This is an optimization exercise on Yosys and OpenROAD, whose aim is small area, a short achievable clock period and few clock cycles per item, not a production implementation.
Where RTL was checked, it was by simulation tests only, not by an equivalence proof against the original.
The series may have gaps, and a smaller design here may also do less where the tests do not look.
Function not checked in run 9: the RTL went through the layout flow alone.

==> design.v <==
module Final(
    rst_n,
    clk,
    in_valid,
    weight_valid,
    I,
    W,
    out_valid,
    OUT
);
    input rst_n;
    input clk;
    input in_valid;
    input weight_valid;
    input [127:0] I;
    input [127:0] W;
    output reg out_valid;
    output [12:0] OUT;
  reg          wz;
  reg  [127:0] weight;
  wire [127:0] wn = weight_valid ? W : weight;
  always @(posedge clk or negedge rst_n)
    if (~rst_n)            wz <= 1'b1;
    else if (weight_valid) wz <= 1'b0;
  always @(posedge clk)
    weight <= wn;
  always @(posedge clk or negedge rst_n)
    if (~rst_n) out_valid <= 1'b0;
    else        out_valid <= in_valid;
  wire [511:0] pp;
  reg [61:0] cs;
  wire s0;
  wire c1;
  wire s2;
  wire c3;
  wire s4;
  wire c5;
  wire s6;
  wire c7;
  wire s8;
  wire c9;
  wire s10;
  wire c11;
  wire s12;
  wire c13;
  wire s14;
  wire c15;
  wire s16;
  wire c17;
  wire s18;
  wire c19;
  wire s20;
  wire c21;
  wire s22;
  wire c23;
  wire s24;
  wire c25;
  wire s26;
  wire c27;
  wire s28;
  wire c29;
  wire s30;
  wire c31;
  wire s32;
  wire c33;
  wire s34;
  wire c35;
  wire s36;
  wire c37;
  wire s38;
  wire c39;
  wire s40;
  wire c41;
  wire s42;
  wire c43;
  wire s44;
  wire c45;
  wire s46;
  wire c47;
  wire s48;
  wire c49;
  wire s50;
  wire c51;
  wire s52;
  wire c53;
  wire s54;
  wire c55;
  wire s56;
  wire c57;
  wire s58;
  wire c59;
  wire s60;
  wire c61;
  wire s62;
  wire c63;
  wire s64;
  wire c65;
  wire s66;
  wire c67;
  wire s68;
  wire c69;
  wire s70;
  wire c71;
  wire s72;
  wire c73;
  wire s74;
  wire c75;
  wire s76;
  wire c77;
  wire s78;
  wire c79;
  wire s80;
  wire c81;
  wire s82;
  wire c83;
  wire s84;
  wire c85;
  wire s86;
  wire c87;
  wire s88;
  wire c89;
  wire s90;
  wire c91;
  wire s92;
  wire c93;
  wire s94;
  wire c95;
  wire s96;
  wire c97;
  wire s98;
  wire c99;
  wire s100;
  wire c101;
  wire s102;
  wire c103;
  wire s104;
  wire c105;
  wire s106;
  wire c107;
  wire s108;
  wire c109;
  wire s110;
  wire c111;
  wire s112;
  wire c113;
  wire s114;
  wire c115;
  wire s116;
  wire c117;
  wire s118;
  wire c119;
  wire s120;
  wire c121;
  wire s122;
  wire c123;
  wire s124;
  wire c125;
  wire s126;
  wire c127;
  wire s128;
  wire c129;
  wire s130;
  wire c131;
  wire s132;
  wire c133;
  wire s134;
  wire c135;
  wire s136;
  wire c137;
  wire s138;
  wire c139;
  wire s140;
  wire c141;
  wire s142;
  wire c143;
  wire s144;
  wire c145;
  wire s146;
  wire c147;
  wire s148;
  wire c149;
  wire s150;
  wire c151;
  wire s152;
  wire c153;
  wire s154;
  wire c155;
  wire s156;
  wire c157;
  wire s158;
  wire c159;
  wire s160;
  wire c161;
  wire s162;
  wire c163;
  wire s164;
  wire c165;
  wire s166;
  wire c167;
  wire s168;
  wire c169;
  wire s170;
  wire c171;
  wire s172;
  wire c173;
  wire s174;
  wire c175;
  wire s176;
  wire c177;
  wire s178;
  wire c179;
  wire s180;
  wire c181;
  wire s182;
  wire c183;
  wire s184;
  wire c185;
  wire s186;
  wire c187;
  wire s188;
  wire c189;
  wire s190;
  wire c191;
  wire s192;
  wire c193;
  wire s194;
  wire c195;
  wire s196;
  wire c197;
  wire s198;
  wire c199;
  wire s200;
  wire c201;
  wire s202;
  wire c203;
  wire s204;
  wire c205;
  wire s206;
  wire c207;
  wire s208;
  wire c209;
  wire s210;
  wire c211;
  wire s212;
  wire c213;
  wire s214;
  wire c215;
  wire s216;
  wire c217;
  wire s218;
  wire c219;
  wire s220;
  wire c221;
  wire s222;
  wire c223;
  wire s224;
  wire c225;
  wire s226;
  wire c227;
  wire s228;
  wire c229;
  wire s230;
  wire c231;
  wire s232;
  wire c233;
  wire s234;
  wire c235;
  wire s236;
  wire c237;
  wire s238;
  wire c239;
  wire s240;
  wire c241;
  wire s242;
  wire c243;
  wire s244;
  wire c245;
  wire s246;
  wire c247;
  wire s248;
  wire c249;
  wire s250;
  wire c251;
  wire s252;
  wire c253;
  wire s254;
  wire c255;
  wire s256;
  wire c257;
  wire s258;
  wire c259;
  wire s260;
  wire c261;
  wire s262;
  wire c263;
  wire s264;
  wire c265;
  wire s266;
  wire c267;
  wire s268;
  wire c269;
  wire s270;
  wire c271;
  wire s272;
  wire c273;
  wire s274;
  wire c275;
  wire s276;
  wire c277;
  wire s278;
  wire c279;
  wire s280;
  wire c281;
  wire s282;
  wire c283;
  wire s284;
  wire c285;
  wire s286;
  wire c287;
  wire s288;
  wire c289;
  wire s290;
  wire c291;
  wire s292;
  wire c293;
  wire s294;
  wire c295;
  wire s296;
  wire c297;
  wire s298;
  wire c299;
  wire s300;
  wire c301;
  wire s302;
  wire c303;
  wire s304;
  wire c305;
  wire s306;
  wire c307;
  wire s308;
  wire c309;
  wire s310;
  wire c311;
  wire s312;
  wire c313;
  wire s314;
  wire c315;
  wire s316;
  wire c317;
  wire s318;
  wire c319;
  wire s320;
  wire c321;
  wire s322;
  wire c323;
  wire s324;
  wire c325;
  wire s326;
  wire c327;
  wire s328;
  wire c329;
  wire s330;
  wire c331;
  wire s332;
  wire c333;
  wire s334;
  wire c335;
  wire s336;
  wire c337;
  wire s338;
  wire c339;
  wire s340;
  wire c341;
  wire s342;
  wire c343;
  wire s344;
  wire c345;
  wire s346;
  wire c347;
  wire s348;
  wire c349;
  wire s350;
  wire c351;
  wire s352;
  wire c353;
  wire s354;
  wire c355;
  wire s356;
  wire c357;
  wire s358;
  wire c359;
  wire s360;
  wire c361;
  wire s362;
  wire c363;
  wire s364;
  wire c365;
  wire s366;
  wire c367;
  wire s368;
  wire c369;
  wire s370;
  wire c371;
  wire s372;
  wire c373;
  wire s374;
  wire c375;
  wire s376;
  wire c377;
  wire s378;
  wire c379;
  wire s380;
  wire c381;
  wire s382;
  wire c383;
  wire s384;
  wire c385;
  wire s386;
  wire c387;
  wire s388;
  wire c389;
  wire s390;
  wire c391;
  wire s392;
  wire c393;
  wire s394;
  wire c395;
  wire s396;
  wire c397;
  wire s398;
  wire c399;
  wire s400;
  wire c401;
  wire s402;
  wire c403;
  wire s404;
  wire c405;
  wire s406;
  wire c407;
  wire s408;
  wire c409;
  wire s410;
  wire c411;
  wire s412;
  wire c413;
  wire s414;
  wire c415;
  wire s416;
  wire c417;
  wire s418;
  wire c419;
  wire s420;
  wire c421;
  wire s422;
  wire c423;
  wire s424;
  wire c425;
  wire s426;
  wire c427;
  wire s428;
  wire c429;
  wire s430;
  wire c431;
  wire s432;
  wire c433;
  wire s434;
  wire c435;
  wire s436;
  wire c437;
  wire s438;
  wire c439;
  wire s440;
  wire c441;
  wire s442;
  wire c443;
  wire s444;
  wire c445;
  wire s446;
  wire c447;
  wire s448;
  wire c449;
  wire s450;
  wire c451;
  wire s452;
  wire c453;
  wire s454;
  wire c455;
  wire s456;
  wire c457;
  wire s458;
  wire c459;
  wire s460;
  wire c461;
  wire s462;
  wire c463;
  wire s464;
  wire c465;
  wire s466;
  wire c467;
  wire s468;
  wire c469;
  wire s470;
  wire c471;
  wire s472;
  wire c473;
  wire s474;
  wire c475;
  wire s476;
  wire c477;
  wire s478;
  wire c479;
  wire s480;
  wire c481;
  wire s482;
  wire c483;
  wire s484;
  wire c485;
  wire s486;
  wire c487;
  wire s488;
  wire c489;
  wire s490;
  wire c491;
  wire s492;
  wire c493;
  wire s494;
  wire c495;
  wire s496;
  wire c497;
  wire s498;
  wire c499;
  wire s500;
  wire c501;
  wire s502;
  wire c503;
  wire s504;
  wire c505;
  wire s506;
  wire c507;
  wire s508;
  wire c509;
  wire s510;
  wire c511;
  wire s512;
  wire c513;
  wire s514;
  wire c515;
  wire s516;
  wire c517;
  wire s518;
  wire c519;
  wire s520;
  wire c521;
  wire s522;
  wire c523;
  wire s524;
  wire c525;
  wire s526;
  wire c527;
  wire s528;
  wire c529;
  wire s530;
  wire c531;
  wire s532;
  wire c533;
  wire s534;
  wire c535;
  wire s536;
  wire c537;
  wire s538;
  wire c539;
  wire s540;
  wire c541;
  wire s542;
  wire c543;
  wire s544;
  wire c545;
  wire s546;
  wire c547;
  wire s548;
  wire c549;
  wire s550;
  wire c551;
  wire s552;
  wire c553;
  wire s554;
  wire c555;
  wire s556;
  wire c557;
  wire s558;
  wire c559;
  wire s560;
  wire c561;
  wire s562;
  wire c563;
  wire s564;
  wire c565;
  wire s566;
  wire c567;
  wire s568;
  wire c569;
  wire s570;
  wire c571;
  wire s572;
  wire c573;
  wire s574;
  wire c575;
  wire s576;
  wire c577;
  wire s578;
  wire c579;
  wire s580;
  wire c581;
  wire s582;
  wire c583;
  wire s584;
  wire c585;
  wire s586;
  wire c587;
  wire s588;
  wire c589;
  wire s590;
  wire c591;
  wire s592;
  wire c593;
  wire s594;
  wire c595;
  wire s596;
  wire c597;
  wire s598;
  wire c599;
  wire s600;
  wire c601;
  wire s602;
  wire c603;
  wire s604;
  wire c605;
  wire s606;
  wire c607;
  wire s608;
  wire c609;
  wire s610;
  wire c611;
  wire s612;
  wire c613;
  wire s614;
  wire c615;
  wire s616;
  wire c617;
  wire s618;
  wire c619;
  wire s620;
  wire c621;
  wire s622;
  wire c623;
  wire s624;
  wire c625;
  wire s626;
  wire c627;
  wire s628;
  wire c629;
  wire s630;
  wire c631;
  wire s632;
  wire c633;
  wire s634;
  wire c635;
  wire s636;
  wire c637;
  wire s638;
  wire c639;
  wire s640;
  wire c641;
  wire s642;
  wire c643;
  wire s644;
  wire c645;
  wire s646;
  wire c647;
  wire s648;
  wire c649;
  wire s650;
  wire c651;
  wire s652;
  wire c653;
  wire s654;
  wire c655;
  wire s656;
  wire c657;
  wire s658;
  wire c659;
  wire s660;
  wire c661;
  wire s662;
  wire c663;
  wire s664;
  wire c665;
  wire s666;
  wire c667;
  wire s668;
  wire c669;
  wire s670;
  wire c671;
  wire s672;
  wire c673;
  wire s674;
  wire c675;
  wire s676;
  wire c677;
  wire s678;
  wire c679;
  wire s680;
  wire c681;
  wire s682;
  wire c683;
  wire s684;
  wire c685;
  wire s686;
  wire c687;
  wire s688;
  wire c689;
  wire s690;
  wire c691;
  wire s692;
  wire c693;
  wire s694;
  wire c695;
  wire s696;
  wire c697;
  wire s698;
  wire c699;
  wire s700;
  wire c701;
  wire s702;
  wire c703;
  wire s704;
  wire c705;
  wire s706;
  wire c707;
  wire s708;
  wire c709;
  wire s710;
  wire c711;
  wire s712;
  wire c713;
  wire s714;
  wire c715;
  wire s716;
  wire c717;
  wire s718;
  wire c719;
  wire s720;
  wire c721;
  wire s722;
  wire c723;
  wire s724;
  wire c725;
  wire s726;
  wire c727;
  wire s728;
  wire c729;
  wire s730;
  wire c731;
  wire s732;
  wire c733;
  wire s734;
  wire c735;
  wire s736;
  wire c737;
  wire s738;
  wire c739;
  wire s740;
  wire c741;
  wire s742;
  wire c743;
  wire s744;
  wire c745;
  wire s746;
  wire c747;
  wire s748;
  wire c749;
  wire s750;
  wire c751;
  wire s752;
  wire c753;
  wire s754;
  wire c755;
  wire s756;
  wire c757;
  wire s758;
  wire c759;
  wire s760;
  wire c761;
  wire s762;
  wire c763;
  wire s764;
  wire c765;
  wire s766;
  wire c767;
  wire s768;
  wire c769;
  wire s770;
  wire c771;
  wire s772;
  wire c773;
  wire s774;
  wire c775;
  wire s776;
  wire c777;
  wire s778;
  wire c779;
  wire s780;
  wire c781;
  wire s782;
  wire c783;
  wire s784;
  wire c785;
  wire s786;
  wire c787;
  wire s788;
  wire c789;
  wire s790;
  wire c791;
  wire s792;
  wire c793;
  wire s794;
  wire c795;
  wire s796;
  wire c797;
  wire s798;
  wire c799;
  wire s800;
  wire c801;
  wire s802;
  wire c803;
  wire s804;
  wire c805;
  wire s806;
  wire c807;
  wire s808;
  wire c809;
  wire s810;
  wire c811;
  wire s812;
  wire c813;
  wire s814;
  wire c815;
  wire s816;
  wire c817;
  wire s818;
  wire c819;
  wire s820;
  wire c821;
  wire s822;
  wire c823;
  wire s824;
  wire c825;
  wire s826;
  wire c827;
  wire s828;
  wire c829;
  wire s830;
  wire c831;
  wire s832;
  wire c833;
  wire s834;
  wire c835;
  wire s836;
  wire c837;
  wire s838;
  wire c839;
  wire s840;
  wire c841;
  wire s842;
  wire c843;
  wire s844;
  wire c845;
  wire s846;
  wire c847;
  wire s848;
  wire c849;
  wire s850;
  wire c851;
  wire s852;
  wire c853;
  wire s854;
  wire c855;
  wire s856;
  wire c857;
  wire s858;
  wire c859;
  wire s860;
  wire c861;
  wire s862;
  wire c863;
  wire s864;
  wire c865;
  wire s866;
  wire c867;
  wire s868;
  wire c869;
  wire s870;
  wire c871;
  wire s872;
  wire c873;
  wire s874;
  wire c875;
  wire s876;
  wire c877;
  wire s878;
  wire c879;
  wire s880;
  wire c881;
  wire s882;
  wire c883;
  wire s884;
  wire c885;
  wire s886;
  wire c887;
  wire s888;
  wire c889;
  wire s890;
  wire c891;
  wire s892;
  wire c893;
  wire s894;
  wire c895;
  wire s896;
  wire c897;
  wire s898;
  wire c899;
  wire s900;
  wire c901;
  wire s902;
  wire c903;
  wire s904;
  wire c905;
  wire s906;
  wire c907;
  wire s908;
  wire c909;
  wire s910;
  wire c911;
  wire s912;
  wire c913;
  wire s914;
  wire c915;
  wire s916;
  wire c917;
  wire s918;
  wire c919;
  wire s920;
  wire c921;
  wire s922;
  wire c923;
  wire s924;
  wire c925;
  wire s926;
  wire c927;
  wire s928;
  wire c929;
  wire s930;
  wire c931;
  wire s932;
  wire c933;
  wire s934;
  wire c935;
  wire s936;
  wire c937;
  wire s938;
  wire c939;
  wire s940;
  wire c941;
  wire s942;
  wire c943;
  wire s944;
  wire c945;
  wire s946;
  wire c947;
  wire s948;
  wire c949;
  wire s950;
  wire c951;
  wire s952;
  wire c953;
  wire s954;
  wire c955;
  wire s956;
  wire c957;
  wire s958;
  wire c959;
  wire s960;
  wire c961;
  wire s962;
  wire c963;
  wire s964;
  wire c965;
  wire s966;
  wire c967;
  wire s968;
  wire c969;
  wire s970;
  wire c971;
  wire s972;
  wire c973;
  wire s974;
  wire c975;
  wire s976;
  wire c977;
  wire s978;
  wire c979;
  wire s980;
  wire c981;
  wire s982;
  wire c983;
  wire s984;
  wire c985;
  wire s986;
  wire c987;
  wire s988;
  wire c989;
  wire s990;
  wire c991;
  assign pp[0] = ~(I[0] & wn[0]);
  assign pp[1] = ~(I[0] & wn[1]);
  assign pp[2] = ~(I[0] & wn[2]);
  assign pp[3] = ~(I[0] & wn[3]);
  assign pp[4] = ~(I[1] & wn[0]);
  assign pp[5] = ~(I[1] & wn[1]);
  assign pp[6] = ~(I[1] & wn[2]);
  assign pp[7] = ~(I[1] & wn[3]);
  assign pp[8] = ~(I[2] & wn[0]);
  assign pp[9] = ~(I[2] & wn[1]);
  assign pp[10] = ~(I[2] & wn[2]);
  assign pp[11] = ~(I[2] & wn[3]);
  assign pp[12] = ~(I[3] & wn[0]);
  assign pp[13] = ~(I[3] & wn[1]);
  assign pp[14] = ~(I[3] & wn[2]);
  assign pp[15] = ~(I[3] & wn[3]);
  assign pp[16] = ~(I[4] & wn[4]);
  assign pp[17] = ~(I[4] & wn[5]);
  assign pp[18] = ~(I[4] & wn[6]);
  assign pp[19] = ~(I[4] & wn[7]);
  assign pp[20] = ~(I[5] & wn[4]);
  assign pp[21] = ~(I[5] & wn[5]);
  assign pp[22] = ~(I[5] & wn[6]);
  assign pp[23] = ~(I[5] & wn[7]);
  assign pp[24] = ~(I[6] & wn[4]);
  assign pp[25] = ~(I[6] & wn[5]);
  assign pp[26] = ~(I[6] & wn[6]);
  assign pp[27] = ~(I[6] & wn[7]);
  assign pp[28] = ~(I[7] & wn[4]);
  assign pp[29] = ~(I[7] & wn[5]);
  assign pp[30] = ~(I[7] & wn[6]);
  assign pp[31] = ~(I[7] & wn[7]);
  assign pp[32] = ~(I[8] & wn[8]);
  assign pp[33] = ~(I[8] & wn[9]);
  assign pp[34] = ~(I[8] & wn[10]);
  assign pp[35] = ~(I[8] & wn[11]);
  assign pp[36] = ~(I[9] & wn[8]);
  assign pp[37] = ~(I[9] & wn[9]);
  assign pp[38] = ~(I[9] & wn[10]);
  assign pp[39] = ~(I[9] & wn[11]);
  assign pp[40] = ~(I[10] & wn[8]);
  assign pp[41] = ~(I[10] & wn[9]);
  assign pp[42] = ~(I[10] & wn[10]);
  assign pp[43] = ~(I[10] & wn[11]);
  assign pp[44] = ~(I[11] & wn[8]);
  assign pp[45] = ~(I[11] & wn[9]);
  assign pp[46] = ~(I[11] & wn[10]);
  assign pp[47] = ~(I[11] & wn[11]);
  assign pp[48] = ~(I[12] & wn[12]);
  assign pp[49] = ~(I[12] & wn[13]);
  assign pp[50] = ~(I[12] & wn[14]);
  assign pp[51] = ~(I[12] & wn[15]);
  assign pp[52] = ~(I[13] & wn[12]);
  assign pp[53] = ~(I[13] & wn[13]);
  assign pp[54] = ~(I[13] & wn[14]);
  assign pp[55] = ~(I[13] & wn[15]);
  assign pp[56] = ~(I[14] & wn[12]);
  assign pp[57] = ~(I[14] & wn[13]);
  assign pp[58] = ~(I[14] & wn[14]);
  assign pp[59] = ~(I[14] & wn[15]);
  assign pp[60] = ~(I[15] & wn[12]);
  assign pp[61] = ~(I[15] & wn[13]);
  assign pp[62] = ~(I[15] & wn[14]);
  assign pp[63] = ~(I[15] & wn[15]);
  assign pp[64] = ~(I[16] & wn[16]);
  assign pp[65] = ~(I[16] & wn[17]);
  assign pp[66] = ~(I[16] & wn[18]);
  assign pp[67] = ~(I[16] & wn[19]);
  assign pp[68] = ~(I[17] & wn[16]);
  assign pp[69] = ~(I[17] & wn[17]);
  assign pp[70] = ~(I[17] & wn[18]);
  assign pp[71] = ~(I[17] & wn[19]);
  assign pp[72] = ~(I[18] & wn[16]);
  assign pp[73] = ~(I[18] & wn[17]);
  assign pp[74] = ~(I[18] & wn[18]);
  assign pp[75] = ~(I[18] & wn[19]);
  assign pp[76] = ~(I[19] & wn[16]);
  assign pp[77] = ~(I[19] & wn[17]);
  assign pp[78] = ~(I[19] & wn[18]);
  assign pp[79] = ~(I[19] & wn[19]);
  assign pp[80] = ~(I[20] & wn[20]);
  assign pp[81] = ~(I[20] & wn[21]);
  assign pp[82] = ~(I[20] & wn[22]);
  assign pp[83] = ~(I[20] & wn[23]);
  assign pp[84] = ~(I[21] & wn[20]);
  assign pp[85] = ~(I[21] & wn[21]);
  assign pp[86] = ~(I[21] & wn[22]);
  assign pp[87] = ~(I[21] & wn[23]);
  assign pp[88] = ~(I[22] & wn[20]);
  assign pp[89] = ~(I[22] & wn[21]);
  assign pp[90] = ~(I[22] & wn[22]);
  assign pp[91] = ~(I[22] & wn[23]);
  assign pp[92] = ~(I[23] & wn[20]);
  assign pp[93] = ~(I[23] & wn[21]);
  assign pp[94] = ~(I[23] & wn[22]);
  assign pp[95] = ~(I[23] & wn[23]);
  assign pp[96] = ~(I[24] & wn[24]);
  assign pp[97] = ~(I[24] & wn[25]);
  assign pp[98] = ~(I[24] & wn[26]);
  assign pp[99] = ~(I[24] & wn[27]);
  assign pp[100] = ~(I[25] & wn[24]);
  assign pp[101] = ~(I[25] & wn[25]);
  assign pp[102] = ~(I[25] & wn[26]);
  assign pp[103] = ~(I[25] & wn[27]);
  assign pp[104] = ~(I[26] & wn[24]);
  assign pp[105] = ~(I[26] & wn[25]);
  assign pp[106] = ~(I[26] & wn[26]);
  assign pp[107] = ~(I[26] & wn[27]);
  assign pp[108] = ~(I[27] & wn[24]);
  assign pp[109] = ~(I[27] & wn[25]);
  assign pp[110] = ~(I[27] & wn[26]);
  assign pp[111] = ~(I[27] & wn[27]);
  assign pp[112] = ~(I[28] & wn[28]);
  assign pp[113] = ~(I[28] & wn[29]);
  assign pp[114] = ~(I[28] & wn[30]);
  assign pp[115] = ~(I[28] & wn[31]);
  assign pp[116] = ~(I[29] & wn[28]);
  assign pp[117] = ~(I[29] & wn[29]);
  assign pp[118] = ~(I[29] & wn[30]);
  assign pp[119] = ~(I[29] & wn[31]);
  assign pp[120] = ~(I[30] & wn[28]);
  assign pp[121] = ~(I[30] & wn[29]);
  assign pp[122] = ~(I[30] & wn[30]);
  assign pp[123] = ~(I[30] & wn[31]);
  assign pp[124] = ~(I[31] & wn[28]);
  assign pp[125] = ~(I[31] & wn[29]);
  assign pp[126] = ~(I[31] & wn[30]);
  assign pp[127] = ~(I[31] & wn[31]);
  assign pp[128] = ~(I[32] & wn[32]);
  assign pp[129] = ~(I[32] & wn[33]);
  assign pp[130] = ~(I[32] & wn[34]);
  assign pp[131] = ~(I[32] & wn[35]);
  assign pp[132] = ~(I[33] & wn[32]);
  assign pp[133] = ~(I[33] & wn[33]);
  assign pp[134] = ~(I[33] & wn[34]);
  assign pp[135] = ~(I[33] & wn[35]);
  assign pp[136] = ~(I[34] & wn[32]);
  assign pp[137] = ~(I[34] & wn[33]);
  assign pp[138] = ~(I[34] & wn[34]);
  assign pp[139] = ~(I[34] & wn[35]);
  assign pp[140] = ~(I[35] & wn[32]);
  assign pp[141] = ~(I[35] & wn[33]);
  assign pp[142] = ~(I[35] & wn[34]);
  assign pp[143] = ~(I[35] & wn[35]);
  assign pp[144] = ~(I[36] & wn[36]);
  assign pp[145] = ~(I[36] & wn[37]);
  assign pp[146] = ~(I[36] & wn[38]);
  assign pp[147] = ~(I[36] & wn[39]);
  assign pp[148] = ~(I[37] & wn[36]);
  assign pp[149] = ~(I[37] & wn[37]);
  assign pp[150] = ~(I[37] & wn[38]);
  assign pp[151] = ~(I[37] & wn[39]);
  assign pp[152] = ~(I[38] & wn[36]);
  assign pp[153] = ~(I[38] & wn[37]);
  assign pp[154] = ~(I[38] & wn[38]);
  assign pp[155] = ~(I[38] & wn[39]);
  assign pp[156] = ~(I[39] & wn[36]);
  assign pp[157] = ~(I[39] & wn[37]);
  assign pp[158] = ~(I[39] & wn[38]);
  assign pp[159] = ~(I[39] & wn[39]);
  assign pp[160] = ~(I[40] & wn[40]);
  assign pp[161] = ~(I[40] & wn[41]);
  assign pp[162] = ~(I[40] & wn[42]);
  assign pp[163] = ~(I[40] & wn[43]);
  assign pp[164] = ~(I[41] & wn[40]);
  assign pp[165] = ~(I[41] & wn[41]);
  assign pp[166] = ~(I[41] & wn[42]);
  assign pp[167] = ~(I[41] & wn[43]);
  assign pp[168] = ~(I[42] & wn[40]);
  assign pp[169] = ~(I[42] & wn[41]);
  assign pp[170] = ~(I[42] & wn[42]);
  assign pp[171] = ~(I[42] & wn[43]);
  assign pp[172] = ~(I[43] & wn[40]);
  assign pp[173] = ~(I[43] & wn[41]);
  assign pp[174] = ~(I[43] & wn[42]);
  assign pp[175] = ~(I[43] & wn[43]);
  assign pp[176] = ~(I[44] & wn[44]);
  assign pp[177] = ~(I[44] & wn[45]);
  assign pp[178] = ~(I[44] & wn[46]);
  assign pp[179] = ~(I[44] & wn[47]);
  assign pp[180] = ~(I[45] & wn[44]);
  assign pp[181] = ~(I[45] & wn[45]);
  assign pp[182] = ~(I[45] & wn[46]);
  assign pp[183] = ~(I[45] & wn[47]);
  assign pp[184] = ~(I[46] & wn[44]);
  assign pp[185] = ~(I[46] & wn[45]);
  assign pp[186] = ~(I[46] & wn[46]);
  assign pp[187] = ~(I[46] & wn[47]);
  assign pp[188] = ~(I[47] & wn[44]);
  assign pp[189] = ~(I[47] & wn[45]);
  assign pp[190] = ~(I[47] & wn[46]);
  assign pp[191] = ~(I[47] & wn[47]);
  assign pp[192] = ~(I[48] & wn[48]);
  assign pp[193] = ~(I[48] & wn[49]);
  assign pp[194] = ~(I[48] & wn[50]);
  assign pp[195] = ~(I[48] & wn[51]);
  assign pp[196] = ~(I[49] & wn[48]);
  assign pp[197] = ~(I[49] & wn[49]);
  assign pp[198] = ~(I[49] & wn[50]);
  assign pp[199] = ~(I[49] & wn[51]);
  assign pp[200] = ~(I[50] & wn[48]);
  assign pp[201] = ~(I[50] & wn[49]);
  assign pp[202] = ~(I[50] & wn[50]);
  assign pp[203] = ~(I[50] & wn[51]);
  assign pp[204] = ~(I[51] & wn[48]);
  assign pp[205] = ~(I[51] & wn[49]);
  assign pp[206] = ~(I[51] & wn[50]);
  assign pp[207] = ~(I[51] & wn[51]);
  assign pp[208] = ~(I[52] & wn[52]);
  assign pp[209] = ~(I[52] & wn[53]);
  assign pp[210] = ~(I[52] & wn[54]);
  assign pp[211] = ~(I[52] & wn[55]);
  assign pp[212] = ~(I[53] & wn[52]);
  assign pp[213] = ~(I[53] & wn[53]);
  assign pp[214] = ~(I[53] & wn[54]);
  assign pp[215] = ~(I[53] & wn[55]);
  assign pp[216] = ~(I[54] & wn[52]);
  assign pp[217] = ~(I[54] & wn[53]);
  assign pp[218] = ~(I[54] & wn[54]);
  assign pp[219] = ~(I[54] & wn[55]);
  assign pp[220] = ~(I[55] & wn[52]);
  assign pp[221] = ~(I[55] & wn[53]);
  assign pp[222] = ~(I[55] & wn[54]);
  assign pp[223] = ~(I[55] & wn[55]);
  assign pp[224] = ~(I[56] & wn[56]);
  assign pp[225] = ~(I[56] & wn[57]);
  assign pp[226] = ~(I[56] & wn[58]);
  assign pp[227] = ~(I[56] & wn[59]);
  assign pp[228] = ~(I[57] & wn[56]);
  assign pp[229] = ~(I[57] & wn[57]);
  assign pp[230] = ~(I[57] & wn[58]);
  assign pp[231] = ~(I[57] & wn[59]);
  assign pp[232] = ~(I[58] & wn[56]);
  assign pp[233] = ~(I[58] & wn[57]);
  assign pp[234] = ~(I[58] & wn[58]);
  assign pp[235] = ~(I[58] & wn[59]);
  assign pp[236] = ~(I[59] & wn[56]);
  assign pp[237] = ~(I[59] & wn[57]);
  assign pp[238] = ~(I[59] & wn[58]);
  assign pp[239] = ~(I[59] & wn[59]);
  assign pp[240] = ~(I[60] & wn[60]);
  assign pp[241] = ~(I[60] & wn[61]);
  assign pp[242] = ~(I[60] & wn[62]);
  assign pp[243] = ~(I[60] & wn[63]);
  assign pp[244] = ~(I[61] & wn[60]);
  assign pp[245] = ~(I[61] & wn[61]);
  assign pp[246] = ~(I[61] & wn[62]);
  assign pp[247] = ~(I[61] & wn[63]);
  assign pp[248] = ~(I[62] & wn[60]);
  assign pp[249] = ~(I[62] & wn[61]);
  assign pp[250] = ~(I[62] & wn[62]);
  assign pp[251] = ~(I[62] & wn[63]);
  assign pp[252] = ~(I[63] & wn[60]);
  assign pp[253] = ~(I[63] & wn[61]);
  assign pp[254] = ~(I[63] & wn[62]);
  assign pp[255] = ~(I[63] & wn[63]);
  assign pp[256] = ~(I[64] & wn[64]);
  assign pp[257] = ~(I[64] & wn[65]);
  assign pp[258] = ~(I[64] & wn[66]);
  assign pp[259] = ~(I[64] & wn[67]);
  assign pp[260] = ~(I[65] & wn[64]);
  assign pp[261] = ~(I[65] & wn[65]);
  assign pp[262] = ~(I[65] & wn[66]);
  assign pp[263] = ~(I[65] & wn[67]);
  assign pp[264] = ~(I[66] & wn[64]);
  assign pp[265] = ~(I[66] & wn[65]);
  assign pp[266] = ~(I[66] & wn[66]);
  assign pp[267] = ~(I[66] & wn[67]);
  assign pp[268] = ~(I[67] & wn[64]);
  assign pp[269] = ~(I[67] & wn[65]);
  assign pp[270] = ~(I[67] & wn[66]);
  assign pp[271] = ~(I[67] & wn[67]);
  assign pp[272] = ~(I[68] & wn[68]);
  assign pp[273] = ~(I[68] & wn[69]);
  assign pp[274] = ~(I[68] & wn[70]);
  assign pp[275] = ~(I[68] & wn[71]);
  assign pp[276] = ~(I[69] & wn[68]);
  assign pp[277] = ~(I[69] & wn[69]);
  assign pp[278] = ~(I[69] & wn[70]);
  assign pp[279] = ~(I[69] & wn[71]);
  assign pp[280] = ~(I[70] & wn[68]);
  assign pp[281] = ~(I[70] & wn[69]);
  assign pp[282] = ~(I[70] & wn[70]);
  assign pp[283] = ~(I[70] & wn[71]);
  assign pp[284] = ~(I[71] & wn[68]);
  assign pp[285] = ~(I[71] & wn[69]);
  assign pp[286] = ~(I[71] & wn[70]);
  assign pp[287] = ~(I[71] & wn[71]);
  assign pp[288] = ~(I[72] & wn[72]);
  assign pp[289] = ~(I[72] & wn[73]);
  assign pp[290] = ~(I[72] & wn[74]);
  assign pp[291] = ~(I[72] & wn[75]);
  assign pp[292] = ~(I[73] & wn[72]);
  assign pp[293] = ~(I[73] & wn[73]);
  assign pp[294] = ~(I[73] & wn[74]);
  assign pp[295] = ~(I[73] & wn[75]);
  assign pp[296] = ~(I[74] & wn[72]);
  assign pp[297] = ~(I[74] & wn[73]);
  assign pp[298] = ~(I[74] & wn[74]);
  assign pp[299] = ~(I[74] & wn[75]);
  assign pp[300] = ~(I[75] & wn[72]);
  assign pp[301] = ~(I[75] & wn[73]);
  assign pp[302] = ~(I[75] & wn[74]);
  assign pp[303] = ~(I[75] & wn[75]);
  assign pp[304] = ~(I[76] & wn[76]);
  assign pp[305] = ~(I[76] & wn[77]);
  assign pp[306] = ~(I[76] & wn[78]);
  assign pp[307] = ~(I[76] & wn[79]);
  assign pp[308] = ~(I[77] & wn[76]);
  assign pp[309] = ~(I[77] & wn[77]);
  assign pp[310] = ~(I[77] & wn[78]);
  assign pp[311] = ~(I[77] & wn[79]);
  assign pp[312] = ~(I[78] & wn[76]);
  assign pp[313] = ~(I[78] & wn[77]);
  assign pp[314] = ~(I[78] & wn[78]);
  assign pp[315] = ~(I[78] & wn[79]);
  assign pp[316] = ~(I[79] & wn[76]);
  assign pp[317] = ~(I[79] & wn[77]);
  assign pp[318] = ~(I[79] & wn[78]);
  assign pp[319] = ~(I[79] & wn[79]);
  assign pp[320] = ~(I[80] & wn[80]);
  assign pp[321] = ~(I[80] & wn[81]);
  assign pp[322] = ~(I[80] & wn[82]);
  assign pp[323] = ~(I[80] & wn[83]);
  assign pp[324] = ~(I[81] & wn[80]);
  assign pp[325] = ~(I[81] & wn[81]);
  assign pp[326] = ~(I[81] & wn[82]);
  assign pp[327] = ~(I[81] & wn[83]);
  assign pp[328] = ~(I[82] & wn[80]);
  assign pp[329] = ~(I[82] & wn[81]);
  assign pp[330] = ~(I[82] & wn[82]);
  assign pp[331] = ~(I[82] & wn[83]);
  assign pp[332] = ~(I[83] & wn[80]);
  assign pp[333] = ~(I[83] & wn[81]);
  assign pp[334] = ~(I[83] & wn[82]);
  assign pp[335] = ~(I[83] & wn[83]);
  assign pp[336] = ~(I[84] & wn[84]);
  assign pp[337] = ~(I[84] & wn[85]);
  assign pp[338] = ~(I[84] & wn[86]);
  assign pp[339] = ~(I[84] & wn[87]);
  assign pp[340] = ~(I[85] & wn[84]);
  assign pp[341] = ~(I[85] & wn[85]);
  assign pp[342] = ~(I[85] & wn[86]);
  assign pp[343] = ~(I[85] & wn[87]);
  assign pp[344] = ~(I[86] & wn[84]);
  assign pp[345] = ~(I[86] & wn[85]);
  assign pp[346] = ~(I[86] & wn[86]);
  assign pp[347] = ~(I[86] & wn[87]);
  assign pp[348] = ~(I[87] & wn[84]);
  assign pp[349] = ~(I[87] & wn[85]);
  assign pp[350] = ~(I[87] & wn[86]);
  assign pp[351] = ~(I[87] & wn[87]);
  assign pp[352] = ~(I[88] & wn[88]);
  assign pp[353] = ~(I[88] & wn[89]);
  assign pp[354] = ~(I[88] & wn[90]);
  assign pp[355] = ~(I[88] & wn[91]);
  assign pp[356] = ~(I[89] & wn[88]);
  assign pp[357] = ~(I[89] & wn[89]);
  assign pp[358] = ~(I[89] & wn[90]);
  assign pp[359] = ~(I[89] & wn[91]);
  assign pp[360] = ~(I[90] & wn[88]);
  assign pp[361] = ~(I[90] & wn[89]);
  assign pp[362] = ~(I[90] & wn[90]);
  assign pp[363] = ~(I[90] & wn[91]);
  assign pp[364] = ~(I[91] & wn[88]);
  assign pp[365] = ~(I[91] & wn[89]);
  assign pp[366] = ~(I[91] & wn[90]);
  assign pp[367] = ~(I[91] & wn[91]);
  assign pp[368] = ~(I[92] & wn[92]);
  assign pp[369] = ~(I[92] & wn[93]);
  assign pp[370] = ~(I[92] & wn[94]);
  assign pp[371] = ~(I[92] & wn[95]);
  assign pp[372] = ~(I[93] & wn[92]);
  assign pp[373] = ~(I[93] & wn[93]);
  assign pp[374] = ~(I[93] & wn[94]);
  assign pp[375] = ~(I[93] & wn[95]);
  assign pp[376] = ~(I[94] & wn[92]);
  assign pp[377] = ~(I[94] & wn[93]);
  assign pp[378] = ~(I[94] & wn[94]);
  assign pp[379] = ~(I[94] & wn[95]);
  assign pp[380] = ~(I[95] & wn[92]);
  assign pp[381] = ~(I[95] & wn[93]);
  assign pp[382] = ~(I[95] & wn[94]);
  assign pp[383] = ~(I[95] & wn[95]);
  assign pp[384] = ~(I[96] & wn[96]);
  assign pp[385] = ~(I[96] & wn[97]);
  assign pp[386] = ~(I[96] & wn[98]);
  assign pp[387] = ~(I[96] & wn[99]);
  assign pp[388] = ~(I[97] & wn[96]);
  assign pp[389] = ~(I[97] & wn[97]);
  assign pp[390] = ~(I[97] & wn[98]);
  assign pp[391] = ~(I[97] & wn[99]);
  assign pp[392] = ~(I[98] & wn[96]);
  assign pp[393] = ~(I[98] & wn[97]);
  assign pp[394] = ~(I[98] & wn[98]);
  assign pp[395] = ~(I[98] & wn[99]);
  assign pp[396] = ~(I[99] & wn[96]);
  assign pp[397] = ~(I[99] & wn[97]);
  assign pp[398] = ~(I[99] & wn[98]);
  assign pp[399] = ~(I[99] & wn[99]);
  assign pp[400] = ~(I[100] & wn[100]);
  assign pp[401] = ~(I[100] & wn[101]);
  assign pp[402] = ~(I[100] & wn[102]);
  assign pp[403] = ~(I[100] & wn[103]);
  assign pp[404] = ~(I[101] & wn[100]);
  assign pp[405] = ~(I[101] & wn[101]);
  assign pp[406] = ~(I[101] & wn[102]);
  assign pp[407] = ~(I[101] & wn[103]);
  assign pp[408] = ~(I[102] & wn[100]);
  assign pp[409] = ~(I[102] & wn[101]);
  assign pp[410] = ~(I[102] & wn[102]);
  assign pp[411] = ~(I[102] & wn[103]);
  assign pp[412] = ~(I[103] & wn[100]);
  assign pp[413] = ~(I[103] & wn[101]);
  assign pp[414] = ~(I[103] & wn[102]);
  assign pp[415] = ~(I[103] & wn[103]);
  assign pp[416] = ~(I[104] & wn[104]);
  assign pp[417] = ~(I[104] & wn[105]);
  assign pp[418] = ~(I[104] & wn[106]);
  assign pp[419] = ~(I[104] & wn[107]);
  assign pp[420] = ~(I[105] & wn[104]);
  assign pp[421] = ~(I[105] & wn[105]);
  assign pp[422] = ~(I[105] & wn[106]);
  assign pp[423] = ~(I[105] & wn[107]);
  assign pp[424] = ~(I[106] & wn[104]);
  assign pp[425] = ~(I[106] & wn[105]);
  assign pp[426] = ~(I[106] & wn[106]);
  assign pp[427] = ~(I[106] & wn[107]);
  assign pp[428] = ~(I[107] & wn[104]);
  assign pp[429] = ~(I[107] & wn[105]);
  assign pp[430] = ~(I[107] & wn[106]);
  assign pp[431] = ~(I[107] & wn[107]);
  assign pp[432] = ~(I[108] & wn[108]);
  assign pp[433] = ~(I[108] & wn[109]);
  assign pp[434] = ~(I[108] & wn[110]);
  assign pp[435] = ~(I[108] & wn[111]);
  assign pp[436] = ~(I[109] & wn[108]);
  assign pp[437] = ~(I[109] & wn[109]);
  assign pp[438] = ~(I[109] & wn[110]);
  assign pp[439] = ~(I[109] & wn[111]);
  assign pp[440] = ~(I[110] & wn[108]);
  assign pp[441] = ~(I[110] & wn[109]);
  assign pp[442] = ~(I[110] & wn[110]);
  assign pp[443] = ~(I[110] & wn[111]);
  assign pp[444] = ~(I[111] & wn[108]);
  assign pp[445] = ~(I[111] & wn[109]);
  assign pp[446] = ~(I[111] & wn[110]);
  assign pp[447] = ~(I[111] & wn[111]);
  assign pp[448] = ~(I[112] & wn[112]);
  assign pp[449] = ~(I[112] & wn[113]);
  assign pp[450] = ~(I[112] & wn[114]);
  assign pp[451] = ~(I[112] & wn[115]);
  assign pp[452] = ~(I[113] & wn[112]);
  assign pp[453] = ~(I[113] & wn[113]);
  assign pp[454] = ~(I[113] & wn[114]);
  assign pp[455] = ~(I[113] & wn[115]);
  assign pp[456] = ~(I[114] & wn[112]);
  assign pp[457] = ~(I[114] & wn[113]);
  assign pp[458] = ~(I[114] & wn[114]);
  assign pp[459] = ~(I[114] & wn[115]);
  assign pp[460] = ~(I[115] & wn[112]);
  assign pp[461] = ~(I[115] & wn[113]);
  assign pp[462] = ~(I[115] & wn[114]);
  assign pp[463] = ~(I[115] & wn[115]);
  assign pp[464] = ~(I[116] & wn[116]);
  assign pp[465] = ~(I[116] & wn[117]);
  assign pp[466] = ~(I[116] & wn[118]);
  assign pp[467] = ~(I[116] & wn[119]);
  assign pp[468] = ~(I[117] & wn[116]);
  assign pp[469] = ~(I[117] & wn[117]);
  assign pp[470] = ~(I[117] & wn[118]);
  assign pp[471] = ~(I[117] & wn[119]);
  assign pp[472] = ~(I[118] & wn[116]);
  assign pp[473] = ~(I[118] & wn[117]);
  assign pp[474] = ~(I[118] & wn[118]);
  assign pp[475] = ~(I[118] & wn[119]);
  assign pp[476] = ~(I[119] & wn[116]);
  assign pp[477] = ~(I[119] & wn[117]);
  assign pp[478] = ~(I[119] & wn[118]);
  assign pp[479] = ~(I[119] & wn[119]);
  assign pp[480] = ~(I[120] & wn[120]);
  assign pp[481] = ~(I[120] & wn[121]);
  assign pp[482] = ~(I[120] & wn[122]);
  assign pp[483] = ~(I[120] & wn[123]);
  assign pp[484] = ~(I[121] & wn[120]);
  assign pp[485] = ~(I[121] & wn[121]);
  assign pp[486] = ~(I[121] & wn[122]);
  assign pp[487] = ~(I[121] & wn[123]);
  assign pp[488] = ~(I[122] & wn[120]);
  assign pp[489] = ~(I[122] & wn[121]);
  assign pp[490] = ~(I[122] & wn[122]);
  assign pp[491] = ~(I[122] & wn[123]);
  assign pp[492] = ~(I[123] & wn[120]);
  assign pp[493] = ~(I[123] & wn[121]);
  assign pp[494] = ~(I[123] & wn[122]);
  assign pp[495] = ~(I[123] & wn[123]);
  assign pp[496] = ~(I[124] & wn[124]);
  assign pp[497] = ~(I[124] & wn[125]);
  assign pp[498] = ~(I[124] & wn[126]);
  assign pp[499] = ~(I[124] & wn[127]);
  assign pp[500] = ~(I[125] & wn[124]);
  assign pp[501] = ~(I[125] & wn[125]);
  assign pp[502] = ~(I[125] & wn[126]);
  assign pp[503] = ~(I[125] & wn[127]);
  assign pp[504] = ~(I[126] & wn[124]);
  assign pp[505] = ~(I[126] & wn[125]);
  assign pp[506] = ~(I[126] & wn[126]);
  assign pp[507] = ~(I[126] & wn[127]);
  assign pp[508] = ~(I[127] & wn[124]);
  assign pp[509] = ~(I[127] & wn[125]);
  assign pp[510] = ~(I[127] & wn[126]);
  assign pp[511] = ~(I[127] & wn[127]);
  Final_fa us0 (.a(pp[0]), .b(pp[112]), .c(pp[128]), .s(s0), .co(c1));
  Final_fa us2 (.a(pp[144]), .b(pp[160]), .c(pp[16]), .s(s2), .co(c3));
  Final_fa us4 (.a(pp[176]), .b(pp[192]), .c(pp[208]), .s(s4), .co(c5));
  Final_fa us6 (.a(pp[224]), .b(pp[240]), .c(pp[256]), .s(s6), .co(c7));
  Final_fa us8 (.a(pp[272]), .b(pp[288]), .c(pp[304]), .s(s8), .co(c9));
  Final_fa us10 (.a(pp[320]), .b(pp[32]), .c(pp[336]), .s(s10), .co(c11));
  Final_fa us12 (.a(pp[352]), .b(pp[368]), .c(pp[384]), .s(s12), .co(c13));
  Final_fa us14 (.a(pp[400]), .b(pp[416]), .c(pp[432]), .s(s14), .co(c15));
  Final_fa us16 (.a(pp[448]), .b(pp[464]), .c(pp[480]), .s(s16), .co(c17));
  Final_fa us18 (.a(pp[48]), .b(pp[496]), .c(pp[64]), .s(s18), .co(c19));
  Final_fa us20 (.a(pp[80]), .b(pp[96]), .c(s0), .s(s20), .co(c21));
  Final_fa us22 (.a(s10), .b(s12), .c(s14), .s(s22), .co(c23));
  Final_fa us24 (.a(s16), .b(s18), .c(s2), .s(s24), .co(c25));
  Final_fa us26 (.a(pp[100]), .b(pp[113]), .c(pp[116]), .s(s26), .co(c27));
  Final_fa us28 (.a(pp[129]), .b(pp[132]), .c(pp[145]), .s(s28), .co(c29));
  Final_fa us30 (.a(pp[148]), .b(pp[161]), .c(pp[164]), .s(s30), .co(c31));
  Final_fa us32 (.a(pp[177]), .b(pp[17]), .c(pp[180]), .s(s32), .co(c33));
  Final_fa us34 (.a(pp[193]), .b(pp[196]), .c(pp[1]), .s(s34), .co(c35));
  Final_fa us36 (.a(pp[209]), .b(pp[20]), .c(pp[212]), .s(s36), .co(c37));
  Final_fa us38 (.a(pp[225]), .b(pp[228]), .c(pp[241]), .s(s38), .co(c39));
  Final_fa us40 (.a(pp[244]), .b(pp[257]), .c(pp[260]), .s(s40), .co(c41));
  Final_fa us42 (.a(pp[273]), .b(pp[276]), .c(pp[289]), .s(s42), .co(c43));
  Final_fa us44 (.a(pp[292]), .b(pp[305]), .c(pp[308]), .s(s44), .co(c45));
  Final_fa us46 (.a(pp[321]), .b(pp[324]), .c(pp[337]), .s(s46), .co(c47));
  Final_fa us48 (.a(pp[33]), .b(pp[340]), .c(pp[353]), .s(s48), .co(c49));
  Final_fa us50 (.a(pp[356]), .b(pp[369]), .c(pp[36]), .s(s50), .co(c51));
  Final_fa us52 (.a(pp[372]), .b(pp[385]), .c(pp[388]), .s(s52), .co(c53));
  Final_fa us54 (.a(pp[401]), .b(pp[404]), .c(pp[417]), .s(s54), .co(c55));
  Final_fa us56 (.a(pp[420]), .b(pp[433]), .c(pp[436]), .s(s56), .co(c57));
  Final_fa us58 (.a(pp[449]), .b(pp[452]), .c(pp[465]), .s(s58), .co(c59));
  Final_fa us60 (.a(pp[468]), .b(pp[481]), .c(pp[484]), .s(s60), .co(c61));
  Final_fa us62 (.a(pp[497]), .b(pp[49]), .c(pp[4]), .s(s62), .co(c63));
  Final_fa us64 (.a(pp[500]), .b(pp[52]), .c(pp[65]), .s(s64), .co(c65));
  Final_fa us66 (.a(pp[68]), .b(pp[81]), .c(pp[84]), .s(s66), .co(c67));
  Final_fa us68 (.a(pp[97]), .b(c1), .c(c11), .s(s68), .co(c69));
  Final_fa us70 (.a(c13), .b(c15), .c(c17), .s(s70), .co(c71));
  Final_fa us72 (.a(c19), .b(c3), .c(c5), .s(s72), .co(c73));
  Final_fa us74 (.a(c7), .b(c9), .c(s26), .s(s74), .co(c75));
  Final_fa us76 (.a(s28), .b(s30), .c(s32), .s(s76), .co(c77));
  Final_fa us78 (.a(s34), .b(s36), .c(s38), .s(s78), .co(c79));
  Final_fa us80 (.a(s40), .b(s42), .c(s44), .s(s80), .co(c81));
  Final_fa us82 (.a(s46), .b(s48), .c(s50), .s(s82), .co(c83));
  Final_fa us84 (.a(s52), .b(s54), .c(s56), .s(s84), .co(c85));
  Final_fa us86 (.a(s58), .b(s60), .c(s62), .s(s86), .co(c87));
  Final_fa us88 (.a(s64), .b(s66), .c(c21), .s(s88), .co(c89));
  Final_fa us90 (.a(c23), .b(c25), .c(s68), .s(s90), .co(c91));
  Final_fa us92 (.a(s70), .b(s72), .c(s74), .s(s92), .co(c93));
  Final_fa us94 (.a(s76), .b(s78), .c(s80), .s(s94), .co(c95));
  Final_fa us96 (.a(s82), .b(s84), .c(1'b1), .s(s96), .co(c97));
  Final_fa us98 (.a(pp[101]), .b(pp[104]), .c(pp[114]), .s(s98), .co(c99));
  Final_fa us100 (.a(pp[117]), .b(pp[120]), .c(pp[130]), .s(s100), .co(c101));
  Final_fa us102 (.a(pp[133]), .b(pp[136]), .c(pp[146]), .s(s102), .co(c103));
  Final_fa us104 (.a(pp[149]), .b(pp[152]), .c(pp[162]), .s(s104), .co(c105));
  Final_fa us106 (.a(pp[165]), .b(pp[168]), .c(pp[178]), .s(s106), .co(c107));
  Final_fa us108 (.a(pp[181]), .b(pp[184]), .c(pp[18]), .s(s108), .co(c109));
  Final_fa us110 (.a(pp[194]), .b(pp[197]), .c(pp[200]), .s(s110), .co(c111));
  Final_fa us112 (.a(pp[210]), .b(pp[213]), .c(pp[216]), .s(s112), .co(c113));
  Final_fa us114 (.a(pp[21]), .b(pp[226]), .c(pp[229]), .s(s114), .co(c115));
  Final_fa us116 (.a(pp[232]), .b(pp[242]), .c(pp[245]), .s(s116), .co(c117));
  Final_fa us118 (.a(pp[248]), .b(pp[24]), .c(pp[258]), .s(s118), .co(c119));
  Final_fa us120 (.a(pp[261]), .b(pp[264]), .c(pp[274]), .s(s120), .co(c121));
  Final_fa us122 (.a(pp[277]), .b(pp[280]), .c(pp[290]), .s(s122), .co(c123));
  Final_fa us124 (.a(pp[293]), .b(pp[296]), .c(pp[2]), .s(s124), .co(c125));
  Final_fa us126 (.a(pp[306]), .b(pp[309]), .c(pp[312]), .s(s126), .co(c127));
  Final_fa us128 (.a(pp[322]), .b(pp[325]), .c(pp[328]), .s(s128), .co(c129));
  Final_fa us130 (.a(pp[338]), .b(pp[341]), .c(pp[344]), .s(s130), .co(c131));
  Final_fa us132 (.a(pp[34]), .b(pp[354]), .c(pp[357]), .s(s132), .co(c133));
  Final_fa us134 (.a(pp[360]), .b(pp[370]), .c(pp[373]), .s(s134), .co(c135));
  Final_fa us136 (.a(pp[376]), .b(pp[37]), .c(pp[386]), .s(s136), .co(c137));
  Final_fa us138 (.a(pp[389]), .b(pp[392]), .c(pp[402]), .s(s138), .co(c139));
  Final_fa us140 (.a(pp[405]), .b(pp[408]), .c(pp[40]), .s(s140), .co(c141));
  Final_fa us142 (.a(pp[418]), .b(pp[421]), .c(pp[424]), .s(s142), .co(c143));
  Final_fa us144 (.a(pp[434]), .b(pp[437]), .c(pp[440]), .s(s144), .co(c145));
  Final_fa us146 (.a(pp[450]), .b(pp[453]), .c(pp[456]), .s(s146), .co(c147));
  Final_fa us148 (.a(pp[466]), .b(pp[469]), .c(pp[472]), .s(s148), .co(c149));
  Final_fa us150 (.a(pp[482]), .b(pp[485]), .c(pp[488]), .s(s150), .co(c151));
  Final_fa us152 (.a(pp[498]), .b(pp[501]), .c(pp[504]), .s(s152), .co(c153));
  Final_fa us154 (.a(pp[50]), .b(pp[53]), .c(pp[56]), .s(s154), .co(c155));
  Final_fa us156 (.a(pp[5]), .b(pp[66]), .c(pp[69]), .s(s156), .co(c157));
  Final_fa us158 (.a(pp[72]), .b(pp[82]), .c(pp[85]), .s(s158), .co(c159));
  Final_fa us160 (.a(pp[88]), .b(pp[8]), .c(pp[98]), .s(s160), .co(c161));
  Final_fa us162 (.a(c27), .b(c29), .c(c31), .s(s162), .co(c163));
  Final_fa us164 (.a(c33), .b(c35), .c(c37), .s(s164), .co(c165));
  Final_fa us166 (.a(c39), .b(c41), .c(c43), .s(s166), .co(c167));
  Final_fa us168 (.a(c45), .b(c47), .c(c49), .s(s168), .co(c169));
  Final_fa us170 (.a(c51), .b(c53), .c(c55), .s(s170), .co(c171));
  Final_fa us172 (.a(c57), .b(c59), .c(c61), .s(s172), .co(c173));
  Final_fa us174 (.a(c63), .b(c65), .c(c67), .s(s174), .co(c175));
  Final_fa us176 (.a(s100), .b(s102), .c(s104), .s(s176), .co(c177));
  Final_fa us178 (.a(s106), .b(s108), .c(s110), .s(s178), .co(c179));
  Final_fa us180 (.a(s112), .b(s114), .c(s116), .s(s180), .co(c181));
  Final_fa us182 (.a(s118), .b(s120), .c(s122), .s(s182), .co(c183));
  Final_fa us184 (.a(s124), .b(s126), .c(s128), .s(s184), .co(c185));
  Final_fa us186 (.a(s130), .b(s132), .c(s134), .s(s186), .co(c187));
  Final_fa us188 (.a(s136), .b(s138), .c(s140), .s(s188), .co(c189));
  Final_fa us190 (.a(s142), .b(s144), .c(s146), .s(s190), .co(c191));
  Final_fa us192 (.a(s148), .b(s150), .c(s152), .s(s192), .co(c193));
  Final_fa us194 (.a(s154), .b(s156), .c(s158), .s(s194), .co(c195));
  Final_fa us196 (.a(s160), .b(s98), .c(c69), .s(s196), .co(c197));
  Final_fa us198 (.a(c71), .b(c73), .c(c75), .s(s198), .co(c199));
  Final_fa us200 (.a(c77), .b(c79), .c(c81), .s(s200), .co(c201));
  Final_fa us202 (.a(c83), .b(c85), .c(c87), .s(s202), .co(c203));
  Final_fa us204 (.a(s162), .b(s164), .c(s166), .s(s204), .co(c205));
  Final_fa us206 (.a(s168), .b(s170), .c(s172), .s(s206), .co(c207));
  Final_fa us208 (.a(s174), .b(s176), .c(s178), .s(s208), .co(c209));
  Final_fa us210 (.a(s180), .b(s182), .c(s184), .s(s210), .co(c211));
  Final_fa us212 (.a(s186), .b(s188), .c(s190), .s(s212), .co(c213));
  Final_fa us214 (.a(s192), .b(s194), .c(c97), .s(s214), .co(c215));
  Final_fa us216 (.a(s196), .b(c89), .c(c91), .s(s216), .co(c217));
  Final_fa us218 (.a(c93), .b(s198), .c(c95), .s(s218), .co(c219));
  Final_fa us220 (.a(s200), .b(s202), .c(s204), .s(s220), .co(c221));
  Final_fa us222 (.a(s206), .b(s208), .c(s210), .s(s222), .co(c223));
  Final_fa us224 (.a(pp[102]), .b(pp[105]), .c(pp[108]), .s(s224), .co(c225));
  Final_fa us226 (.a(pp[115]), .b(pp[118]), .c(pp[121]), .s(s226), .co(c227));
  Final_fa us228 (.a(pp[124]), .b(pp[12]), .c(pp[131]), .s(s228), .co(c229));
  Final_fa us230 (.a(pp[134]), .b(pp[137]), .c(pp[140]), .s(s230), .co(c231));
  Final_fa us232 (.a(pp[147]), .b(pp[150]), .c(pp[153]), .s(s232), .co(c233));
  Final_fa us234 (.a(pp[156]), .b(pp[163]), .c(pp[166]), .s(s234), .co(c235));
  Final_fa us236 (.a(pp[169]), .b(pp[172]), .c(pp[179]), .s(s236), .co(c237));
  Final_fa us238 (.a(pp[182]), .b(pp[185]), .c(pp[188]), .s(s238), .co(c239));
  Final_fa us240 (.a(pp[195]), .b(pp[198]), .c(pp[19]), .s(s240), .co(c241));
  Final_fa us242 (.a(pp[201]), .b(pp[204]), .c(pp[211]), .s(s242), .co(c243));
  Final_fa us244 (.a(pp[214]), .b(pp[217]), .c(pp[220]), .s(s244), .co(c245));
  Final_fa us246 (.a(pp[227]), .b(pp[22]), .c(pp[230]), .s(s246), .co(c247));
  Final_fa us248 (.a(pp[233]), .b(pp[236]), .c(pp[243]), .s(s248), .co(c249));
  Final_fa us250 (.a(pp[246]), .b(pp[249]), .c(pp[252]), .s(s250), .co(c251));
  Final_fa us252 (.a(pp[259]), .b(pp[25]), .c(pp[262]), .s(s252), .co(c253));
  Final_fa us254 (.a(pp[265]), .b(pp[268]), .c(pp[275]), .s(s254), .co(c255));
  Final_fa us256 (.a(pp[278]), .b(pp[281]), .c(pp[284]), .s(s256), .co(c257));
  Final_fa us258 (.a(pp[28]), .b(pp[291]), .c(pp[294]), .s(s258), .co(c259));
  Final_fa us260 (.a(pp[297]), .b(pp[300]), .c(pp[307]), .s(s260), .co(c261));
  Final_fa us262 (.a(pp[310]), .b(pp[313]), .c(pp[316]), .s(s262), .co(c263));
  Final_fa us264 (.a(pp[323]), .b(pp[326]), .c(pp[329]), .s(s264), .co(c265));
  Final_fa us266 (.a(pp[332]), .b(pp[339]), .c(pp[342]), .s(s266), .co(c267));
  Final_fa us268 (.a(pp[345]), .b(pp[348]), .c(pp[355]), .s(s268), .co(c269));
  Final_fa us270 (.a(pp[358]), .b(pp[35]), .c(pp[361]), .s(s270), .co(c271));
  Final_fa us272 (.a(pp[364]), .b(pp[371]), .c(pp[374]), .s(s272), .co(c273));
  Final_fa us274 (.a(pp[377]), .b(pp[380]), .c(pp[387]), .s(s274), .co(c275));
  Final_fa us276 (.a(pp[38]), .b(pp[390]), .c(pp[393]), .s(s276), .co(c277));
  Final_fa us278 (.a(pp[396]), .b(pp[3]), .c(pp[403]), .s(s278), .co(c279));
  Final_fa us280 (.a(pp[406]), .b(pp[409]), .c(pp[412]), .s(s280), .co(c281));
  Final_fa us282 (.a(pp[419]), .b(pp[41]), .c(pp[422]), .s(s282), .co(c283));
  Final_fa us284 (.a(pp[425]), .b(pp[428]), .c(pp[435]), .s(s284), .co(c285));
  Final_fa us286 (.a(pp[438]), .b(pp[441]), .c(pp[444]), .s(s286), .co(c287));
  Final_fa us288 (.a(pp[44]), .b(pp[451]), .c(pp[454]), .s(s288), .co(c289));
  Final_fa us290 (.a(pp[457]), .b(pp[460]), .c(pp[467]), .s(s290), .co(c291));
  Final_fa us292 (.a(pp[470]), .b(pp[473]), .c(pp[476]), .s(s292), .co(c293));
  Final_fa us294 (.a(pp[483]), .b(pp[486]), .c(pp[489]), .s(s294), .co(c295));
  Final_fa us296 (.a(pp[492]), .b(pp[499]), .c(pp[502]), .s(s296), .co(c297));
  Final_fa us298 (.a(pp[505]), .b(pp[508]), .c(pp[51]), .s(s298), .co(c299));
  Final_fa us300 (.a(pp[54]), .b(pp[57]), .c(pp[60]), .s(s300), .co(c301));
  Final_fa us302 (.a(pp[67]), .b(pp[6]), .c(pp[70]), .s(s302), .co(c303));
  Final_fa us304 (.a(pp[73]), .b(pp[76]), .c(pp[83]), .s(s304), .co(c305));
  Final_fa us306 (.a(pp[86]), .b(pp[89]), .c(pp[92]), .s(s306), .co(c307));
  Final_fa us308 (.a(pp[99]), .b(pp[9]), .c(c101), .s(s308), .co(c309));
  Final_fa us310 (.a(c103), .b(c105), .c(c107), .s(s310), .co(c311));
  Final_fa us312 (.a(c109), .b(c111), .c(c113), .s(s312), .co(c313));
  Final_fa us314 (.a(c115), .b(c117), .c(c119), .s(s314), .co(c315));
  Final_fa us316 (.a(c121), .b(c123), .c(c125), .s(s316), .co(c317));
  Final_fa us318 (.a(c127), .b(c129), .c(c131), .s(s318), .co(c319));
  Final_fa us320 (.a(c133), .b(c135), .c(c137), .s(s320), .co(c321));
  Final_fa us322 (.a(c139), .b(c141), .c(c143), .s(s322), .co(c323));
  Final_fa us324 (.a(c145), .b(c147), .c(c149), .s(s324), .co(c325));
  Final_fa us326 (.a(c151), .b(c153), .c(c155), .s(s326), .co(c327));
  Final_fa us328 (.a(c157), .b(c159), .c(c161), .s(s328), .co(c329));
  Final_fa us330 (.a(c99), .b(s224), .c(s226), .s(s330), .co(c331));
  Final_fa us332 (.a(s228), .b(s230), .c(s232), .s(s332), .co(c333));
  Final_fa us334 (.a(s234), .b(s236), .c(s238), .s(s334), .co(c335));
  Final_fa us336 (.a(s240), .b(s242), .c(s244), .s(s336), .co(c337));
  Final_fa us338 (.a(s246), .b(s248), .c(s250), .s(s338), .co(c339));
  Final_fa us340 (.a(s252), .b(s254), .c(s256), .s(s340), .co(c341));
  Final_fa us342 (.a(s258), .b(s260), .c(s262), .s(s342), .co(c343));
  Final_fa us344 (.a(s264), .b(s266), .c(s268), .s(s344), .co(c345));
  Final_fa us346 (.a(s270), .b(s272), .c(s274), .s(s346), .co(c347));
  Final_fa us348 (.a(s276), .b(s278), .c(s280), .s(s348), .co(c349));
  Final_fa us350 (.a(s282), .b(s284), .c(s286), .s(s350), .co(c351));
  Final_fa us352 (.a(s288), .b(s290), .c(s292), .s(s352), .co(c353));
  Final_fa us354 (.a(s294), .b(s296), .c(s298), .s(s354), .co(c355));
  Final_fa us356 (.a(s300), .b(s302), .c(s304), .s(s356), .co(c357));
  Final_fa us358 (.a(s306), .b(c163), .c(c165), .s(s358), .co(c359));
  Final_fa us360 (.a(c167), .b(c169), .c(c171), .s(s360), .co(c361));
  Final_fa us362 (.a(c173), .b(c175), .c(s308), .s(s362), .co(c363));
  Final_fa us364 (.a(c177), .b(c179), .c(c181), .s(s364), .co(c365));
  Final_fa us366 (.a(c183), .b(c185), .c(c187), .s(s366), .co(c367));
  Final_fa us368 (.a(c189), .b(c191), .c(c193), .s(s368), .co(c369));
  Final_fa us370 (.a(c195), .b(s310), .c(s312), .s(s370), .co(c371));
  Final_fa us372 (.a(s314), .b(s316), .c(s318), .s(s372), .co(c373));
  Final_fa us374 (.a(s320), .b(s322), .c(s324), .s(s374), .co(c375));
  Final_fa us376 (.a(s326), .b(s328), .c(s330), .s(s376), .co(c377));
  Final_fa us378 (.a(s332), .b(s334), .c(s336), .s(s378), .co(c379));
  Final_fa us380 (.a(s338), .b(s340), .c(s342), .s(s380), .co(c381));
  Final_fa us382 (.a(s344), .b(s346), .c(s348), .s(s382), .co(c383));
  Final_fa us384 (.a(s350), .b(s352), .c(s354), .s(s384), .co(c385));
  Final_fa us386 (.a(s356), .b(c197), .c(c199), .s(s386), .co(c387));
  Final_fa us388 (.a(c201), .b(c203), .c(c205), .s(s388), .co(c389));
  Final_fa us390 (.a(c207), .b(s358), .c(s360), .s(s390), .co(c391));
  Final_fa us392 (.a(s362), .b(c209), .c(c211), .s(s392), .co(c393));
  Final_fa us394 (.a(c213), .b(s364), .c(s366), .s(s394), .co(c395));
  Final_fa us396 (.a(s368), .b(s370), .c(s372), .s(s396), .co(c397));
  Final_fa us398 (.a(s374), .b(s376), .c(s378), .s(s398), .co(c399));
  Final_fa us400 (.a(s380), .b(s382), .c(s384), .s(s400), .co(c401));
  Final_fa us402 (.a(c215), .b(c217), .c(s386), .s(s402), .co(c403));
  Final_fa us404 (.a(c219), .b(c221), .c(s388), .s(s404), .co(c405));
  Final_fa us406 (.a(s390), .b(c223), .c(s392), .s(s406), .co(c407));
  Final_fa us408 (.a(s394), .b(s396), .c(1'b1), .s(s408), .co(c409));
  Final_fa us410 (.a(pp[103]), .b(pp[106]), .c(pp[109]), .s(s410), .co(c411));
  Final_fa us412 (.a(pp[10]), .b(pp[119]), .c(pp[122]), .s(s412), .co(c413));
  Final_fa us414 (.a(pp[125]), .b(pp[135]), .c(pp[138]), .s(s414), .co(c415));
  Final_fa us416 (.a(pp[13]), .b(pp[141]), .c(pp[151]), .s(s416), .co(c417));
  Final_fa us418 (.a(pp[154]), .b(pp[157]), .c(pp[167]), .s(s418), .co(c419));
  Final_fa us420 (.a(pp[170]), .b(pp[173]), .c(pp[183]), .s(s420), .co(c421));
  Final_fa us422 (.a(pp[186]), .b(pp[189]), .c(pp[199]), .s(s422), .co(c423));
  Final_fa us424 (.a(pp[202]), .b(pp[205]), .c(pp[215]), .s(s424), .co(c425));
  Final_fa us426 (.a(pp[218]), .b(pp[221]), .c(pp[231]), .s(s426), .co(c427));
  Final_fa us428 (.a(pp[234]), .b(pp[237]), .c(pp[23]), .s(s428), .co(c429));
  Final_fa us430 (.a(pp[247]), .b(pp[250]), .c(pp[253]), .s(s430), .co(c431));
  Final_fa us432 (.a(pp[263]), .b(pp[266]), .c(pp[269]), .s(s432), .co(c433));
  Final_fa us434 (.a(pp[26]), .b(pp[279]), .c(pp[282]), .s(s434), .co(c435));
  Final_fa us436 (.a(pp[285]), .b(pp[295]), .c(pp[298]), .s(s436), .co(c437));
  Final_fa us438 (.a(pp[29]), .b(pp[301]), .c(pp[311]), .s(s438), .co(c439));
  Final_fa us440 (.a(pp[314]), .b(pp[317]), .c(pp[327]), .s(s440), .co(c441));
  Final_fa us442 (.a(pp[330]), .b(pp[333]), .c(pp[343]), .s(s442), .co(c443));
  Final_fa us444 (.a(pp[346]), .b(pp[349]), .c(pp[359]), .s(s444), .co(c445));
  Final_fa us446 (.a(pp[362]), .b(pp[365]), .c(pp[375]), .s(s446), .co(c447));
  Final_fa us448 (.a(pp[378]), .b(pp[381]), .c(pp[391]), .s(s448), .co(c449));
  Final_fa us450 (.a(pp[394]), .b(pp[397]), .c(pp[39]), .s(s450), .co(c451));
  Final_fa us452 (.a(pp[407]), .b(pp[410]), .c(pp[413]), .s(s452), .co(c453));
  Final_fa us454 (.a(pp[423]), .b(pp[426]), .c(pp[429]), .s(s454), .co(c455));
  Final_fa us456 (.a(pp[42]), .b(pp[439]), .c(pp[442]), .s(s456), .co(c457));
  Final_fa us458 (.a(pp[445]), .b(pp[455]), .c(pp[458]), .s(s458), .co(c459));
  Final_fa us460 (.a(pp[45]), .b(pp[461]), .c(pp[471]), .s(s460), .co(c461));
  Final_fa us462 (.a(pp[474]), .b(pp[477]), .c(pp[487]), .s(s462), .co(c463));
  Final_fa us464 (.a(pp[490]), .b(pp[493]), .c(pp[503]), .s(s464), .co(c465));
  Final_fa us466 (.a(pp[506]), .b(pp[509]), .c(pp[55]), .s(s466), .co(c467));
  Final_fa us468 (.a(pp[58]), .b(pp[61]), .c(pp[71]), .s(s468), .co(c469));
  Final_fa us470 (.a(pp[74]), .b(pp[77]), .c(pp[7]), .s(s470), .co(c471));
  Final_fa us472 (.a(pp[87]), .b(pp[90]), .c(pp[93]), .s(s472), .co(c473));
  Final_fa us474 (.a(c225), .b(c227), .c(c229), .s(s474), .co(c475));
  Final_fa us476 (.a(c231), .b(c233), .c(c235), .s(s476), .co(c477));
  Final_fa us478 (.a(c237), .b(c239), .c(c241), .s(s478), .co(c479));
  Final_fa us480 (.a(c243), .b(c245), .c(c247), .s(s480), .co(c481));
  Final_fa us482 (.a(c249), .b(c251), .c(c253), .s(s482), .co(c483));
  Final_fa us484 (.a(c255), .b(c257), .c(c259), .s(s484), .co(c485));
  Final_fa us486 (.a(c261), .b(c263), .c(c265), .s(s486), .co(c487));
  Final_fa us488 (.a(c267), .b(c269), .c(c271), .s(s488), .co(c489));
  Final_fa us490 (.a(c273), .b(c275), .c(c277), .s(s490), .co(c491));
  Final_fa us492 (.a(c279), .b(c281), .c(c283), .s(s492), .co(c493));
  Final_fa us494 (.a(c285), .b(c287), .c(c289), .s(s494), .co(c495));
  Final_fa us496 (.a(c291), .b(c293), .c(c295), .s(s496), .co(c497));
  Final_fa us498 (.a(c297), .b(c299), .c(c301), .s(s498), .co(c499));
  Final_fa us500 (.a(c303), .b(c305), .c(c307), .s(s500), .co(c501));
  Final_fa us502 (.a(s410), .b(s412), .c(s414), .s(s502), .co(c503));
  Final_fa us504 (.a(s416), .b(s418), .c(s420), .s(s504), .co(c505));
  Final_fa us506 (.a(s422), .b(s424), .c(s426), .s(s506), .co(c507));
  Final_fa us508 (.a(s428), .b(s430), .c(s432), .s(s508), .co(c509));
  Final_fa us510 (.a(s434), .b(s436), .c(s438), .s(s510), .co(c511));
  Final_fa us512 (.a(s440), .b(s442), .c(s444), .s(s512), .co(c513));
  Final_fa us514 (.a(s446), .b(s448), .c(s450), .s(s514), .co(c515));
  Final_fa us516 (.a(s452), .b(s454), .c(s456), .s(s516), .co(c517));
  Final_fa us518 (.a(s458), .b(s460), .c(s462), .s(s518), .co(c519));
  Final_fa us520 (.a(s464), .b(s466), .c(s468), .s(s520), .co(c521));
  Final_fa us522 (.a(s470), .b(s472), .c(c309), .s(s522), .co(c523));
  Final_fa us524 (.a(c311), .b(c313), .c(c315), .s(s524), .co(c525));
  Final_fa us526 (.a(c317), .b(c319), .c(c321), .s(s526), .co(c527));
  Final_fa us528 (.a(c323), .b(c325), .c(c327), .s(s528), .co(c529));
  Final_fa us530 (.a(c329), .b(c331), .c(c333), .s(s530), .co(c531));
  Final_fa us532 (.a(c335), .b(c337), .c(c339), .s(s532), .co(c533));
  Final_fa us534 (.a(c341), .b(c343), .c(c345), .s(s534), .co(c535));
  Final_fa us536 (.a(c347), .b(c349), .c(c351), .s(s536), .co(c537));
  Final_fa us538 (.a(c353), .b(c355), .c(c357), .s(s538), .co(c539));
  Final_fa us540 (.a(s474), .b(s476), .c(s478), .s(s540), .co(c541));
  Final_fa us542 (.a(s480), .b(s482), .c(s484), .s(s542), .co(c543));
  Final_fa us544 (.a(s486), .b(s488), .c(s490), .s(s544), .co(c545));
  Final_fa us546 (.a(s492), .b(s494), .c(s496), .s(s546), .co(c547));
  Final_fa us548 (.a(s498), .b(s500), .c(s502), .s(s548), .co(c549));
  Final_fa us550 (.a(s504), .b(s506), .c(s508), .s(s550), .co(c551));
  Final_fa us552 (.a(s510), .b(s512), .c(s514), .s(s552), .co(c553));
  Final_fa us554 (.a(s516), .b(s518), .c(s520), .s(s554), .co(c555));
  Final_fa us556 (.a(s522), .b(c359), .c(c361), .s(s556), .co(c557));
  Final_fa us558 (.a(c363), .b(c365), .c(c367), .s(s558), .co(c559));
  Final_fa us560 (.a(c369), .b(c371), .c(c373), .s(s560), .co(c561));
  Final_fa us562 (.a(c375), .b(s524), .c(s526), .s(s562), .co(c563));
  Final_fa us564 (.a(s528), .b(c377), .c(c379), .s(s564), .co(c565));
  Final_fa us566 (.a(c381), .b(c383), .c(c385), .s(s566), .co(c567));
  Final_fa us568 (.a(s530), .b(s532), .c(s534), .s(s568), .co(c569));
  Final_fa us570 (.a(s536), .b(s538), .c(s540), .s(s570), .co(c571));
  Final_fa us572 (.a(s542), .b(s544), .c(s546), .s(s572), .co(c573));
  Final_fa us574 (.a(s548), .b(s550), .c(s552), .s(s574), .co(c575));
  Final_fa us576 (.a(s554), .b(c387), .c(c389), .s(s576), .co(c577));
  Final_fa us578 (.a(s556), .b(c391), .c(c393), .s(s578), .co(c579));
  Final_fa us580 (.a(c395), .b(c397), .c(s558), .s(s580), .co(c581));
  Final_fa us582 (.a(s560), .b(s562), .c(c399), .s(s582), .co(c583));
  Final_fa us584 (.a(s564), .b(c401), .c(s566), .s(s584), .co(c585));
  Final_fa us586 (.a(s568), .b(s570), .c(s572), .s(s586), .co(c587));
  Final_fa us588 (.a(s574), .b(c403), .c(c409), .s(s588), .co(c589));
  Final_fa us590 (.a(s576), .b(c405), .c(s578), .s(s590), .co(c591));
  Final_fa us592 (.a(c407), .b(s580), .c(1'b1), .s(s592), .co(c593));
  Final_fa us594 (.a(pp[107]), .b(pp[110]), .c(pp[11]), .s(s594), .co(c595));
  Final_fa us596 (.a(pp[123]), .b(pp[126]), .c(pp[139]), .s(s596), .co(c597));
  Final_fa us598 (.a(pp[142]), .b(pp[14]), .c(pp[155]), .s(s598), .co(c599));
  Final_fa us600 (.a(pp[158]), .b(pp[171]), .c(pp[174]), .s(s600), .co(c601));
  Final_fa us602 (.a(pp[187]), .b(pp[190]), .c(pp[203]), .s(s602), .co(c603));
  Final_fa us604 (.a(pp[206]), .b(pp[219]), .c(pp[222]), .s(s604), .co(c605));
  Final_fa us606 (.a(pp[235]), .b(pp[238]), .c(pp[251]), .s(s606), .co(c607));
  Final_fa us608 (.a(pp[254]), .b(pp[267]), .c(pp[270]), .s(s608), .co(c609));
  Final_fa us610 (.a(pp[27]), .b(pp[283]), .c(pp[286]), .s(s610), .co(c611));
  Final_fa us612 (.a(pp[299]), .b(pp[302]), .c(pp[30]), .s(s612), .co(c613));
  Final_fa us614 (.a(pp[315]), .b(pp[318]), .c(pp[331]), .s(s614), .co(c615));
  Final_fa us616 (.a(pp[334]), .b(pp[347]), .c(pp[350]), .s(s616), .co(c617));
  Final_fa us618 (.a(pp[363]), .b(pp[366]), .c(pp[379]), .s(s618), .co(c619));
  Final_fa us620 (.a(pp[382]), .b(pp[395]), .c(pp[398]), .s(s620), .co(c621));
  Final_fa us622 (.a(pp[411]), .b(pp[414]), .c(pp[427]), .s(s622), .co(c623));
  Final_fa us624 (.a(pp[430]), .b(pp[43]), .c(pp[443]), .s(s624), .co(c625));
  Final_fa us626 (.a(pp[446]), .b(pp[459]), .c(pp[462]), .s(s626), .co(c627));
  Final_fa us628 (.a(pp[46]), .b(pp[475]), .c(pp[478]), .s(s628), .co(c629));
  Final_fa us630 (.a(pp[491]), .b(pp[494]), .c(pp[507]), .s(s630), .co(c631));
  Final_fa us632 (.a(pp[510]), .b(pp[59]), .c(pp[62]), .s(s632), .co(c633));
  Final_fa us634 (.a(pp[75]), .b(pp[78]), .c(pp[91]), .s(s634), .co(c635));
  Final_fa us636 (.a(pp[94]), .b(c411), .c(c413), .s(s636), .co(c637));
  Final_fa us638 (.a(c415), .b(c417), .c(c419), .s(s638), .co(c639));
  Final_fa us640 (.a(c421), .b(c423), .c(c425), .s(s640), .co(c641));
  Final_fa us642 (.a(c427), .b(c429), .c(c431), .s(s642), .co(c643));
  Final_fa us644 (.a(c433), .b(c435), .c(c437), .s(s644), .co(c645));
  Final_fa us646 (.a(c439), .b(c441), .c(c443), .s(s646), .co(c647));
  Final_fa us648 (.a(c445), .b(c447), .c(c449), .s(s648), .co(c649));
  Final_fa us650 (.a(c451), .b(c453), .c(c455), .s(s650), .co(c651));
  Final_fa us652 (.a(c457), .b(c459), .c(c461), .s(s652), .co(c653));
  Final_fa us654 (.a(c463), .b(c465), .c(c467), .s(s654), .co(c655));
  Final_fa us656 (.a(c469), .b(c471), .c(c473), .s(s656), .co(c657));
  Final_fa us658 (.a(s594), .b(s596), .c(s598), .s(s658), .co(c659));
  Final_fa us660 (.a(s600), .b(s602), .c(s604), .s(s660), .co(c661));
  Final_fa us662 (.a(s606), .b(s608), .c(s610), .s(s662), .co(c663));
  Final_fa us664 (.a(s612), .b(s614), .c(s616), .s(s664), .co(c665));
  Final_fa us666 (.a(s618), .b(s620), .c(s622), .s(s666), .co(c667));
  Final_fa us668 (.a(s624), .b(s626), .c(s628), .s(s668), .co(c669));
  Final_fa us670 (.a(s630), .b(s632), .c(s634), .s(s670), .co(c671));
  Final_fa us672 (.a(c475), .b(c477), .c(c479), .s(s672), .co(c673));
  Final_fa us674 (.a(c481), .b(c483), .c(c485), .s(s674), .co(c675));
  Final_fa us676 (.a(c487), .b(c489), .c(c491), .s(s676), .co(c677));
  Final_fa us678 (.a(c493), .b(c495), .c(c497), .s(s678), .co(c679));
  Final_fa us680 (.a(c499), .b(c501), .c(c503), .s(s680), .co(c681));
  Final_fa us682 (.a(c505), .b(c507), .c(c509), .s(s682), .co(c683));
  Final_fa us684 (.a(c511), .b(c513), .c(c515), .s(s684), .co(c685));
  Final_fa us686 (.a(c517), .b(c519), .c(c521), .s(s686), .co(c687));
  Final_fa us688 (.a(s636), .b(s638), .c(s640), .s(s688), .co(c689));
  Final_fa us690 (.a(s642), .b(s644), .c(s646), .s(s690), .co(c691));
  Final_fa us692 (.a(s648), .b(s650), .c(s652), .s(s692), .co(c693));
  Final_fa us694 (.a(s654), .b(s656), .c(s658), .s(s694), .co(c695));
  Final_fa us696 (.a(s660), .b(s662), .c(s664), .s(s696), .co(c697));
  Final_fa us698 (.a(s666), .b(s668), .c(s670), .s(s698), .co(c699));
  Final_fa us700 (.a(c523), .b(c525), .c(c527), .s(s700), .co(c701));
  Final_fa us702 (.a(c529), .b(c531), .c(c533), .s(s702), .co(c703));
  Final_fa us704 (.a(c535), .b(c537), .c(c539), .s(s704), .co(c705));
  Final_fa us706 (.a(c541), .b(c543), .c(c545), .s(s706), .co(c707));
  Final_fa us708 (.a(c547), .b(s672), .c(s674), .s(s708), .co(c709));
  Final_fa us710 (.a(s676), .b(s678), .c(s680), .s(s710), .co(c711));
  Final_fa us712 (.a(c549), .b(c551), .c(c553), .s(s712), .co(c713));
  Final_fa us714 (.a(c555), .b(s682), .c(s684), .s(s714), .co(c715));
  Final_fa us716 (.a(s686), .b(s688), .c(s690), .s(s716), .co(c717));
  Final_fa us718 (.a(s692), .b(s694), .c(s696), .s(s718), .co(c719));
  Final_fa us720 (.a(s698), .b(c557), .c(c559), .s(s720), .co(c721));
  Final_fa us722 (.a(c561), .b(s700), .c(c563), .s(s722), .co(c723));
  Final_fa us724 (.a(c565), .b(c567), .c(c569), .s(s724), .co(c725));
  Final_fa us726 (.a(c571), .b(c573), .c(s702), .s(s726), .co(c727));
  Final_fa us728 (.a(s704), .b(s706), .c(s708), .s(s728), .co(c729));
  Final_fa us730 (.a(s710), .b(c575), .c(s712), .s(s730), .co(c731));
  Final_fa us732 (.a(s714), .b(s716), .c(s718), .s(s732), .co(c733));
  Final_fa us734 (.a(c577), .b(s720), .c(c579), .s(s734), .co(c735));
  Final_fa us736 (.a(c581), .b(s722), .c(c583), .s(s736), .co(c737));
  Final_fa us738 (.a(c585), .b(c587), .c(s724), .s(s738), .co(c739));
  Final_fa us740 (.a(s726), .b(s728), .c(s730), .s(s740), .co(c741));
  Final_fa us742 (.a(s732), .b(c589), .c(c593), .s(s742), .co(c743));
  Final_fa us744 (.a(pp[111]), .b(pp[127]), .c(pp[143]), .s(s744), .co(c745));
  Final_fa us746 (.a(pp[159]), .b(pp[15]), .c(pp[175]), .s(s746), .co(c747));
  Final_fa us748 (.a(pp[191]), .b(pp[207]), .c(pp[223]), .s(s748), .co(c749));
  Final_fa us750 (.a(pp[239]), .b(pp[255]), .c(pp[271]), .s(s750), .co(c751));
  Final_fa us752 (.a(pp[287]), .b(pp[303]), .c(pp[319]), .s(s752), .co(c753));
  Final_fa us754 (.a(pp[31]), .b(pp[335]), .c(pp[351]), .s(s754), .co(c755));
  Final_fa us756 (.a(pp[367]), .b(pp[383]), .c(pp[399]), .s(s756), .co(c757));
  Final_fa us758 (.a(pp[415]), .b(pp[431]), .c(pp[447]), .s(s758), .co(c759));
  Final_fa us760 (.a(pp[463]), .b(pp[479]), .c(pp[47]), .s(s760), .co(c761));
  Final_fa us762 (.a(pp[495]), .b(pp[511]), .c(pp[63]), .s(s762), .co(c763));
  Final_fa us764 (.a(pp[79]), .b(pp[95]), .c(c595), .s(s764), .co(c765));
  Final_fa us766 (.a(c597), .b(c599), .c(c601), .s(s766), .co(c767));
  Final_fa us768 (.a(c603), .b(c605), .c(c607), .s(s768), .co(c769));
  Final_fa us770 (.a(c609), .b(c611), .c(c613), .s(s770), .co(c771));
  Final_fa us772 (.a(c615), .b(c617), .c(c619), .s(s772), .co(c773));
  Final_fa us774 (.a(c621), .b(c623), .c(c625), .s(s774), .co(c775));
  Final_fa us776 (.a(c627), .b(c629), .c(c631), .s(s776), .co(c777));
  Final_fa us778 (.a(c633), .b(c635), .c(s744), .s(s778), .co(c779));
  Final_fa us780 (.a(s746), .b(s748), .c(s750), .s(s780), .co(c781));
  Final_fa us782 (.a(s752), .b(s754), .c(s756), .s(s782), .co(c783));
  Final_fa us784 (.a(s758), .b(s760), .c(s762), .s(s784), .co(c785));
  Final_fa us786 (.a(c637), .b(c639), .c(c641), .s(s786), .co(c787));
  Final_fa us788 (.a(c643), .b(c645), .c(c647), .s(s788), .co(c789));
  Final_fa us790 (.a(c649), .b(c651), .c(c653), .s(s790), .co(c791));
  Final_fa us792 (.a(c655), .b(c657), .c(s764), .s(s792), .co(c793));
  Final_fa us794 (.a(c659), .b(c661), .c(c663), .s(s794), .co(c795));
  Final_fa us796 (.a(c665), .b(c667), .c(c669), .s(s796), .co(c797));
  Final_fa us798 (.a(c671), .b(s766), .c(s768), .s(s798), .co(c799));
  Final_fa us800 (.a(s770), .b(s772), .c(s774), .s(s800), .co(c801));
  Final_fa us802 (.a(s776), .b(s778), .c(s780), .s(s802), .co(c803));
  Final_fa us804 (.a(s782), .b(s784), .c(c673), .s(s804), .co(c805));
  Final_fa us806 (.a(c675), .b(c677), .c(c679), .s(s806), .co(c807));
  Final_fa us808 (.a(c681), .b(c683), .c(c685), .s(s808), .co(c809));
  Final_fa us810 (.a(c687), .b(c689), .c(c691), .s(s810), .co(c811));
  Final_fa us812 (.a(c693), .b(s786), .c(s788), .s(s812), .co(c813));
  Final_fa us814 (.a(s790), .b(s792), .c(c695), .s(s814), .co(c815));
  Final_fa us816 (.a(c697), .b(c699), .c(s794), .s(s816), .co(c817));
  Final_fa us818 (.a(s796), .b(s798), .c(s800), .s(s818), .co(c819));
  Final_fa us820 (.a(s802), .b(c701), .c(s804), .s(s820), .co(c821));
  Final_fa us822 (.a(c703), .b(c705), .c(c707), .s(s822), .co(c823));
  Final_fa us824 (.a(s806), .b(c709), .c(c711), .s(s824), .co(c825));
  Final_fa us826 (.a(c713), .b(c715), .c(c717), .s(s826), .co(c827));
  Final_fa us828 (.a(s808), .b(s810), .c(s812), .s(s828), .co(c829));
  Final_fa us830 (.a(s814), .b(c719), .c(s816), .s(s830), .co(c831));
  Final_fa us832 (.a(s818), .b(c721), .c(c723), .s(s832), .co(c833));
  Final_fa us834 (.a(s820), .b(c725), .c(c727), .s(s834), .co(c835));
  Final_fa us836 (.a(c729), .b(s822), .c(s824), .s(s836), .co(c837));
  Final_fa us838 (.a(c731), .b(c733), .c(s826), .s(s838), .co(c839));
  Final_fa us840 (.a(s828), .b(s830), .c(c735), .s(s840), .co(c841));
  Final_fa us842 (.a(s832), .b(c737), .c(c739), .s(s842), .co(c843));
  Final_fa us844 (.a(s834), .b(s836), .c(1'b1), .s(s844), .co(c845));
  Final_fa us846 (.a(c745), .b(c747), .c(c749), .s(s846), .co(c847));
  Final_fa us848 (.a(c751), .b(c753), .c(c755), .s(s848), .co(c849));
  Final_fa us850 (.a(c757), .b(c759), .c(c761), .s(s850), .co(c851));
  Final_fa us852 (.a(c763), .b(c765), .c(c767), .s(s852), .co(c853));
  Final_fa us854 (.a(c769), .b(c771), .c(c773), .s(s854), .co(c855));
  Final_fa us856 (.a(c775), .b(c777), .c(c779), .s(s856), .co(c857));
  Final_fa us858 (.a(c781), .b(c783), .c(c785), .s(s858), .co(c859));
  Final_fa us860 (.a(s846), .b(s848), .c(s850), .s(s860), .co(c861));
  Final_fa us862 (.a(c787), .b(c789), .c(c791), .s(s862), .co(c863));
  Final_fa us864 (.a(c793), .b(s852), .c(c795), .s(s864), .co(c865));
  Final_fa us866 (.a(c797), .b(c799), .c(c801), .s(s866), .co(c867));
  Final_fa us868 (.a(s854), .b(s856), .c(c803), .s(s868), .co(c869));
  Final_fa us870 (.a(s858), .b(s860), .c(c805), .s(s870), .co(c871));
  Final_fa us872 (.a(c807), .b(c809), .c(c811), .s(s872), .co(c873));
  Final_fa us874 (.a(s862), .b(c813), .c(c815), .s(s874), .co(c875));
  Final_fa us876 (.a(s864), .b(c817), .c(c819), .s(s876), .co(c877));
  Final_fa us878 (.a(s866), .b(s868), .c(s870), .s(s878), .co(c879));
  Final_fa us880 (.a(c821), .b(c823), .c(c825), .s(s880), .co(c881));
  Final_fa us882 (.a(c827), .b(c829), .c(s872), .s(s882), .co(c883));
  Final_fa us884 (.a(s874), .b(c831), .c(s876), .s(s884), .co(c885));
  Final_fa us886 (.a(s878), .b(c833), .c(c835), .s(s886), .co(c887));
  Final_fa us888 (.a(c837), .b(s880), .c(c839), .s(s888), .co(c889));
  Final_fa us890 (.a(s882), .b(s884), .c(1'b1), .s(s890), .co(c891));
  Final_fa us892 (.a(c847), .b(c849), .c(c851), .s(s892), .co(c893));
  Final_fa us894 (.a(c853), .b(c855), .c(c857), .s(s894), .co(c895));
  Final_fa us896 (.a(c859), .b(c861), .c(s892), .s(s896), .co(c897));
  Final_fa us898 (.a(c863), .b(c865), .c(c867), .s(s898), .co(c899));
  Final_fa us900 (.a(s894), .b(c869), .c(s896), .s(s900), .co(c901));
  Final_fa us902 (.a(c871), .b(c873), .c(c875), .s(s902), .co(c903));
  Final_fa us904 (.a(s898), .b(c877), .c(s900), .s(s904), .co(c905));
  Final_fa us906 (.a(c879), .b(c881), .c(c883), .s(s906), .co(c907));
  Final_fa us908 (.a(s902), .b(c885), .c(1'b1), .s(s908), .co(c909));
  Final_fa us910 (.a(c893), .b(c895), .c(c897), .s(s910), .co(c911));
  Final_fa us912 (.a(c899), .b(s910), .c(1'b1), .s(s912), .co(c913));
  Final_fa us914 (.a(cs[0]), .b(cs[1]), .c(cs[2]), .s(s914), .co(c915));
  Final_fa us916 (.a(cs[3]), .b(cs[4]), .c(cs[5]), .s(s916), .co(c917));
  Final_fa us918 (.a(cs[10]), .b(cs[11]), .c(cs[6]), .s(s918), .co(c919));
  Final_fa us920 (.a(cs[7]), .b(cs[8]), .c(cs[9]), .s(s920), .co(c921));
  Final_fa us922 (.a(c915), .b(c917), .c(s918), .s(s922), .co(c923));
  Final_fa us924 (.a(cs[12]), .b(cs[13]), .c(cs[14]), .s(s924), .co(c925));
  Final_fa us926 (.a(cs[15]), .b(cs[16]), .c(cs[17]), .s(s926), .co(c927));
  Final_fa us928 (.a(c919), .b(c921), .c(s924), .s(s928), .co(c929));
  Final_fa us930 (.a(s926), .b(c923), .c(1'b1), .s(s930), .co(c931));
  Final_fa us932 (.a(cs[18]), .b(cs[19]), .c(cs[20]), .s(s932), .co(c933));
  Final_fa us934 (.a(cs[21]), .b(cs[22]), .c(cs[23]), .s(s934), .co(c935));
  Final_fa us936 (.a(c925), .b(c927), .c(s932), .s(s936), .co(c937));
  Final_fa us938 (.a(s934), .b(c929), .c(s936), .s(s938), .co(c939));
  Final_fa us940 (.a(cs[24]), .b(cs[25]), .c(cs[26]), .s(s940), .co(c941));
  Final_fa us942 (.a(cs[27]), .b(cs[28]), .c(cs[29]), .s(s942), .co(c943));
  Final_fa us944 (.a(c933), .b(c935), .c(s940), .s(s944), .co(c945));
  Final_fa us946 (.a(s942), .b(c937), .c(s944), .s(s946), .co(c947));
  Final_fa us948 (.a(cs[30]), .b(cs[31]), .c(cs[32]), .s(s948), .co(c949));
  Final_fa us950 (.a(cs[33]), .b(cs[34]), .c(cs[35]), .s(s950), .co(c951));
  Final_fa us952 (.a(c941), .b(c943), .c(s948), .s(s952), .co(c953));
  Final_fa us954 (.a(s950), .b(c945), .c(s952), .s(s954), .co(c955));
  Final_fa us956 (.a(cs[36]), .b(cs[37]), .c(cs[38]), .s(s956), .co(c957));
  Final_fa us958 (.a(cs[39]), .b(cs[40]), .c(cs[41]), .s(s958), .co(c959));
  Final_fa us960 (.a(c949), .b(c951), .c(s956), .s(s960), .co(c961));
  Final_fa us962 (.a(s958), .b(c953), .c(s960), .s(s962), .co(c963));
  Final_fa us964 (.a(cs[42]), .b(cs[43]), .c(cs[44]), .s(s964), .co(c965));
  Final_fa us966 (.a(cs[45]), .b(cs[46]), .c(cs[47]), .s(s966), .co(c967));
  Final_fa us968 (.a(c957), .b(c959), .c(s964), .s(s968), .co(c969));
  Final_fa us970 (.a(s966), .b(c961), .c(s968), .s(s970), .co(c971));
  Final_fa us972 (.a(cs[48]), .b(cs[49]), .c(cs[50]), .s(s972), .co(c973));
  Final_fa us974 (.a(cs[51]), .b(cs[52]), .c(cs[53]), .s(s974), .co(c975));
  Final_fa us976 (.a(c965), .b(c967), .c(s972), .s(s976), .co(c977));
  Final_fa us978 (.a(s974), .b(c969), .c(s976), .s(s978), .co(c979));
  Final_fa us980 (.a(cs[54]), .b(cs[55]), .c(cs[56]), .s(s980), .co(c981));
  Final_fa us982 (.a(cs[57]), .b(cs[58]), .c(cs[59]), .s(s982), .co(c983));
  Final_fa us984 (.a(c973), .b(c975), .c(s980), .s(s984), .co(c985));
  Final_fa us986 (.a(s982), .b(c977), .c(s984), .s(s986), .co(c987));
  Final_fa us988 (.a(cs[60]), .b(cs[61]), .c(c981), .s(s988), .co(c989));
  Final_fa us990 (.a(c983), .b(s988), .c(c985), .s(s990), .co(c991));
  always @(posedge clk) begin
    cs[0] <= s4;
    cs[1] <= s6;
    cs[2] <= s8;
    cs[3] <= s20;
    cs[4] <= s22;
    cs[5] <= s24;
    cs[6] <= s86;
    cs[7] <= s96;
    cs[8] <= s88;
    cs[9] <= s90;
    cs[10] <= s92;
    cs[11] <= s94;
    cs[12] <= s212;
    cs[13] <= s214;
    cs[14] <= s216;
    cs[15] <= s218;
    cs[16] <= s220;
    cs[17] <= s222;
    cs[18] <= s398;
    cs[19] <= s400;
    cs[20] <= s408;
    cs[21] <= s402;
    cs[22] <= s404;
    cs[23] <= s406;
    cs[24] <= s582;
    cs[25] <= s584;
    cs[26] <= s586;
    cs[27] <= s592;
    cs[28] <= s588;
    cs[29] <= s590;
    cs[30] <= c591;
    cs[31] <= s734;
    cs[32] <= s736;
    cs[33] <= s738;
    cs[34] <= s740;
    cs[35] <= s742;
    cs[36] <= c741;
    cs[37] <= s838;
    cs[38] <= c743;
    cs[39] <= s840;
    cs[40] <= s844;
    cs[41] <= s842;
    cs[42] <= c841;
    cs[43] <= c845;
    cs[44] <= s886;
    cs[45] <= s890;
    cs[46] <= c843;
    cs[47] <= s888;
    cs[48] <= s904;
    cs[49] <= s908;
    cs[50] <= c887;
    cs[51] <= c891;
    cs[52] <= s906;
    cs[53] <= c889;
    cs[54] <= c901;
    cs[55] <= s912;
    cs[56] <= c903;
    cs[57] <= c905;
    cs[58] <= c909;
    cs[59] <= c907;
    cs[60] <= c911;
    cs[61] <= c913;
  end
  wire [12:0] ra = {1'b0, ~c989, ~c987, ~c979, ~c971, ~c963, ~c955, ~c947, ~c939, ~c931, ~s928, ~s920, ~s914};
  wire [12:0] rb = {1'b0, ~c991, ~s990, ~s986, ~s978, ~s970, ~s962, ~s954, ~s946, ~s938, ~s930, ~s922, ~s916};
  assign OUT = (ra + rb) & {13{~wz}};
endmodule
module Final_fa(input a, input b, input c, output s, output co);
  assign s = a ^ b ^ c;
  assign co = (a & b) | (a & c) | (b & c);
endmodule
==> flow/run.sh <==
#!/bin/bash
# Own layout flow: the standard flow (standard.sh, unchanged synthesis and
# steps) with
#  - port buffers made from the small sky130_fd_sc_hd__buf_1 instead of the
#    default delay buffer;
#  - clock tree synthesis without dummy loads and with smaller clock buffers.
# The make output goes to standard_flow.log here; ORFS keeps each step's log
# under orfs/logs.
set -euo pipefail
export BUFFER_PORTS_ARGS="-buffer_cell sky130_fd_sc_hd__buf_1"
export CTS_ARGS="-sink_clustering_enable -sink_buffer_max_cap_derate 0.8 -repair_clock_nets -dont_use_dummy_load -buf_list {sky130_fd_sc_hd__clkbuf_4 sky130_fd_sc_hd__clkbuf_8} -root_buf sky130_fd_sc_hd__clkbuf_8"
bash standard.sh > standard_flow.log 2>&1
==> standard.sh <==
#!/bin/bash
# synth_recipe.tcl (not shown) runs the flow's synth.tcl, then flattens the netlist and writes it again
# the make line also repeats each setting of config.mk as NAME=value (left out here)
make -C /OpenROAD-flow-scripts/flow DESIGN_CONFIG=/design/flow/config.mk WORK_HOME=/design/flow/orfs CLKGATE_MAP_FILE= SYNTH_SCRIPT=/design/flow/synth_recipe.tcl "${@:-finish}"
==> config.mk <==
export PLATFORM = sky130hd
export DESIGN_NAME = Final
export DESIGN_NICKNAME = Final
export VERILOG_FILES = /design/flow/design.v
export SDC_FILE = /design/flow/constraint.sdc
export NUM_CORES = 4
export LEC_CHECK = 0
export CAP_MARGIN = 20
export CORE_MARGIN = 2
export CORE_UTILIZATION = 40
export SETUP_SLACK_MARGIN = 4
export SLEW_MARGIN = 20
export SYNTH_HIERARCHICAL = 1
==> constraint.sdc <==
create_clock -name core_clock -period 10.0 [get_ports {clk}]
set_input_delay 2.0000 -clock core_clock [delete_from_list [all_inputs] [get_ports {clk}]]
set_output_delay 2.0000 -clock core_clock [all_outputs]
set_load 0.01 [all_outputs]
Figure 1. Power grid (run 1).
Scale bar: 50 µm. Pins as bars on the die edge.
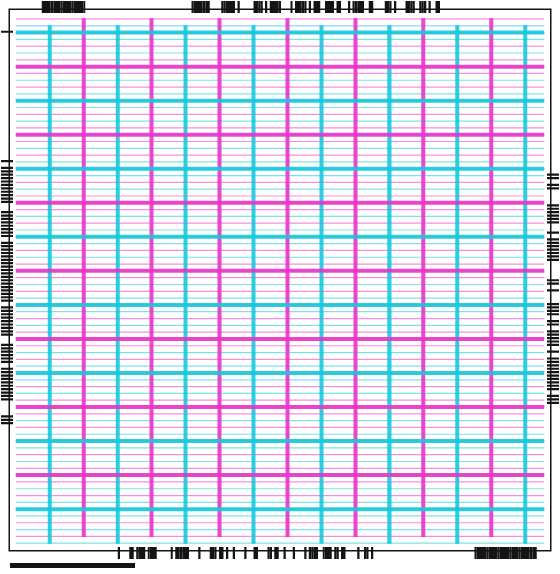
VDD: in magenta. VSS: in cyan.
274 signal pins sit on the boundary. 15 straps on met5. 78 met1 rails follow the rows. 15 straps on met4.
DIE HEIGHT: 216 µm
Chip Width: 216 µm

Figure 2. Placed cells, one color a class (run 1).
Fill, decap, tap and diode cells in gray.
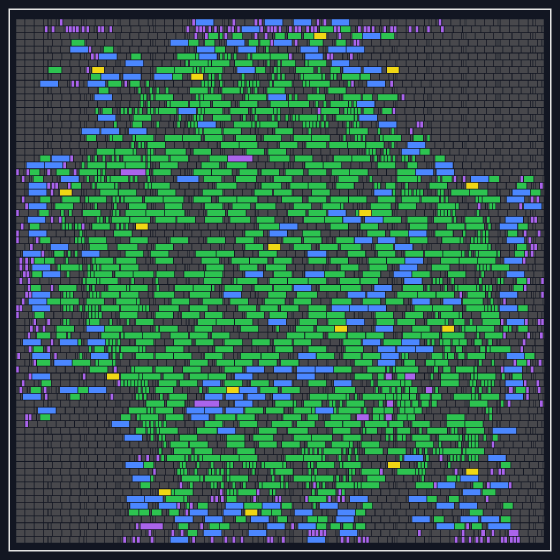
clock-net drivers: in yellow, cells 17. remaining logic cells: in green, cells 1,246. sequential cells: in blue, cells 192. remaining buffers and delay cells: in purple, cells 282.
standard-cell row count: 77
area inside the core boundary: 44,200 µm²
final standard cell area without fillers: 20,400 µm²
register fraction of the total cell area: 0.190

==> metrics.log, run 1 <==
INFO  metric final_tns_setup = 0 ns
INFO  metric first_pass_iters = 6
INFO  metric first_iter_violations = roughly 960
INFO  metric buffer_ports.inserted = 273
INFO  metric seq_cell_area = 3860 µm²
INFO  metric crit_path_required_time = ~8 ns
INFO  metric postSynthRegisterBits = 192
INFO  metric cts_tree = built
INFO  metric antennaDiodeCount = 0
INFO  metric hold_path_class = flip-flop to flip-flop
INFO  metric report.final.slew_viol_count = 0
INFO  metric post_dp_hpwl = about 53 mm
INFO  metric fin_util = 0.461
INFO  metric routedLengthMet1 = 24.2 mm
INFO  metric largest_net_degree_at_the_start_of_global_routing = 35
INFO  metric achievable-frequency = approximately 0.17 GHz
INFO  metric initial_core_util = 0.406
INFO  metric floorplan.die_area = 46,500 µm²
INFO  metric portion_of_the_post_synthesis_area_used_by_sequential_elements = 0.215
INFO  metric design.final.nets = 2,508
INFO  metric cts-root-to-sink-buffers = 2
INFO  metric finalHoldViolations = 0
INFO  metric critical_path_peak_fanout = 3
INFO  metric global_route_wire_length_before_repair = 88.2 mm
INFO  metric dr.max_layer_used = met4
INFO  metric detailroute.via_count = around 12,000
INFO  metric routed_wl = around 60 mm
INFO  metric worstPathArrival = about 4.0 ns
INFO  metric ys_types = 40
INFO  metric cts_sinks = 192
INFO  metric area_added_between_synthesis_and_finish = 13.6%
INFO  metric crit-reg2reg-launch = weight[3]
INFO  metric mappedNetlistArea = about 18,000 µm²
INFO  metric grt_setup_unrepaired = yes
INFO  metric drive_gt1_frac = 0.145
INFO  metric ctsHtreeMaxLevel = 4
INFO  metric setup-violations-final = 0
INFO  metric cts_buffers = 17
INFO  metric drv.max_cap_violation_count = 0
INFO  metric crit_path_end = OUT[11]
INFO  metric global_route.usage.total = 0.272
INFO  metric path_clk_slew = 0.09 ns
INFO  metric synth_cells = 1,448
INFO  metric detail_route.wl_per_cell = approximately 26 µm
INFO  metric critical_path_class = flip-flop to output pin
INFO  metric post-route-min-period = between 5 and 6 ns
INFO  metric worst_reg2reg_path_length_in_cells = 9
INFO  metric setup.reg_to_reg.worst_slack = 5.47 ns
INFO  metric fillCellCount = 4,103
INFO  metric layout_commonest_cell = nand2_1
INFO  metric syn_area_per_cell = 12.4 µm²
INFO  metric multi_input_area = 14,200 µm²
INFO  metric global_route_congestion_overflow_total = 0
INFO  metric min-delay-start = weight[83]
INFO  metric synth-warning-count = 7
INFO  metric ctsRootBufferMaster = clkbuf_8
INFO  metric dr_wl_met2 = roughly 29 mm
INFO  metric pin_count = 274
INFO  metric synth-edff-count = 0
INFO  metric ys_async_sr_fraction = 0.0104
INFO  metric initial_antenna_violation_count = 0
INFO  metric critPathLaunch = cs[38]
INFO  metric timing.rr.end = cs[40]
INFO  metric status = finished clean
INFO  metric worstSetupEndpointType = output pin
INFO  metric detailroute.wirelength.met3 = 4.58 mm
INFO  metric post_route_fraction_of_the_period_consumed_by_the_critical_path = 0.595
INFO  metric timing.critical_path.from_type = flip-flop
INFO  metric first_global_vias = 13,600
INFO  metric routabilityCongestion = slightly below 1
INFO  metric synth-main-ff-cell = dfxtp_1
INFO  metric vias_per_cell = 5.11
INFO  metric layout_common_cells = 514 x nand2_1, 429 x fa_1, 269 x buf_1, 186 x dfxtp_1, 114 x mux2_2
INFO  metric antenna_violating_nets_post_route = 0
INFO  metric drc = 0
Testbench counts for the RTL of run 1, summed over its fixed seeds: cycles 3,200, items 3,200.
Figure 3. Clock wires, drivers and flops (run 1).
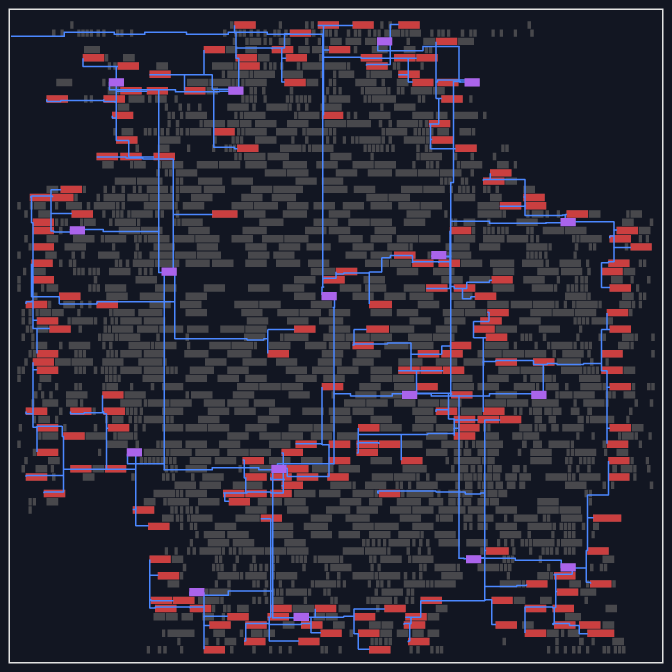
clock wires: in blue, length 3,030 µm. clock-net drivers: in purple, count 17. flip-flops: in red, count 192.
Position of the flops: all over the die.
latest clock arrival within the worst-skew pair: 0.60 ns
final clock skew: 0.0560 ns

-- run 1: modules after synthesis, one instance, submodules excluded --
| module | flops+latches | times used | area (µm²) | cells |
|---|---|---|---|---|
| Final_fa | 0 | 496 | 20.0 | 1 |
| Final | 192 | 1 | 8010 | 952 |
-- run 1: per-layer routing --
metal / track usage / up-vias
met1: 0.344 / 6221
met2: 0.444 / 511
li1: - / 5076
met4: 0.108 / 0
met3: 0.0734 / 83
met5: 0 / -
-- run 1: logic make-up after synthesis --
kind of cell             share of synthesized area
buffers and inverters                       0.0104
other                                     0.000209
AO/OA/AOI/OAI                               0.0119
XOR/XNOR                                   0.00244
AND/OR/NAND/NOR                              0.115
adder cells (fa/ha/maj)                      0.563
flip-flops                                   0.215
multiplexers                                0.0816
-- run 1: critical path: stages, from the launching register on --
cell	delay (ns)
dfxtp_2	0.33
fa_2	0.59
fa_1	0.45
fa_1	0.52
inv_2	0.05
ha_4	0.22
a211o_1	0.29
a211oi_2	0.18
o21bai_1	0.10
a41oi_2	0.18
mux2_4	0.35
buf_6	0.13
-- run 1: what timing repair did --
| action | 4_1_cts | 5_1_grt |
|---|---|---|
| pin swaps | 7 | 1 |
| gates cloned | 3 | 1 |
| hold buffers | 0 | 0 |
| endpoints found under the hold margin | 0 | 0 |
| endpoints found under the setup margin | 37 | 11 |
| resized for setup | 28 | 12 |
| setup buffers | 4 | 0 |
-- run 1: how the worst min path moves through the flow --
stage / to / cells after the start
6_report: weight[83] / 1
2_1_floorplan: weight[26] / 1
3_3_place_gp: weight[26] / 1
5_1_grt: weight[71] / 1
3_5_place_dp: weight[26] / 1
4_1_cts: weight[54] / 1
-- run 1: flip-flops by register name, indices dropped and copies added, names as in the netlist --
register	flops
wz	1
weight	128
out_valid	1
cs	62
-- run 1: area by class of cell --
| class | count | share of cell area |
|---|---|---|
| flip-flops and latches | 192 | 0.190 |
| inverters | 26 | 0.00479 |
| clock buffers | 17 | 0.0115 |
| well taps | 592 | 0.0364 |
| repair buffers | 282 | 0.0586 |
| multi-input cells | 1220 | 0.699 |
-- run 1: synthesized netlist by cell type, types with 2 or more instances --
cell type  count  share of area
nand2_1      514           0.11
fa_1         497           0.55
dfxtp_1      190           0.21
mux2_2       129          0.081
inv_1         26         0.0054
buf_2         14         0.0039
ha_1          12         0.0084
nor2_1        11         0.0023
nor2b_1        6         0.0021
xnor2_1        5         0.0024
a21oi_1        4         0.0011
nand3_1        4         0.0011
o21a_1         3         0.0013
o21ai_0        3        0.00084
a211o_1        2        0.00098
a211oi_1       2        0.00084
clkbuf_1       2        0.00042
nor3_1         2        0.00056
-- run 1: through the flow --
stage | area (µm²) | hold WS (ns) | setup WS [ns] | std cells
3_5_place_dp | 19900 | 0.488 | 2.63 | 2304
5_1_grt | 20400 | 0.528 | 3.92 | 2329
3_3_place_gp | 19900 | 0.489 | 2.68 | 2304
6_report | 20400 | 0.516 | 4.05 | 2329
2_1_floorplan | 18300 | 0.472 | 3.97 | 1455
4_1_cts | 20300 | 0.516 | 4.00 | 2328
==> run 2, diff against run 1 <==
--- a/flow/run.sh
+++ b/flow/run.sh
@@ -8,5 +8,5 @@
 # under orfs/logs.
 set -euo pipefail
 export BUFFER_PORTS_ARGS="-buffer_cell sky130_fd_sc_hd__buf_1"
-export CTS_ARGS="-sink_clustering_enable -sink_buffer_max_cap_derate 0.8 -repair_clock_nets -dont_use_dummy_load -buf_list {sky130_fd_sc_hd__clkbuf_4 sky130_fd_sc_hd__clkbuf_8} -root_buf sky130_fd_sc_hd__clkbuf_8"
+export CTS_ARGS="-sink_clustering_enable -sink_buffer_max_cap_derate 0.6 -repair_clock_nets -dont_use_dummy_load -buf_list {sky130_fd_sc_hd__clkbuf_4 sky130_fd_sc_hd__clkbuf_8} -root_buf sky130_fd_sc_hd__clkbuf_8"
 bash standard.sh > standard_flow.log 2>&1
Figure 4. Metal layers overlaid (run 2).
Two of the layers only.
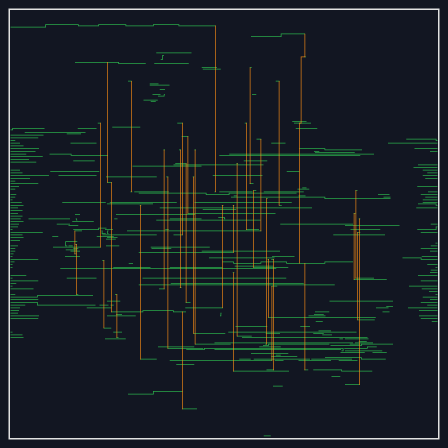
M4: in orange, wire length 2,160 µm. M3: in green, wire length 4,580 µm.
aggregate routed wire length: 60.2 mm
overall track demand over capacity in global routing: 0.272
routed length per placed instance: 25.9 µm

Figure 5. Finished layout with every layer on (run 2).
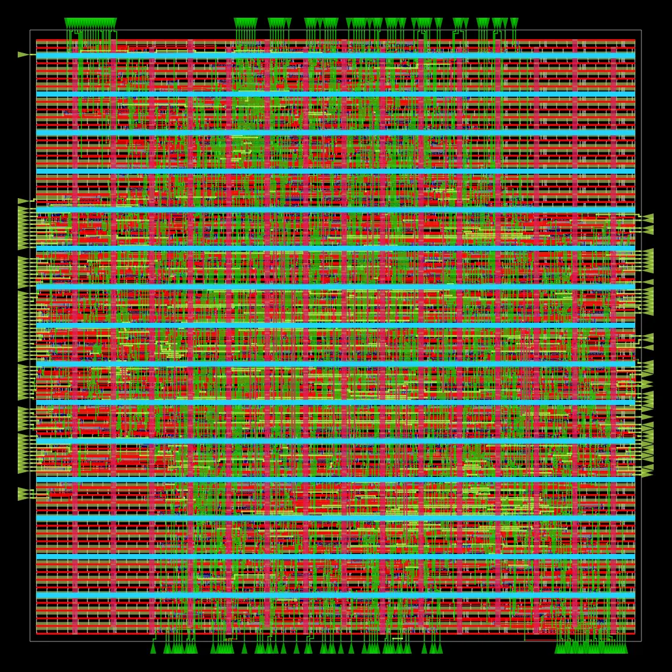
filler-free cell count of the finished design: 2,329
Die Area: 46,500 µm²
final core utilization: 0.461

==> metrics.log, run 2 <==
INFO  metric status = finished clean
INFO  metric worst_reg2reg_path_length_in_cells = 9
INFO  metric postSynthRegisterBits = 192
INFO  metric die-width = between 200 and 250 µm
INFO  metric cts-root-to-sink-buffers = 2
INFO  metric worstSetupEndpointType = output pin
INFO  metric fillCellCount = 4,103
INFO  metric cts_sinks = 192
INFO  metric synth_top_cells_by_area = fa_1 55%, dfxtp_1 21%, nand2_1 11%, mux2_2 8.1%, ha_1 0.84%
INFO  metric layout_commonest_cell = nand2_1
INFO  metric pin_count = 274
INFO  metric synth-warning-count = 7
INFO  metric critical_path.slowest_cell = fa_2
INFO  metric initial_core_util = 0.406
INFO  metric first_iter_violations = 961
INFO  metric largestRegisters = weight x128, cs x62
INFO  metric post_route_fraction_of_the_period_consumed_by_the_critical_path = 0.595
INFO  metric routabilityCongestion = 0.991
INFO  metric worstPathArrival = 3.95 ns
INFO  metric largest_net_degree_at_the_start_of_global_routing = 35
INFO  metric hold_path_class = flip-flop to flip-flop
INFO  metric std_cell_rows = 77
INFO  metric synthMostInstantiatedCell = nand2_1
INFO  metric critical_path_peak_fanout = 3
INFO  metric timing.rr.end = cs[40]
INFO  metric detailroute.via_count = 11,900
INFO  metric final_tns_setup = 0 ns
INFO  metric critical_path.n_buffers_inverters = 2
INFO  metric cell_accounting_for_the_most_synthesized_area = fa_1
INFO  metric initial_antenna_violation_count = 0
INFO  metric achievable-frequency = 0.168 GHz
INFO  metric ctsHtreeMaxLevel = 4
INFO  metric registers.top_by_ff_count = weight
INFO  metric first_pass_iters = 6
INFO  metric whs_path_depth = 1
INFO  metric cts_tree = built
INFO  metric setup-violations-final = 0
INFO  metric design.final.nets = 2,508
INFO  metric layout_common_cells = 514 x nand2_1, 429 x fa_1, 269 x buf_1, 186 x dfxtp_1, 114 x mux2_2
INFO  metric area_added_between_synthesis_and_finish = 13.6%
INFO  metric max_stage_delay = 0.59 ns
INFO  metric cts_buffers = 17
INFO  metric path_cells = fa_2 > fa_1 > fa_1 > inv_2 > ha_4 > a211o_1 > a211oi_2 > o21bai_1 > a41oi_2 > mux2_4 > buf_6
INFO  metric post_dp_hpwl = 52.8 mm
INFO  metric antenna_violating_nets_post_route = 0
INFO  metric hold_path_end = weight[83]
INFO  metric antennaDiodeCount = 0
INFO  metric critical_path_class = flip-flop to output pin
INFO  metric finalHoldViolations = 0
INFO  metric final.setup_skew = 0.0560 ns
INFO  metric post-route-min-period = 5.95 ns
INFO  metric buffer_ports.inserted = approximately 270
INFO  metric clock_latency = 0.60 ns
INFO  metric syn_area_per_cell = roughly 12 µm²
INFO  metric crit_path_required_time = 8.00 ns
INFO  metric report.final.slew_viol_count = 0
INFO  metric dpl-instance-area = 19,900 µm²
INFO  metric ys_async_sr_fraction = 0.0104
INFO  metric setup.reg_to_reg.worst_slack = 5.47 ns
INFO  metric ys_types = 40
INFO  metric mappedNetlistArea = 17,900 µm²
INFO  metric max_ffs_per_register = 128
INFO  metric final_area = 20,400 µm²
INFO  metric min-delay-start = weight[83]
INFO  metric critical_path.top_delay_family = adder cells
INFO  metric synth_cells = 1,448
INFO  metric drv.max_cap_violation_count = 0
INFO  metric path_clk_slew = 0.09 ns
INFO  metric timing.critical_path.from_type = flip-flop
INFO  metric vias_per_cell = 5.11
INFO  metric yosys.area.top_type_share = 0.555
INFO  metric grt_setup_unrepaired = yes
INFO  metric synth_top_cells_by_count = 514 x nand2_1, 497 x fa_1, 190 x dfxtp_1, 129 x mux2_2, 26 x inv_1
INFO  metric portion_of_the_post_synthesis_area_used_by_sequential_elements = 0.215
INFO  metric drive_gt1_frac = 0.145
INFO  metric multi_input_area = 14,200 µm²
INFO  metric crit-reg2reg-launch = weight[3]
INFO  metric synth-edff-count = 0
INFO  metric ctsRootBufferMaster = clkbuf_8
INFO  metric die_height = 216 µm
INFO  metric first_global_vias = 13,600
INFO  metric global_route_congestion_overflow_total = 0
INFO  metric critPathMostFrequentCell = fa_1
INFO  metric global_route_wire_length_before_repair = 88.2 mm
INFO  metric synth-main-ff-cell = dfxtp_1
INFO  metric seq_cell_area = 3860 µm²
INFO  metric drc = 0
INFO  metric core-area = 44,200 µm²
==> run 2: cell counts after synthesis <==
Identical to the previous run, type by type.
==> run 2: worst max-delay path by stage <==
stage                            start       to  cells past startpoint  slack, ns
after global routing            cs[36]  OUT[11]                     11       3.92
after CTS                       cs[54]  OUT[12]                     10       4.00
after floorplan           weight_valid   cs[40]                     11       3.97
after global placement    weight_valid   cs[51]                     11       2.68
after detailed placement  weight_valid   cs[51]                     11       2.63
final                           cs[38]  OUT[11]                     11       4.05
==> run 2: layer usage <==
metal / track usage / vias up / wire length, µm
met5: 0 / - / 0
met4: 0.108 / 0 / 2160
met3: 0.0734 / 83 / 4580
met2: 0.444 / 511 / 29300
met1: 0.344 / 6221 / 24200
li1: - / 5076 / -
==> run 2: through the flow <==
stage                     instances  utilization  setup WS [ns]  hold WS, ns
after global placement         2304        0.449           2.68        0.489
after CTS                      2328        0.460           4.00        0.516
final                          2329        0.461           4.05        0.516
after floorplan                1455            -           3.97        0.472
after detailed placement       2304        0.449           2.63        0.488
after global routing           2329        0.461           3.92        0.528
==> run 2: cell type report <==
class | count | share of cell area
multi-input cells | 1220 | 0.699
clock buffers | 17 | 0.0115
repair buffers | 282 | 0.0586
inverters | 26 | 0.00479
flip-flops and latches | 192 | 0.190
well taps | 592 | 0.0364
==> run 2: logic make-up after synthesis <==
group	after synthesis	synth area share
AOI/OAI and AO/OA	27	0.0119
xor gates and xnor gates	5	0.00244
adders and majority gates	509	0.563
buffers and inverters	43	0.0104
DFF	192	0.215
muxes	130	0.0816
other	1	0.000209
and+or+nand+nor	541	0.115
==> run 2: worst reg2reg max path, delay by kind of cell (launching register included) <==
family	cells	cell delay, ns
adder cells (fa/ha/maj)	7	3.69
AND/OR/NAND/NOR	1	0.22
multiplexers	1	0.21
flip-flops	1	0.32
==> run 2: per-module statistics from Yosys, one instance, submodules excluded <==
module,cell area (µm²),cells
Final,8010,952
Final_fa,20.0,1
==> run 2: what timing repair did <==
action / CTS / global route
pin swaps: 7 / 1
setup buffers: 4 / 0
gates cloned: 3 / 1
hold buffers: 0 / 0
setup endpoints to repair: 37 / 11
gates resized for setup: 28 / 12
==> run 3, diff against run 2 <==
--- a/flow/run.sh
+++ b/flow/run.sh
@@ -8,5 +8,5 @@
 # under orfs/logs.
 set -euo pipefail
 export BUFFER_PORTS_ARGS="-buffer_cell sky130_fd_sc_hd__buf_1"
-export CTS_ARGS="-sink_clustering_enable -sink_buffer_max_cap_derate 0.6 -repair_clock_nets -dont_use_dummy_load -buf_list {sky130_fd_sc_hd__clkbuf_4 sky130_fd_sc_hd__clkbuf_8} -root_buf sky130_fd_sc_hd__clkbuf_8"
+export CTS_ARGS="-sink_clustering_enable -repair_clock_nets -dont_use_dummy_load -buf_list {sky130_fd_sc_hd__clkbuf_8 sky130_fd_sc_hd__clkbuf_16} -root_buf sky130_fd_sc_hd__clkbuf_16"
 bash standard.sh > standard_flow.log 2>&1
Figure 6. Finished layout with every layer on (run 3).
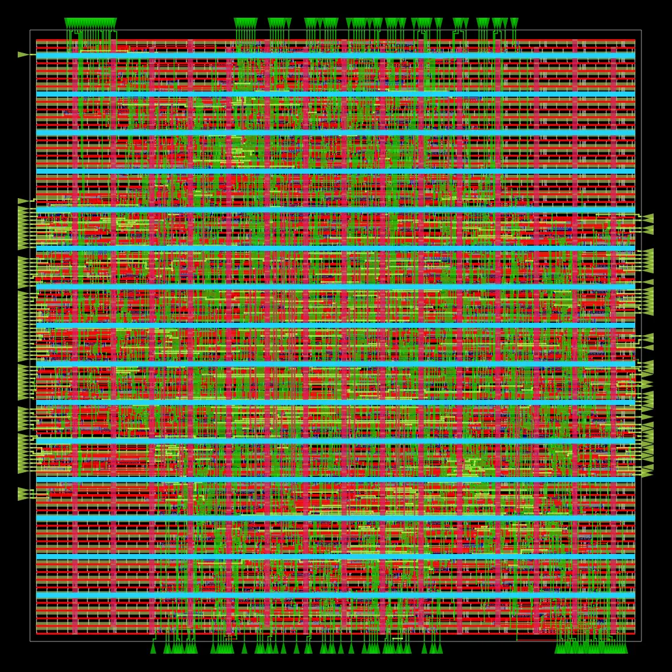
final standard cell area without fillers: 20,600 µm²
final core utilization: 0.466
boundary pin count: 274

Figure 7. Placed cells, one color a class (run 3).
Fill, decap, tap and diode cells in gray.
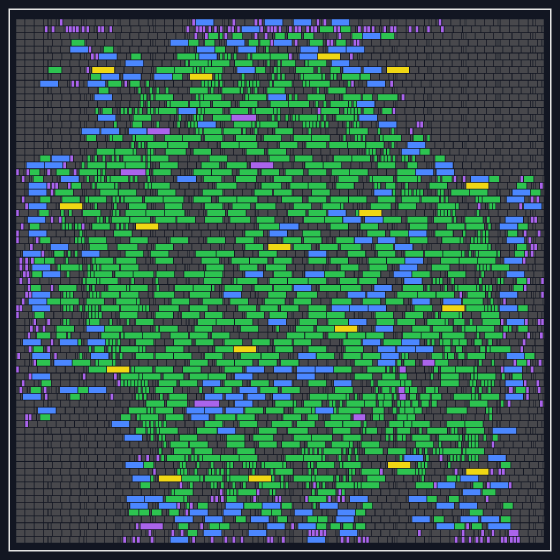
sequential cells: in blue, cells 192. clock-net drivers: in yellow, cells 17. remaining buffers and delay cells: in purple, cells 283. remaining logic cells: in green, cells 1,246.
register fraction of the total cell area: 0.187

Figure 8. Clock wires, drivers and flops (run 3).
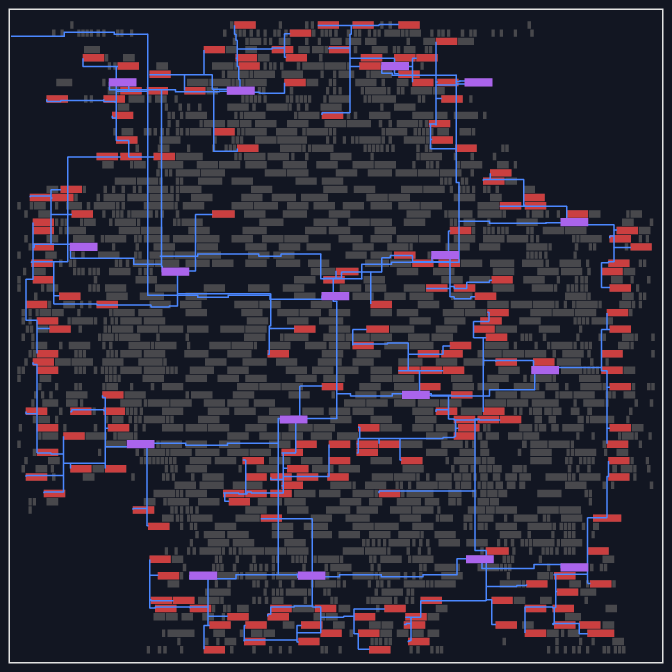
flip-flops: in red, count 192. clock wires: in blue, length 3,070 µm. clock-net drivers: in purple, count 17.
Position of the flops: all over the die. There are 18 routed clock nets.
final clock skew: 0.0350 ns
latest clock arrival within the worst-skew pair: 0.51 ns

==> metrics.log, run 3 <==
INFO  metric status = finished clean
INFO  metric post_route_fraction_of_the_period_consumed_by_the_critical_path = 0.598
INFO  metric initial_core_util = 0.406
INFO  metric first_global_vias = between 10,000 and 15,000
INFO  metric area_added_between_synthesis_and_finish = 14.8%
INFO  metric cts_sinks = roughly 190
INFO  metric first_iter_violations = roughly 950
INFO  metric routabilityCongestion = 0.991
INFO  metric antenna_violating_nets_post_route = 0
INFO  metric layoutNonFillerInstCount = roughly 2,300
INFO  metric syn_area_per_cell = 12.4 µm²
INFO  metric synth-main-ff-cell = dfxtp_1
INFO  metric synth_top_cells_by_count = 514 x nand2_1, 497 x fa_1, 190 x dfxtp_1, 129 x mux2_2, 26 x inv_1
INFO  metric timing.rr.end = cs[40]
INFO  metric floorplan.die_area = 46,500 µm²
INFO  metric global_route.usage.total = 0.273
INFO  metric first_pass_iters = 6
INFO  metric crit_path_required_time = between 10 and 15 ns
INFO  metric yosys.area.top_type_share = 0.555
INFO  metric drive_gt1_frac = 0.146
INFO  metric std_cell_rows = 77
INFO  metric post-route-min-period = 5.98 ns
INFO  metric postSynthRegisterBits = 192
INFO  metric routed_wl = 60.8 mm
INFO  metric core-area = 44,200 µm²
INFO  metric portion_of_the_post_synthesis_area_used_by_sequential_elements = 0.215
INFO  metric largestRegisters = weight x128, cs x62
INFO  metric cell_accounting_for_the_most_synthesized_area = fa_1
INFO  metric mappedNetlistArea = 17,900 µm²
INFO  metric final_critical_path_setup_slack = a little over 4 ns
INFO  metric cts_buffers = 17
INFO  metric global_route_wire_length_before_repair = 88.4 mm
INFO  metric cts-root-to-sink-buffers = 2
INFO  metric hold_path_end = weight[35]
INFO  metric initial_antenna_violation_count = 0
INFO  metric synth_top_cells_by_area = fa_1 55%, dfxtp_1 21%, nand2_1 11%, mux2_2 8.1%, ha_1 0.84%
INFO  metric synth_cells = 1,448
INFO  metric final_tns_setup = 0 ns
INFO  metric critical_path_peak_fanout = 18
INFO  metric antennaDiodeCount = 0
INFO  metric min-delay-start = weight[35]
INFO  metric grt_setup_unrepaired = yes
INFO  metric drc = 0
INFO  metric synth-edff-count = 0
INFO  metric timing.critical_path.from_type = input pin
INFO  metric setup-violations-final = 0
INFO  metric setup.reg_to_reg.worst_slack = 5.54 ns
INFO  metric design.final.nets = 2,509
INFO  metric ctsRootBufferMaster = clkbuf_16
INFO  metric vias_per_cell = just over 5
INFO  metric fillCellCount = 4,064
INFO  metric fin_worst_hold_slack = 0.510 ns
INFO  metric die_height = 216 µm
INFO  metric drv.max_cap_violation_count = 0
INFO  metric layout_commonest_cell = nand2_1
INFO  metric path_clk_slew = roughly 0.080 ns
INFO  metric achievable-frequency = 0.167 GHz
INFO  metric largest_net_degree_at_the_start_of_global_routing = 35
INFO  metric report.final.slew_viol_count = 0
INFO  metric registers.top_by_ff_count = weight
==> run 3: cell count changes in the layout (fill, tap and decap cells not counted), moves of 2 or more <==
cell,change
clkbuf_16,+19
clkbuf_8,-16
fa_1,-3
fa_2,+3
ha_4,-3
ha_2,+2
==> run 3: kinds of logic (layout without fill, tap and decap cells) <==
kind of cell / count (synthesis) / in the layout / synth area share
muxes: 130 / 130 / 0.0816
AOI/OAI and AO/OA: 27 / 27 / 0.0119
DFF: 192 / 192 / 0.215
buffers and inverters: 43 / 326 / 0.0104
adders and majority gates: 509 / 509 / 0.563
xor gates and xnor gates: 5 / 5 / 0.00244
other: 1 / 8 / 0.000209
and+or+nand+nor: 541 / 541 / 0.115
==> run 3: area by class of cell <==
cell class	count	area, µm²	area share
Inverter	26	97.6	0.00474
Tap cell	592	741	0.0360
Timing Repair Buffer	283	1240	0.0601
Clock buffer	17	425	0.0207
Multi-Input combinational cell	1220	14200	0.691
Sequential cell	192	3860	0.187
==> run 3: worst max path at each step <==
stage | startpoint | endpoint | slack [ns] | depth (start not counted)
floorplan | weight_valid | cs[40] | 3.97 | 11
global placement | weight_valid | cs[51] | 2.68 | 11
detailed placement | weight_valid | cs[51] | 2.63 | 11
CTS | weight_valid | cs[40] | 4.02 | 10
global route | cs[30] | OUT[9] | 3.83 | 11
finish | weight_valid | cs[40] | 4.02 | 10
==> run 3: worst max-delay path: stages <==
cell	delay, ns
clkbuf_16	0.20
mux2_2	0.33
nand2_1	0.22
fa_1	0.53
fa_2	0.55
fa_1	0.55
fa_1	0.48
fa_1	0.54
fa_1	0.46
fa_1	0.49
==> run 3: metal layers <==
| metal | wire [µm] | up-vias | share of wire | GRT usage |
|---|---|---|---|---|
| met3 | 4700 | 81 | 0.077 | 0.0860 |
| met4 | 2090 | 0 | 0.034 | 0.0903 |
| met5 | 0 | - | 0 | 0 |
| met1 | 24400 | 6220 | 0.40 | 0.345 |
| met2 | 29600 | 534 | 0.49 | 0.446 |
| li1 | - | 5078 | - | - |
==> run 3: repair_timing <==
action                                  CTS  global route
buffers inserted                          0             3
resized for setup                        17            23
pin swaps                                 3             7
gates cloned                              4             2
endpoints found under the setup margin   38             9
==> run 3: Yosys stat by module (local to each module, per instance) <==
module	cells inside	times used	area (µm²)	flip-flops and latches
Final	952	1	8010	192
Final_fa	1	496	20.0	0
==> run 3: per-stage QoR <==
stage / cell area, µm²
final: 20600
after global routing: 20600
after CTS: 20400
after detailed placement: 19900
after global placement: 19900
after floorplan: 18300
## Run 4: large edit since run 3, in outline
design.v: 2103 -> 2103 lines; modules unchanged: 1
  Final: edited, 2099 -> 2099 lines
--- a/flow/run.sh
+++ b/flow/run.sh
@@ -9,4 +9,4 @@
 set -euo pipefail
 export BUFFER_PORTS_ARGS="-buffer_cell sky130_fd_sc_hd__buf_1"
-export CTS_ARGS="-sink_clustering_enable -repair_clock_nets -dont_use_dummy_load -buf_list {sky130_fd_sc_hd__clkbuf_8 sky130_fd_sc_hd__clkbuf_16} -root_buf sky130_fd_sc_hd__clkbuf_16"
+export CTS_ARGS="-sink_clustering_enable -repair_clock_nets -dont_use_dummy_load -buf_list {sky130_fd_sc_hd__clkbuf_4 sky130_fd_sc_hd__clkbuf_8} -root_buf sky130_fd_sc_hd__clkbuf_8"
 bash standard.sh > standard_flow.log 2>&1
Figure 9. Finished layout with every layer on (run 4).
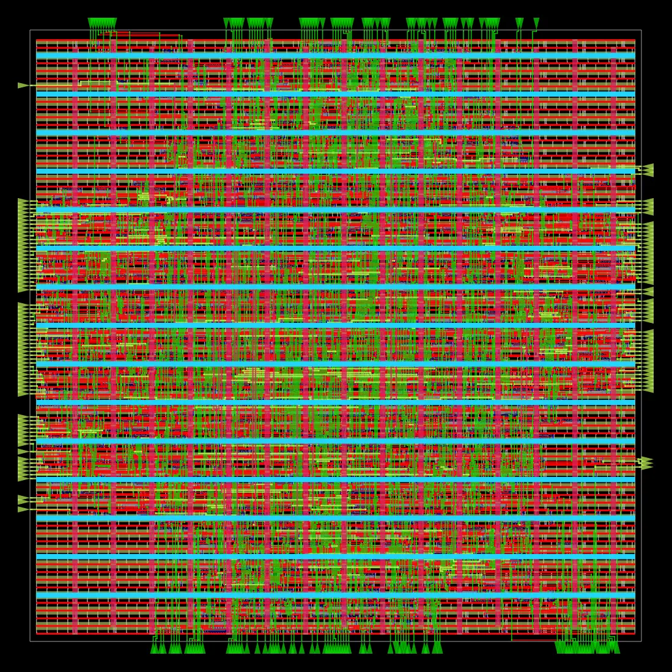
final standard cell area without fillers: 20,300 µm²
final core utilization: 0.459
aggregate routed wire length: 54.4 mm
filler-free cell count of the finished design: 2,326

Figure 10. Placed cells, one color a class (run 4).
Fill, decap, tap and diode cells in gray.
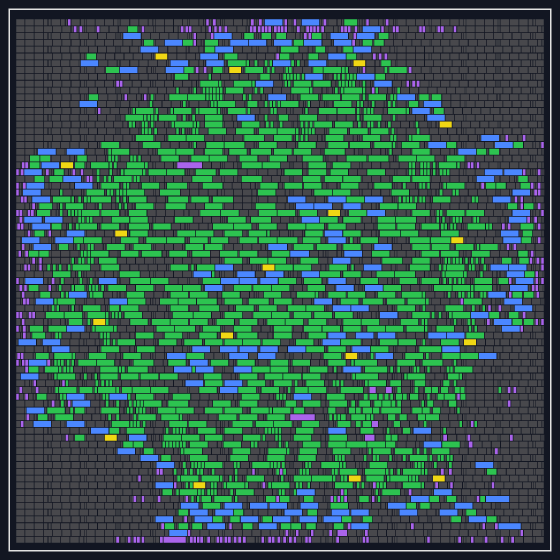
clock-net drivers: in yellow, cells 17. sequential cells: in blue, cells 192. remaining buffers and delay cells: in purple, cells 279. remaining logic cells: in green, cells 1,246.
register fraction of the total cell area: 0.190

Figure 11. Metal layers overlaid (run 4).
Two of the layers only.
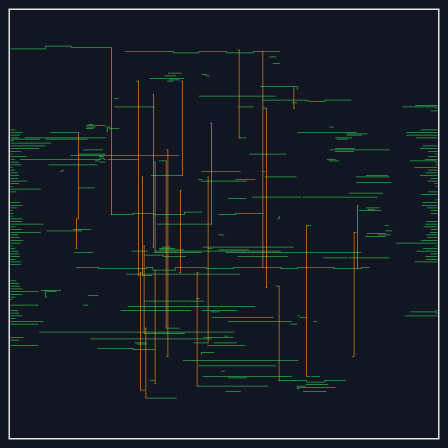
M4: in orange, wire length 1,550 µm. M3: in green, wire length 3,280 µm.
routed length per placed instance: 23.4 µm
overall track demand over capacity in global routing: 0.245
total via count in the routed design: 11,700

==> metrics.log, run 4 <==
INFO  metric grt_setup_unrepaired = yes
INFO  metric antenna_violating_nets_post_route = 0
INFO  metric synth_top_cells_by_count = 514 x nand2_1, 497 x fa_1, 190 x dfxtp_1, 129 x mux2_2, 26 x inv_1
INFO  metric path_cells = clkbuf_16 > buf_16 > mux2_2 > nand2_1 > fa_1 > fa_1 > fa_1 > fa_1 > fa_1 > fa_1 > fa_1
INFO  metric registers.top_by_ff_count = weight
INFO  metric post_dp_hpwl = 48.2 mm
INFO  metric crit-reg2reg-launch = weight[111]
INFO  metric first_iter_violations = 880
INFO  metric mappedNetlistArea = ~18,000 µm²
INFO  metric achievable-frequency = 0.168 GHz
INFO  metric critical_path_class = input pin to flip-flop
INFO  metric crit_path_required_time = 10.47 ns
INFO  metric hold_path_class = flip-flop to flip-flop
INFO  metric initial_antenna_violation_count = 0
INFO  metric drv.max_cap_violation_count = 0
INFO  metric setup.reg_to_reg.worst_slack = 5.76 ns
INFO  metric synth_cells = 1,448
INFO  metric largestRegisters = weight x128, cs x62
INFO  metric global_route_congestion_overflow_total = 0
INFO  metric antennaDiodeCount = 0
INFO  metric clock_latency = approximately 0.58 ns
INFO  metric path_clk_slew = 0.11 ns
INFO  metric global_route_wire_length_before_repair = between 80 and 90 mm
INFO  metric core-area = 44,200 µm²
INFO  metric drc = 0
INFO  metric critical_path.slowest_cell = fa_1
INFO  metric finalHoldViolations = 0
INFO  metric initial_core_util = 0.406
INFO  metric vias_per_cell = 5.01
INFO  metric report.final.slew_viol_count = 0
INFO  metric floorplan.die_area = 46,500 µm²
INFO  metric ys_async_sr_fraction = 0.0104
INFO  metric cts-root-to-sink-buffers = 2
INFO  metric postSynthRegisterBits = ~190
INFO  metric max_stage_delay = 0.56 ns
INFO  metric post-route-min-period = 5.95 ns
INFO  metric status = finished clean
INFO  metric ys_types = 40
INFO  metric max_ffs_per_register = 128
INFO  metric final_tns_setup = 0 ns
INFO  metric synth-main-ff-cell = dfxtp_1
INFO  metric worstSetupEndpointType = flip-flop
INFO  metric die_height = between 200 and 250 µm
INFO  metric timing.critical_path.from_type = input pin
INFO  metric first_pass_iters = 5
INFO  metric drive_gt1_frac = 0.138
INFO  metric synthMostInstantiatedCell = nand2_1
INFO  metric pin_count = 274
INFO  metric worst_reg2reg_path_length_in_cells = 9
INFO  metric die-width = 216 µm
INFO  metric std_cell_rows = 77
INFO  metric post_route_fraction_of_the_period_consumed_by_the_critical_path = 0.595
INFO  metric critPathMostFrequentCell = fa_1
INFO  metric final.setup_skew = ~0.045 ns
INFO  metric syn_area_per_cell = 12.4 µm²
INFO  metric cts_buffers = 17
INFO  metric layout_common_cells = 514 x nand2_1, 439 x fa_1, 269 x buf_1, 186 x dfxtp_1, 114 x mux2_2
INFO  metric layout_commonest_cell = nand2_1
INFO  metric setup-violations-final = 0
INFO  metric whs_path_depth = 1
INFO  metric critical_path_peak_fanout = 35
INFO  metric yosys.area.top_type_share = 0.555
INFO  metric synth-edff-count = 0
INFO  metric routabilityCongestion = between 0.9 and 1
INFO  metric buffer_ports.inserted = 273
INFO  metric largest_net_degree_at_the_start_of_global_routing = slightly above 60
INFO  metric area_added_between_synthesis_and_finish = 13.2%
INFO  metric cts_tree = built
INFO  metric synth-warning-count = 7
INFO  metric design.final.nets = 2,505
INFO  metric portion_of_the_post_synthesis_area_used_by_sequential_elements = 0.215
INFO  metric cts_hold_buf = 0
INFO  metric worstPathArrival = 6.42 ns
INFO  metric min-delay-start = weight[18]
INFO  metric first_global_vias = between 10,000 and 15,000
INFO  metric ctsHtreeMaxLevel = 4
INFO  metric cell_accounting_for_the_most_synthesized_area = fa_1
INFO  metric timing.rr.end = cs[45]
INFO  metric ctsRootBufferMaster = clkbuf_8
INFO  metric synth_top_cells_by_area = fa_1 55%, dfxtp_1 21%, nand2_1 11%, mux2_2 8.1%, ha_1 0.84%
INFO  metric hold_path_end = weight[18]
INFO  metric cts_sinks = 192
Testbench counts for the RTL of run 4, summed over its fixed seeds: cycles 3,200, items 3,200.
[run 4: cell counts after synthesis]
No cell type changed its count.
[run 4: worst max-delay path: cells and delay by family]
kind          cells  cell delay (ns)
fa+ha+maj         7             3.50
buf+inv           2             0.40
mux               1             0.33
simple gates      1             0.09
[run 4: layout make-up]
class	count	area (µm²)
fill	4133	23900
multi-input combinational	1220	14200
sequential	192	3860
timing repair buffer	279	1140
tap	592	741
clock buffer	17	234
inverter	26	97.6
[run 4: how the worst max path moves through the flow]
| stage | end | slack (ns) | start |
|---|---|---|---|
| floorplan | cs[45] | 4.01 | weight_valid |
| global placement | cs[45] | 2.77 | weight_valid |
| detailed placement | cs[45] | 2.73 | weight_valid |
| CTS | OUT[11] | 3.95 | cs[40] |
| global route | OUT[11] | 3.93 | cs[41] |
| finish | cs[45] | 4.05 | weight_valid |
[run 4: layer usage]
layer	track usage	wire (µm)	vias up
met3	0.0519	3280	55
met2	0.405	27100	439
met5	0	0	-
li1	-	-	5069
met1	0.323	22500	6101
met4	0.0837	1550	0
[run 4: stage by stage]
stage / area (µm²) / worst slack [ns] / std cells / hold slack (ns)
final: 20300 / 4.05 / 2326 / 0.513
after global routing: 20300 / 3.93 / 2326 / 0.529
after CTS: 20200 / 3.95 / 2325 / 0.513
after detailed placement: 19900 / 2.73 / 2304 / 0.489
after global placement: 19900 / 2.77 / 2304 / 0.488
after floorplan: 18300 / 4.01 / 1455 / 0.472
[run 4: Yosys stat by module (local to each module, per instance)]
module	cells inside	cell area [µm²]	times used	flops+latches
Final	952	8010	1	192
Final_fa	1	20.0	496	0
[run 4: kinds of logic (layout without fill, tap and decap cells)]
family | count (synthesis) | in the layout | synth area share
and+or+nand+nor | 541 | 541 | 0.115
adders and majority gates | 509 | 509 | 0.563
DFF | 192 | 192 | 0.215
muxes | 130 | 130 | 0.0816
buffers and inverters | 43 | 322 | 0.0104
AOI/OAI and AO/OA | 27 | 27 | 0.0119
xor gates and xnor gates | 5 | 5 | 0.00244
other | 1 | 8 | 0.000209
[run 4: repair_timing]
action / in CTS / in global routing
gates resized for setup: 23 / 11
setup endpoints to repair: 37 / 19
pin swaps: 7 / 7
hold endpoints to repair: 0 / 0
buffers inserted: 3 / 0
cloned: 1 / 1
==> run 5, diff against run 4 <==
--- a/config.mk
+++ b/config.mk
@@ -8,6 +8,6 @@
 export CAP_MARGIN = 20
 export CORE_MARGIN = 2
 export CORE_UTILIZATION = 40
-export SETUP_SLACK_MARGIN = 4
+export SETUP_SLACK_MARGIN = 4.1
 export SLEW_MARGIN = 20
 export SYNTH_HIERARCHICAL = 1
Figure 12. Clock wires, drivers and flops (run 5).
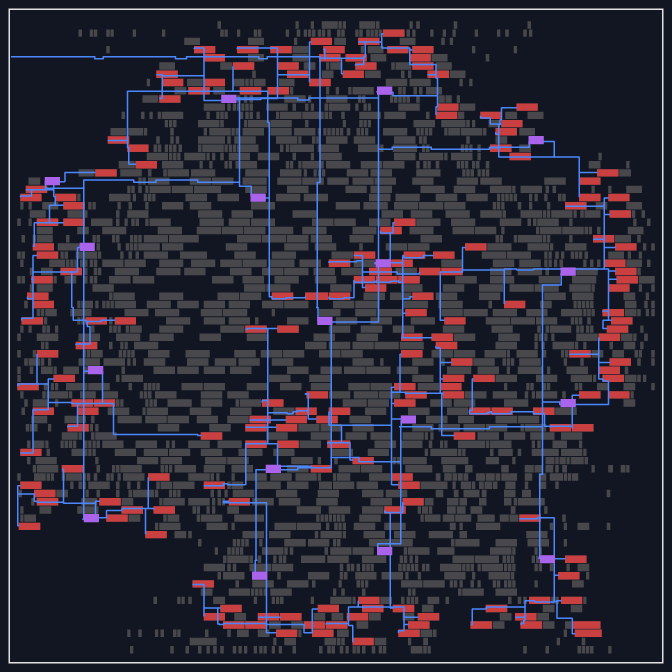
clock wires: in blue, length 2,990 µm. flip-flops: in red, count 192. clock-net drivers: in purple, count 17.
There are 18 routed clock nets.
latest clock arrival within the worst-skew pair: 0.58 ns
final clock skew: 0.0411 ns

Figure 13. Finished layout with every layer on (run 5).
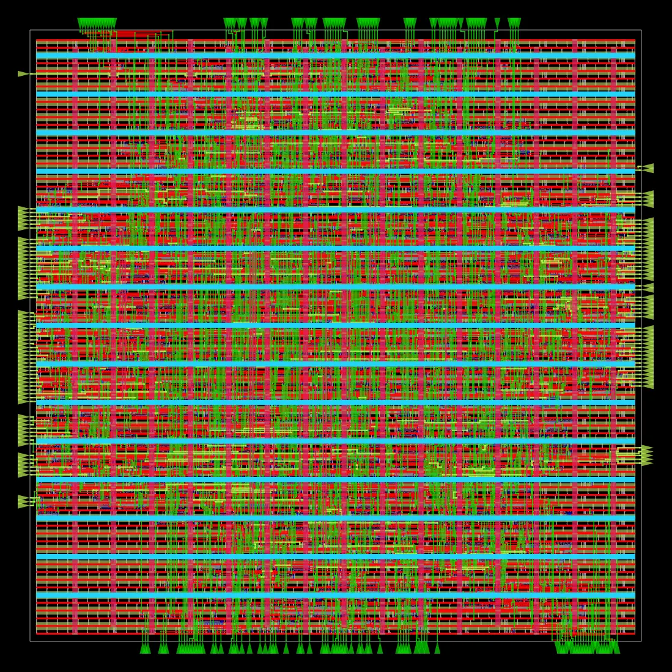
final standard cell area without fillers: 20,700 µm²
aggregate routed wire length: 56.4 mm

Figure 14. Metal layers overlaid (run 5).
Two of the layers only.
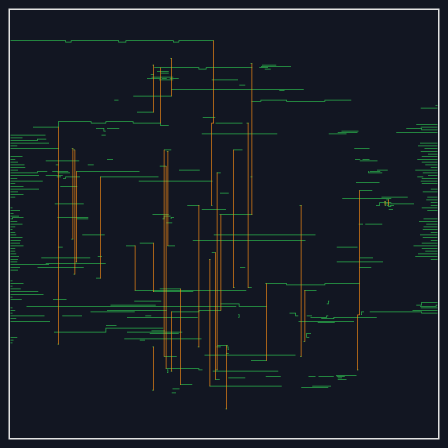
M4: in orange, wire length 1,710 µm. M3: in green, wire length 2,980 µm.
total via count in the routed design: 11,900
overall track demand over capacity in global routing: 0.249

==> metrics.log, run 5 <==
INFO  metric post_dp_hpwl = 48.6 mm
INFO  metric core-area = 44,200 µm²
INFO  metric mappedNetlistArea = 17,900 µm²
INFO  metric max_ffs_per_register = between 100 and 150
INFO  metric ys_types = 40
INFO  metric worstPathArrival = 4.06 ns
INFO  metric largestRegisters = weight x128, cs x62
INFO  metric crit_path_required_time = roughly 8 ns
INFO  metric buffer_ports.inserted = 273
INFO  metric synth_cells = 1,448
INFO  metric cts_tree = built
INFO  metric ys_async_sr_fraction = 0.0104
INFO  metric drc = 0
INFO  metric synth-main-ff-cell = dfxtp_1
INFO  metric cts-root-to-sink-buffers = 2
INFO  metric postSynthRegisterBits = 192
INFO  metric first_iter_violations = 784
INFO  metric initial_core_util = 0.406
INFO  metric achievable-frequency = 0.165 GHz
INFO  metric initial_antenna_violation_count = 0
INFO  metric design.final.nets = roughly 2,500
INFO  metric synth_top_cells_by_area = fa_1 55%, dfxtp_1 21%, nand2_1 11%, mux2_2 8.1%, ha_1 0.84%
INFO  metric global_route_congestion_overflow_total = 0
INFO  metric timing.rr.end = cs[40]
INFO  metric fillCellCount = approximately 4,000
INFO  metric first_global_vias = approximately 13,000
INFO  metric layout_common_cells = 511 x nand2_1, 390 x fa_1, 267 x buf_1, 187 x dfxtp_1, 107 x fa_2
INFO  metric synth-edff-count = 0
INFO  metric finalHoldViolations = 0
INFO  metric fin_worst_hold_slack = 0.510 ns
INFO  metric setup.reg_to_reg.worst_slack = 5.77 ns
INFO  metric grt_setup_unrepaired = yes
INFO  metric drive_gt1_frac = 0.175
INFO  metric routabilityCongestion = 0.923
INFO  metric final_tns_setup = 0 ns
INFO  metric post_route_fraction_of_the_period_consumed_by_the_critical_path = 0.606
INFO  metric layout_commonest_cell = nand2_1
INFO  metric hold_path_class = flip-flop to flip-flop
INFO  metric worst_reg2reg_path_length_in_cells = 9
INFO  metric die_height = 216 µm
INFO  metric worstSetupEndpointType = output pin
INFO  metric status = finished clean
INFO  metric synthMostInstantiatedCell = nand2_1
INFO  metric cell_accounting_for_the_most_synthesized_area = fa_1
INFO  metric crit_path_end = OUT[11]
INFO  metric critPathLaunch = cs[41]
INFO  metric floorplan.die_area = around 47,000 µm²
INFO  metric registers.top_by_ff_count = weight
INFO  metric multi_input_area = 14,500 µm²
INFO  metric crit-reg2reg-launch = weight[1]
INFO  metric first_pass_iters = 7
INFO  metric cts_sinks = 192
INFO  metric die-width = 216 µm
INFO  metric seq_cell_area = between 3000 and 4000 µm²
INFO  metric timing.critical_path.from_type = flip-flop
INFO  metric setup-violations-final = 0
[run 5: per-layer routing]
metal	vias to the layer above	wire (µm)	global-route usage
met5	-	0	0
met4	0	1710	0.0885
met3	75	2980	0.0389
met2	439	28000	0.415
met1	6266	23700	0.333
li1	5088	-	-
[run 5: logic make-up after synthesis]
logic type | Yosys count | synth area share
simple gates | 541 | 0.115
compound gates | 27 | 0.0119
flops | 192 | 0.215
other cells | 1 | 0.000209
buf+inv | 43 | 0.0104
mux | 130 | 0.0816
fa+ha+maj | 509 | 0.563
xor+xnor | 5 | 0.00244
[run 5: how the worst min path moves through the flow]
stage | from | endpoint | depth (start not counted)
floorplan | weight[38] | weight[38] | 1
global placement | weight[26] | weight[26] | 1
detailed placement | weight[22] | weight[22] | 1
CTS | weight[38] | weight[38] | 1
global route | weight[87] | weight[87] | 1
finish | weight[87] | weight[87] | 1
[run 5: per-module statistics from Yosys (local to each module, per instance)]
module,cells,flops+latches,cell area (µm²)
Final,952,192,8010
Final_fa,1,0,20.0
[run 5: final cells by class]
class                      count  area share
clock buffer                  17      0.0113
tap                          592      0.0357
multi-input combinational   1220       0.701
inverter                      26     0.00471
sequential                   192       0.186
timing repair buffer         286      0.0612
[run 5: stage by stage]
step	utilization	setup WS, ns	std cells	area, µm²
after floorplan	-	4.06	1455	18600
after global placement	0.455	2.80	2304	20100
after detailed placement	0.455	2.71	2304	20100
after CTS	0.465	3.96	2325	20500
after global routing	0.469	3.87	2333	20700
final	0.469	3.94	2333	20700
[run 5: worst max-delay path, cell delays in order (launching register included)]
cell	delay [ns]
dfxtp_1	0.33
fa_1	0.61
fa_1	0.46
fa_1	0.51
inv_2	0.05
ha_4	0.24
a211o_1	0.31
a211oi_2	0.21
o21bai_1	0.11
a41oi_2	0.19
mux2_4	0.33
buf_6	0.12
[run 5: what timing repair did]
item                       in CTS  in global routing
pin swaps                      11                 13
gates cloned                    2                  5
setup endpoints to repair      39                 16
resized for setup              33                 18
buffers inserted                2                  3
==> run 6, diff against run 5 <==
--- a/config.mk
+++ b/config.mk
@@ -8,6 +8,7 @@
 export CAP_MARGIN = 20
 export CORE_MARGIN = 2
 export CORE_UTILIZATION = 40
-export SETUP_SLACK_MARGIN = 4.1
+export PLACE_DENSITY = 0.75
+export SETUP_SLACK_MARGIN = 3.9
 export SLEW_MARGIN = 20
 export SYNTH_HIERARCHICAL = 1
Figure 15. Finished layout with every layer on (run 6).
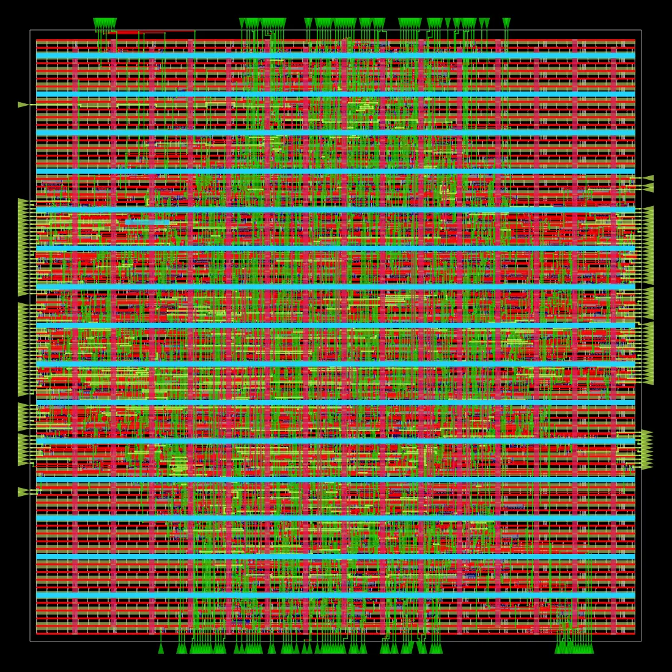
filler-free cell count of the finished design: 2,327
final core utilization: 0.454
aggregate routed wire length: 54.8 mm
final standard cell area without fillers: 20,100 µm²

Figure 16. Clock wires, drivers and flops (run 6).
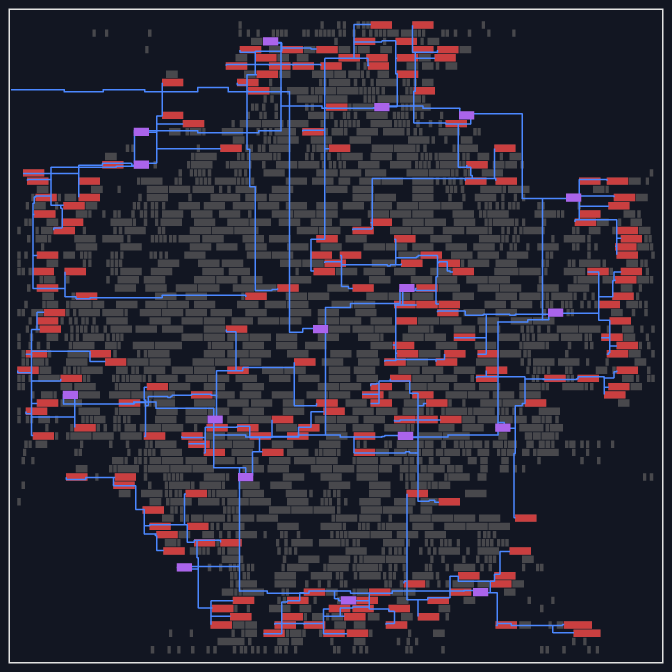
clock-net drivers: in purple, count 17. flip-flops: in red, count 192. clock wires: in blue, length 3,100 µm.
There are 18 routed clock nets.
latest clock arrival within the worst-skew pair: 0.57 ns
final clock skew: 0.0323 ns

Figure 17. Placed cells, one color a class (run 6).
Fill, decap, tap and diode cells in gray.
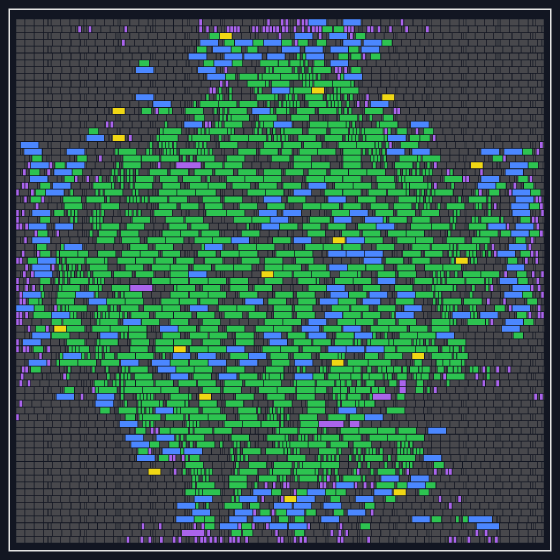
remaining logic cells: in green, cells 1,246. clock-net drivers: in yellow, cells 17. remaining buffers and delay cells: in purple, cells 280. sequential cells: in blue, cells 192.
register fraction of the total cell area: 0.192

==> metrics.log, run 6 <==
INFO  metric status = finished clean
INFO  metric routabilityCongestion = 0.966
INFO  metric crit_path_required_time = 8.00 ns
INFO  metric core-area = 44,200 µm²
INFO  metric achievable-frequency = between 0.15 and 0.2 GHz
INFO  metric initial_core_util = 0.406
INFO  metric design.final.nets = 2,506
INFO  metric synth-warning-count = 7
INFO  metric mappedNetlistArea = 17,900 µm²
INFO  metric setup-violations-final = 0
INFO  metric area_added_between_synthesis_and_finish = 12.0%
INFO  metric global_route_wire_length_before_repair = approximately 80 mm
INFO  metric critical_path_peak_fanout = 2
INFO  metric detail_route.wl_per_cell = 23.5 µm
INFO  metric grt_setup_unrepaired = yes
INFO  metric global_route.usage.total = 0.245
INFO  metric first_iter_violations = 1,005
INFO  metric largest_net_degree_at_the_start_of_global_routing = 59
INFO  metric fillCellCount = ~4,100
INFO  metric layout_commonest_cell = nand2_1
INFO  metric post_route_fraction_of_the_period_consumed_by_the_critical_path = 0.604
INFO  metric critical_path.slowest_cell = fa_1
INFO  metric drc = 0
INFO  metric registers.top_by_ff_count = weight
INFO  metric synth_cells = between 1,000 and 1,500
INFO  metric drive_gt1_frac = 0.101
INFO  metric detailroute.via_count = 11,900
INFO  metric portion_of_the_post_synthesis_area_used_by_sequential_elements = 0.215
INFO  metric cts_buffers = 17
INFO  metric path_cells = fa_1 > fa_1 > fa_1 > inv_1 > ha_4 > a211o_1 > a211oi_2 > o21bai_1 > a41oi_2 > mux2_4 > buf_1
INFO  metric critical_path_class = flip-flop to output pin
INFO  metric critPathMostFrequentCell = fa_1
INFO  metric ctsHtreeMaxLevel = 4
INFO  metric max_ffs_per_register = between 100 and 150
INFO  metric yosys.area.top_type_share = 0.555
INFO  metric post_dp_hpwl = approximately 48 mm
INFO  metric first_pass_iters = 5
INFO  metric synthMostInstantiatedCell = nand2_1
INFO  metric die-width = between 200 and 250 µm
INFO  metric worstPathArrival = 4.04 ns
INFO  metric pin_count = 274
INFO  metric ctsRootBufferMaster = clkbuf_8
INFO  metric max_stage_delay = 0.60 ns
INFO  metric die_height = roughly 220 µm
INFO  metric postSynthRegisterBits = between 150 and 200
INFO  metric global_route_congestion_overflow_total = 0
INFO  metric multi_input_area = 14,000 µm²
INFO  metric worstSetupEndpointType = output pin
INFO  metric synth_top_cells_by_count = 514 x nand2_1, 497 x fa_1, 190 x dfxtp_1, 129 x mux2_2, 26 x inv_1
INFO  metric antennaDiodeCount = 0
INFO  metric cts-root-to-sink-buffers = 2
INFO  metric seq_cell_area = 3850 µm²
INFO  metric cts_sinks = 192
INFO  metric hold_path_class = flip-flop to flip-flop
INFO  metric timing.critical_path.from_type = flip-flop
INFO  metric finalHoldViolations = 0
INFO  metric cell_accounting_for_the_most_synthesized_area = fa_1
INFO  metric ys_types = 40
INFO  metric std_cell_rows = 77
INFO  metric buffer_ports.inserted = roughly 270
INFO  metric post-route-min-period = 6.04 ns
[run 6: cell types whose count changed in the layout (fill, tap and decap cells not counted), moves of 4 or more]
| cell | before | now |
|---|---|---|
| mux2_2 | 77 | 129 |
| ha_4 | 7 | 2 |
| fa_2 | 107 | 6 |
| ha_1 | 5 | 9 |
| fa_1 | 390 | 491 |
| buf_1 | 267 | 272 |
| mux2_4 | 53 | 1 |
[run 6: per-module statistics from Yosys (local to each module, per instance)]
module | flops+latches | copies in the design | cell area (µm²) | cells
Final | 192 | 1 | 8010 | 952
Final_fa | 0 | 496 | 20.0 | 1
[run 6: routing by layer]
metal / up-vias / share of wire / global-route usage / routed length [µm]
met5: - / 0.00024 / 0 / 13
met2: 558 / 0.48 / 0.393 / 26500
met4: 2 / 0.042 / 0.101 / 2280
li1: 5073 / - / - / -
met3: 95 / 0.071 / 0.0588 / 3870
met1: 6211 / 0.40 / 0.320 / 22100
[run 6: stage by stage]
step	instances	setup slack (ns)	hold WS (ns)	area (µm²)
after CTS	2322	3.89	0.533	20000
after global placement	2304	2.71	0.501	19700
after floorplan	1455	3.91	0.491	18100
final	2327	3.96	0.534	20100
after detailed placement	2304	2.69	0.511	19700
after global routing	2327	3.82	0.548	20100
[run 6: repair_timing]
action,4_1_cts,5_1_grt
pin swaps,0,6
hold buffers,0,0
resized for setup,11,8
buffers inserted,0,3
endpoints found under the setup margin,33,20
gates cloned,1,2
[run 6: cell families after synthesis]
kind of cell	count (synthesis)	share of synthesized area
and+or+nand+nor	541	0.115
buffers and inverters	43	0.0104
adders and majority gates	509	0.563
muxes	130	0.0816
other	1	0.000209
AOI/OAI and AO/OA	27	0.0119
xor gates and xnor gates	5	0.00244
DFF	192	0.215
[run 6: worst paths after layout]
path	start	slack, ns	end	depth (start not counted)
min	weight[27]	0.53	weight[27]	1
min reg2reg	weight[27]	0.53	weight[27]	1
min in group asynchronous	rst_n	1.21	out_valid	1
max	cs[41]	3.96	OUT[11]	11
max in group asynchronous	rst_n	8.59	wz	1
max reg2reg	weight[95]	5.67	cs[45]	9
[run 6: area by class of cell]
cell class              count  area share
flip-flops and latches    192       0.192
well taps                 592      0.0369
clock buffers              17      0.0116
inverters                  26     0.00486
multi-input cells        1220       0.696
repair buffers            280      0.0583
[run 6: worst max-delay path: cells and delay by family, from the launching register on]
| family | cells | cell delay, ns |
|---|---|---|
| compound gates | 4 | 0.81 |
| fa+ha+maj | 4 | 1.80 |
| buf+inv | 2 | 0.20 |
| flops | 1 | 0.33 |
| mux | 1 | 0.33 |
==> run 7, diff against run 6 <==
--- a/config.mk
+++ b/config.mk
@@ -8,7 +8,6 @@
 export CAP_MARGIN = 20
 export CORE_MARGIN = 2
 export CORE_UTILIZATION = 40
-export PLACE_DENSITY = 0.75
 export SETUP_SLACK_MARGIN = 3.9
 export SLEW_MARGIN = 20
 export SYNTH_HIERARCHICAL = 1
Figure 18. Clock wires, drivers and flops (run 7).
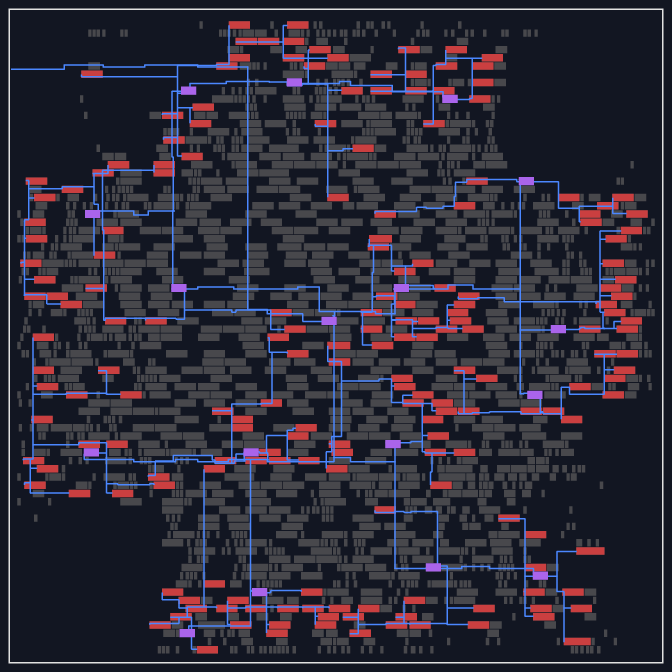
flip-flops: in red, count 192. clock-net drivers: in purple, count 17. clock wires: in blue, length 2,990 µm.
There are 18 routed clock nets. Position of the flops: all over the die.
latest clock arrival within the worst-skew pair: 0.59 ns
final clock skew: 0.0387 ns

Figure 19. Finished layout with every layer on (run 7).
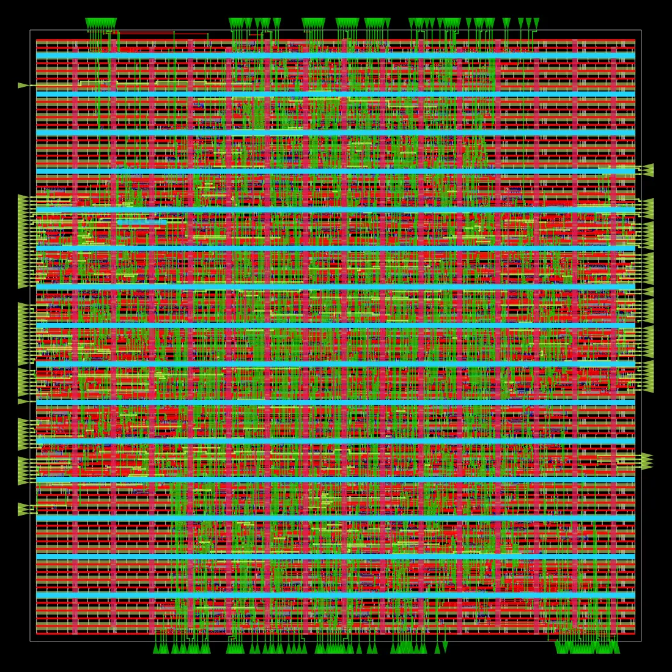
final standard cell area without fillers: 20,100 µm²
final core utilization: 0.454
aggregate routed wire length: 54.9 mm

Figure 20. Metal layers overlaid (run 7).
Two of the layers only.
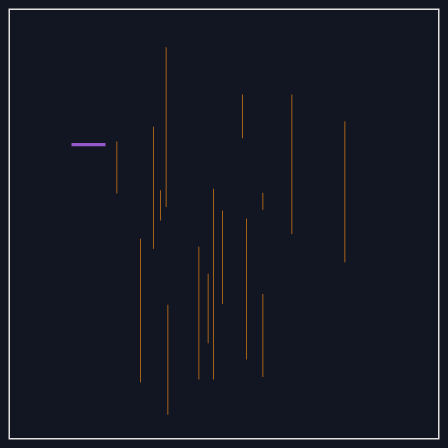
M4: in orange, wire length 836 µm. M5: in purple, wire length 15.6 µm.
overall track demand over capacity in global routing: 0.249
routed length per placed instance: 23.6 µm
total via count in the routed design: 11,700

==> metrics.log, run 7 <==
INFO  metric status = finished clean
INFO  metric largest_net_degree_at_the_start_of_global_routing = 36
INFO  metric drc = 0
INFO  metric initial_antenna_violation_count = 1
INFO  metric post_dp_hpwl = slightly below 50 mm
INFO  metric ys_types = 40
INFO  metric final_tns_setup = 0 ns
INFO  metric critical_path_peak_fanout = 6
INFO  metric timing.critical_path.from_type = flip-flop
INFO  metric first_global_vias = 13,300
INFO  metric worstSetupEndpointType = output pin
INFO  metric routabilityCongestion = approximately 0.91
INFO  metric pin_count = 274
INFO  metric critical_path_class = flip-flop to output pin
INFO  metric cts_hold_buf = 0
INFO  metric layout_commonest_cell = nand2_1
INFO  metric yosys.area.top_type_share = 0.555
INFO  metric finalHoldViolations = 0
INFO  metric hold_path_class = flip-flop to flip-flop
INFO  metric drive_gt1_frac = 0.104
INFO  metric syn_area_per_cell = 12.4 µm²
INFO  metric cts_buffers = 17
INFO  metric cts-root-to-sink-buffers = 2
INFO  metric synth-main-ff-cell = dfxtp_1
INFO  metric achievable-frequency = 0.167 GHz
INFO  metric area_added_between_synthesis_and_finish = 12.0%
INFO  metric synth_top_cells_by_count = 514 x nand2_1, 497 x fa_1, 190 x dfxtp_1, 129 x mux2_2, 26 x inv_1
INFO  metric synth-edff-count = 0
INFO  metric buffer_ports.inserted = approximately 270
INFO  metric design.final.nets = roughly 2,500
INFO  metric global_route_congestion_overflow_total = 0
INFO  metric synthMostInstantiatedCell = nand2_1
INFO  metric worstPathArrival = 4.00 ns
INFO  metric synth-warning-count = 7
INFO  metric initial_core_util = 0.406
INFO  metric max_ffs_per_register = 128
INFO  metric floorplan.die_area = about 47,000 µm²
INFO  metric first_pass_iters = 5
INFO  metric die_height = 216 µm
INFO  metric std_cell_rows = just under 80
INFO  metric path_clk_slew = 0.12 ns
INFO  metric drv.max_cap_violation_count = 0
INFO  metric vias_per_cell = between 5 and 6
INFO  metric antennaDiodeCount = 0
INFO  metric portion_of_the_post_synthesis_area_used_by_sequential_elements = 0.215
INFO  metric synth_top_cells_by_area = fa_1 55%, dfxtp_1 21%, nand2_1 11%, mux2_2 8.1%, ha_1 0.84%
INFO  metric post_route_fraction_of_the_period_consumed_by_the_critical_path = 0.600
INFO  metric first_iter_violations = between 700 and 800
INFO  metric layout_common_cells = 514 x nand2_1, 490 x fa_1, 271 x buf_1, 188 x dfxtp_1, 129 x mux2_2
INFO  metric synth_cells = 1,448
INFO  metric largestRegisters = weight x128, cs x62
INFO  metric ys_async_sr_fraction = 0.0104
INFO  metric cts_sinks = 192
INFO  metric die-width = about 220 µm
INFO  metric fillCellCount = 4,132
INFO  metric global_route_wire_length_before_repair = 82.8 mm
INFO  metric antenna_violating_nets_post_route = 0
INFO  metric ctsHtreeMaxLevel = 4
INFO  metric ctsRootBufferMaster = clkbuf_8
INFO  metric post-route-min-period = about 6.0 ns
INFO  metric cell_accounting_for_the_most_synthesized_area = fa_1
INFO  metric cts_tree = built
INFO  metric setup-violations-final = 0
INFO  metric mappedNetlistArea = between 15,000 and 20,000 µm²
INFO  metric postSynthRegisterBits = 192
INFO  metric registers.top_by_ff_count = weight
INFO  metric crit_path_required_time = 8.00 ns
INFO  metric grt_setup_unrepaired = yes
INFO  metric core-area = 44,200 µm²
INFO  metric report.final.slew_viol_count = 0
run 7: timing repair:
item,CTS,global route
setup buffers,0,3
cloned,3,0
pin swaps,0,4
endpoints found under the setup margin,34,13
gates resized for setup,12,12
run 7: cell type report:
cell class,instances,area (µm²),area share
tap,592,741,0.0369
multi-input combinational,1220,14000,0.697
sequential,192,3860,0.192
inverter,26,97.6,0.00486
clock buffer,17,234,0.0116
timing repair buffer,280,1170,0.0581
run 7: metal layers:
| layer | up-vias | part of all wire | track usage |
|---|---|---|---|
| met5 | - | 0.00027 | 0 |
| met4 | 2 | 0.015 | 0.0554 |
| met3 | 38 | 0.053 | 0.0467 |
| met2 | 389 | 0.51 | 0.426 |
| met1 | 6200 | 0.42 | 0.330 |
| li1 | 5072 | - | - |
run 7: cell families after synthesis:
| logic type | after synthesis | synth area share |
|---|---|---|
| multiplexers | 130 | 0.0816 |
| other | 1 | 0.000209 |
| AND/OR/NAND/NOR | 541 | 0.115 |
| AO/OA/AOI/OAI | 27 | 0.0119 |
| flip-flops | 192 | 0.215 |
| XOR/XNOR | 5 | 0.00244 |
| adder cells (fa/ha/maj) | 509 | 0.563 |
| buffers and inverters | 43 | 0.0104 |
run 7: final timing paths:
kind / from / endpoint / slack, ns / depth (start not counted)
setup / recovery: cs[37] / OUT[11] / 4.00 / 11
hold / removal: weight[57] / weight[57] / 0.53 / 1
setup reg to reg: weight[112] / cs[47] / 5.61 / 9
min in group asynchronous: rst_n / out_valid / 1.24 / 1
hold reg to reg: weight[57] / weight[57] / 0.53 / 1
max in group asynchronous: rst_n / wz / 8.54 / 1
run 7: per-module statistics from Yosys (local to each module, per instance):
module	area (µm²)	times used	flops+latches	cells inside
Final	8010	1	192	952
Final_fa	20.0	496	0	1
run 7: critical path: stages, from the launching register on:
cell	delay [ns]
dfxtp_2	0.35
fa_1	0.57
fa_1	0.43
fa_1	0.54
inv_2	0.06
ha_4	0.23
a211o_1	0.30
a211oi_2	0.20
o21bai_1	0.09
a41oi_2	0.18
mux2_4	0.33
clkbuf_2	0.13
run 7: per-stage QoR:
| stage | instance area [µm²] | hold WS [ns] | worst slack [ns] | instances |
|---|---|---|---|---|
| detailed placement | 19700 | 0.511 | 2.67 | 2304 |
| global route | 20100 | 0.546 | 3.88 | 2327 |
| CTS | 20000 | 0.533 | 3.91 | 2324 |
| floorplan | 18100 | 0.491 | 3.91 | 1455 |
| finish | 20100 | 0.530 | 4.00 | 2327 |
| global placement | 19700 | 0.501 | 2.71 | 2304 |
==> run 8, diff against run 7 <==
--- a/config.mk
+++ b/config.mk
@@ -7,7 +7,7 @@
 export LEC_CHECK = 0
 export CAP_MARGIN = 20
 export CORE_MARGIN = 2
-export CORE_UTILIZATION = 40
+export CORE_UTILIZATION = 50
 export SETUP_SLACK_MARGIN = 3.9
 export SLEW_MARGIN = 20
 export SYNTH_HIERARCHICAL = 1
Figure 21. Power grid (run 8).
Scale bar: 50 µm. Pins as bars on the die edge.
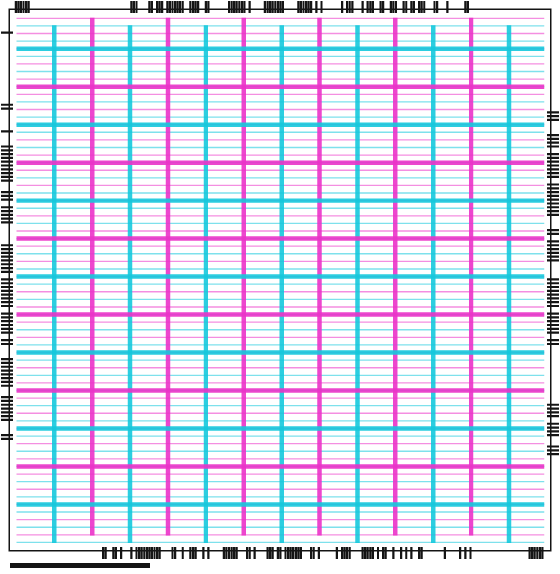
VSS: in cyan. VDD: in magenta.
13 straps on met4. 274 signal pins sit on the boundary. 70 met1 rails follow the rows. The core has 69 rows. 13 straps on met5.
area inside the core boundary: 35,500 µm²
DIE HEIGHT: 193 µm

Figure 22. Finished layout with every layer on (run 8).
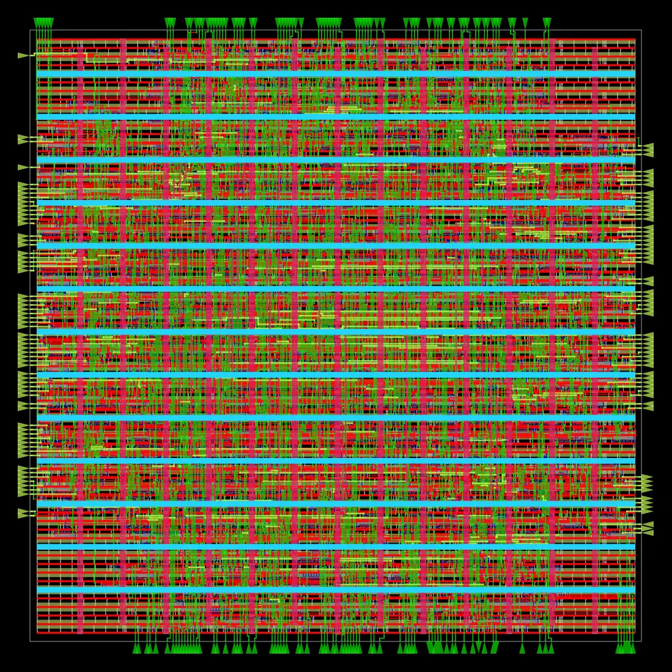
final core utilization: 0.561
Die Area: 37,400 µm²

Figure 23. Clock wires, drivers and flops (run 8).
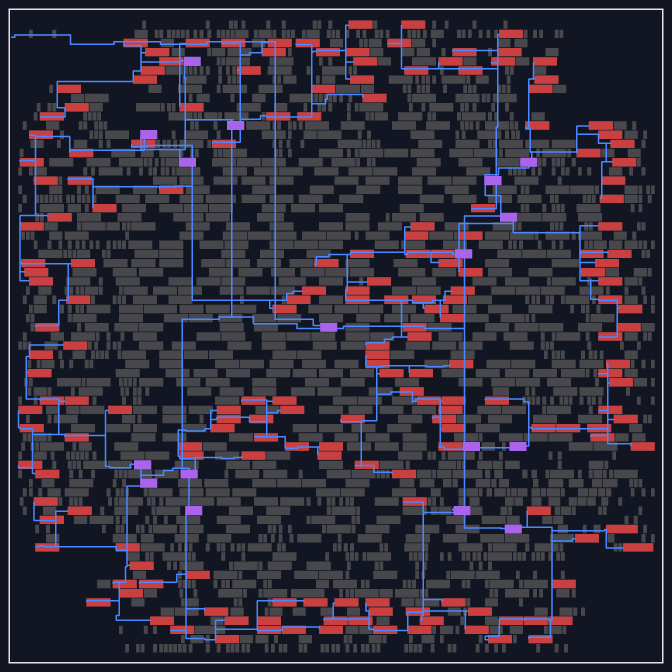
clock-net drivers: in purple, count 17. flip-flops: in red, count 192. clock wires: in blue, length 2,720 µm.
There are 18 routed clock nets.
final clock skew: 0.0363 ns
latest clock arrival within the worst-skew pair: 0.52 ns

==> metrics.log, run 8 <==
INFO  metric status = finished clean
INFO  metric ctsHtreeMaxLevel = 4
INFO  metric post_dp_hpwl = 44.9 mm
INFO  metric min-delay-start = weight[52]
INFO  metric cts_sinks = 192
INFO  metric max_ffs_per_register = 128
INFO  metric max_stage_delay = around 0.55 ns
INFO  metric drive_gt1_frac = 0.0980
INFO  metric layout_commonest_cell = nand2_1
INFO  metric post-route-min-period = between 6 and 7 ns
INFO  metric crit_path_required_time = 10.47 ns
INFO  metric first_pass_iters = 8
INFO  metric postSynthRegisterBits = between 150 and 200
INFO  metric synth_top_cells_by_area = fa_1 55%, dfxtp_1 21%, nand2_1 11%, mux2_2 8.1%, ha_1 0.84%
INFO  metric worstSetupEndpointType = flip-flop
INFO  metric worstPathArrival = 6.48 ns
INFO  metric critPathMostFrequentCell = fa_1
INFO  metric cts_tree = built
INFO  metric mappedNetlistArea = between 15,000 and 20,000 µm²
INFO  metric largest_net_degree_at_the_start_of_global_routing = 35
INFO  metric ys_async_sr_fraction = 0.0104
INFO  metric timing.critical_path.from_type = input pin
INFO  metric routabilityCongestion = 0.978
INFO  metric final_tns_setup = 0 ns
INFO  metric largestRegisters = weight x128, cs x62
INFO  metric cts-root-to-sink-buffers = 2
INFO  metric vias_per_cell = 5.32
INFO  metric timing.rr.end = cs[45]
INFO  metric routed_wl = 51.7 mm
INFO  metric synth_top_cells_by_count = 514 x nand2_1, 497 x fa_1, 190 x dfxtp_1, 129 x mux2_2, 26 x inv_1
INFO  metric report.final.slew_viol_count = 0
INFO  metric global_route_wire_length_before_repair = 76.5 mm
INFO  metric setup.reg_to_reg.worst_slack = 5.71 ns
INFO  metric cts_buffers = 17
INFO  metric path_clk_slew = between 0.1 and 0.15 ns
INFO  metric pin_count = 274
INFO  metric ctsRootBufferMaster = clkbuf_8
INFO  metric cell_accounting_for_the_most_synthesized_area = fa_1
INFO  metric whs_path_depth = 1
INFO  metric yosys.area.top_type_share = 0.555
INFO  metric critical_path_class = input pin to flip-flop
INFO  metric initial_core_util = 0.505
INFO  metric path_cells = clkbuf_16 > clkbuf_16 > mux2_2 > nand2_1 > fa_1 > fa_1 > fa_1 > fa_1 > fa_1 > fa_1 > fa_1
INFO  metric design.final.nets = 2,506
INFO  metric worst_reg2reg_path_length_in_cells = 9
INFO  metric global_route.usage.total = 0.283
INFO  metric finalHoldViolations = 0
INFO  metric achievable-frequency = 0.166 GHz
INFO  metric portion_of_the_post_synthesis_area_used_by_sequential_elements = 0.215
INFO  metric hold_path_class = flip-flop to flip-flop
INFO  metric hold_path_end = weight[52]
INFO  metric drv.max_cap_violation_count = 0
INFO  metric die-width = around 190 µm
INFO  metric synth_cells = 1,448
INFO  metric initial_antenna_violation_count = 0
INFO  metric setup-violations-final = 0
INFO  metric critical_path_peak_fanout = 18
INFO  metric detailroute.via_count = 11,700
INFO  metric first_iter_violations = 804
INFO  metric cts_hold_buf = 0
INFO  metric detail_route.wl_per_cell = 23.5 µm
INFO  metric buffer_ports.inserted = 273
INFO  metric critical_path.top_delay_family = adder cells
INFO  metric drc = 0
INFO  metric global_route_congestion_overflow_total = 0
INFO  metric std_cell_rows = 69
INFO  metric crit-reg2reg-launch = weight[71]
INFO  metric synth-main-ff-cell = dfxtp_1
INFO  metric layout_common_cells = 514 x nand2_1, 492 x fa_1, 272 x buf_1, 190 x dfxtp_1, 129 x mux2_2
INFO  metric first_global_vias = 12,800
INFO  metric critical_path.n_buffers_inverters = 2
INFO  metric grt_setup_unrepaired = no
INFO  metric synthMostInstantiatedCell = nand2_1
INFO  metric antennaDiodeCount = 0
INFO  metric ys_types = 40
INFO  metric post_route_fraction_of_the_period_consumed_by_the_critical_path = 0.601
INFO  metric syn_area_per_cell = 12.4 µm²
INFO  metric critical_path.slowest_cell = fa_1
INFO  metric synth-edff-count = 0
INFO  metric antenna_violating_nets_post_route = 0
INFO  metric synth-warning-count = 7
INFO  metric registers.top_by_ff_count = weight
INFO  metric cts_post_setup_buffers_inserted = 0
INFO  metric area_added_between_synthesis_and_finish = 11.0%
[run 8: cell counts after synthesis]
Identical to the previous run, type by type.
[run 8: cell families (layout without fill, tap and decap cells)]
logic type               after synthesis  in the layout  synth area share
buffers and inverters                 43            323            0.0104
XOR/XNOR                               5              5           0.00244
adder cells (fa/ha/maj)              509            509             0.563
AO/OA/AOI/OAI                         27             27            0.0119
multiplexers                         130            130            0.0816
flip-flops                           192            192             0.215
other                                  1              8          0.000209
AND/OR/NAND/NOR                      541            541             0.115
[run 8: layout make-up]
type	instances	area (µm²)
multi-input combinational	1220	14000
tap	461	577
timing repair buffer	280	1190
inverter	26	97.6
sequential	192	3850
clock buffer	17	234
fill	3127	15600
[run 8: worst max path at each step]
stage | start | end | cells past startpoint
floorplan | weight_valid | cs[45] | 11
global placement | weight_valid | cs[45] | 11
detailed placement | weight_valid | cs[35] | 11
CTS | cs[37] | OUT[11] | 11
global route | cs[11] | OUT[12] | 11
finish | weight_valid | cs[40] | 11
[run 8: routing by layer]
metal / GRT usage / part of all wire
met5: 0 / 0
met3: 0.0500 / 0.061
met4: 0.0814 / 0.024
met2: 0.473 / 0.50
met1: 0.384 / 0.41
[run 8: through the flow]
stage	setup WS [ns]	hold slack, ns	cells	area (µm²)
CTS	3.91	0.528	2192	19800
global route	3.89	0.542	2196	19900
detailed placement	2.70	0.510	2173	19500
global placement	2.73	0.502	2173	19500
finish	3.99	0.528	2196	19900
floorplan	3.91	0.491	1455	18100
[run 8: per-module statistics from Yosys (local to each module, per instance)]
module | cells | times used | flops+latches | area [µm²]
Final | 952 | 1 | 192 | 8010
Final_fa | 1 | 496 | 0 | 20.0
[run 8: repair_timing]
action / in CTS / in global routing
gates resized for setup: 5 / 5
cloned: 2 / 4
setup endpoints to repair: 32 / 13
## Run 9: large edit since run 8, in outline
design.v: 2103 -> 2115 lines; modules unchanged: 1
  Final: edited, 2099 -> 2111 lines
==> flow/run.sh (replaced) <==
#!/bin/bash
# Own layout flow: the standard flow (standard.sh, unchanged synthesis and
# steps) with the port buffers made from the small sky130_fd_sc_hd__buf_1
# instead of the default delay buffer. Each tool's output goes to a log here.
set -euo pipefail
export BUFFER_PORTS_ARGS="-buffer_cell sky130_fd_sc_hd__buf_1"
bash standard.sh > standard_flow.log 2>&1
--- a/config.mk
+++ b/config.mk
@@ -8,6 +8,6 @@
 export CAP_MARGIN = 20
 export CORE_MARGIN = 2
-export CORE_UTILIZATION = 50
-export SETUP_SLACK_MARGIN = 3.9
+export CORE_UTILIZATION = 40
+export SETUP_SLACK_MARGIN = 3.5
 export SLEW_MARGIN = 20
 export SYNTH_HIERARCHICAL = 1
Figure 24. Power grid (run 9).
Scale bar: 50 µm. Pins as bars on the die edge.
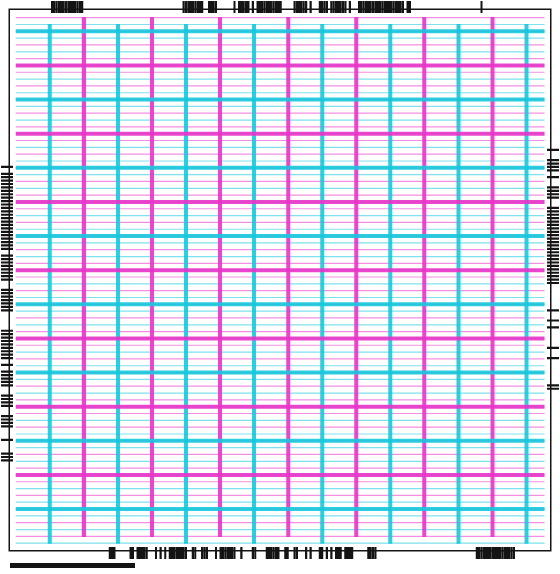
VDD: in magenta. VSS: in cyan.
274 signal pins sit on the boundary. 15 straps on met5. The core has 77 rows. 15 straps on met4. 78 met1 rails follow the rows.
Chip Width: 215 µm
DIE HEIGHT: 215 µm
area inside the core boundary: 44,100 µm²

Figure 25. Metal layers overlaid (run 9).
Two of the layers only.
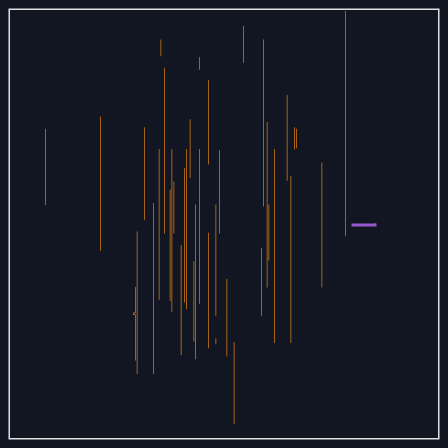
M4: in orange, wire length 2,060 µm. M5: in purple, wire length 11.0 µm.
overall track demand over capacity in global routing: 0.268
aggregate routed wire length: 61.6 mm

Figure 26. Finished layout with every layer on (run 9).
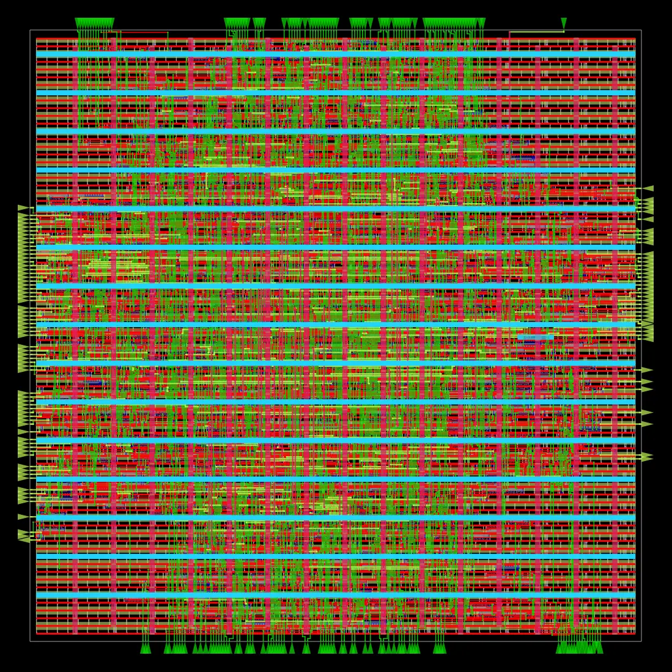
final core utilization: 0.467
filler-free cell count of the finished design: 2,369
Die Area: 46,300 µm²
final standard cell area without fillers: 20,600 µm²

==> metrics.log, run 9 <==
INFO  metric largest_net_degree_at_the_start_of_global_routing = 65
INFO  metric routabilityCongestion = approximately 0.97
INFO  metric hold_path_class = flip-flop to flip-flop
INFO  metric crit_path_required_time = ~8.0 ns
INFO  metric drc = 0
INFO  metric cts_tree = built
INFO  metric std_cell_rows = 77
INFO  metric registers.top_by_ff_count = weight
INFO  metric area_added_between_synthesis_and_finish = 15.4%
INFO  metric fillCellCount = 4,207
INFO  metric synth_top_cells_by_area = fa_1 56%, dfxtp_1 22%, nand2_1 11%, a22o_1 6.3%, ha_1 0.84%
INFO  metric layout_commonest_cell = nand2_1
INFO  metric path_cells = fa_1 > fa_1 > fa_1 > fa_1 > inv_1 > ha_1 > a21oi_2 > nand2b_4 > a211o_1 > o311ai_2 > xor2_1 > buf_1
INFO  metric mappedNetlistArea = between 15,000 and 20,000 µm²
INFO  metric report.final.slew_viol_count = 0
INFO  metric finalHoldViolations = 0
INFO  metric cts_sinks = 201
INFO  metric pin_count = between 200 and 300
INFO  metric worstSetupEndpointType = output pin
INFO  metric drive_gt1_frac = 0.0400
INFO  metric worst_reg2reg_path_length_in_cells = 12
INFO  metric cell_accounting_for_the_most_synthesized_area = fa_1
INFO  metric drv.max_cap_violation_count = 0
INFO  metric synth-edff-count = 0
INFO  metric vias_per_cell = between 5 and 6
INFO  metric portion_of_the_post_synthesis_area_used_by_sequential_elements = 0.226
INFO  metric setup-violations-final = 0
INFO  metric critical_path_class = flip-flop to output pin
INFO  metric largestRegisters = weight x128, cs x71
INFO  metric ys_async_sr_fraction = 0.00995
INFO  metric cts_buffers = 26
INFO  metric final.setup_skew = 0.0150 ns
INFO  metric syn_area_per_cell = 12.2 µm²
INFO  metric achievable-frequency = 0.157 GHz
INFO  metric post_route_fraction_of_the_period_consumed_by_the_critical_path = 0.636
INFO  metric whs_path_depth = 1
INFO  metric initial_antenna_violation_count = 2
INFO  metric synthMostInstantiatedCell = nand2_1
INFO  metric layout_common_cells = 516 x nand2_1, 498 x fa_1, 272 x buf_1, 199 x dfxtp_1, 122 x a22o_1
INFO  metric cts_hold_buf = 0
INFO  metric detail_route.wl_per_cell = 26.0 µm
INFO  metric timing.critical_path.from_type = flip-flop
INFO  metric first_pass_iters = 5
INFO  metric first_iter_violations = 987
INFO  metric synth_cells = 1,468
INFO  metric worstPathArrival = 4.36 ns
INFO  metric synth-main-ff-cell = dfxtp_1
INFO  metric detailroute.via_count = 12,400
INFO  metric critPathMostFrequentCell = fa_1
INFO  metric post-route-min-period = 6.36 ns
INFO  metric status = finished clean
INFO  metric global_route_congestion_overflow_total = 0
INFO  metric post_dp_hpwl = 52.8 mm
INFO  metric critical_path.slowest_cell = fa_1
INFO  metric path_clk_slew = around 0.070 ns
INFO  metric max_stage_delay = 0.54 ns
INFO  metric cts-root-to-sink-buffers = 3
==> run 9: changes by cell type in the layout (fill, tap and decap cells not counted), sizes merged, moves of 6 or more <==
cell    previous run  this run
a22o               0       128
mux2             130         0
clkinv             0         6
clkbuf            21        35
dfxtp            190       199
==> run 9: final cells by class <==
class                           instances  area, µm²  share of cell area
Antenna cell                            2       5.00            0.000243
Clock buffer                           33        738              0.0359
Clock inverter                         13        154             0.00748
Inverter                               26       97.6             0.00474
Multi-Input combinational cell       1221      13600               0.662
Sequential cell                       201       4040               0.196
Tap cell                              592        741              0.0360
Timing Repair Buffer                  281       1190              0.0579
==> run 9: repair_timing <==
action                     CTS  global route
setup endpoints to repair    4             5
pin swaps                    1             1
cloned                       1             2
resized for setup            4            14
buffers inserted             1             1
==> run 9: modules after synthesis (local to each module, per instance) <==
module    flip-flops and latches  copies in the design  area, µm²
Final                        201                     1       7900
Final_fa                       0                   497       20.0
==> run 9: final timing paths <==
path / startpoint / end / slack [ns]
worst max-delay path: cs[35] / OUT[11] / 3.64
worst min-delay path: wz / wz / 0.50
worst max register to register: wz / cs[53] / 5.07
worst min register to register: wz / wz / 0.50
max in group asynchronous: rst_n / wz / 8.60
min in group asynchronous: rst_n / out_valid / 1.20
==> run 9: logic make-up after synthesis <==
logic type	share of synthesized area
simple gates	0.117
other cells	0.000210
fa+ha+maj	0.567
flops	0.226
buf+inv	0.0132
compound gates	0.0733
xor+xnor	0.00344
==> run 9: routing by layer <==
layer,vias to the layer above,global-route usage,wire length [µm]
met5,-,0,11
met4,2,0.0876,2060
met3,86,0.0510,4780
met2,565,0.439,29700
met1,6453,0.360,25100
li1,5270,-,-
==> run 9: critical path: cells and delay by family (launching register included) <==
family	cells	cell delay, ns
XOR/XNOR	1	0.25
flip-flops	1	0.35
AND/OR/NAND/NOR	1	0.14
adder cells (fa/ha/maj)	5	2.35
AO/OA/AOI/OAI	3	0.45
buffers and inverters	2	0.23
==> run 9: per-stage QoR <==
step           hold WS (ns)  setup WS, ns  instances  instance area (µm²)   util
4_1_cts               0.506          3.54       2364                20500  0.465
2_1_floorplan         0.466          3.82       1476                17900      -
3_5_place_dp          0.496          2.81       2316                19500  0.443
5_1_grt               0.520          3.52       2367                20600  0.466
6_report              0.505          3.64       2369                20600  0.467
3_3_place_gp          0.494          2.85       2316                19500  0.443
--- run 10: outline of the changes from run 9 ---
design.v: 2115 -> 2592 lines; modules unchanged: 0
  Final: edited, 2111 -> 2592 lines
  removed: Final_fa
==> run.sh (new file) <==
#!/bin/bash
# synth_recipe.tcl (not shown) runs the flow's synth.tcl, then flattens the netlist and writes it again
# the make line also repeats each setting of config.mk as NAME=value (left out here)
make -C /OpenROAD-flow-scripts/flow DESIGN_CONFIG=/design/flow/config.mk WORK_HOME=/design/flow/orfs CLKGATE_MAP_FILE= SYNTH_SCRIPT=/design/flow/synth_recipe.tcl finish
--- a/config.mk
+++ b/config.mk
@@ -9,5 +9,3 @@
 export CORE_MARGIN = 2
 export CORE_UTILIZATION = 40
-export SETUP_SLACK_MARGIN = 3.5
 export SLEW_MARGIN = 20
-export SYNTH_HIERARCHICAL = 1
removed: flow/run.sh
removed: standard.sh
Figure 27. Power grid (run 10).
Scale bar: 50 µm. Pins as bars on the die edge.
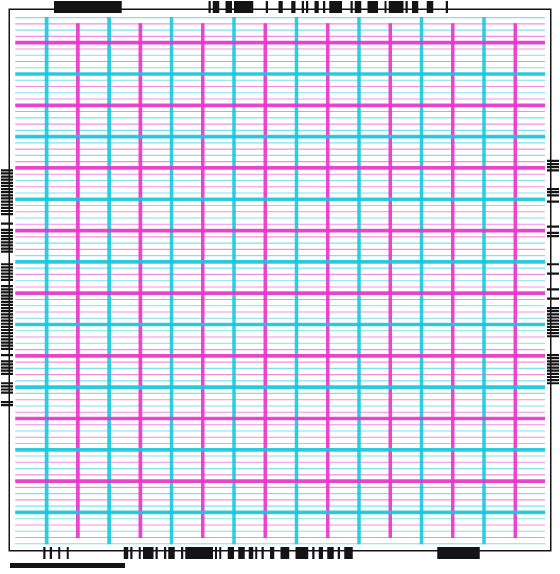
VSS: in cyan. VDD: in magenta.
274 signal pins sit on the boundary. 16 straps on met5. 16 straps on met4.
DIE HEIGHT: 235 µm
area inside the core boundary: 52,600 µm²
Chip Width: 235 µm

Figure 28. Finished layout with every layer on (run 10).
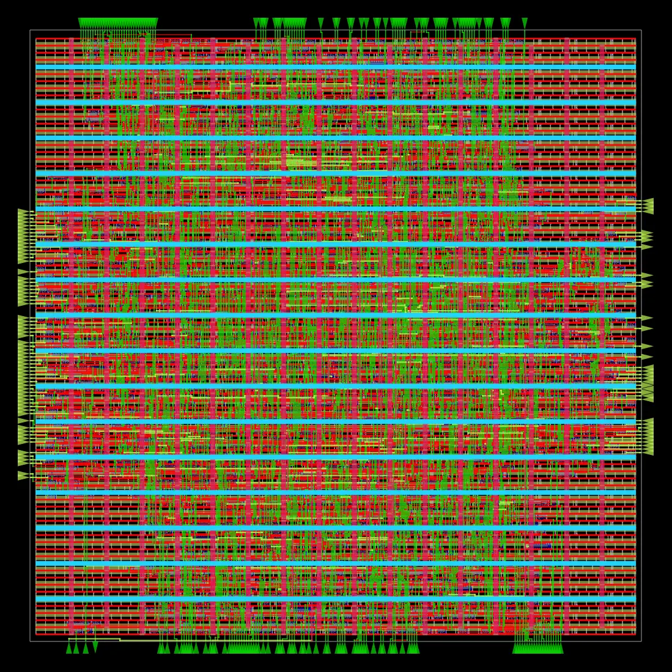
aggregate routed wire length: 64.3 mm
filler-free cell count of the finished design: 2,972
Die Area: 55,000 µm²
final core utilization: 0.483

Figure 29. Placed cells, one color a class (run 10).
Fill, decap, tap and diode cells in gray.
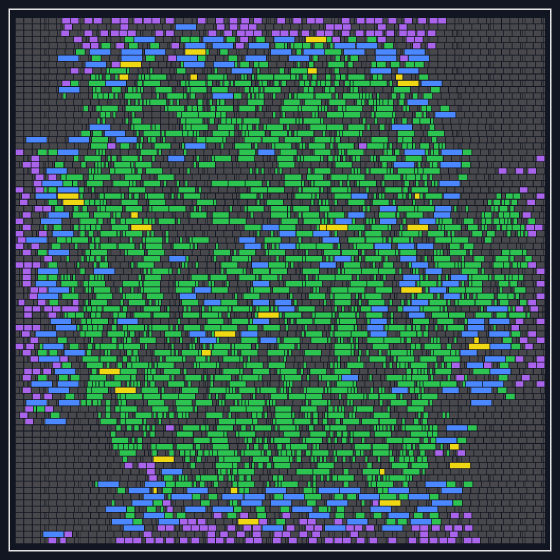
sequential cells: in blue, cells 191. clock drivers and dummy loads: in yellow, cells 32. remaining buffers and delay cells: in purple, cells 277. remaining logic cells: in green, cells 1,783.
final standard cell area without fillers: 25,400 µm²
standard-cell row count: 84
register fraction of the total cell area: 0.176

==> metrics.log, run 10 <==
INFO  metric max_ffs_per_register = 128
INFO  metric grt_setup_unrepaired = no
INFO  metric post_cts_resized = 0
INFO  metric post_route_fraction_of_the_period_consumed_by_the_critical_path = 0.689
INFO  metric area_added_between_synthesis_and_finish = 19.5%
INFO  metric critical_path.top_delay_family = adder cells
INFO  metric synth-warning-count = 1
INFO  metric ys_types = 36
INFO  metric mappedNetlistArea = 21,300 µm²
INFO  metric timing.critical_path.from_type = input pin
INFO  metric path_cells = buf_4 > buf_12 > mux2_2 > and2_1 > fa_1 > fa_1 > fa_1 > inv_1 > fa_1 > inv_1 > fa_1 > inv_1 > fa_1 > fa_1
INFO  metric first_global_vias = 15,800
INFO  metric global_route.usage.total = 0.250
INFO  metric cell_accounting_for_the_most_synthesized_area = fa_1
INFO  metric ctsHtreeMaxLevel = 4
INFO  metric registers.top_by_ff_count = weight
INFO  metric post-route-min-period = 6.89 ns
INFO  metric hold_path_class = flip-flop to flip-flop
INFO  metric layout_commonest_cell = inv_1
INFO  metric status = finished clean
INFO  metric drc = 0
INFO  metric vias_per_cell = 4.65
INFO  metric cts_post_setup_buffers_inserted = 0
INFO  metric post_dp_hpwl = 57.9 mm
INFO  metric combinational_family_with_the_most_area_after_synthesis = adder cells
INFO  metric syn_area_per_cell = between 10 and 15 µm²
INFO  metric largestRegisters = weight x128, cs x62, out_valid x1
INFO  metric final.setup_skew = around 0.021 ns
INFO  metric critPathMostFrequentCell = fa_1
INFO  metric antenna_violating_nets_post_route = 0
INFO  metric synth_top_cells_by_count = 578 x inv_1, 488 x fa_1, 224 x and2_1, 204 x nand2_1, 129 x dfrtp_1
INFO  metric drv.max_cap_violation_count = 0
INFO  metric synth_cells = 1,988
INFO  metric global_route_wire_length_before_repair = 97.7 mm
INFO  metric initial_core_util = 0.404
INFO  metric finalHoldViolations = 0
INFO  metric path_clk_slew = ~0.080 ns
INFO  metric layout_common_cells = 578 x inv_1, 488 x fa_1, 271 x clkdlybuf4s50_1, 224 x and2_1, 204 x nand2_1
INFO  metric cts_hold_buf = 0
INFO  metric initial_antenna_violation_count = 0
INFO  metric routabilityCongestion = between 0.9 and 1
INFO  metric fin_worst_hold_slack = approximately 0.54 ns
INFO  metric critical_path.n_buffers_inverters = 5
INFO  metric cts-root-to-sink-buffers = 2
INFO  metric max_stage_delay = 0.61 ns
INFO  metric ctsRootBufferMaster = clkbuf_16
INFO  metric critical_path_peak_fanout = 66
INFO  metric first_pass_iters = 5
INFO  metric synth_xor_xnor_area_share = 0.00330
INFO  metric first_iter_violations = 863
INFO  metric postSynthRegisterBits = between 150 and 200
INFO  metric detail_route.wl_per_cell = 21.6 µm
INFO  metric report.final.slew_viol_count = 0
INFO  metric cts_tree = built
INFO  metric ys_async_sr_fraction = 0.675
INFO  metric crit_path_required_time = 10.39 ns
INFO  metric synth_top_cells_by_area = fa_1 46%, dfrtp_1 15%, inv_1 10%, and2_1 6.6%, dfxtp_1 5.8%
INFO  metric critical_path_class = input pin to flip-flop
INFO  metric buffer_ports.inserted = 273
INFO  metric largest_net_degree_at_the_start_of_global_routing = 68
Testbench counts for the RTL of run 10, summed over its fixed seeds: cycles 3,200, items 3,200.
## run 10: logic make-up after synthesis
logic type               after synthesis
flip-flops                           191
adder cells (fa/ha/maj)              509
XOR/XNOR                               8
AO/OA/AOI/OAI                         26
AND/OR/NAND/NOR                      533
multiplexers                         129
buffers and inverters                592
## run 10: cell type report
cell class                 count  area [µm²]  share of cell area
antenna                        1        2.50           0.0000985
clock buffer                  19         475              0.0187
clock inverter                13         113             0.00443
inverter                     578        2170              0.0854
multi-input combinational   1205       14500               0.573
sequential                   191        4470               0.176
tap                          688         861              0.0339
timing repair buffer         277        2770               0.109
## run 10: final timing paths
path | startpoint | end | slack, ns | cells after the start
worst max-delay path | weight_valid | cs[47] | 3.11 | 14
worst min-delay path | weight[52] | weight[52] | 0.54 | 1
worst max register to register | weight[121] | cs[47] | 5.40 | 10
worst min register to register | weight[52] | weight[52] | 0.54 | 1
max in group asynchronous | rst_n | weight[30] | 7.01 | 2
min in group asynchronous | rst_n | out_valid | 1.58 | 1
## run 10: stage by stage
step	util	cells
floorplan	-	1988
global placement	0.472	2939
detailed placement	0.472	2939
CTS	0.483	2971
global route	0.483	2971
finish	0.483	2972
## run 10: routing by layer
layer  vias up  share of wire  track usage
met1      7201           0.43        0.335
met5         -              0            0
li1       6181              -            -
met2       371           0.50        0.420
met4         0          0.024       0.0757
met3        64          0.048       0.0382

## Gallery

Metal layers overlaid.
Two of the layers only.
(a)
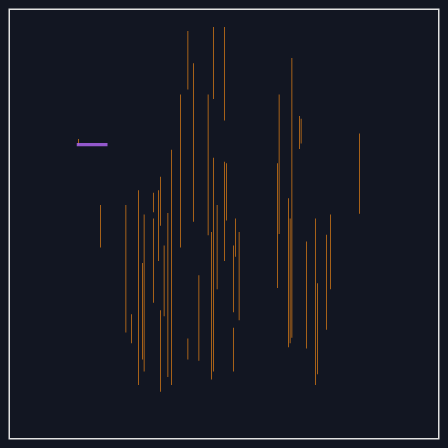
(b)
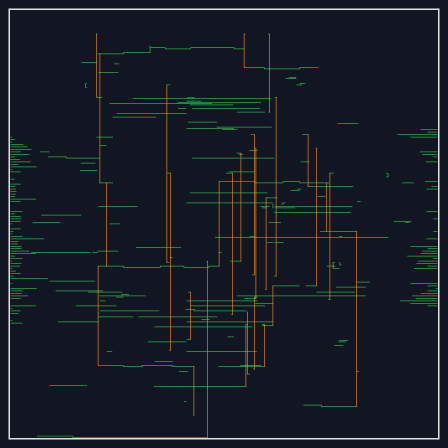
(c)
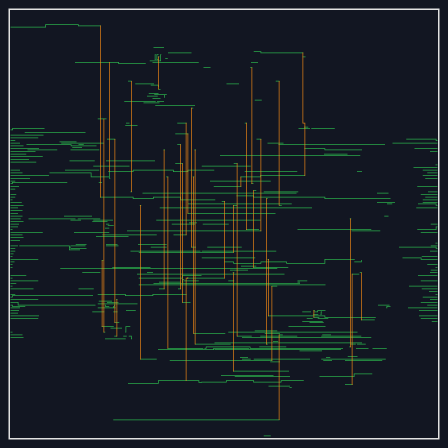
(d)
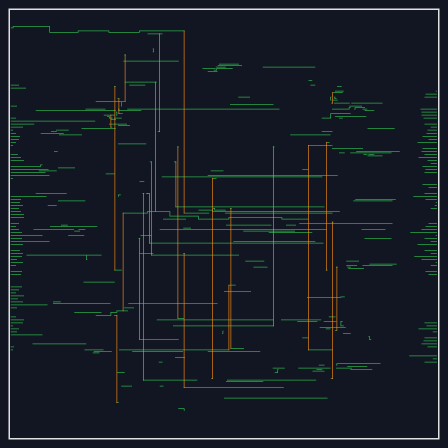
For run 6, see (a).
For run 10, see (b).
For run 8, see (d).
For run 3, see (c).

-- separate check: timing with driven ports --
The results above use ideal ports. As a check the final layouts listed here were re-extracted and re-timed, cells and wires unchanged.
Step 1 (the two cells are an assumption about what drives the block):
set clk [get_ports {clk}]
set_driving_cell -lib_cell sky130_fd_sc_hd__clkbuf_16 $clk
set_driving_cell -lib_cell sky130_fd_sc_hd__buf_2 [delete_from_list [all_inputs] $clk]
Step 2 moves the port delays by t, midway between the first and last clock arrival at a register: inputs arrive t later, outputs are due t later. That takes back most of the time a late clock gives input paths.
Slacks: ideal / step 1 / step 2; pairs: ideal / step 1.
run | shift t [ns] | setup slack, ns | clock arrival spread, ns | cell pins on the clock port's net
run 1 | 0.625 | 4.051 / 3.909 / 3.284 | 0.057 / 0.056 | 1
run 2 | 0.625 | 4.051 / 3.909 / 3.284 | 0.057 / 0.056 | 1
run 3 | 0.549 | 4.022 / 3.892 / 3.342 | 0.035 / 0.035 | 1
run 4 | 0.615 | 4.047 / 3.945 / 3.330 | 0.045 / 0.045 | 1
run 5 | 0.609 | 3.944 / 3.893 / 3.357 | 0.042 / 0.041 | 1
run 6 | 0.604 | 3.955 / 3.853 / 3.249 | 0.032 / 0.032 | 1
run 7 | 0.615 | 4.004 / 3.846 / 3.231 | 0.039 / 0.039 | 1
run 8 | 0.551 | 3.989 / 3.808 / 3.257 | 0.037 / 0.037 | 1
run 9 | 0.625 | 3.643 / 3.586 / 3.119 | 0.016 / 0.015 | 1
run 10 | 0.560 | 3.114 / 3.138 / 2.578 | 0.022 / 0.022 | 1
After both steps every run listed still meets setup and hold. For run 7, which loses most, drivers alone change the setup slack by -0.158 ns; drivers and shift together by -0.773 ns.
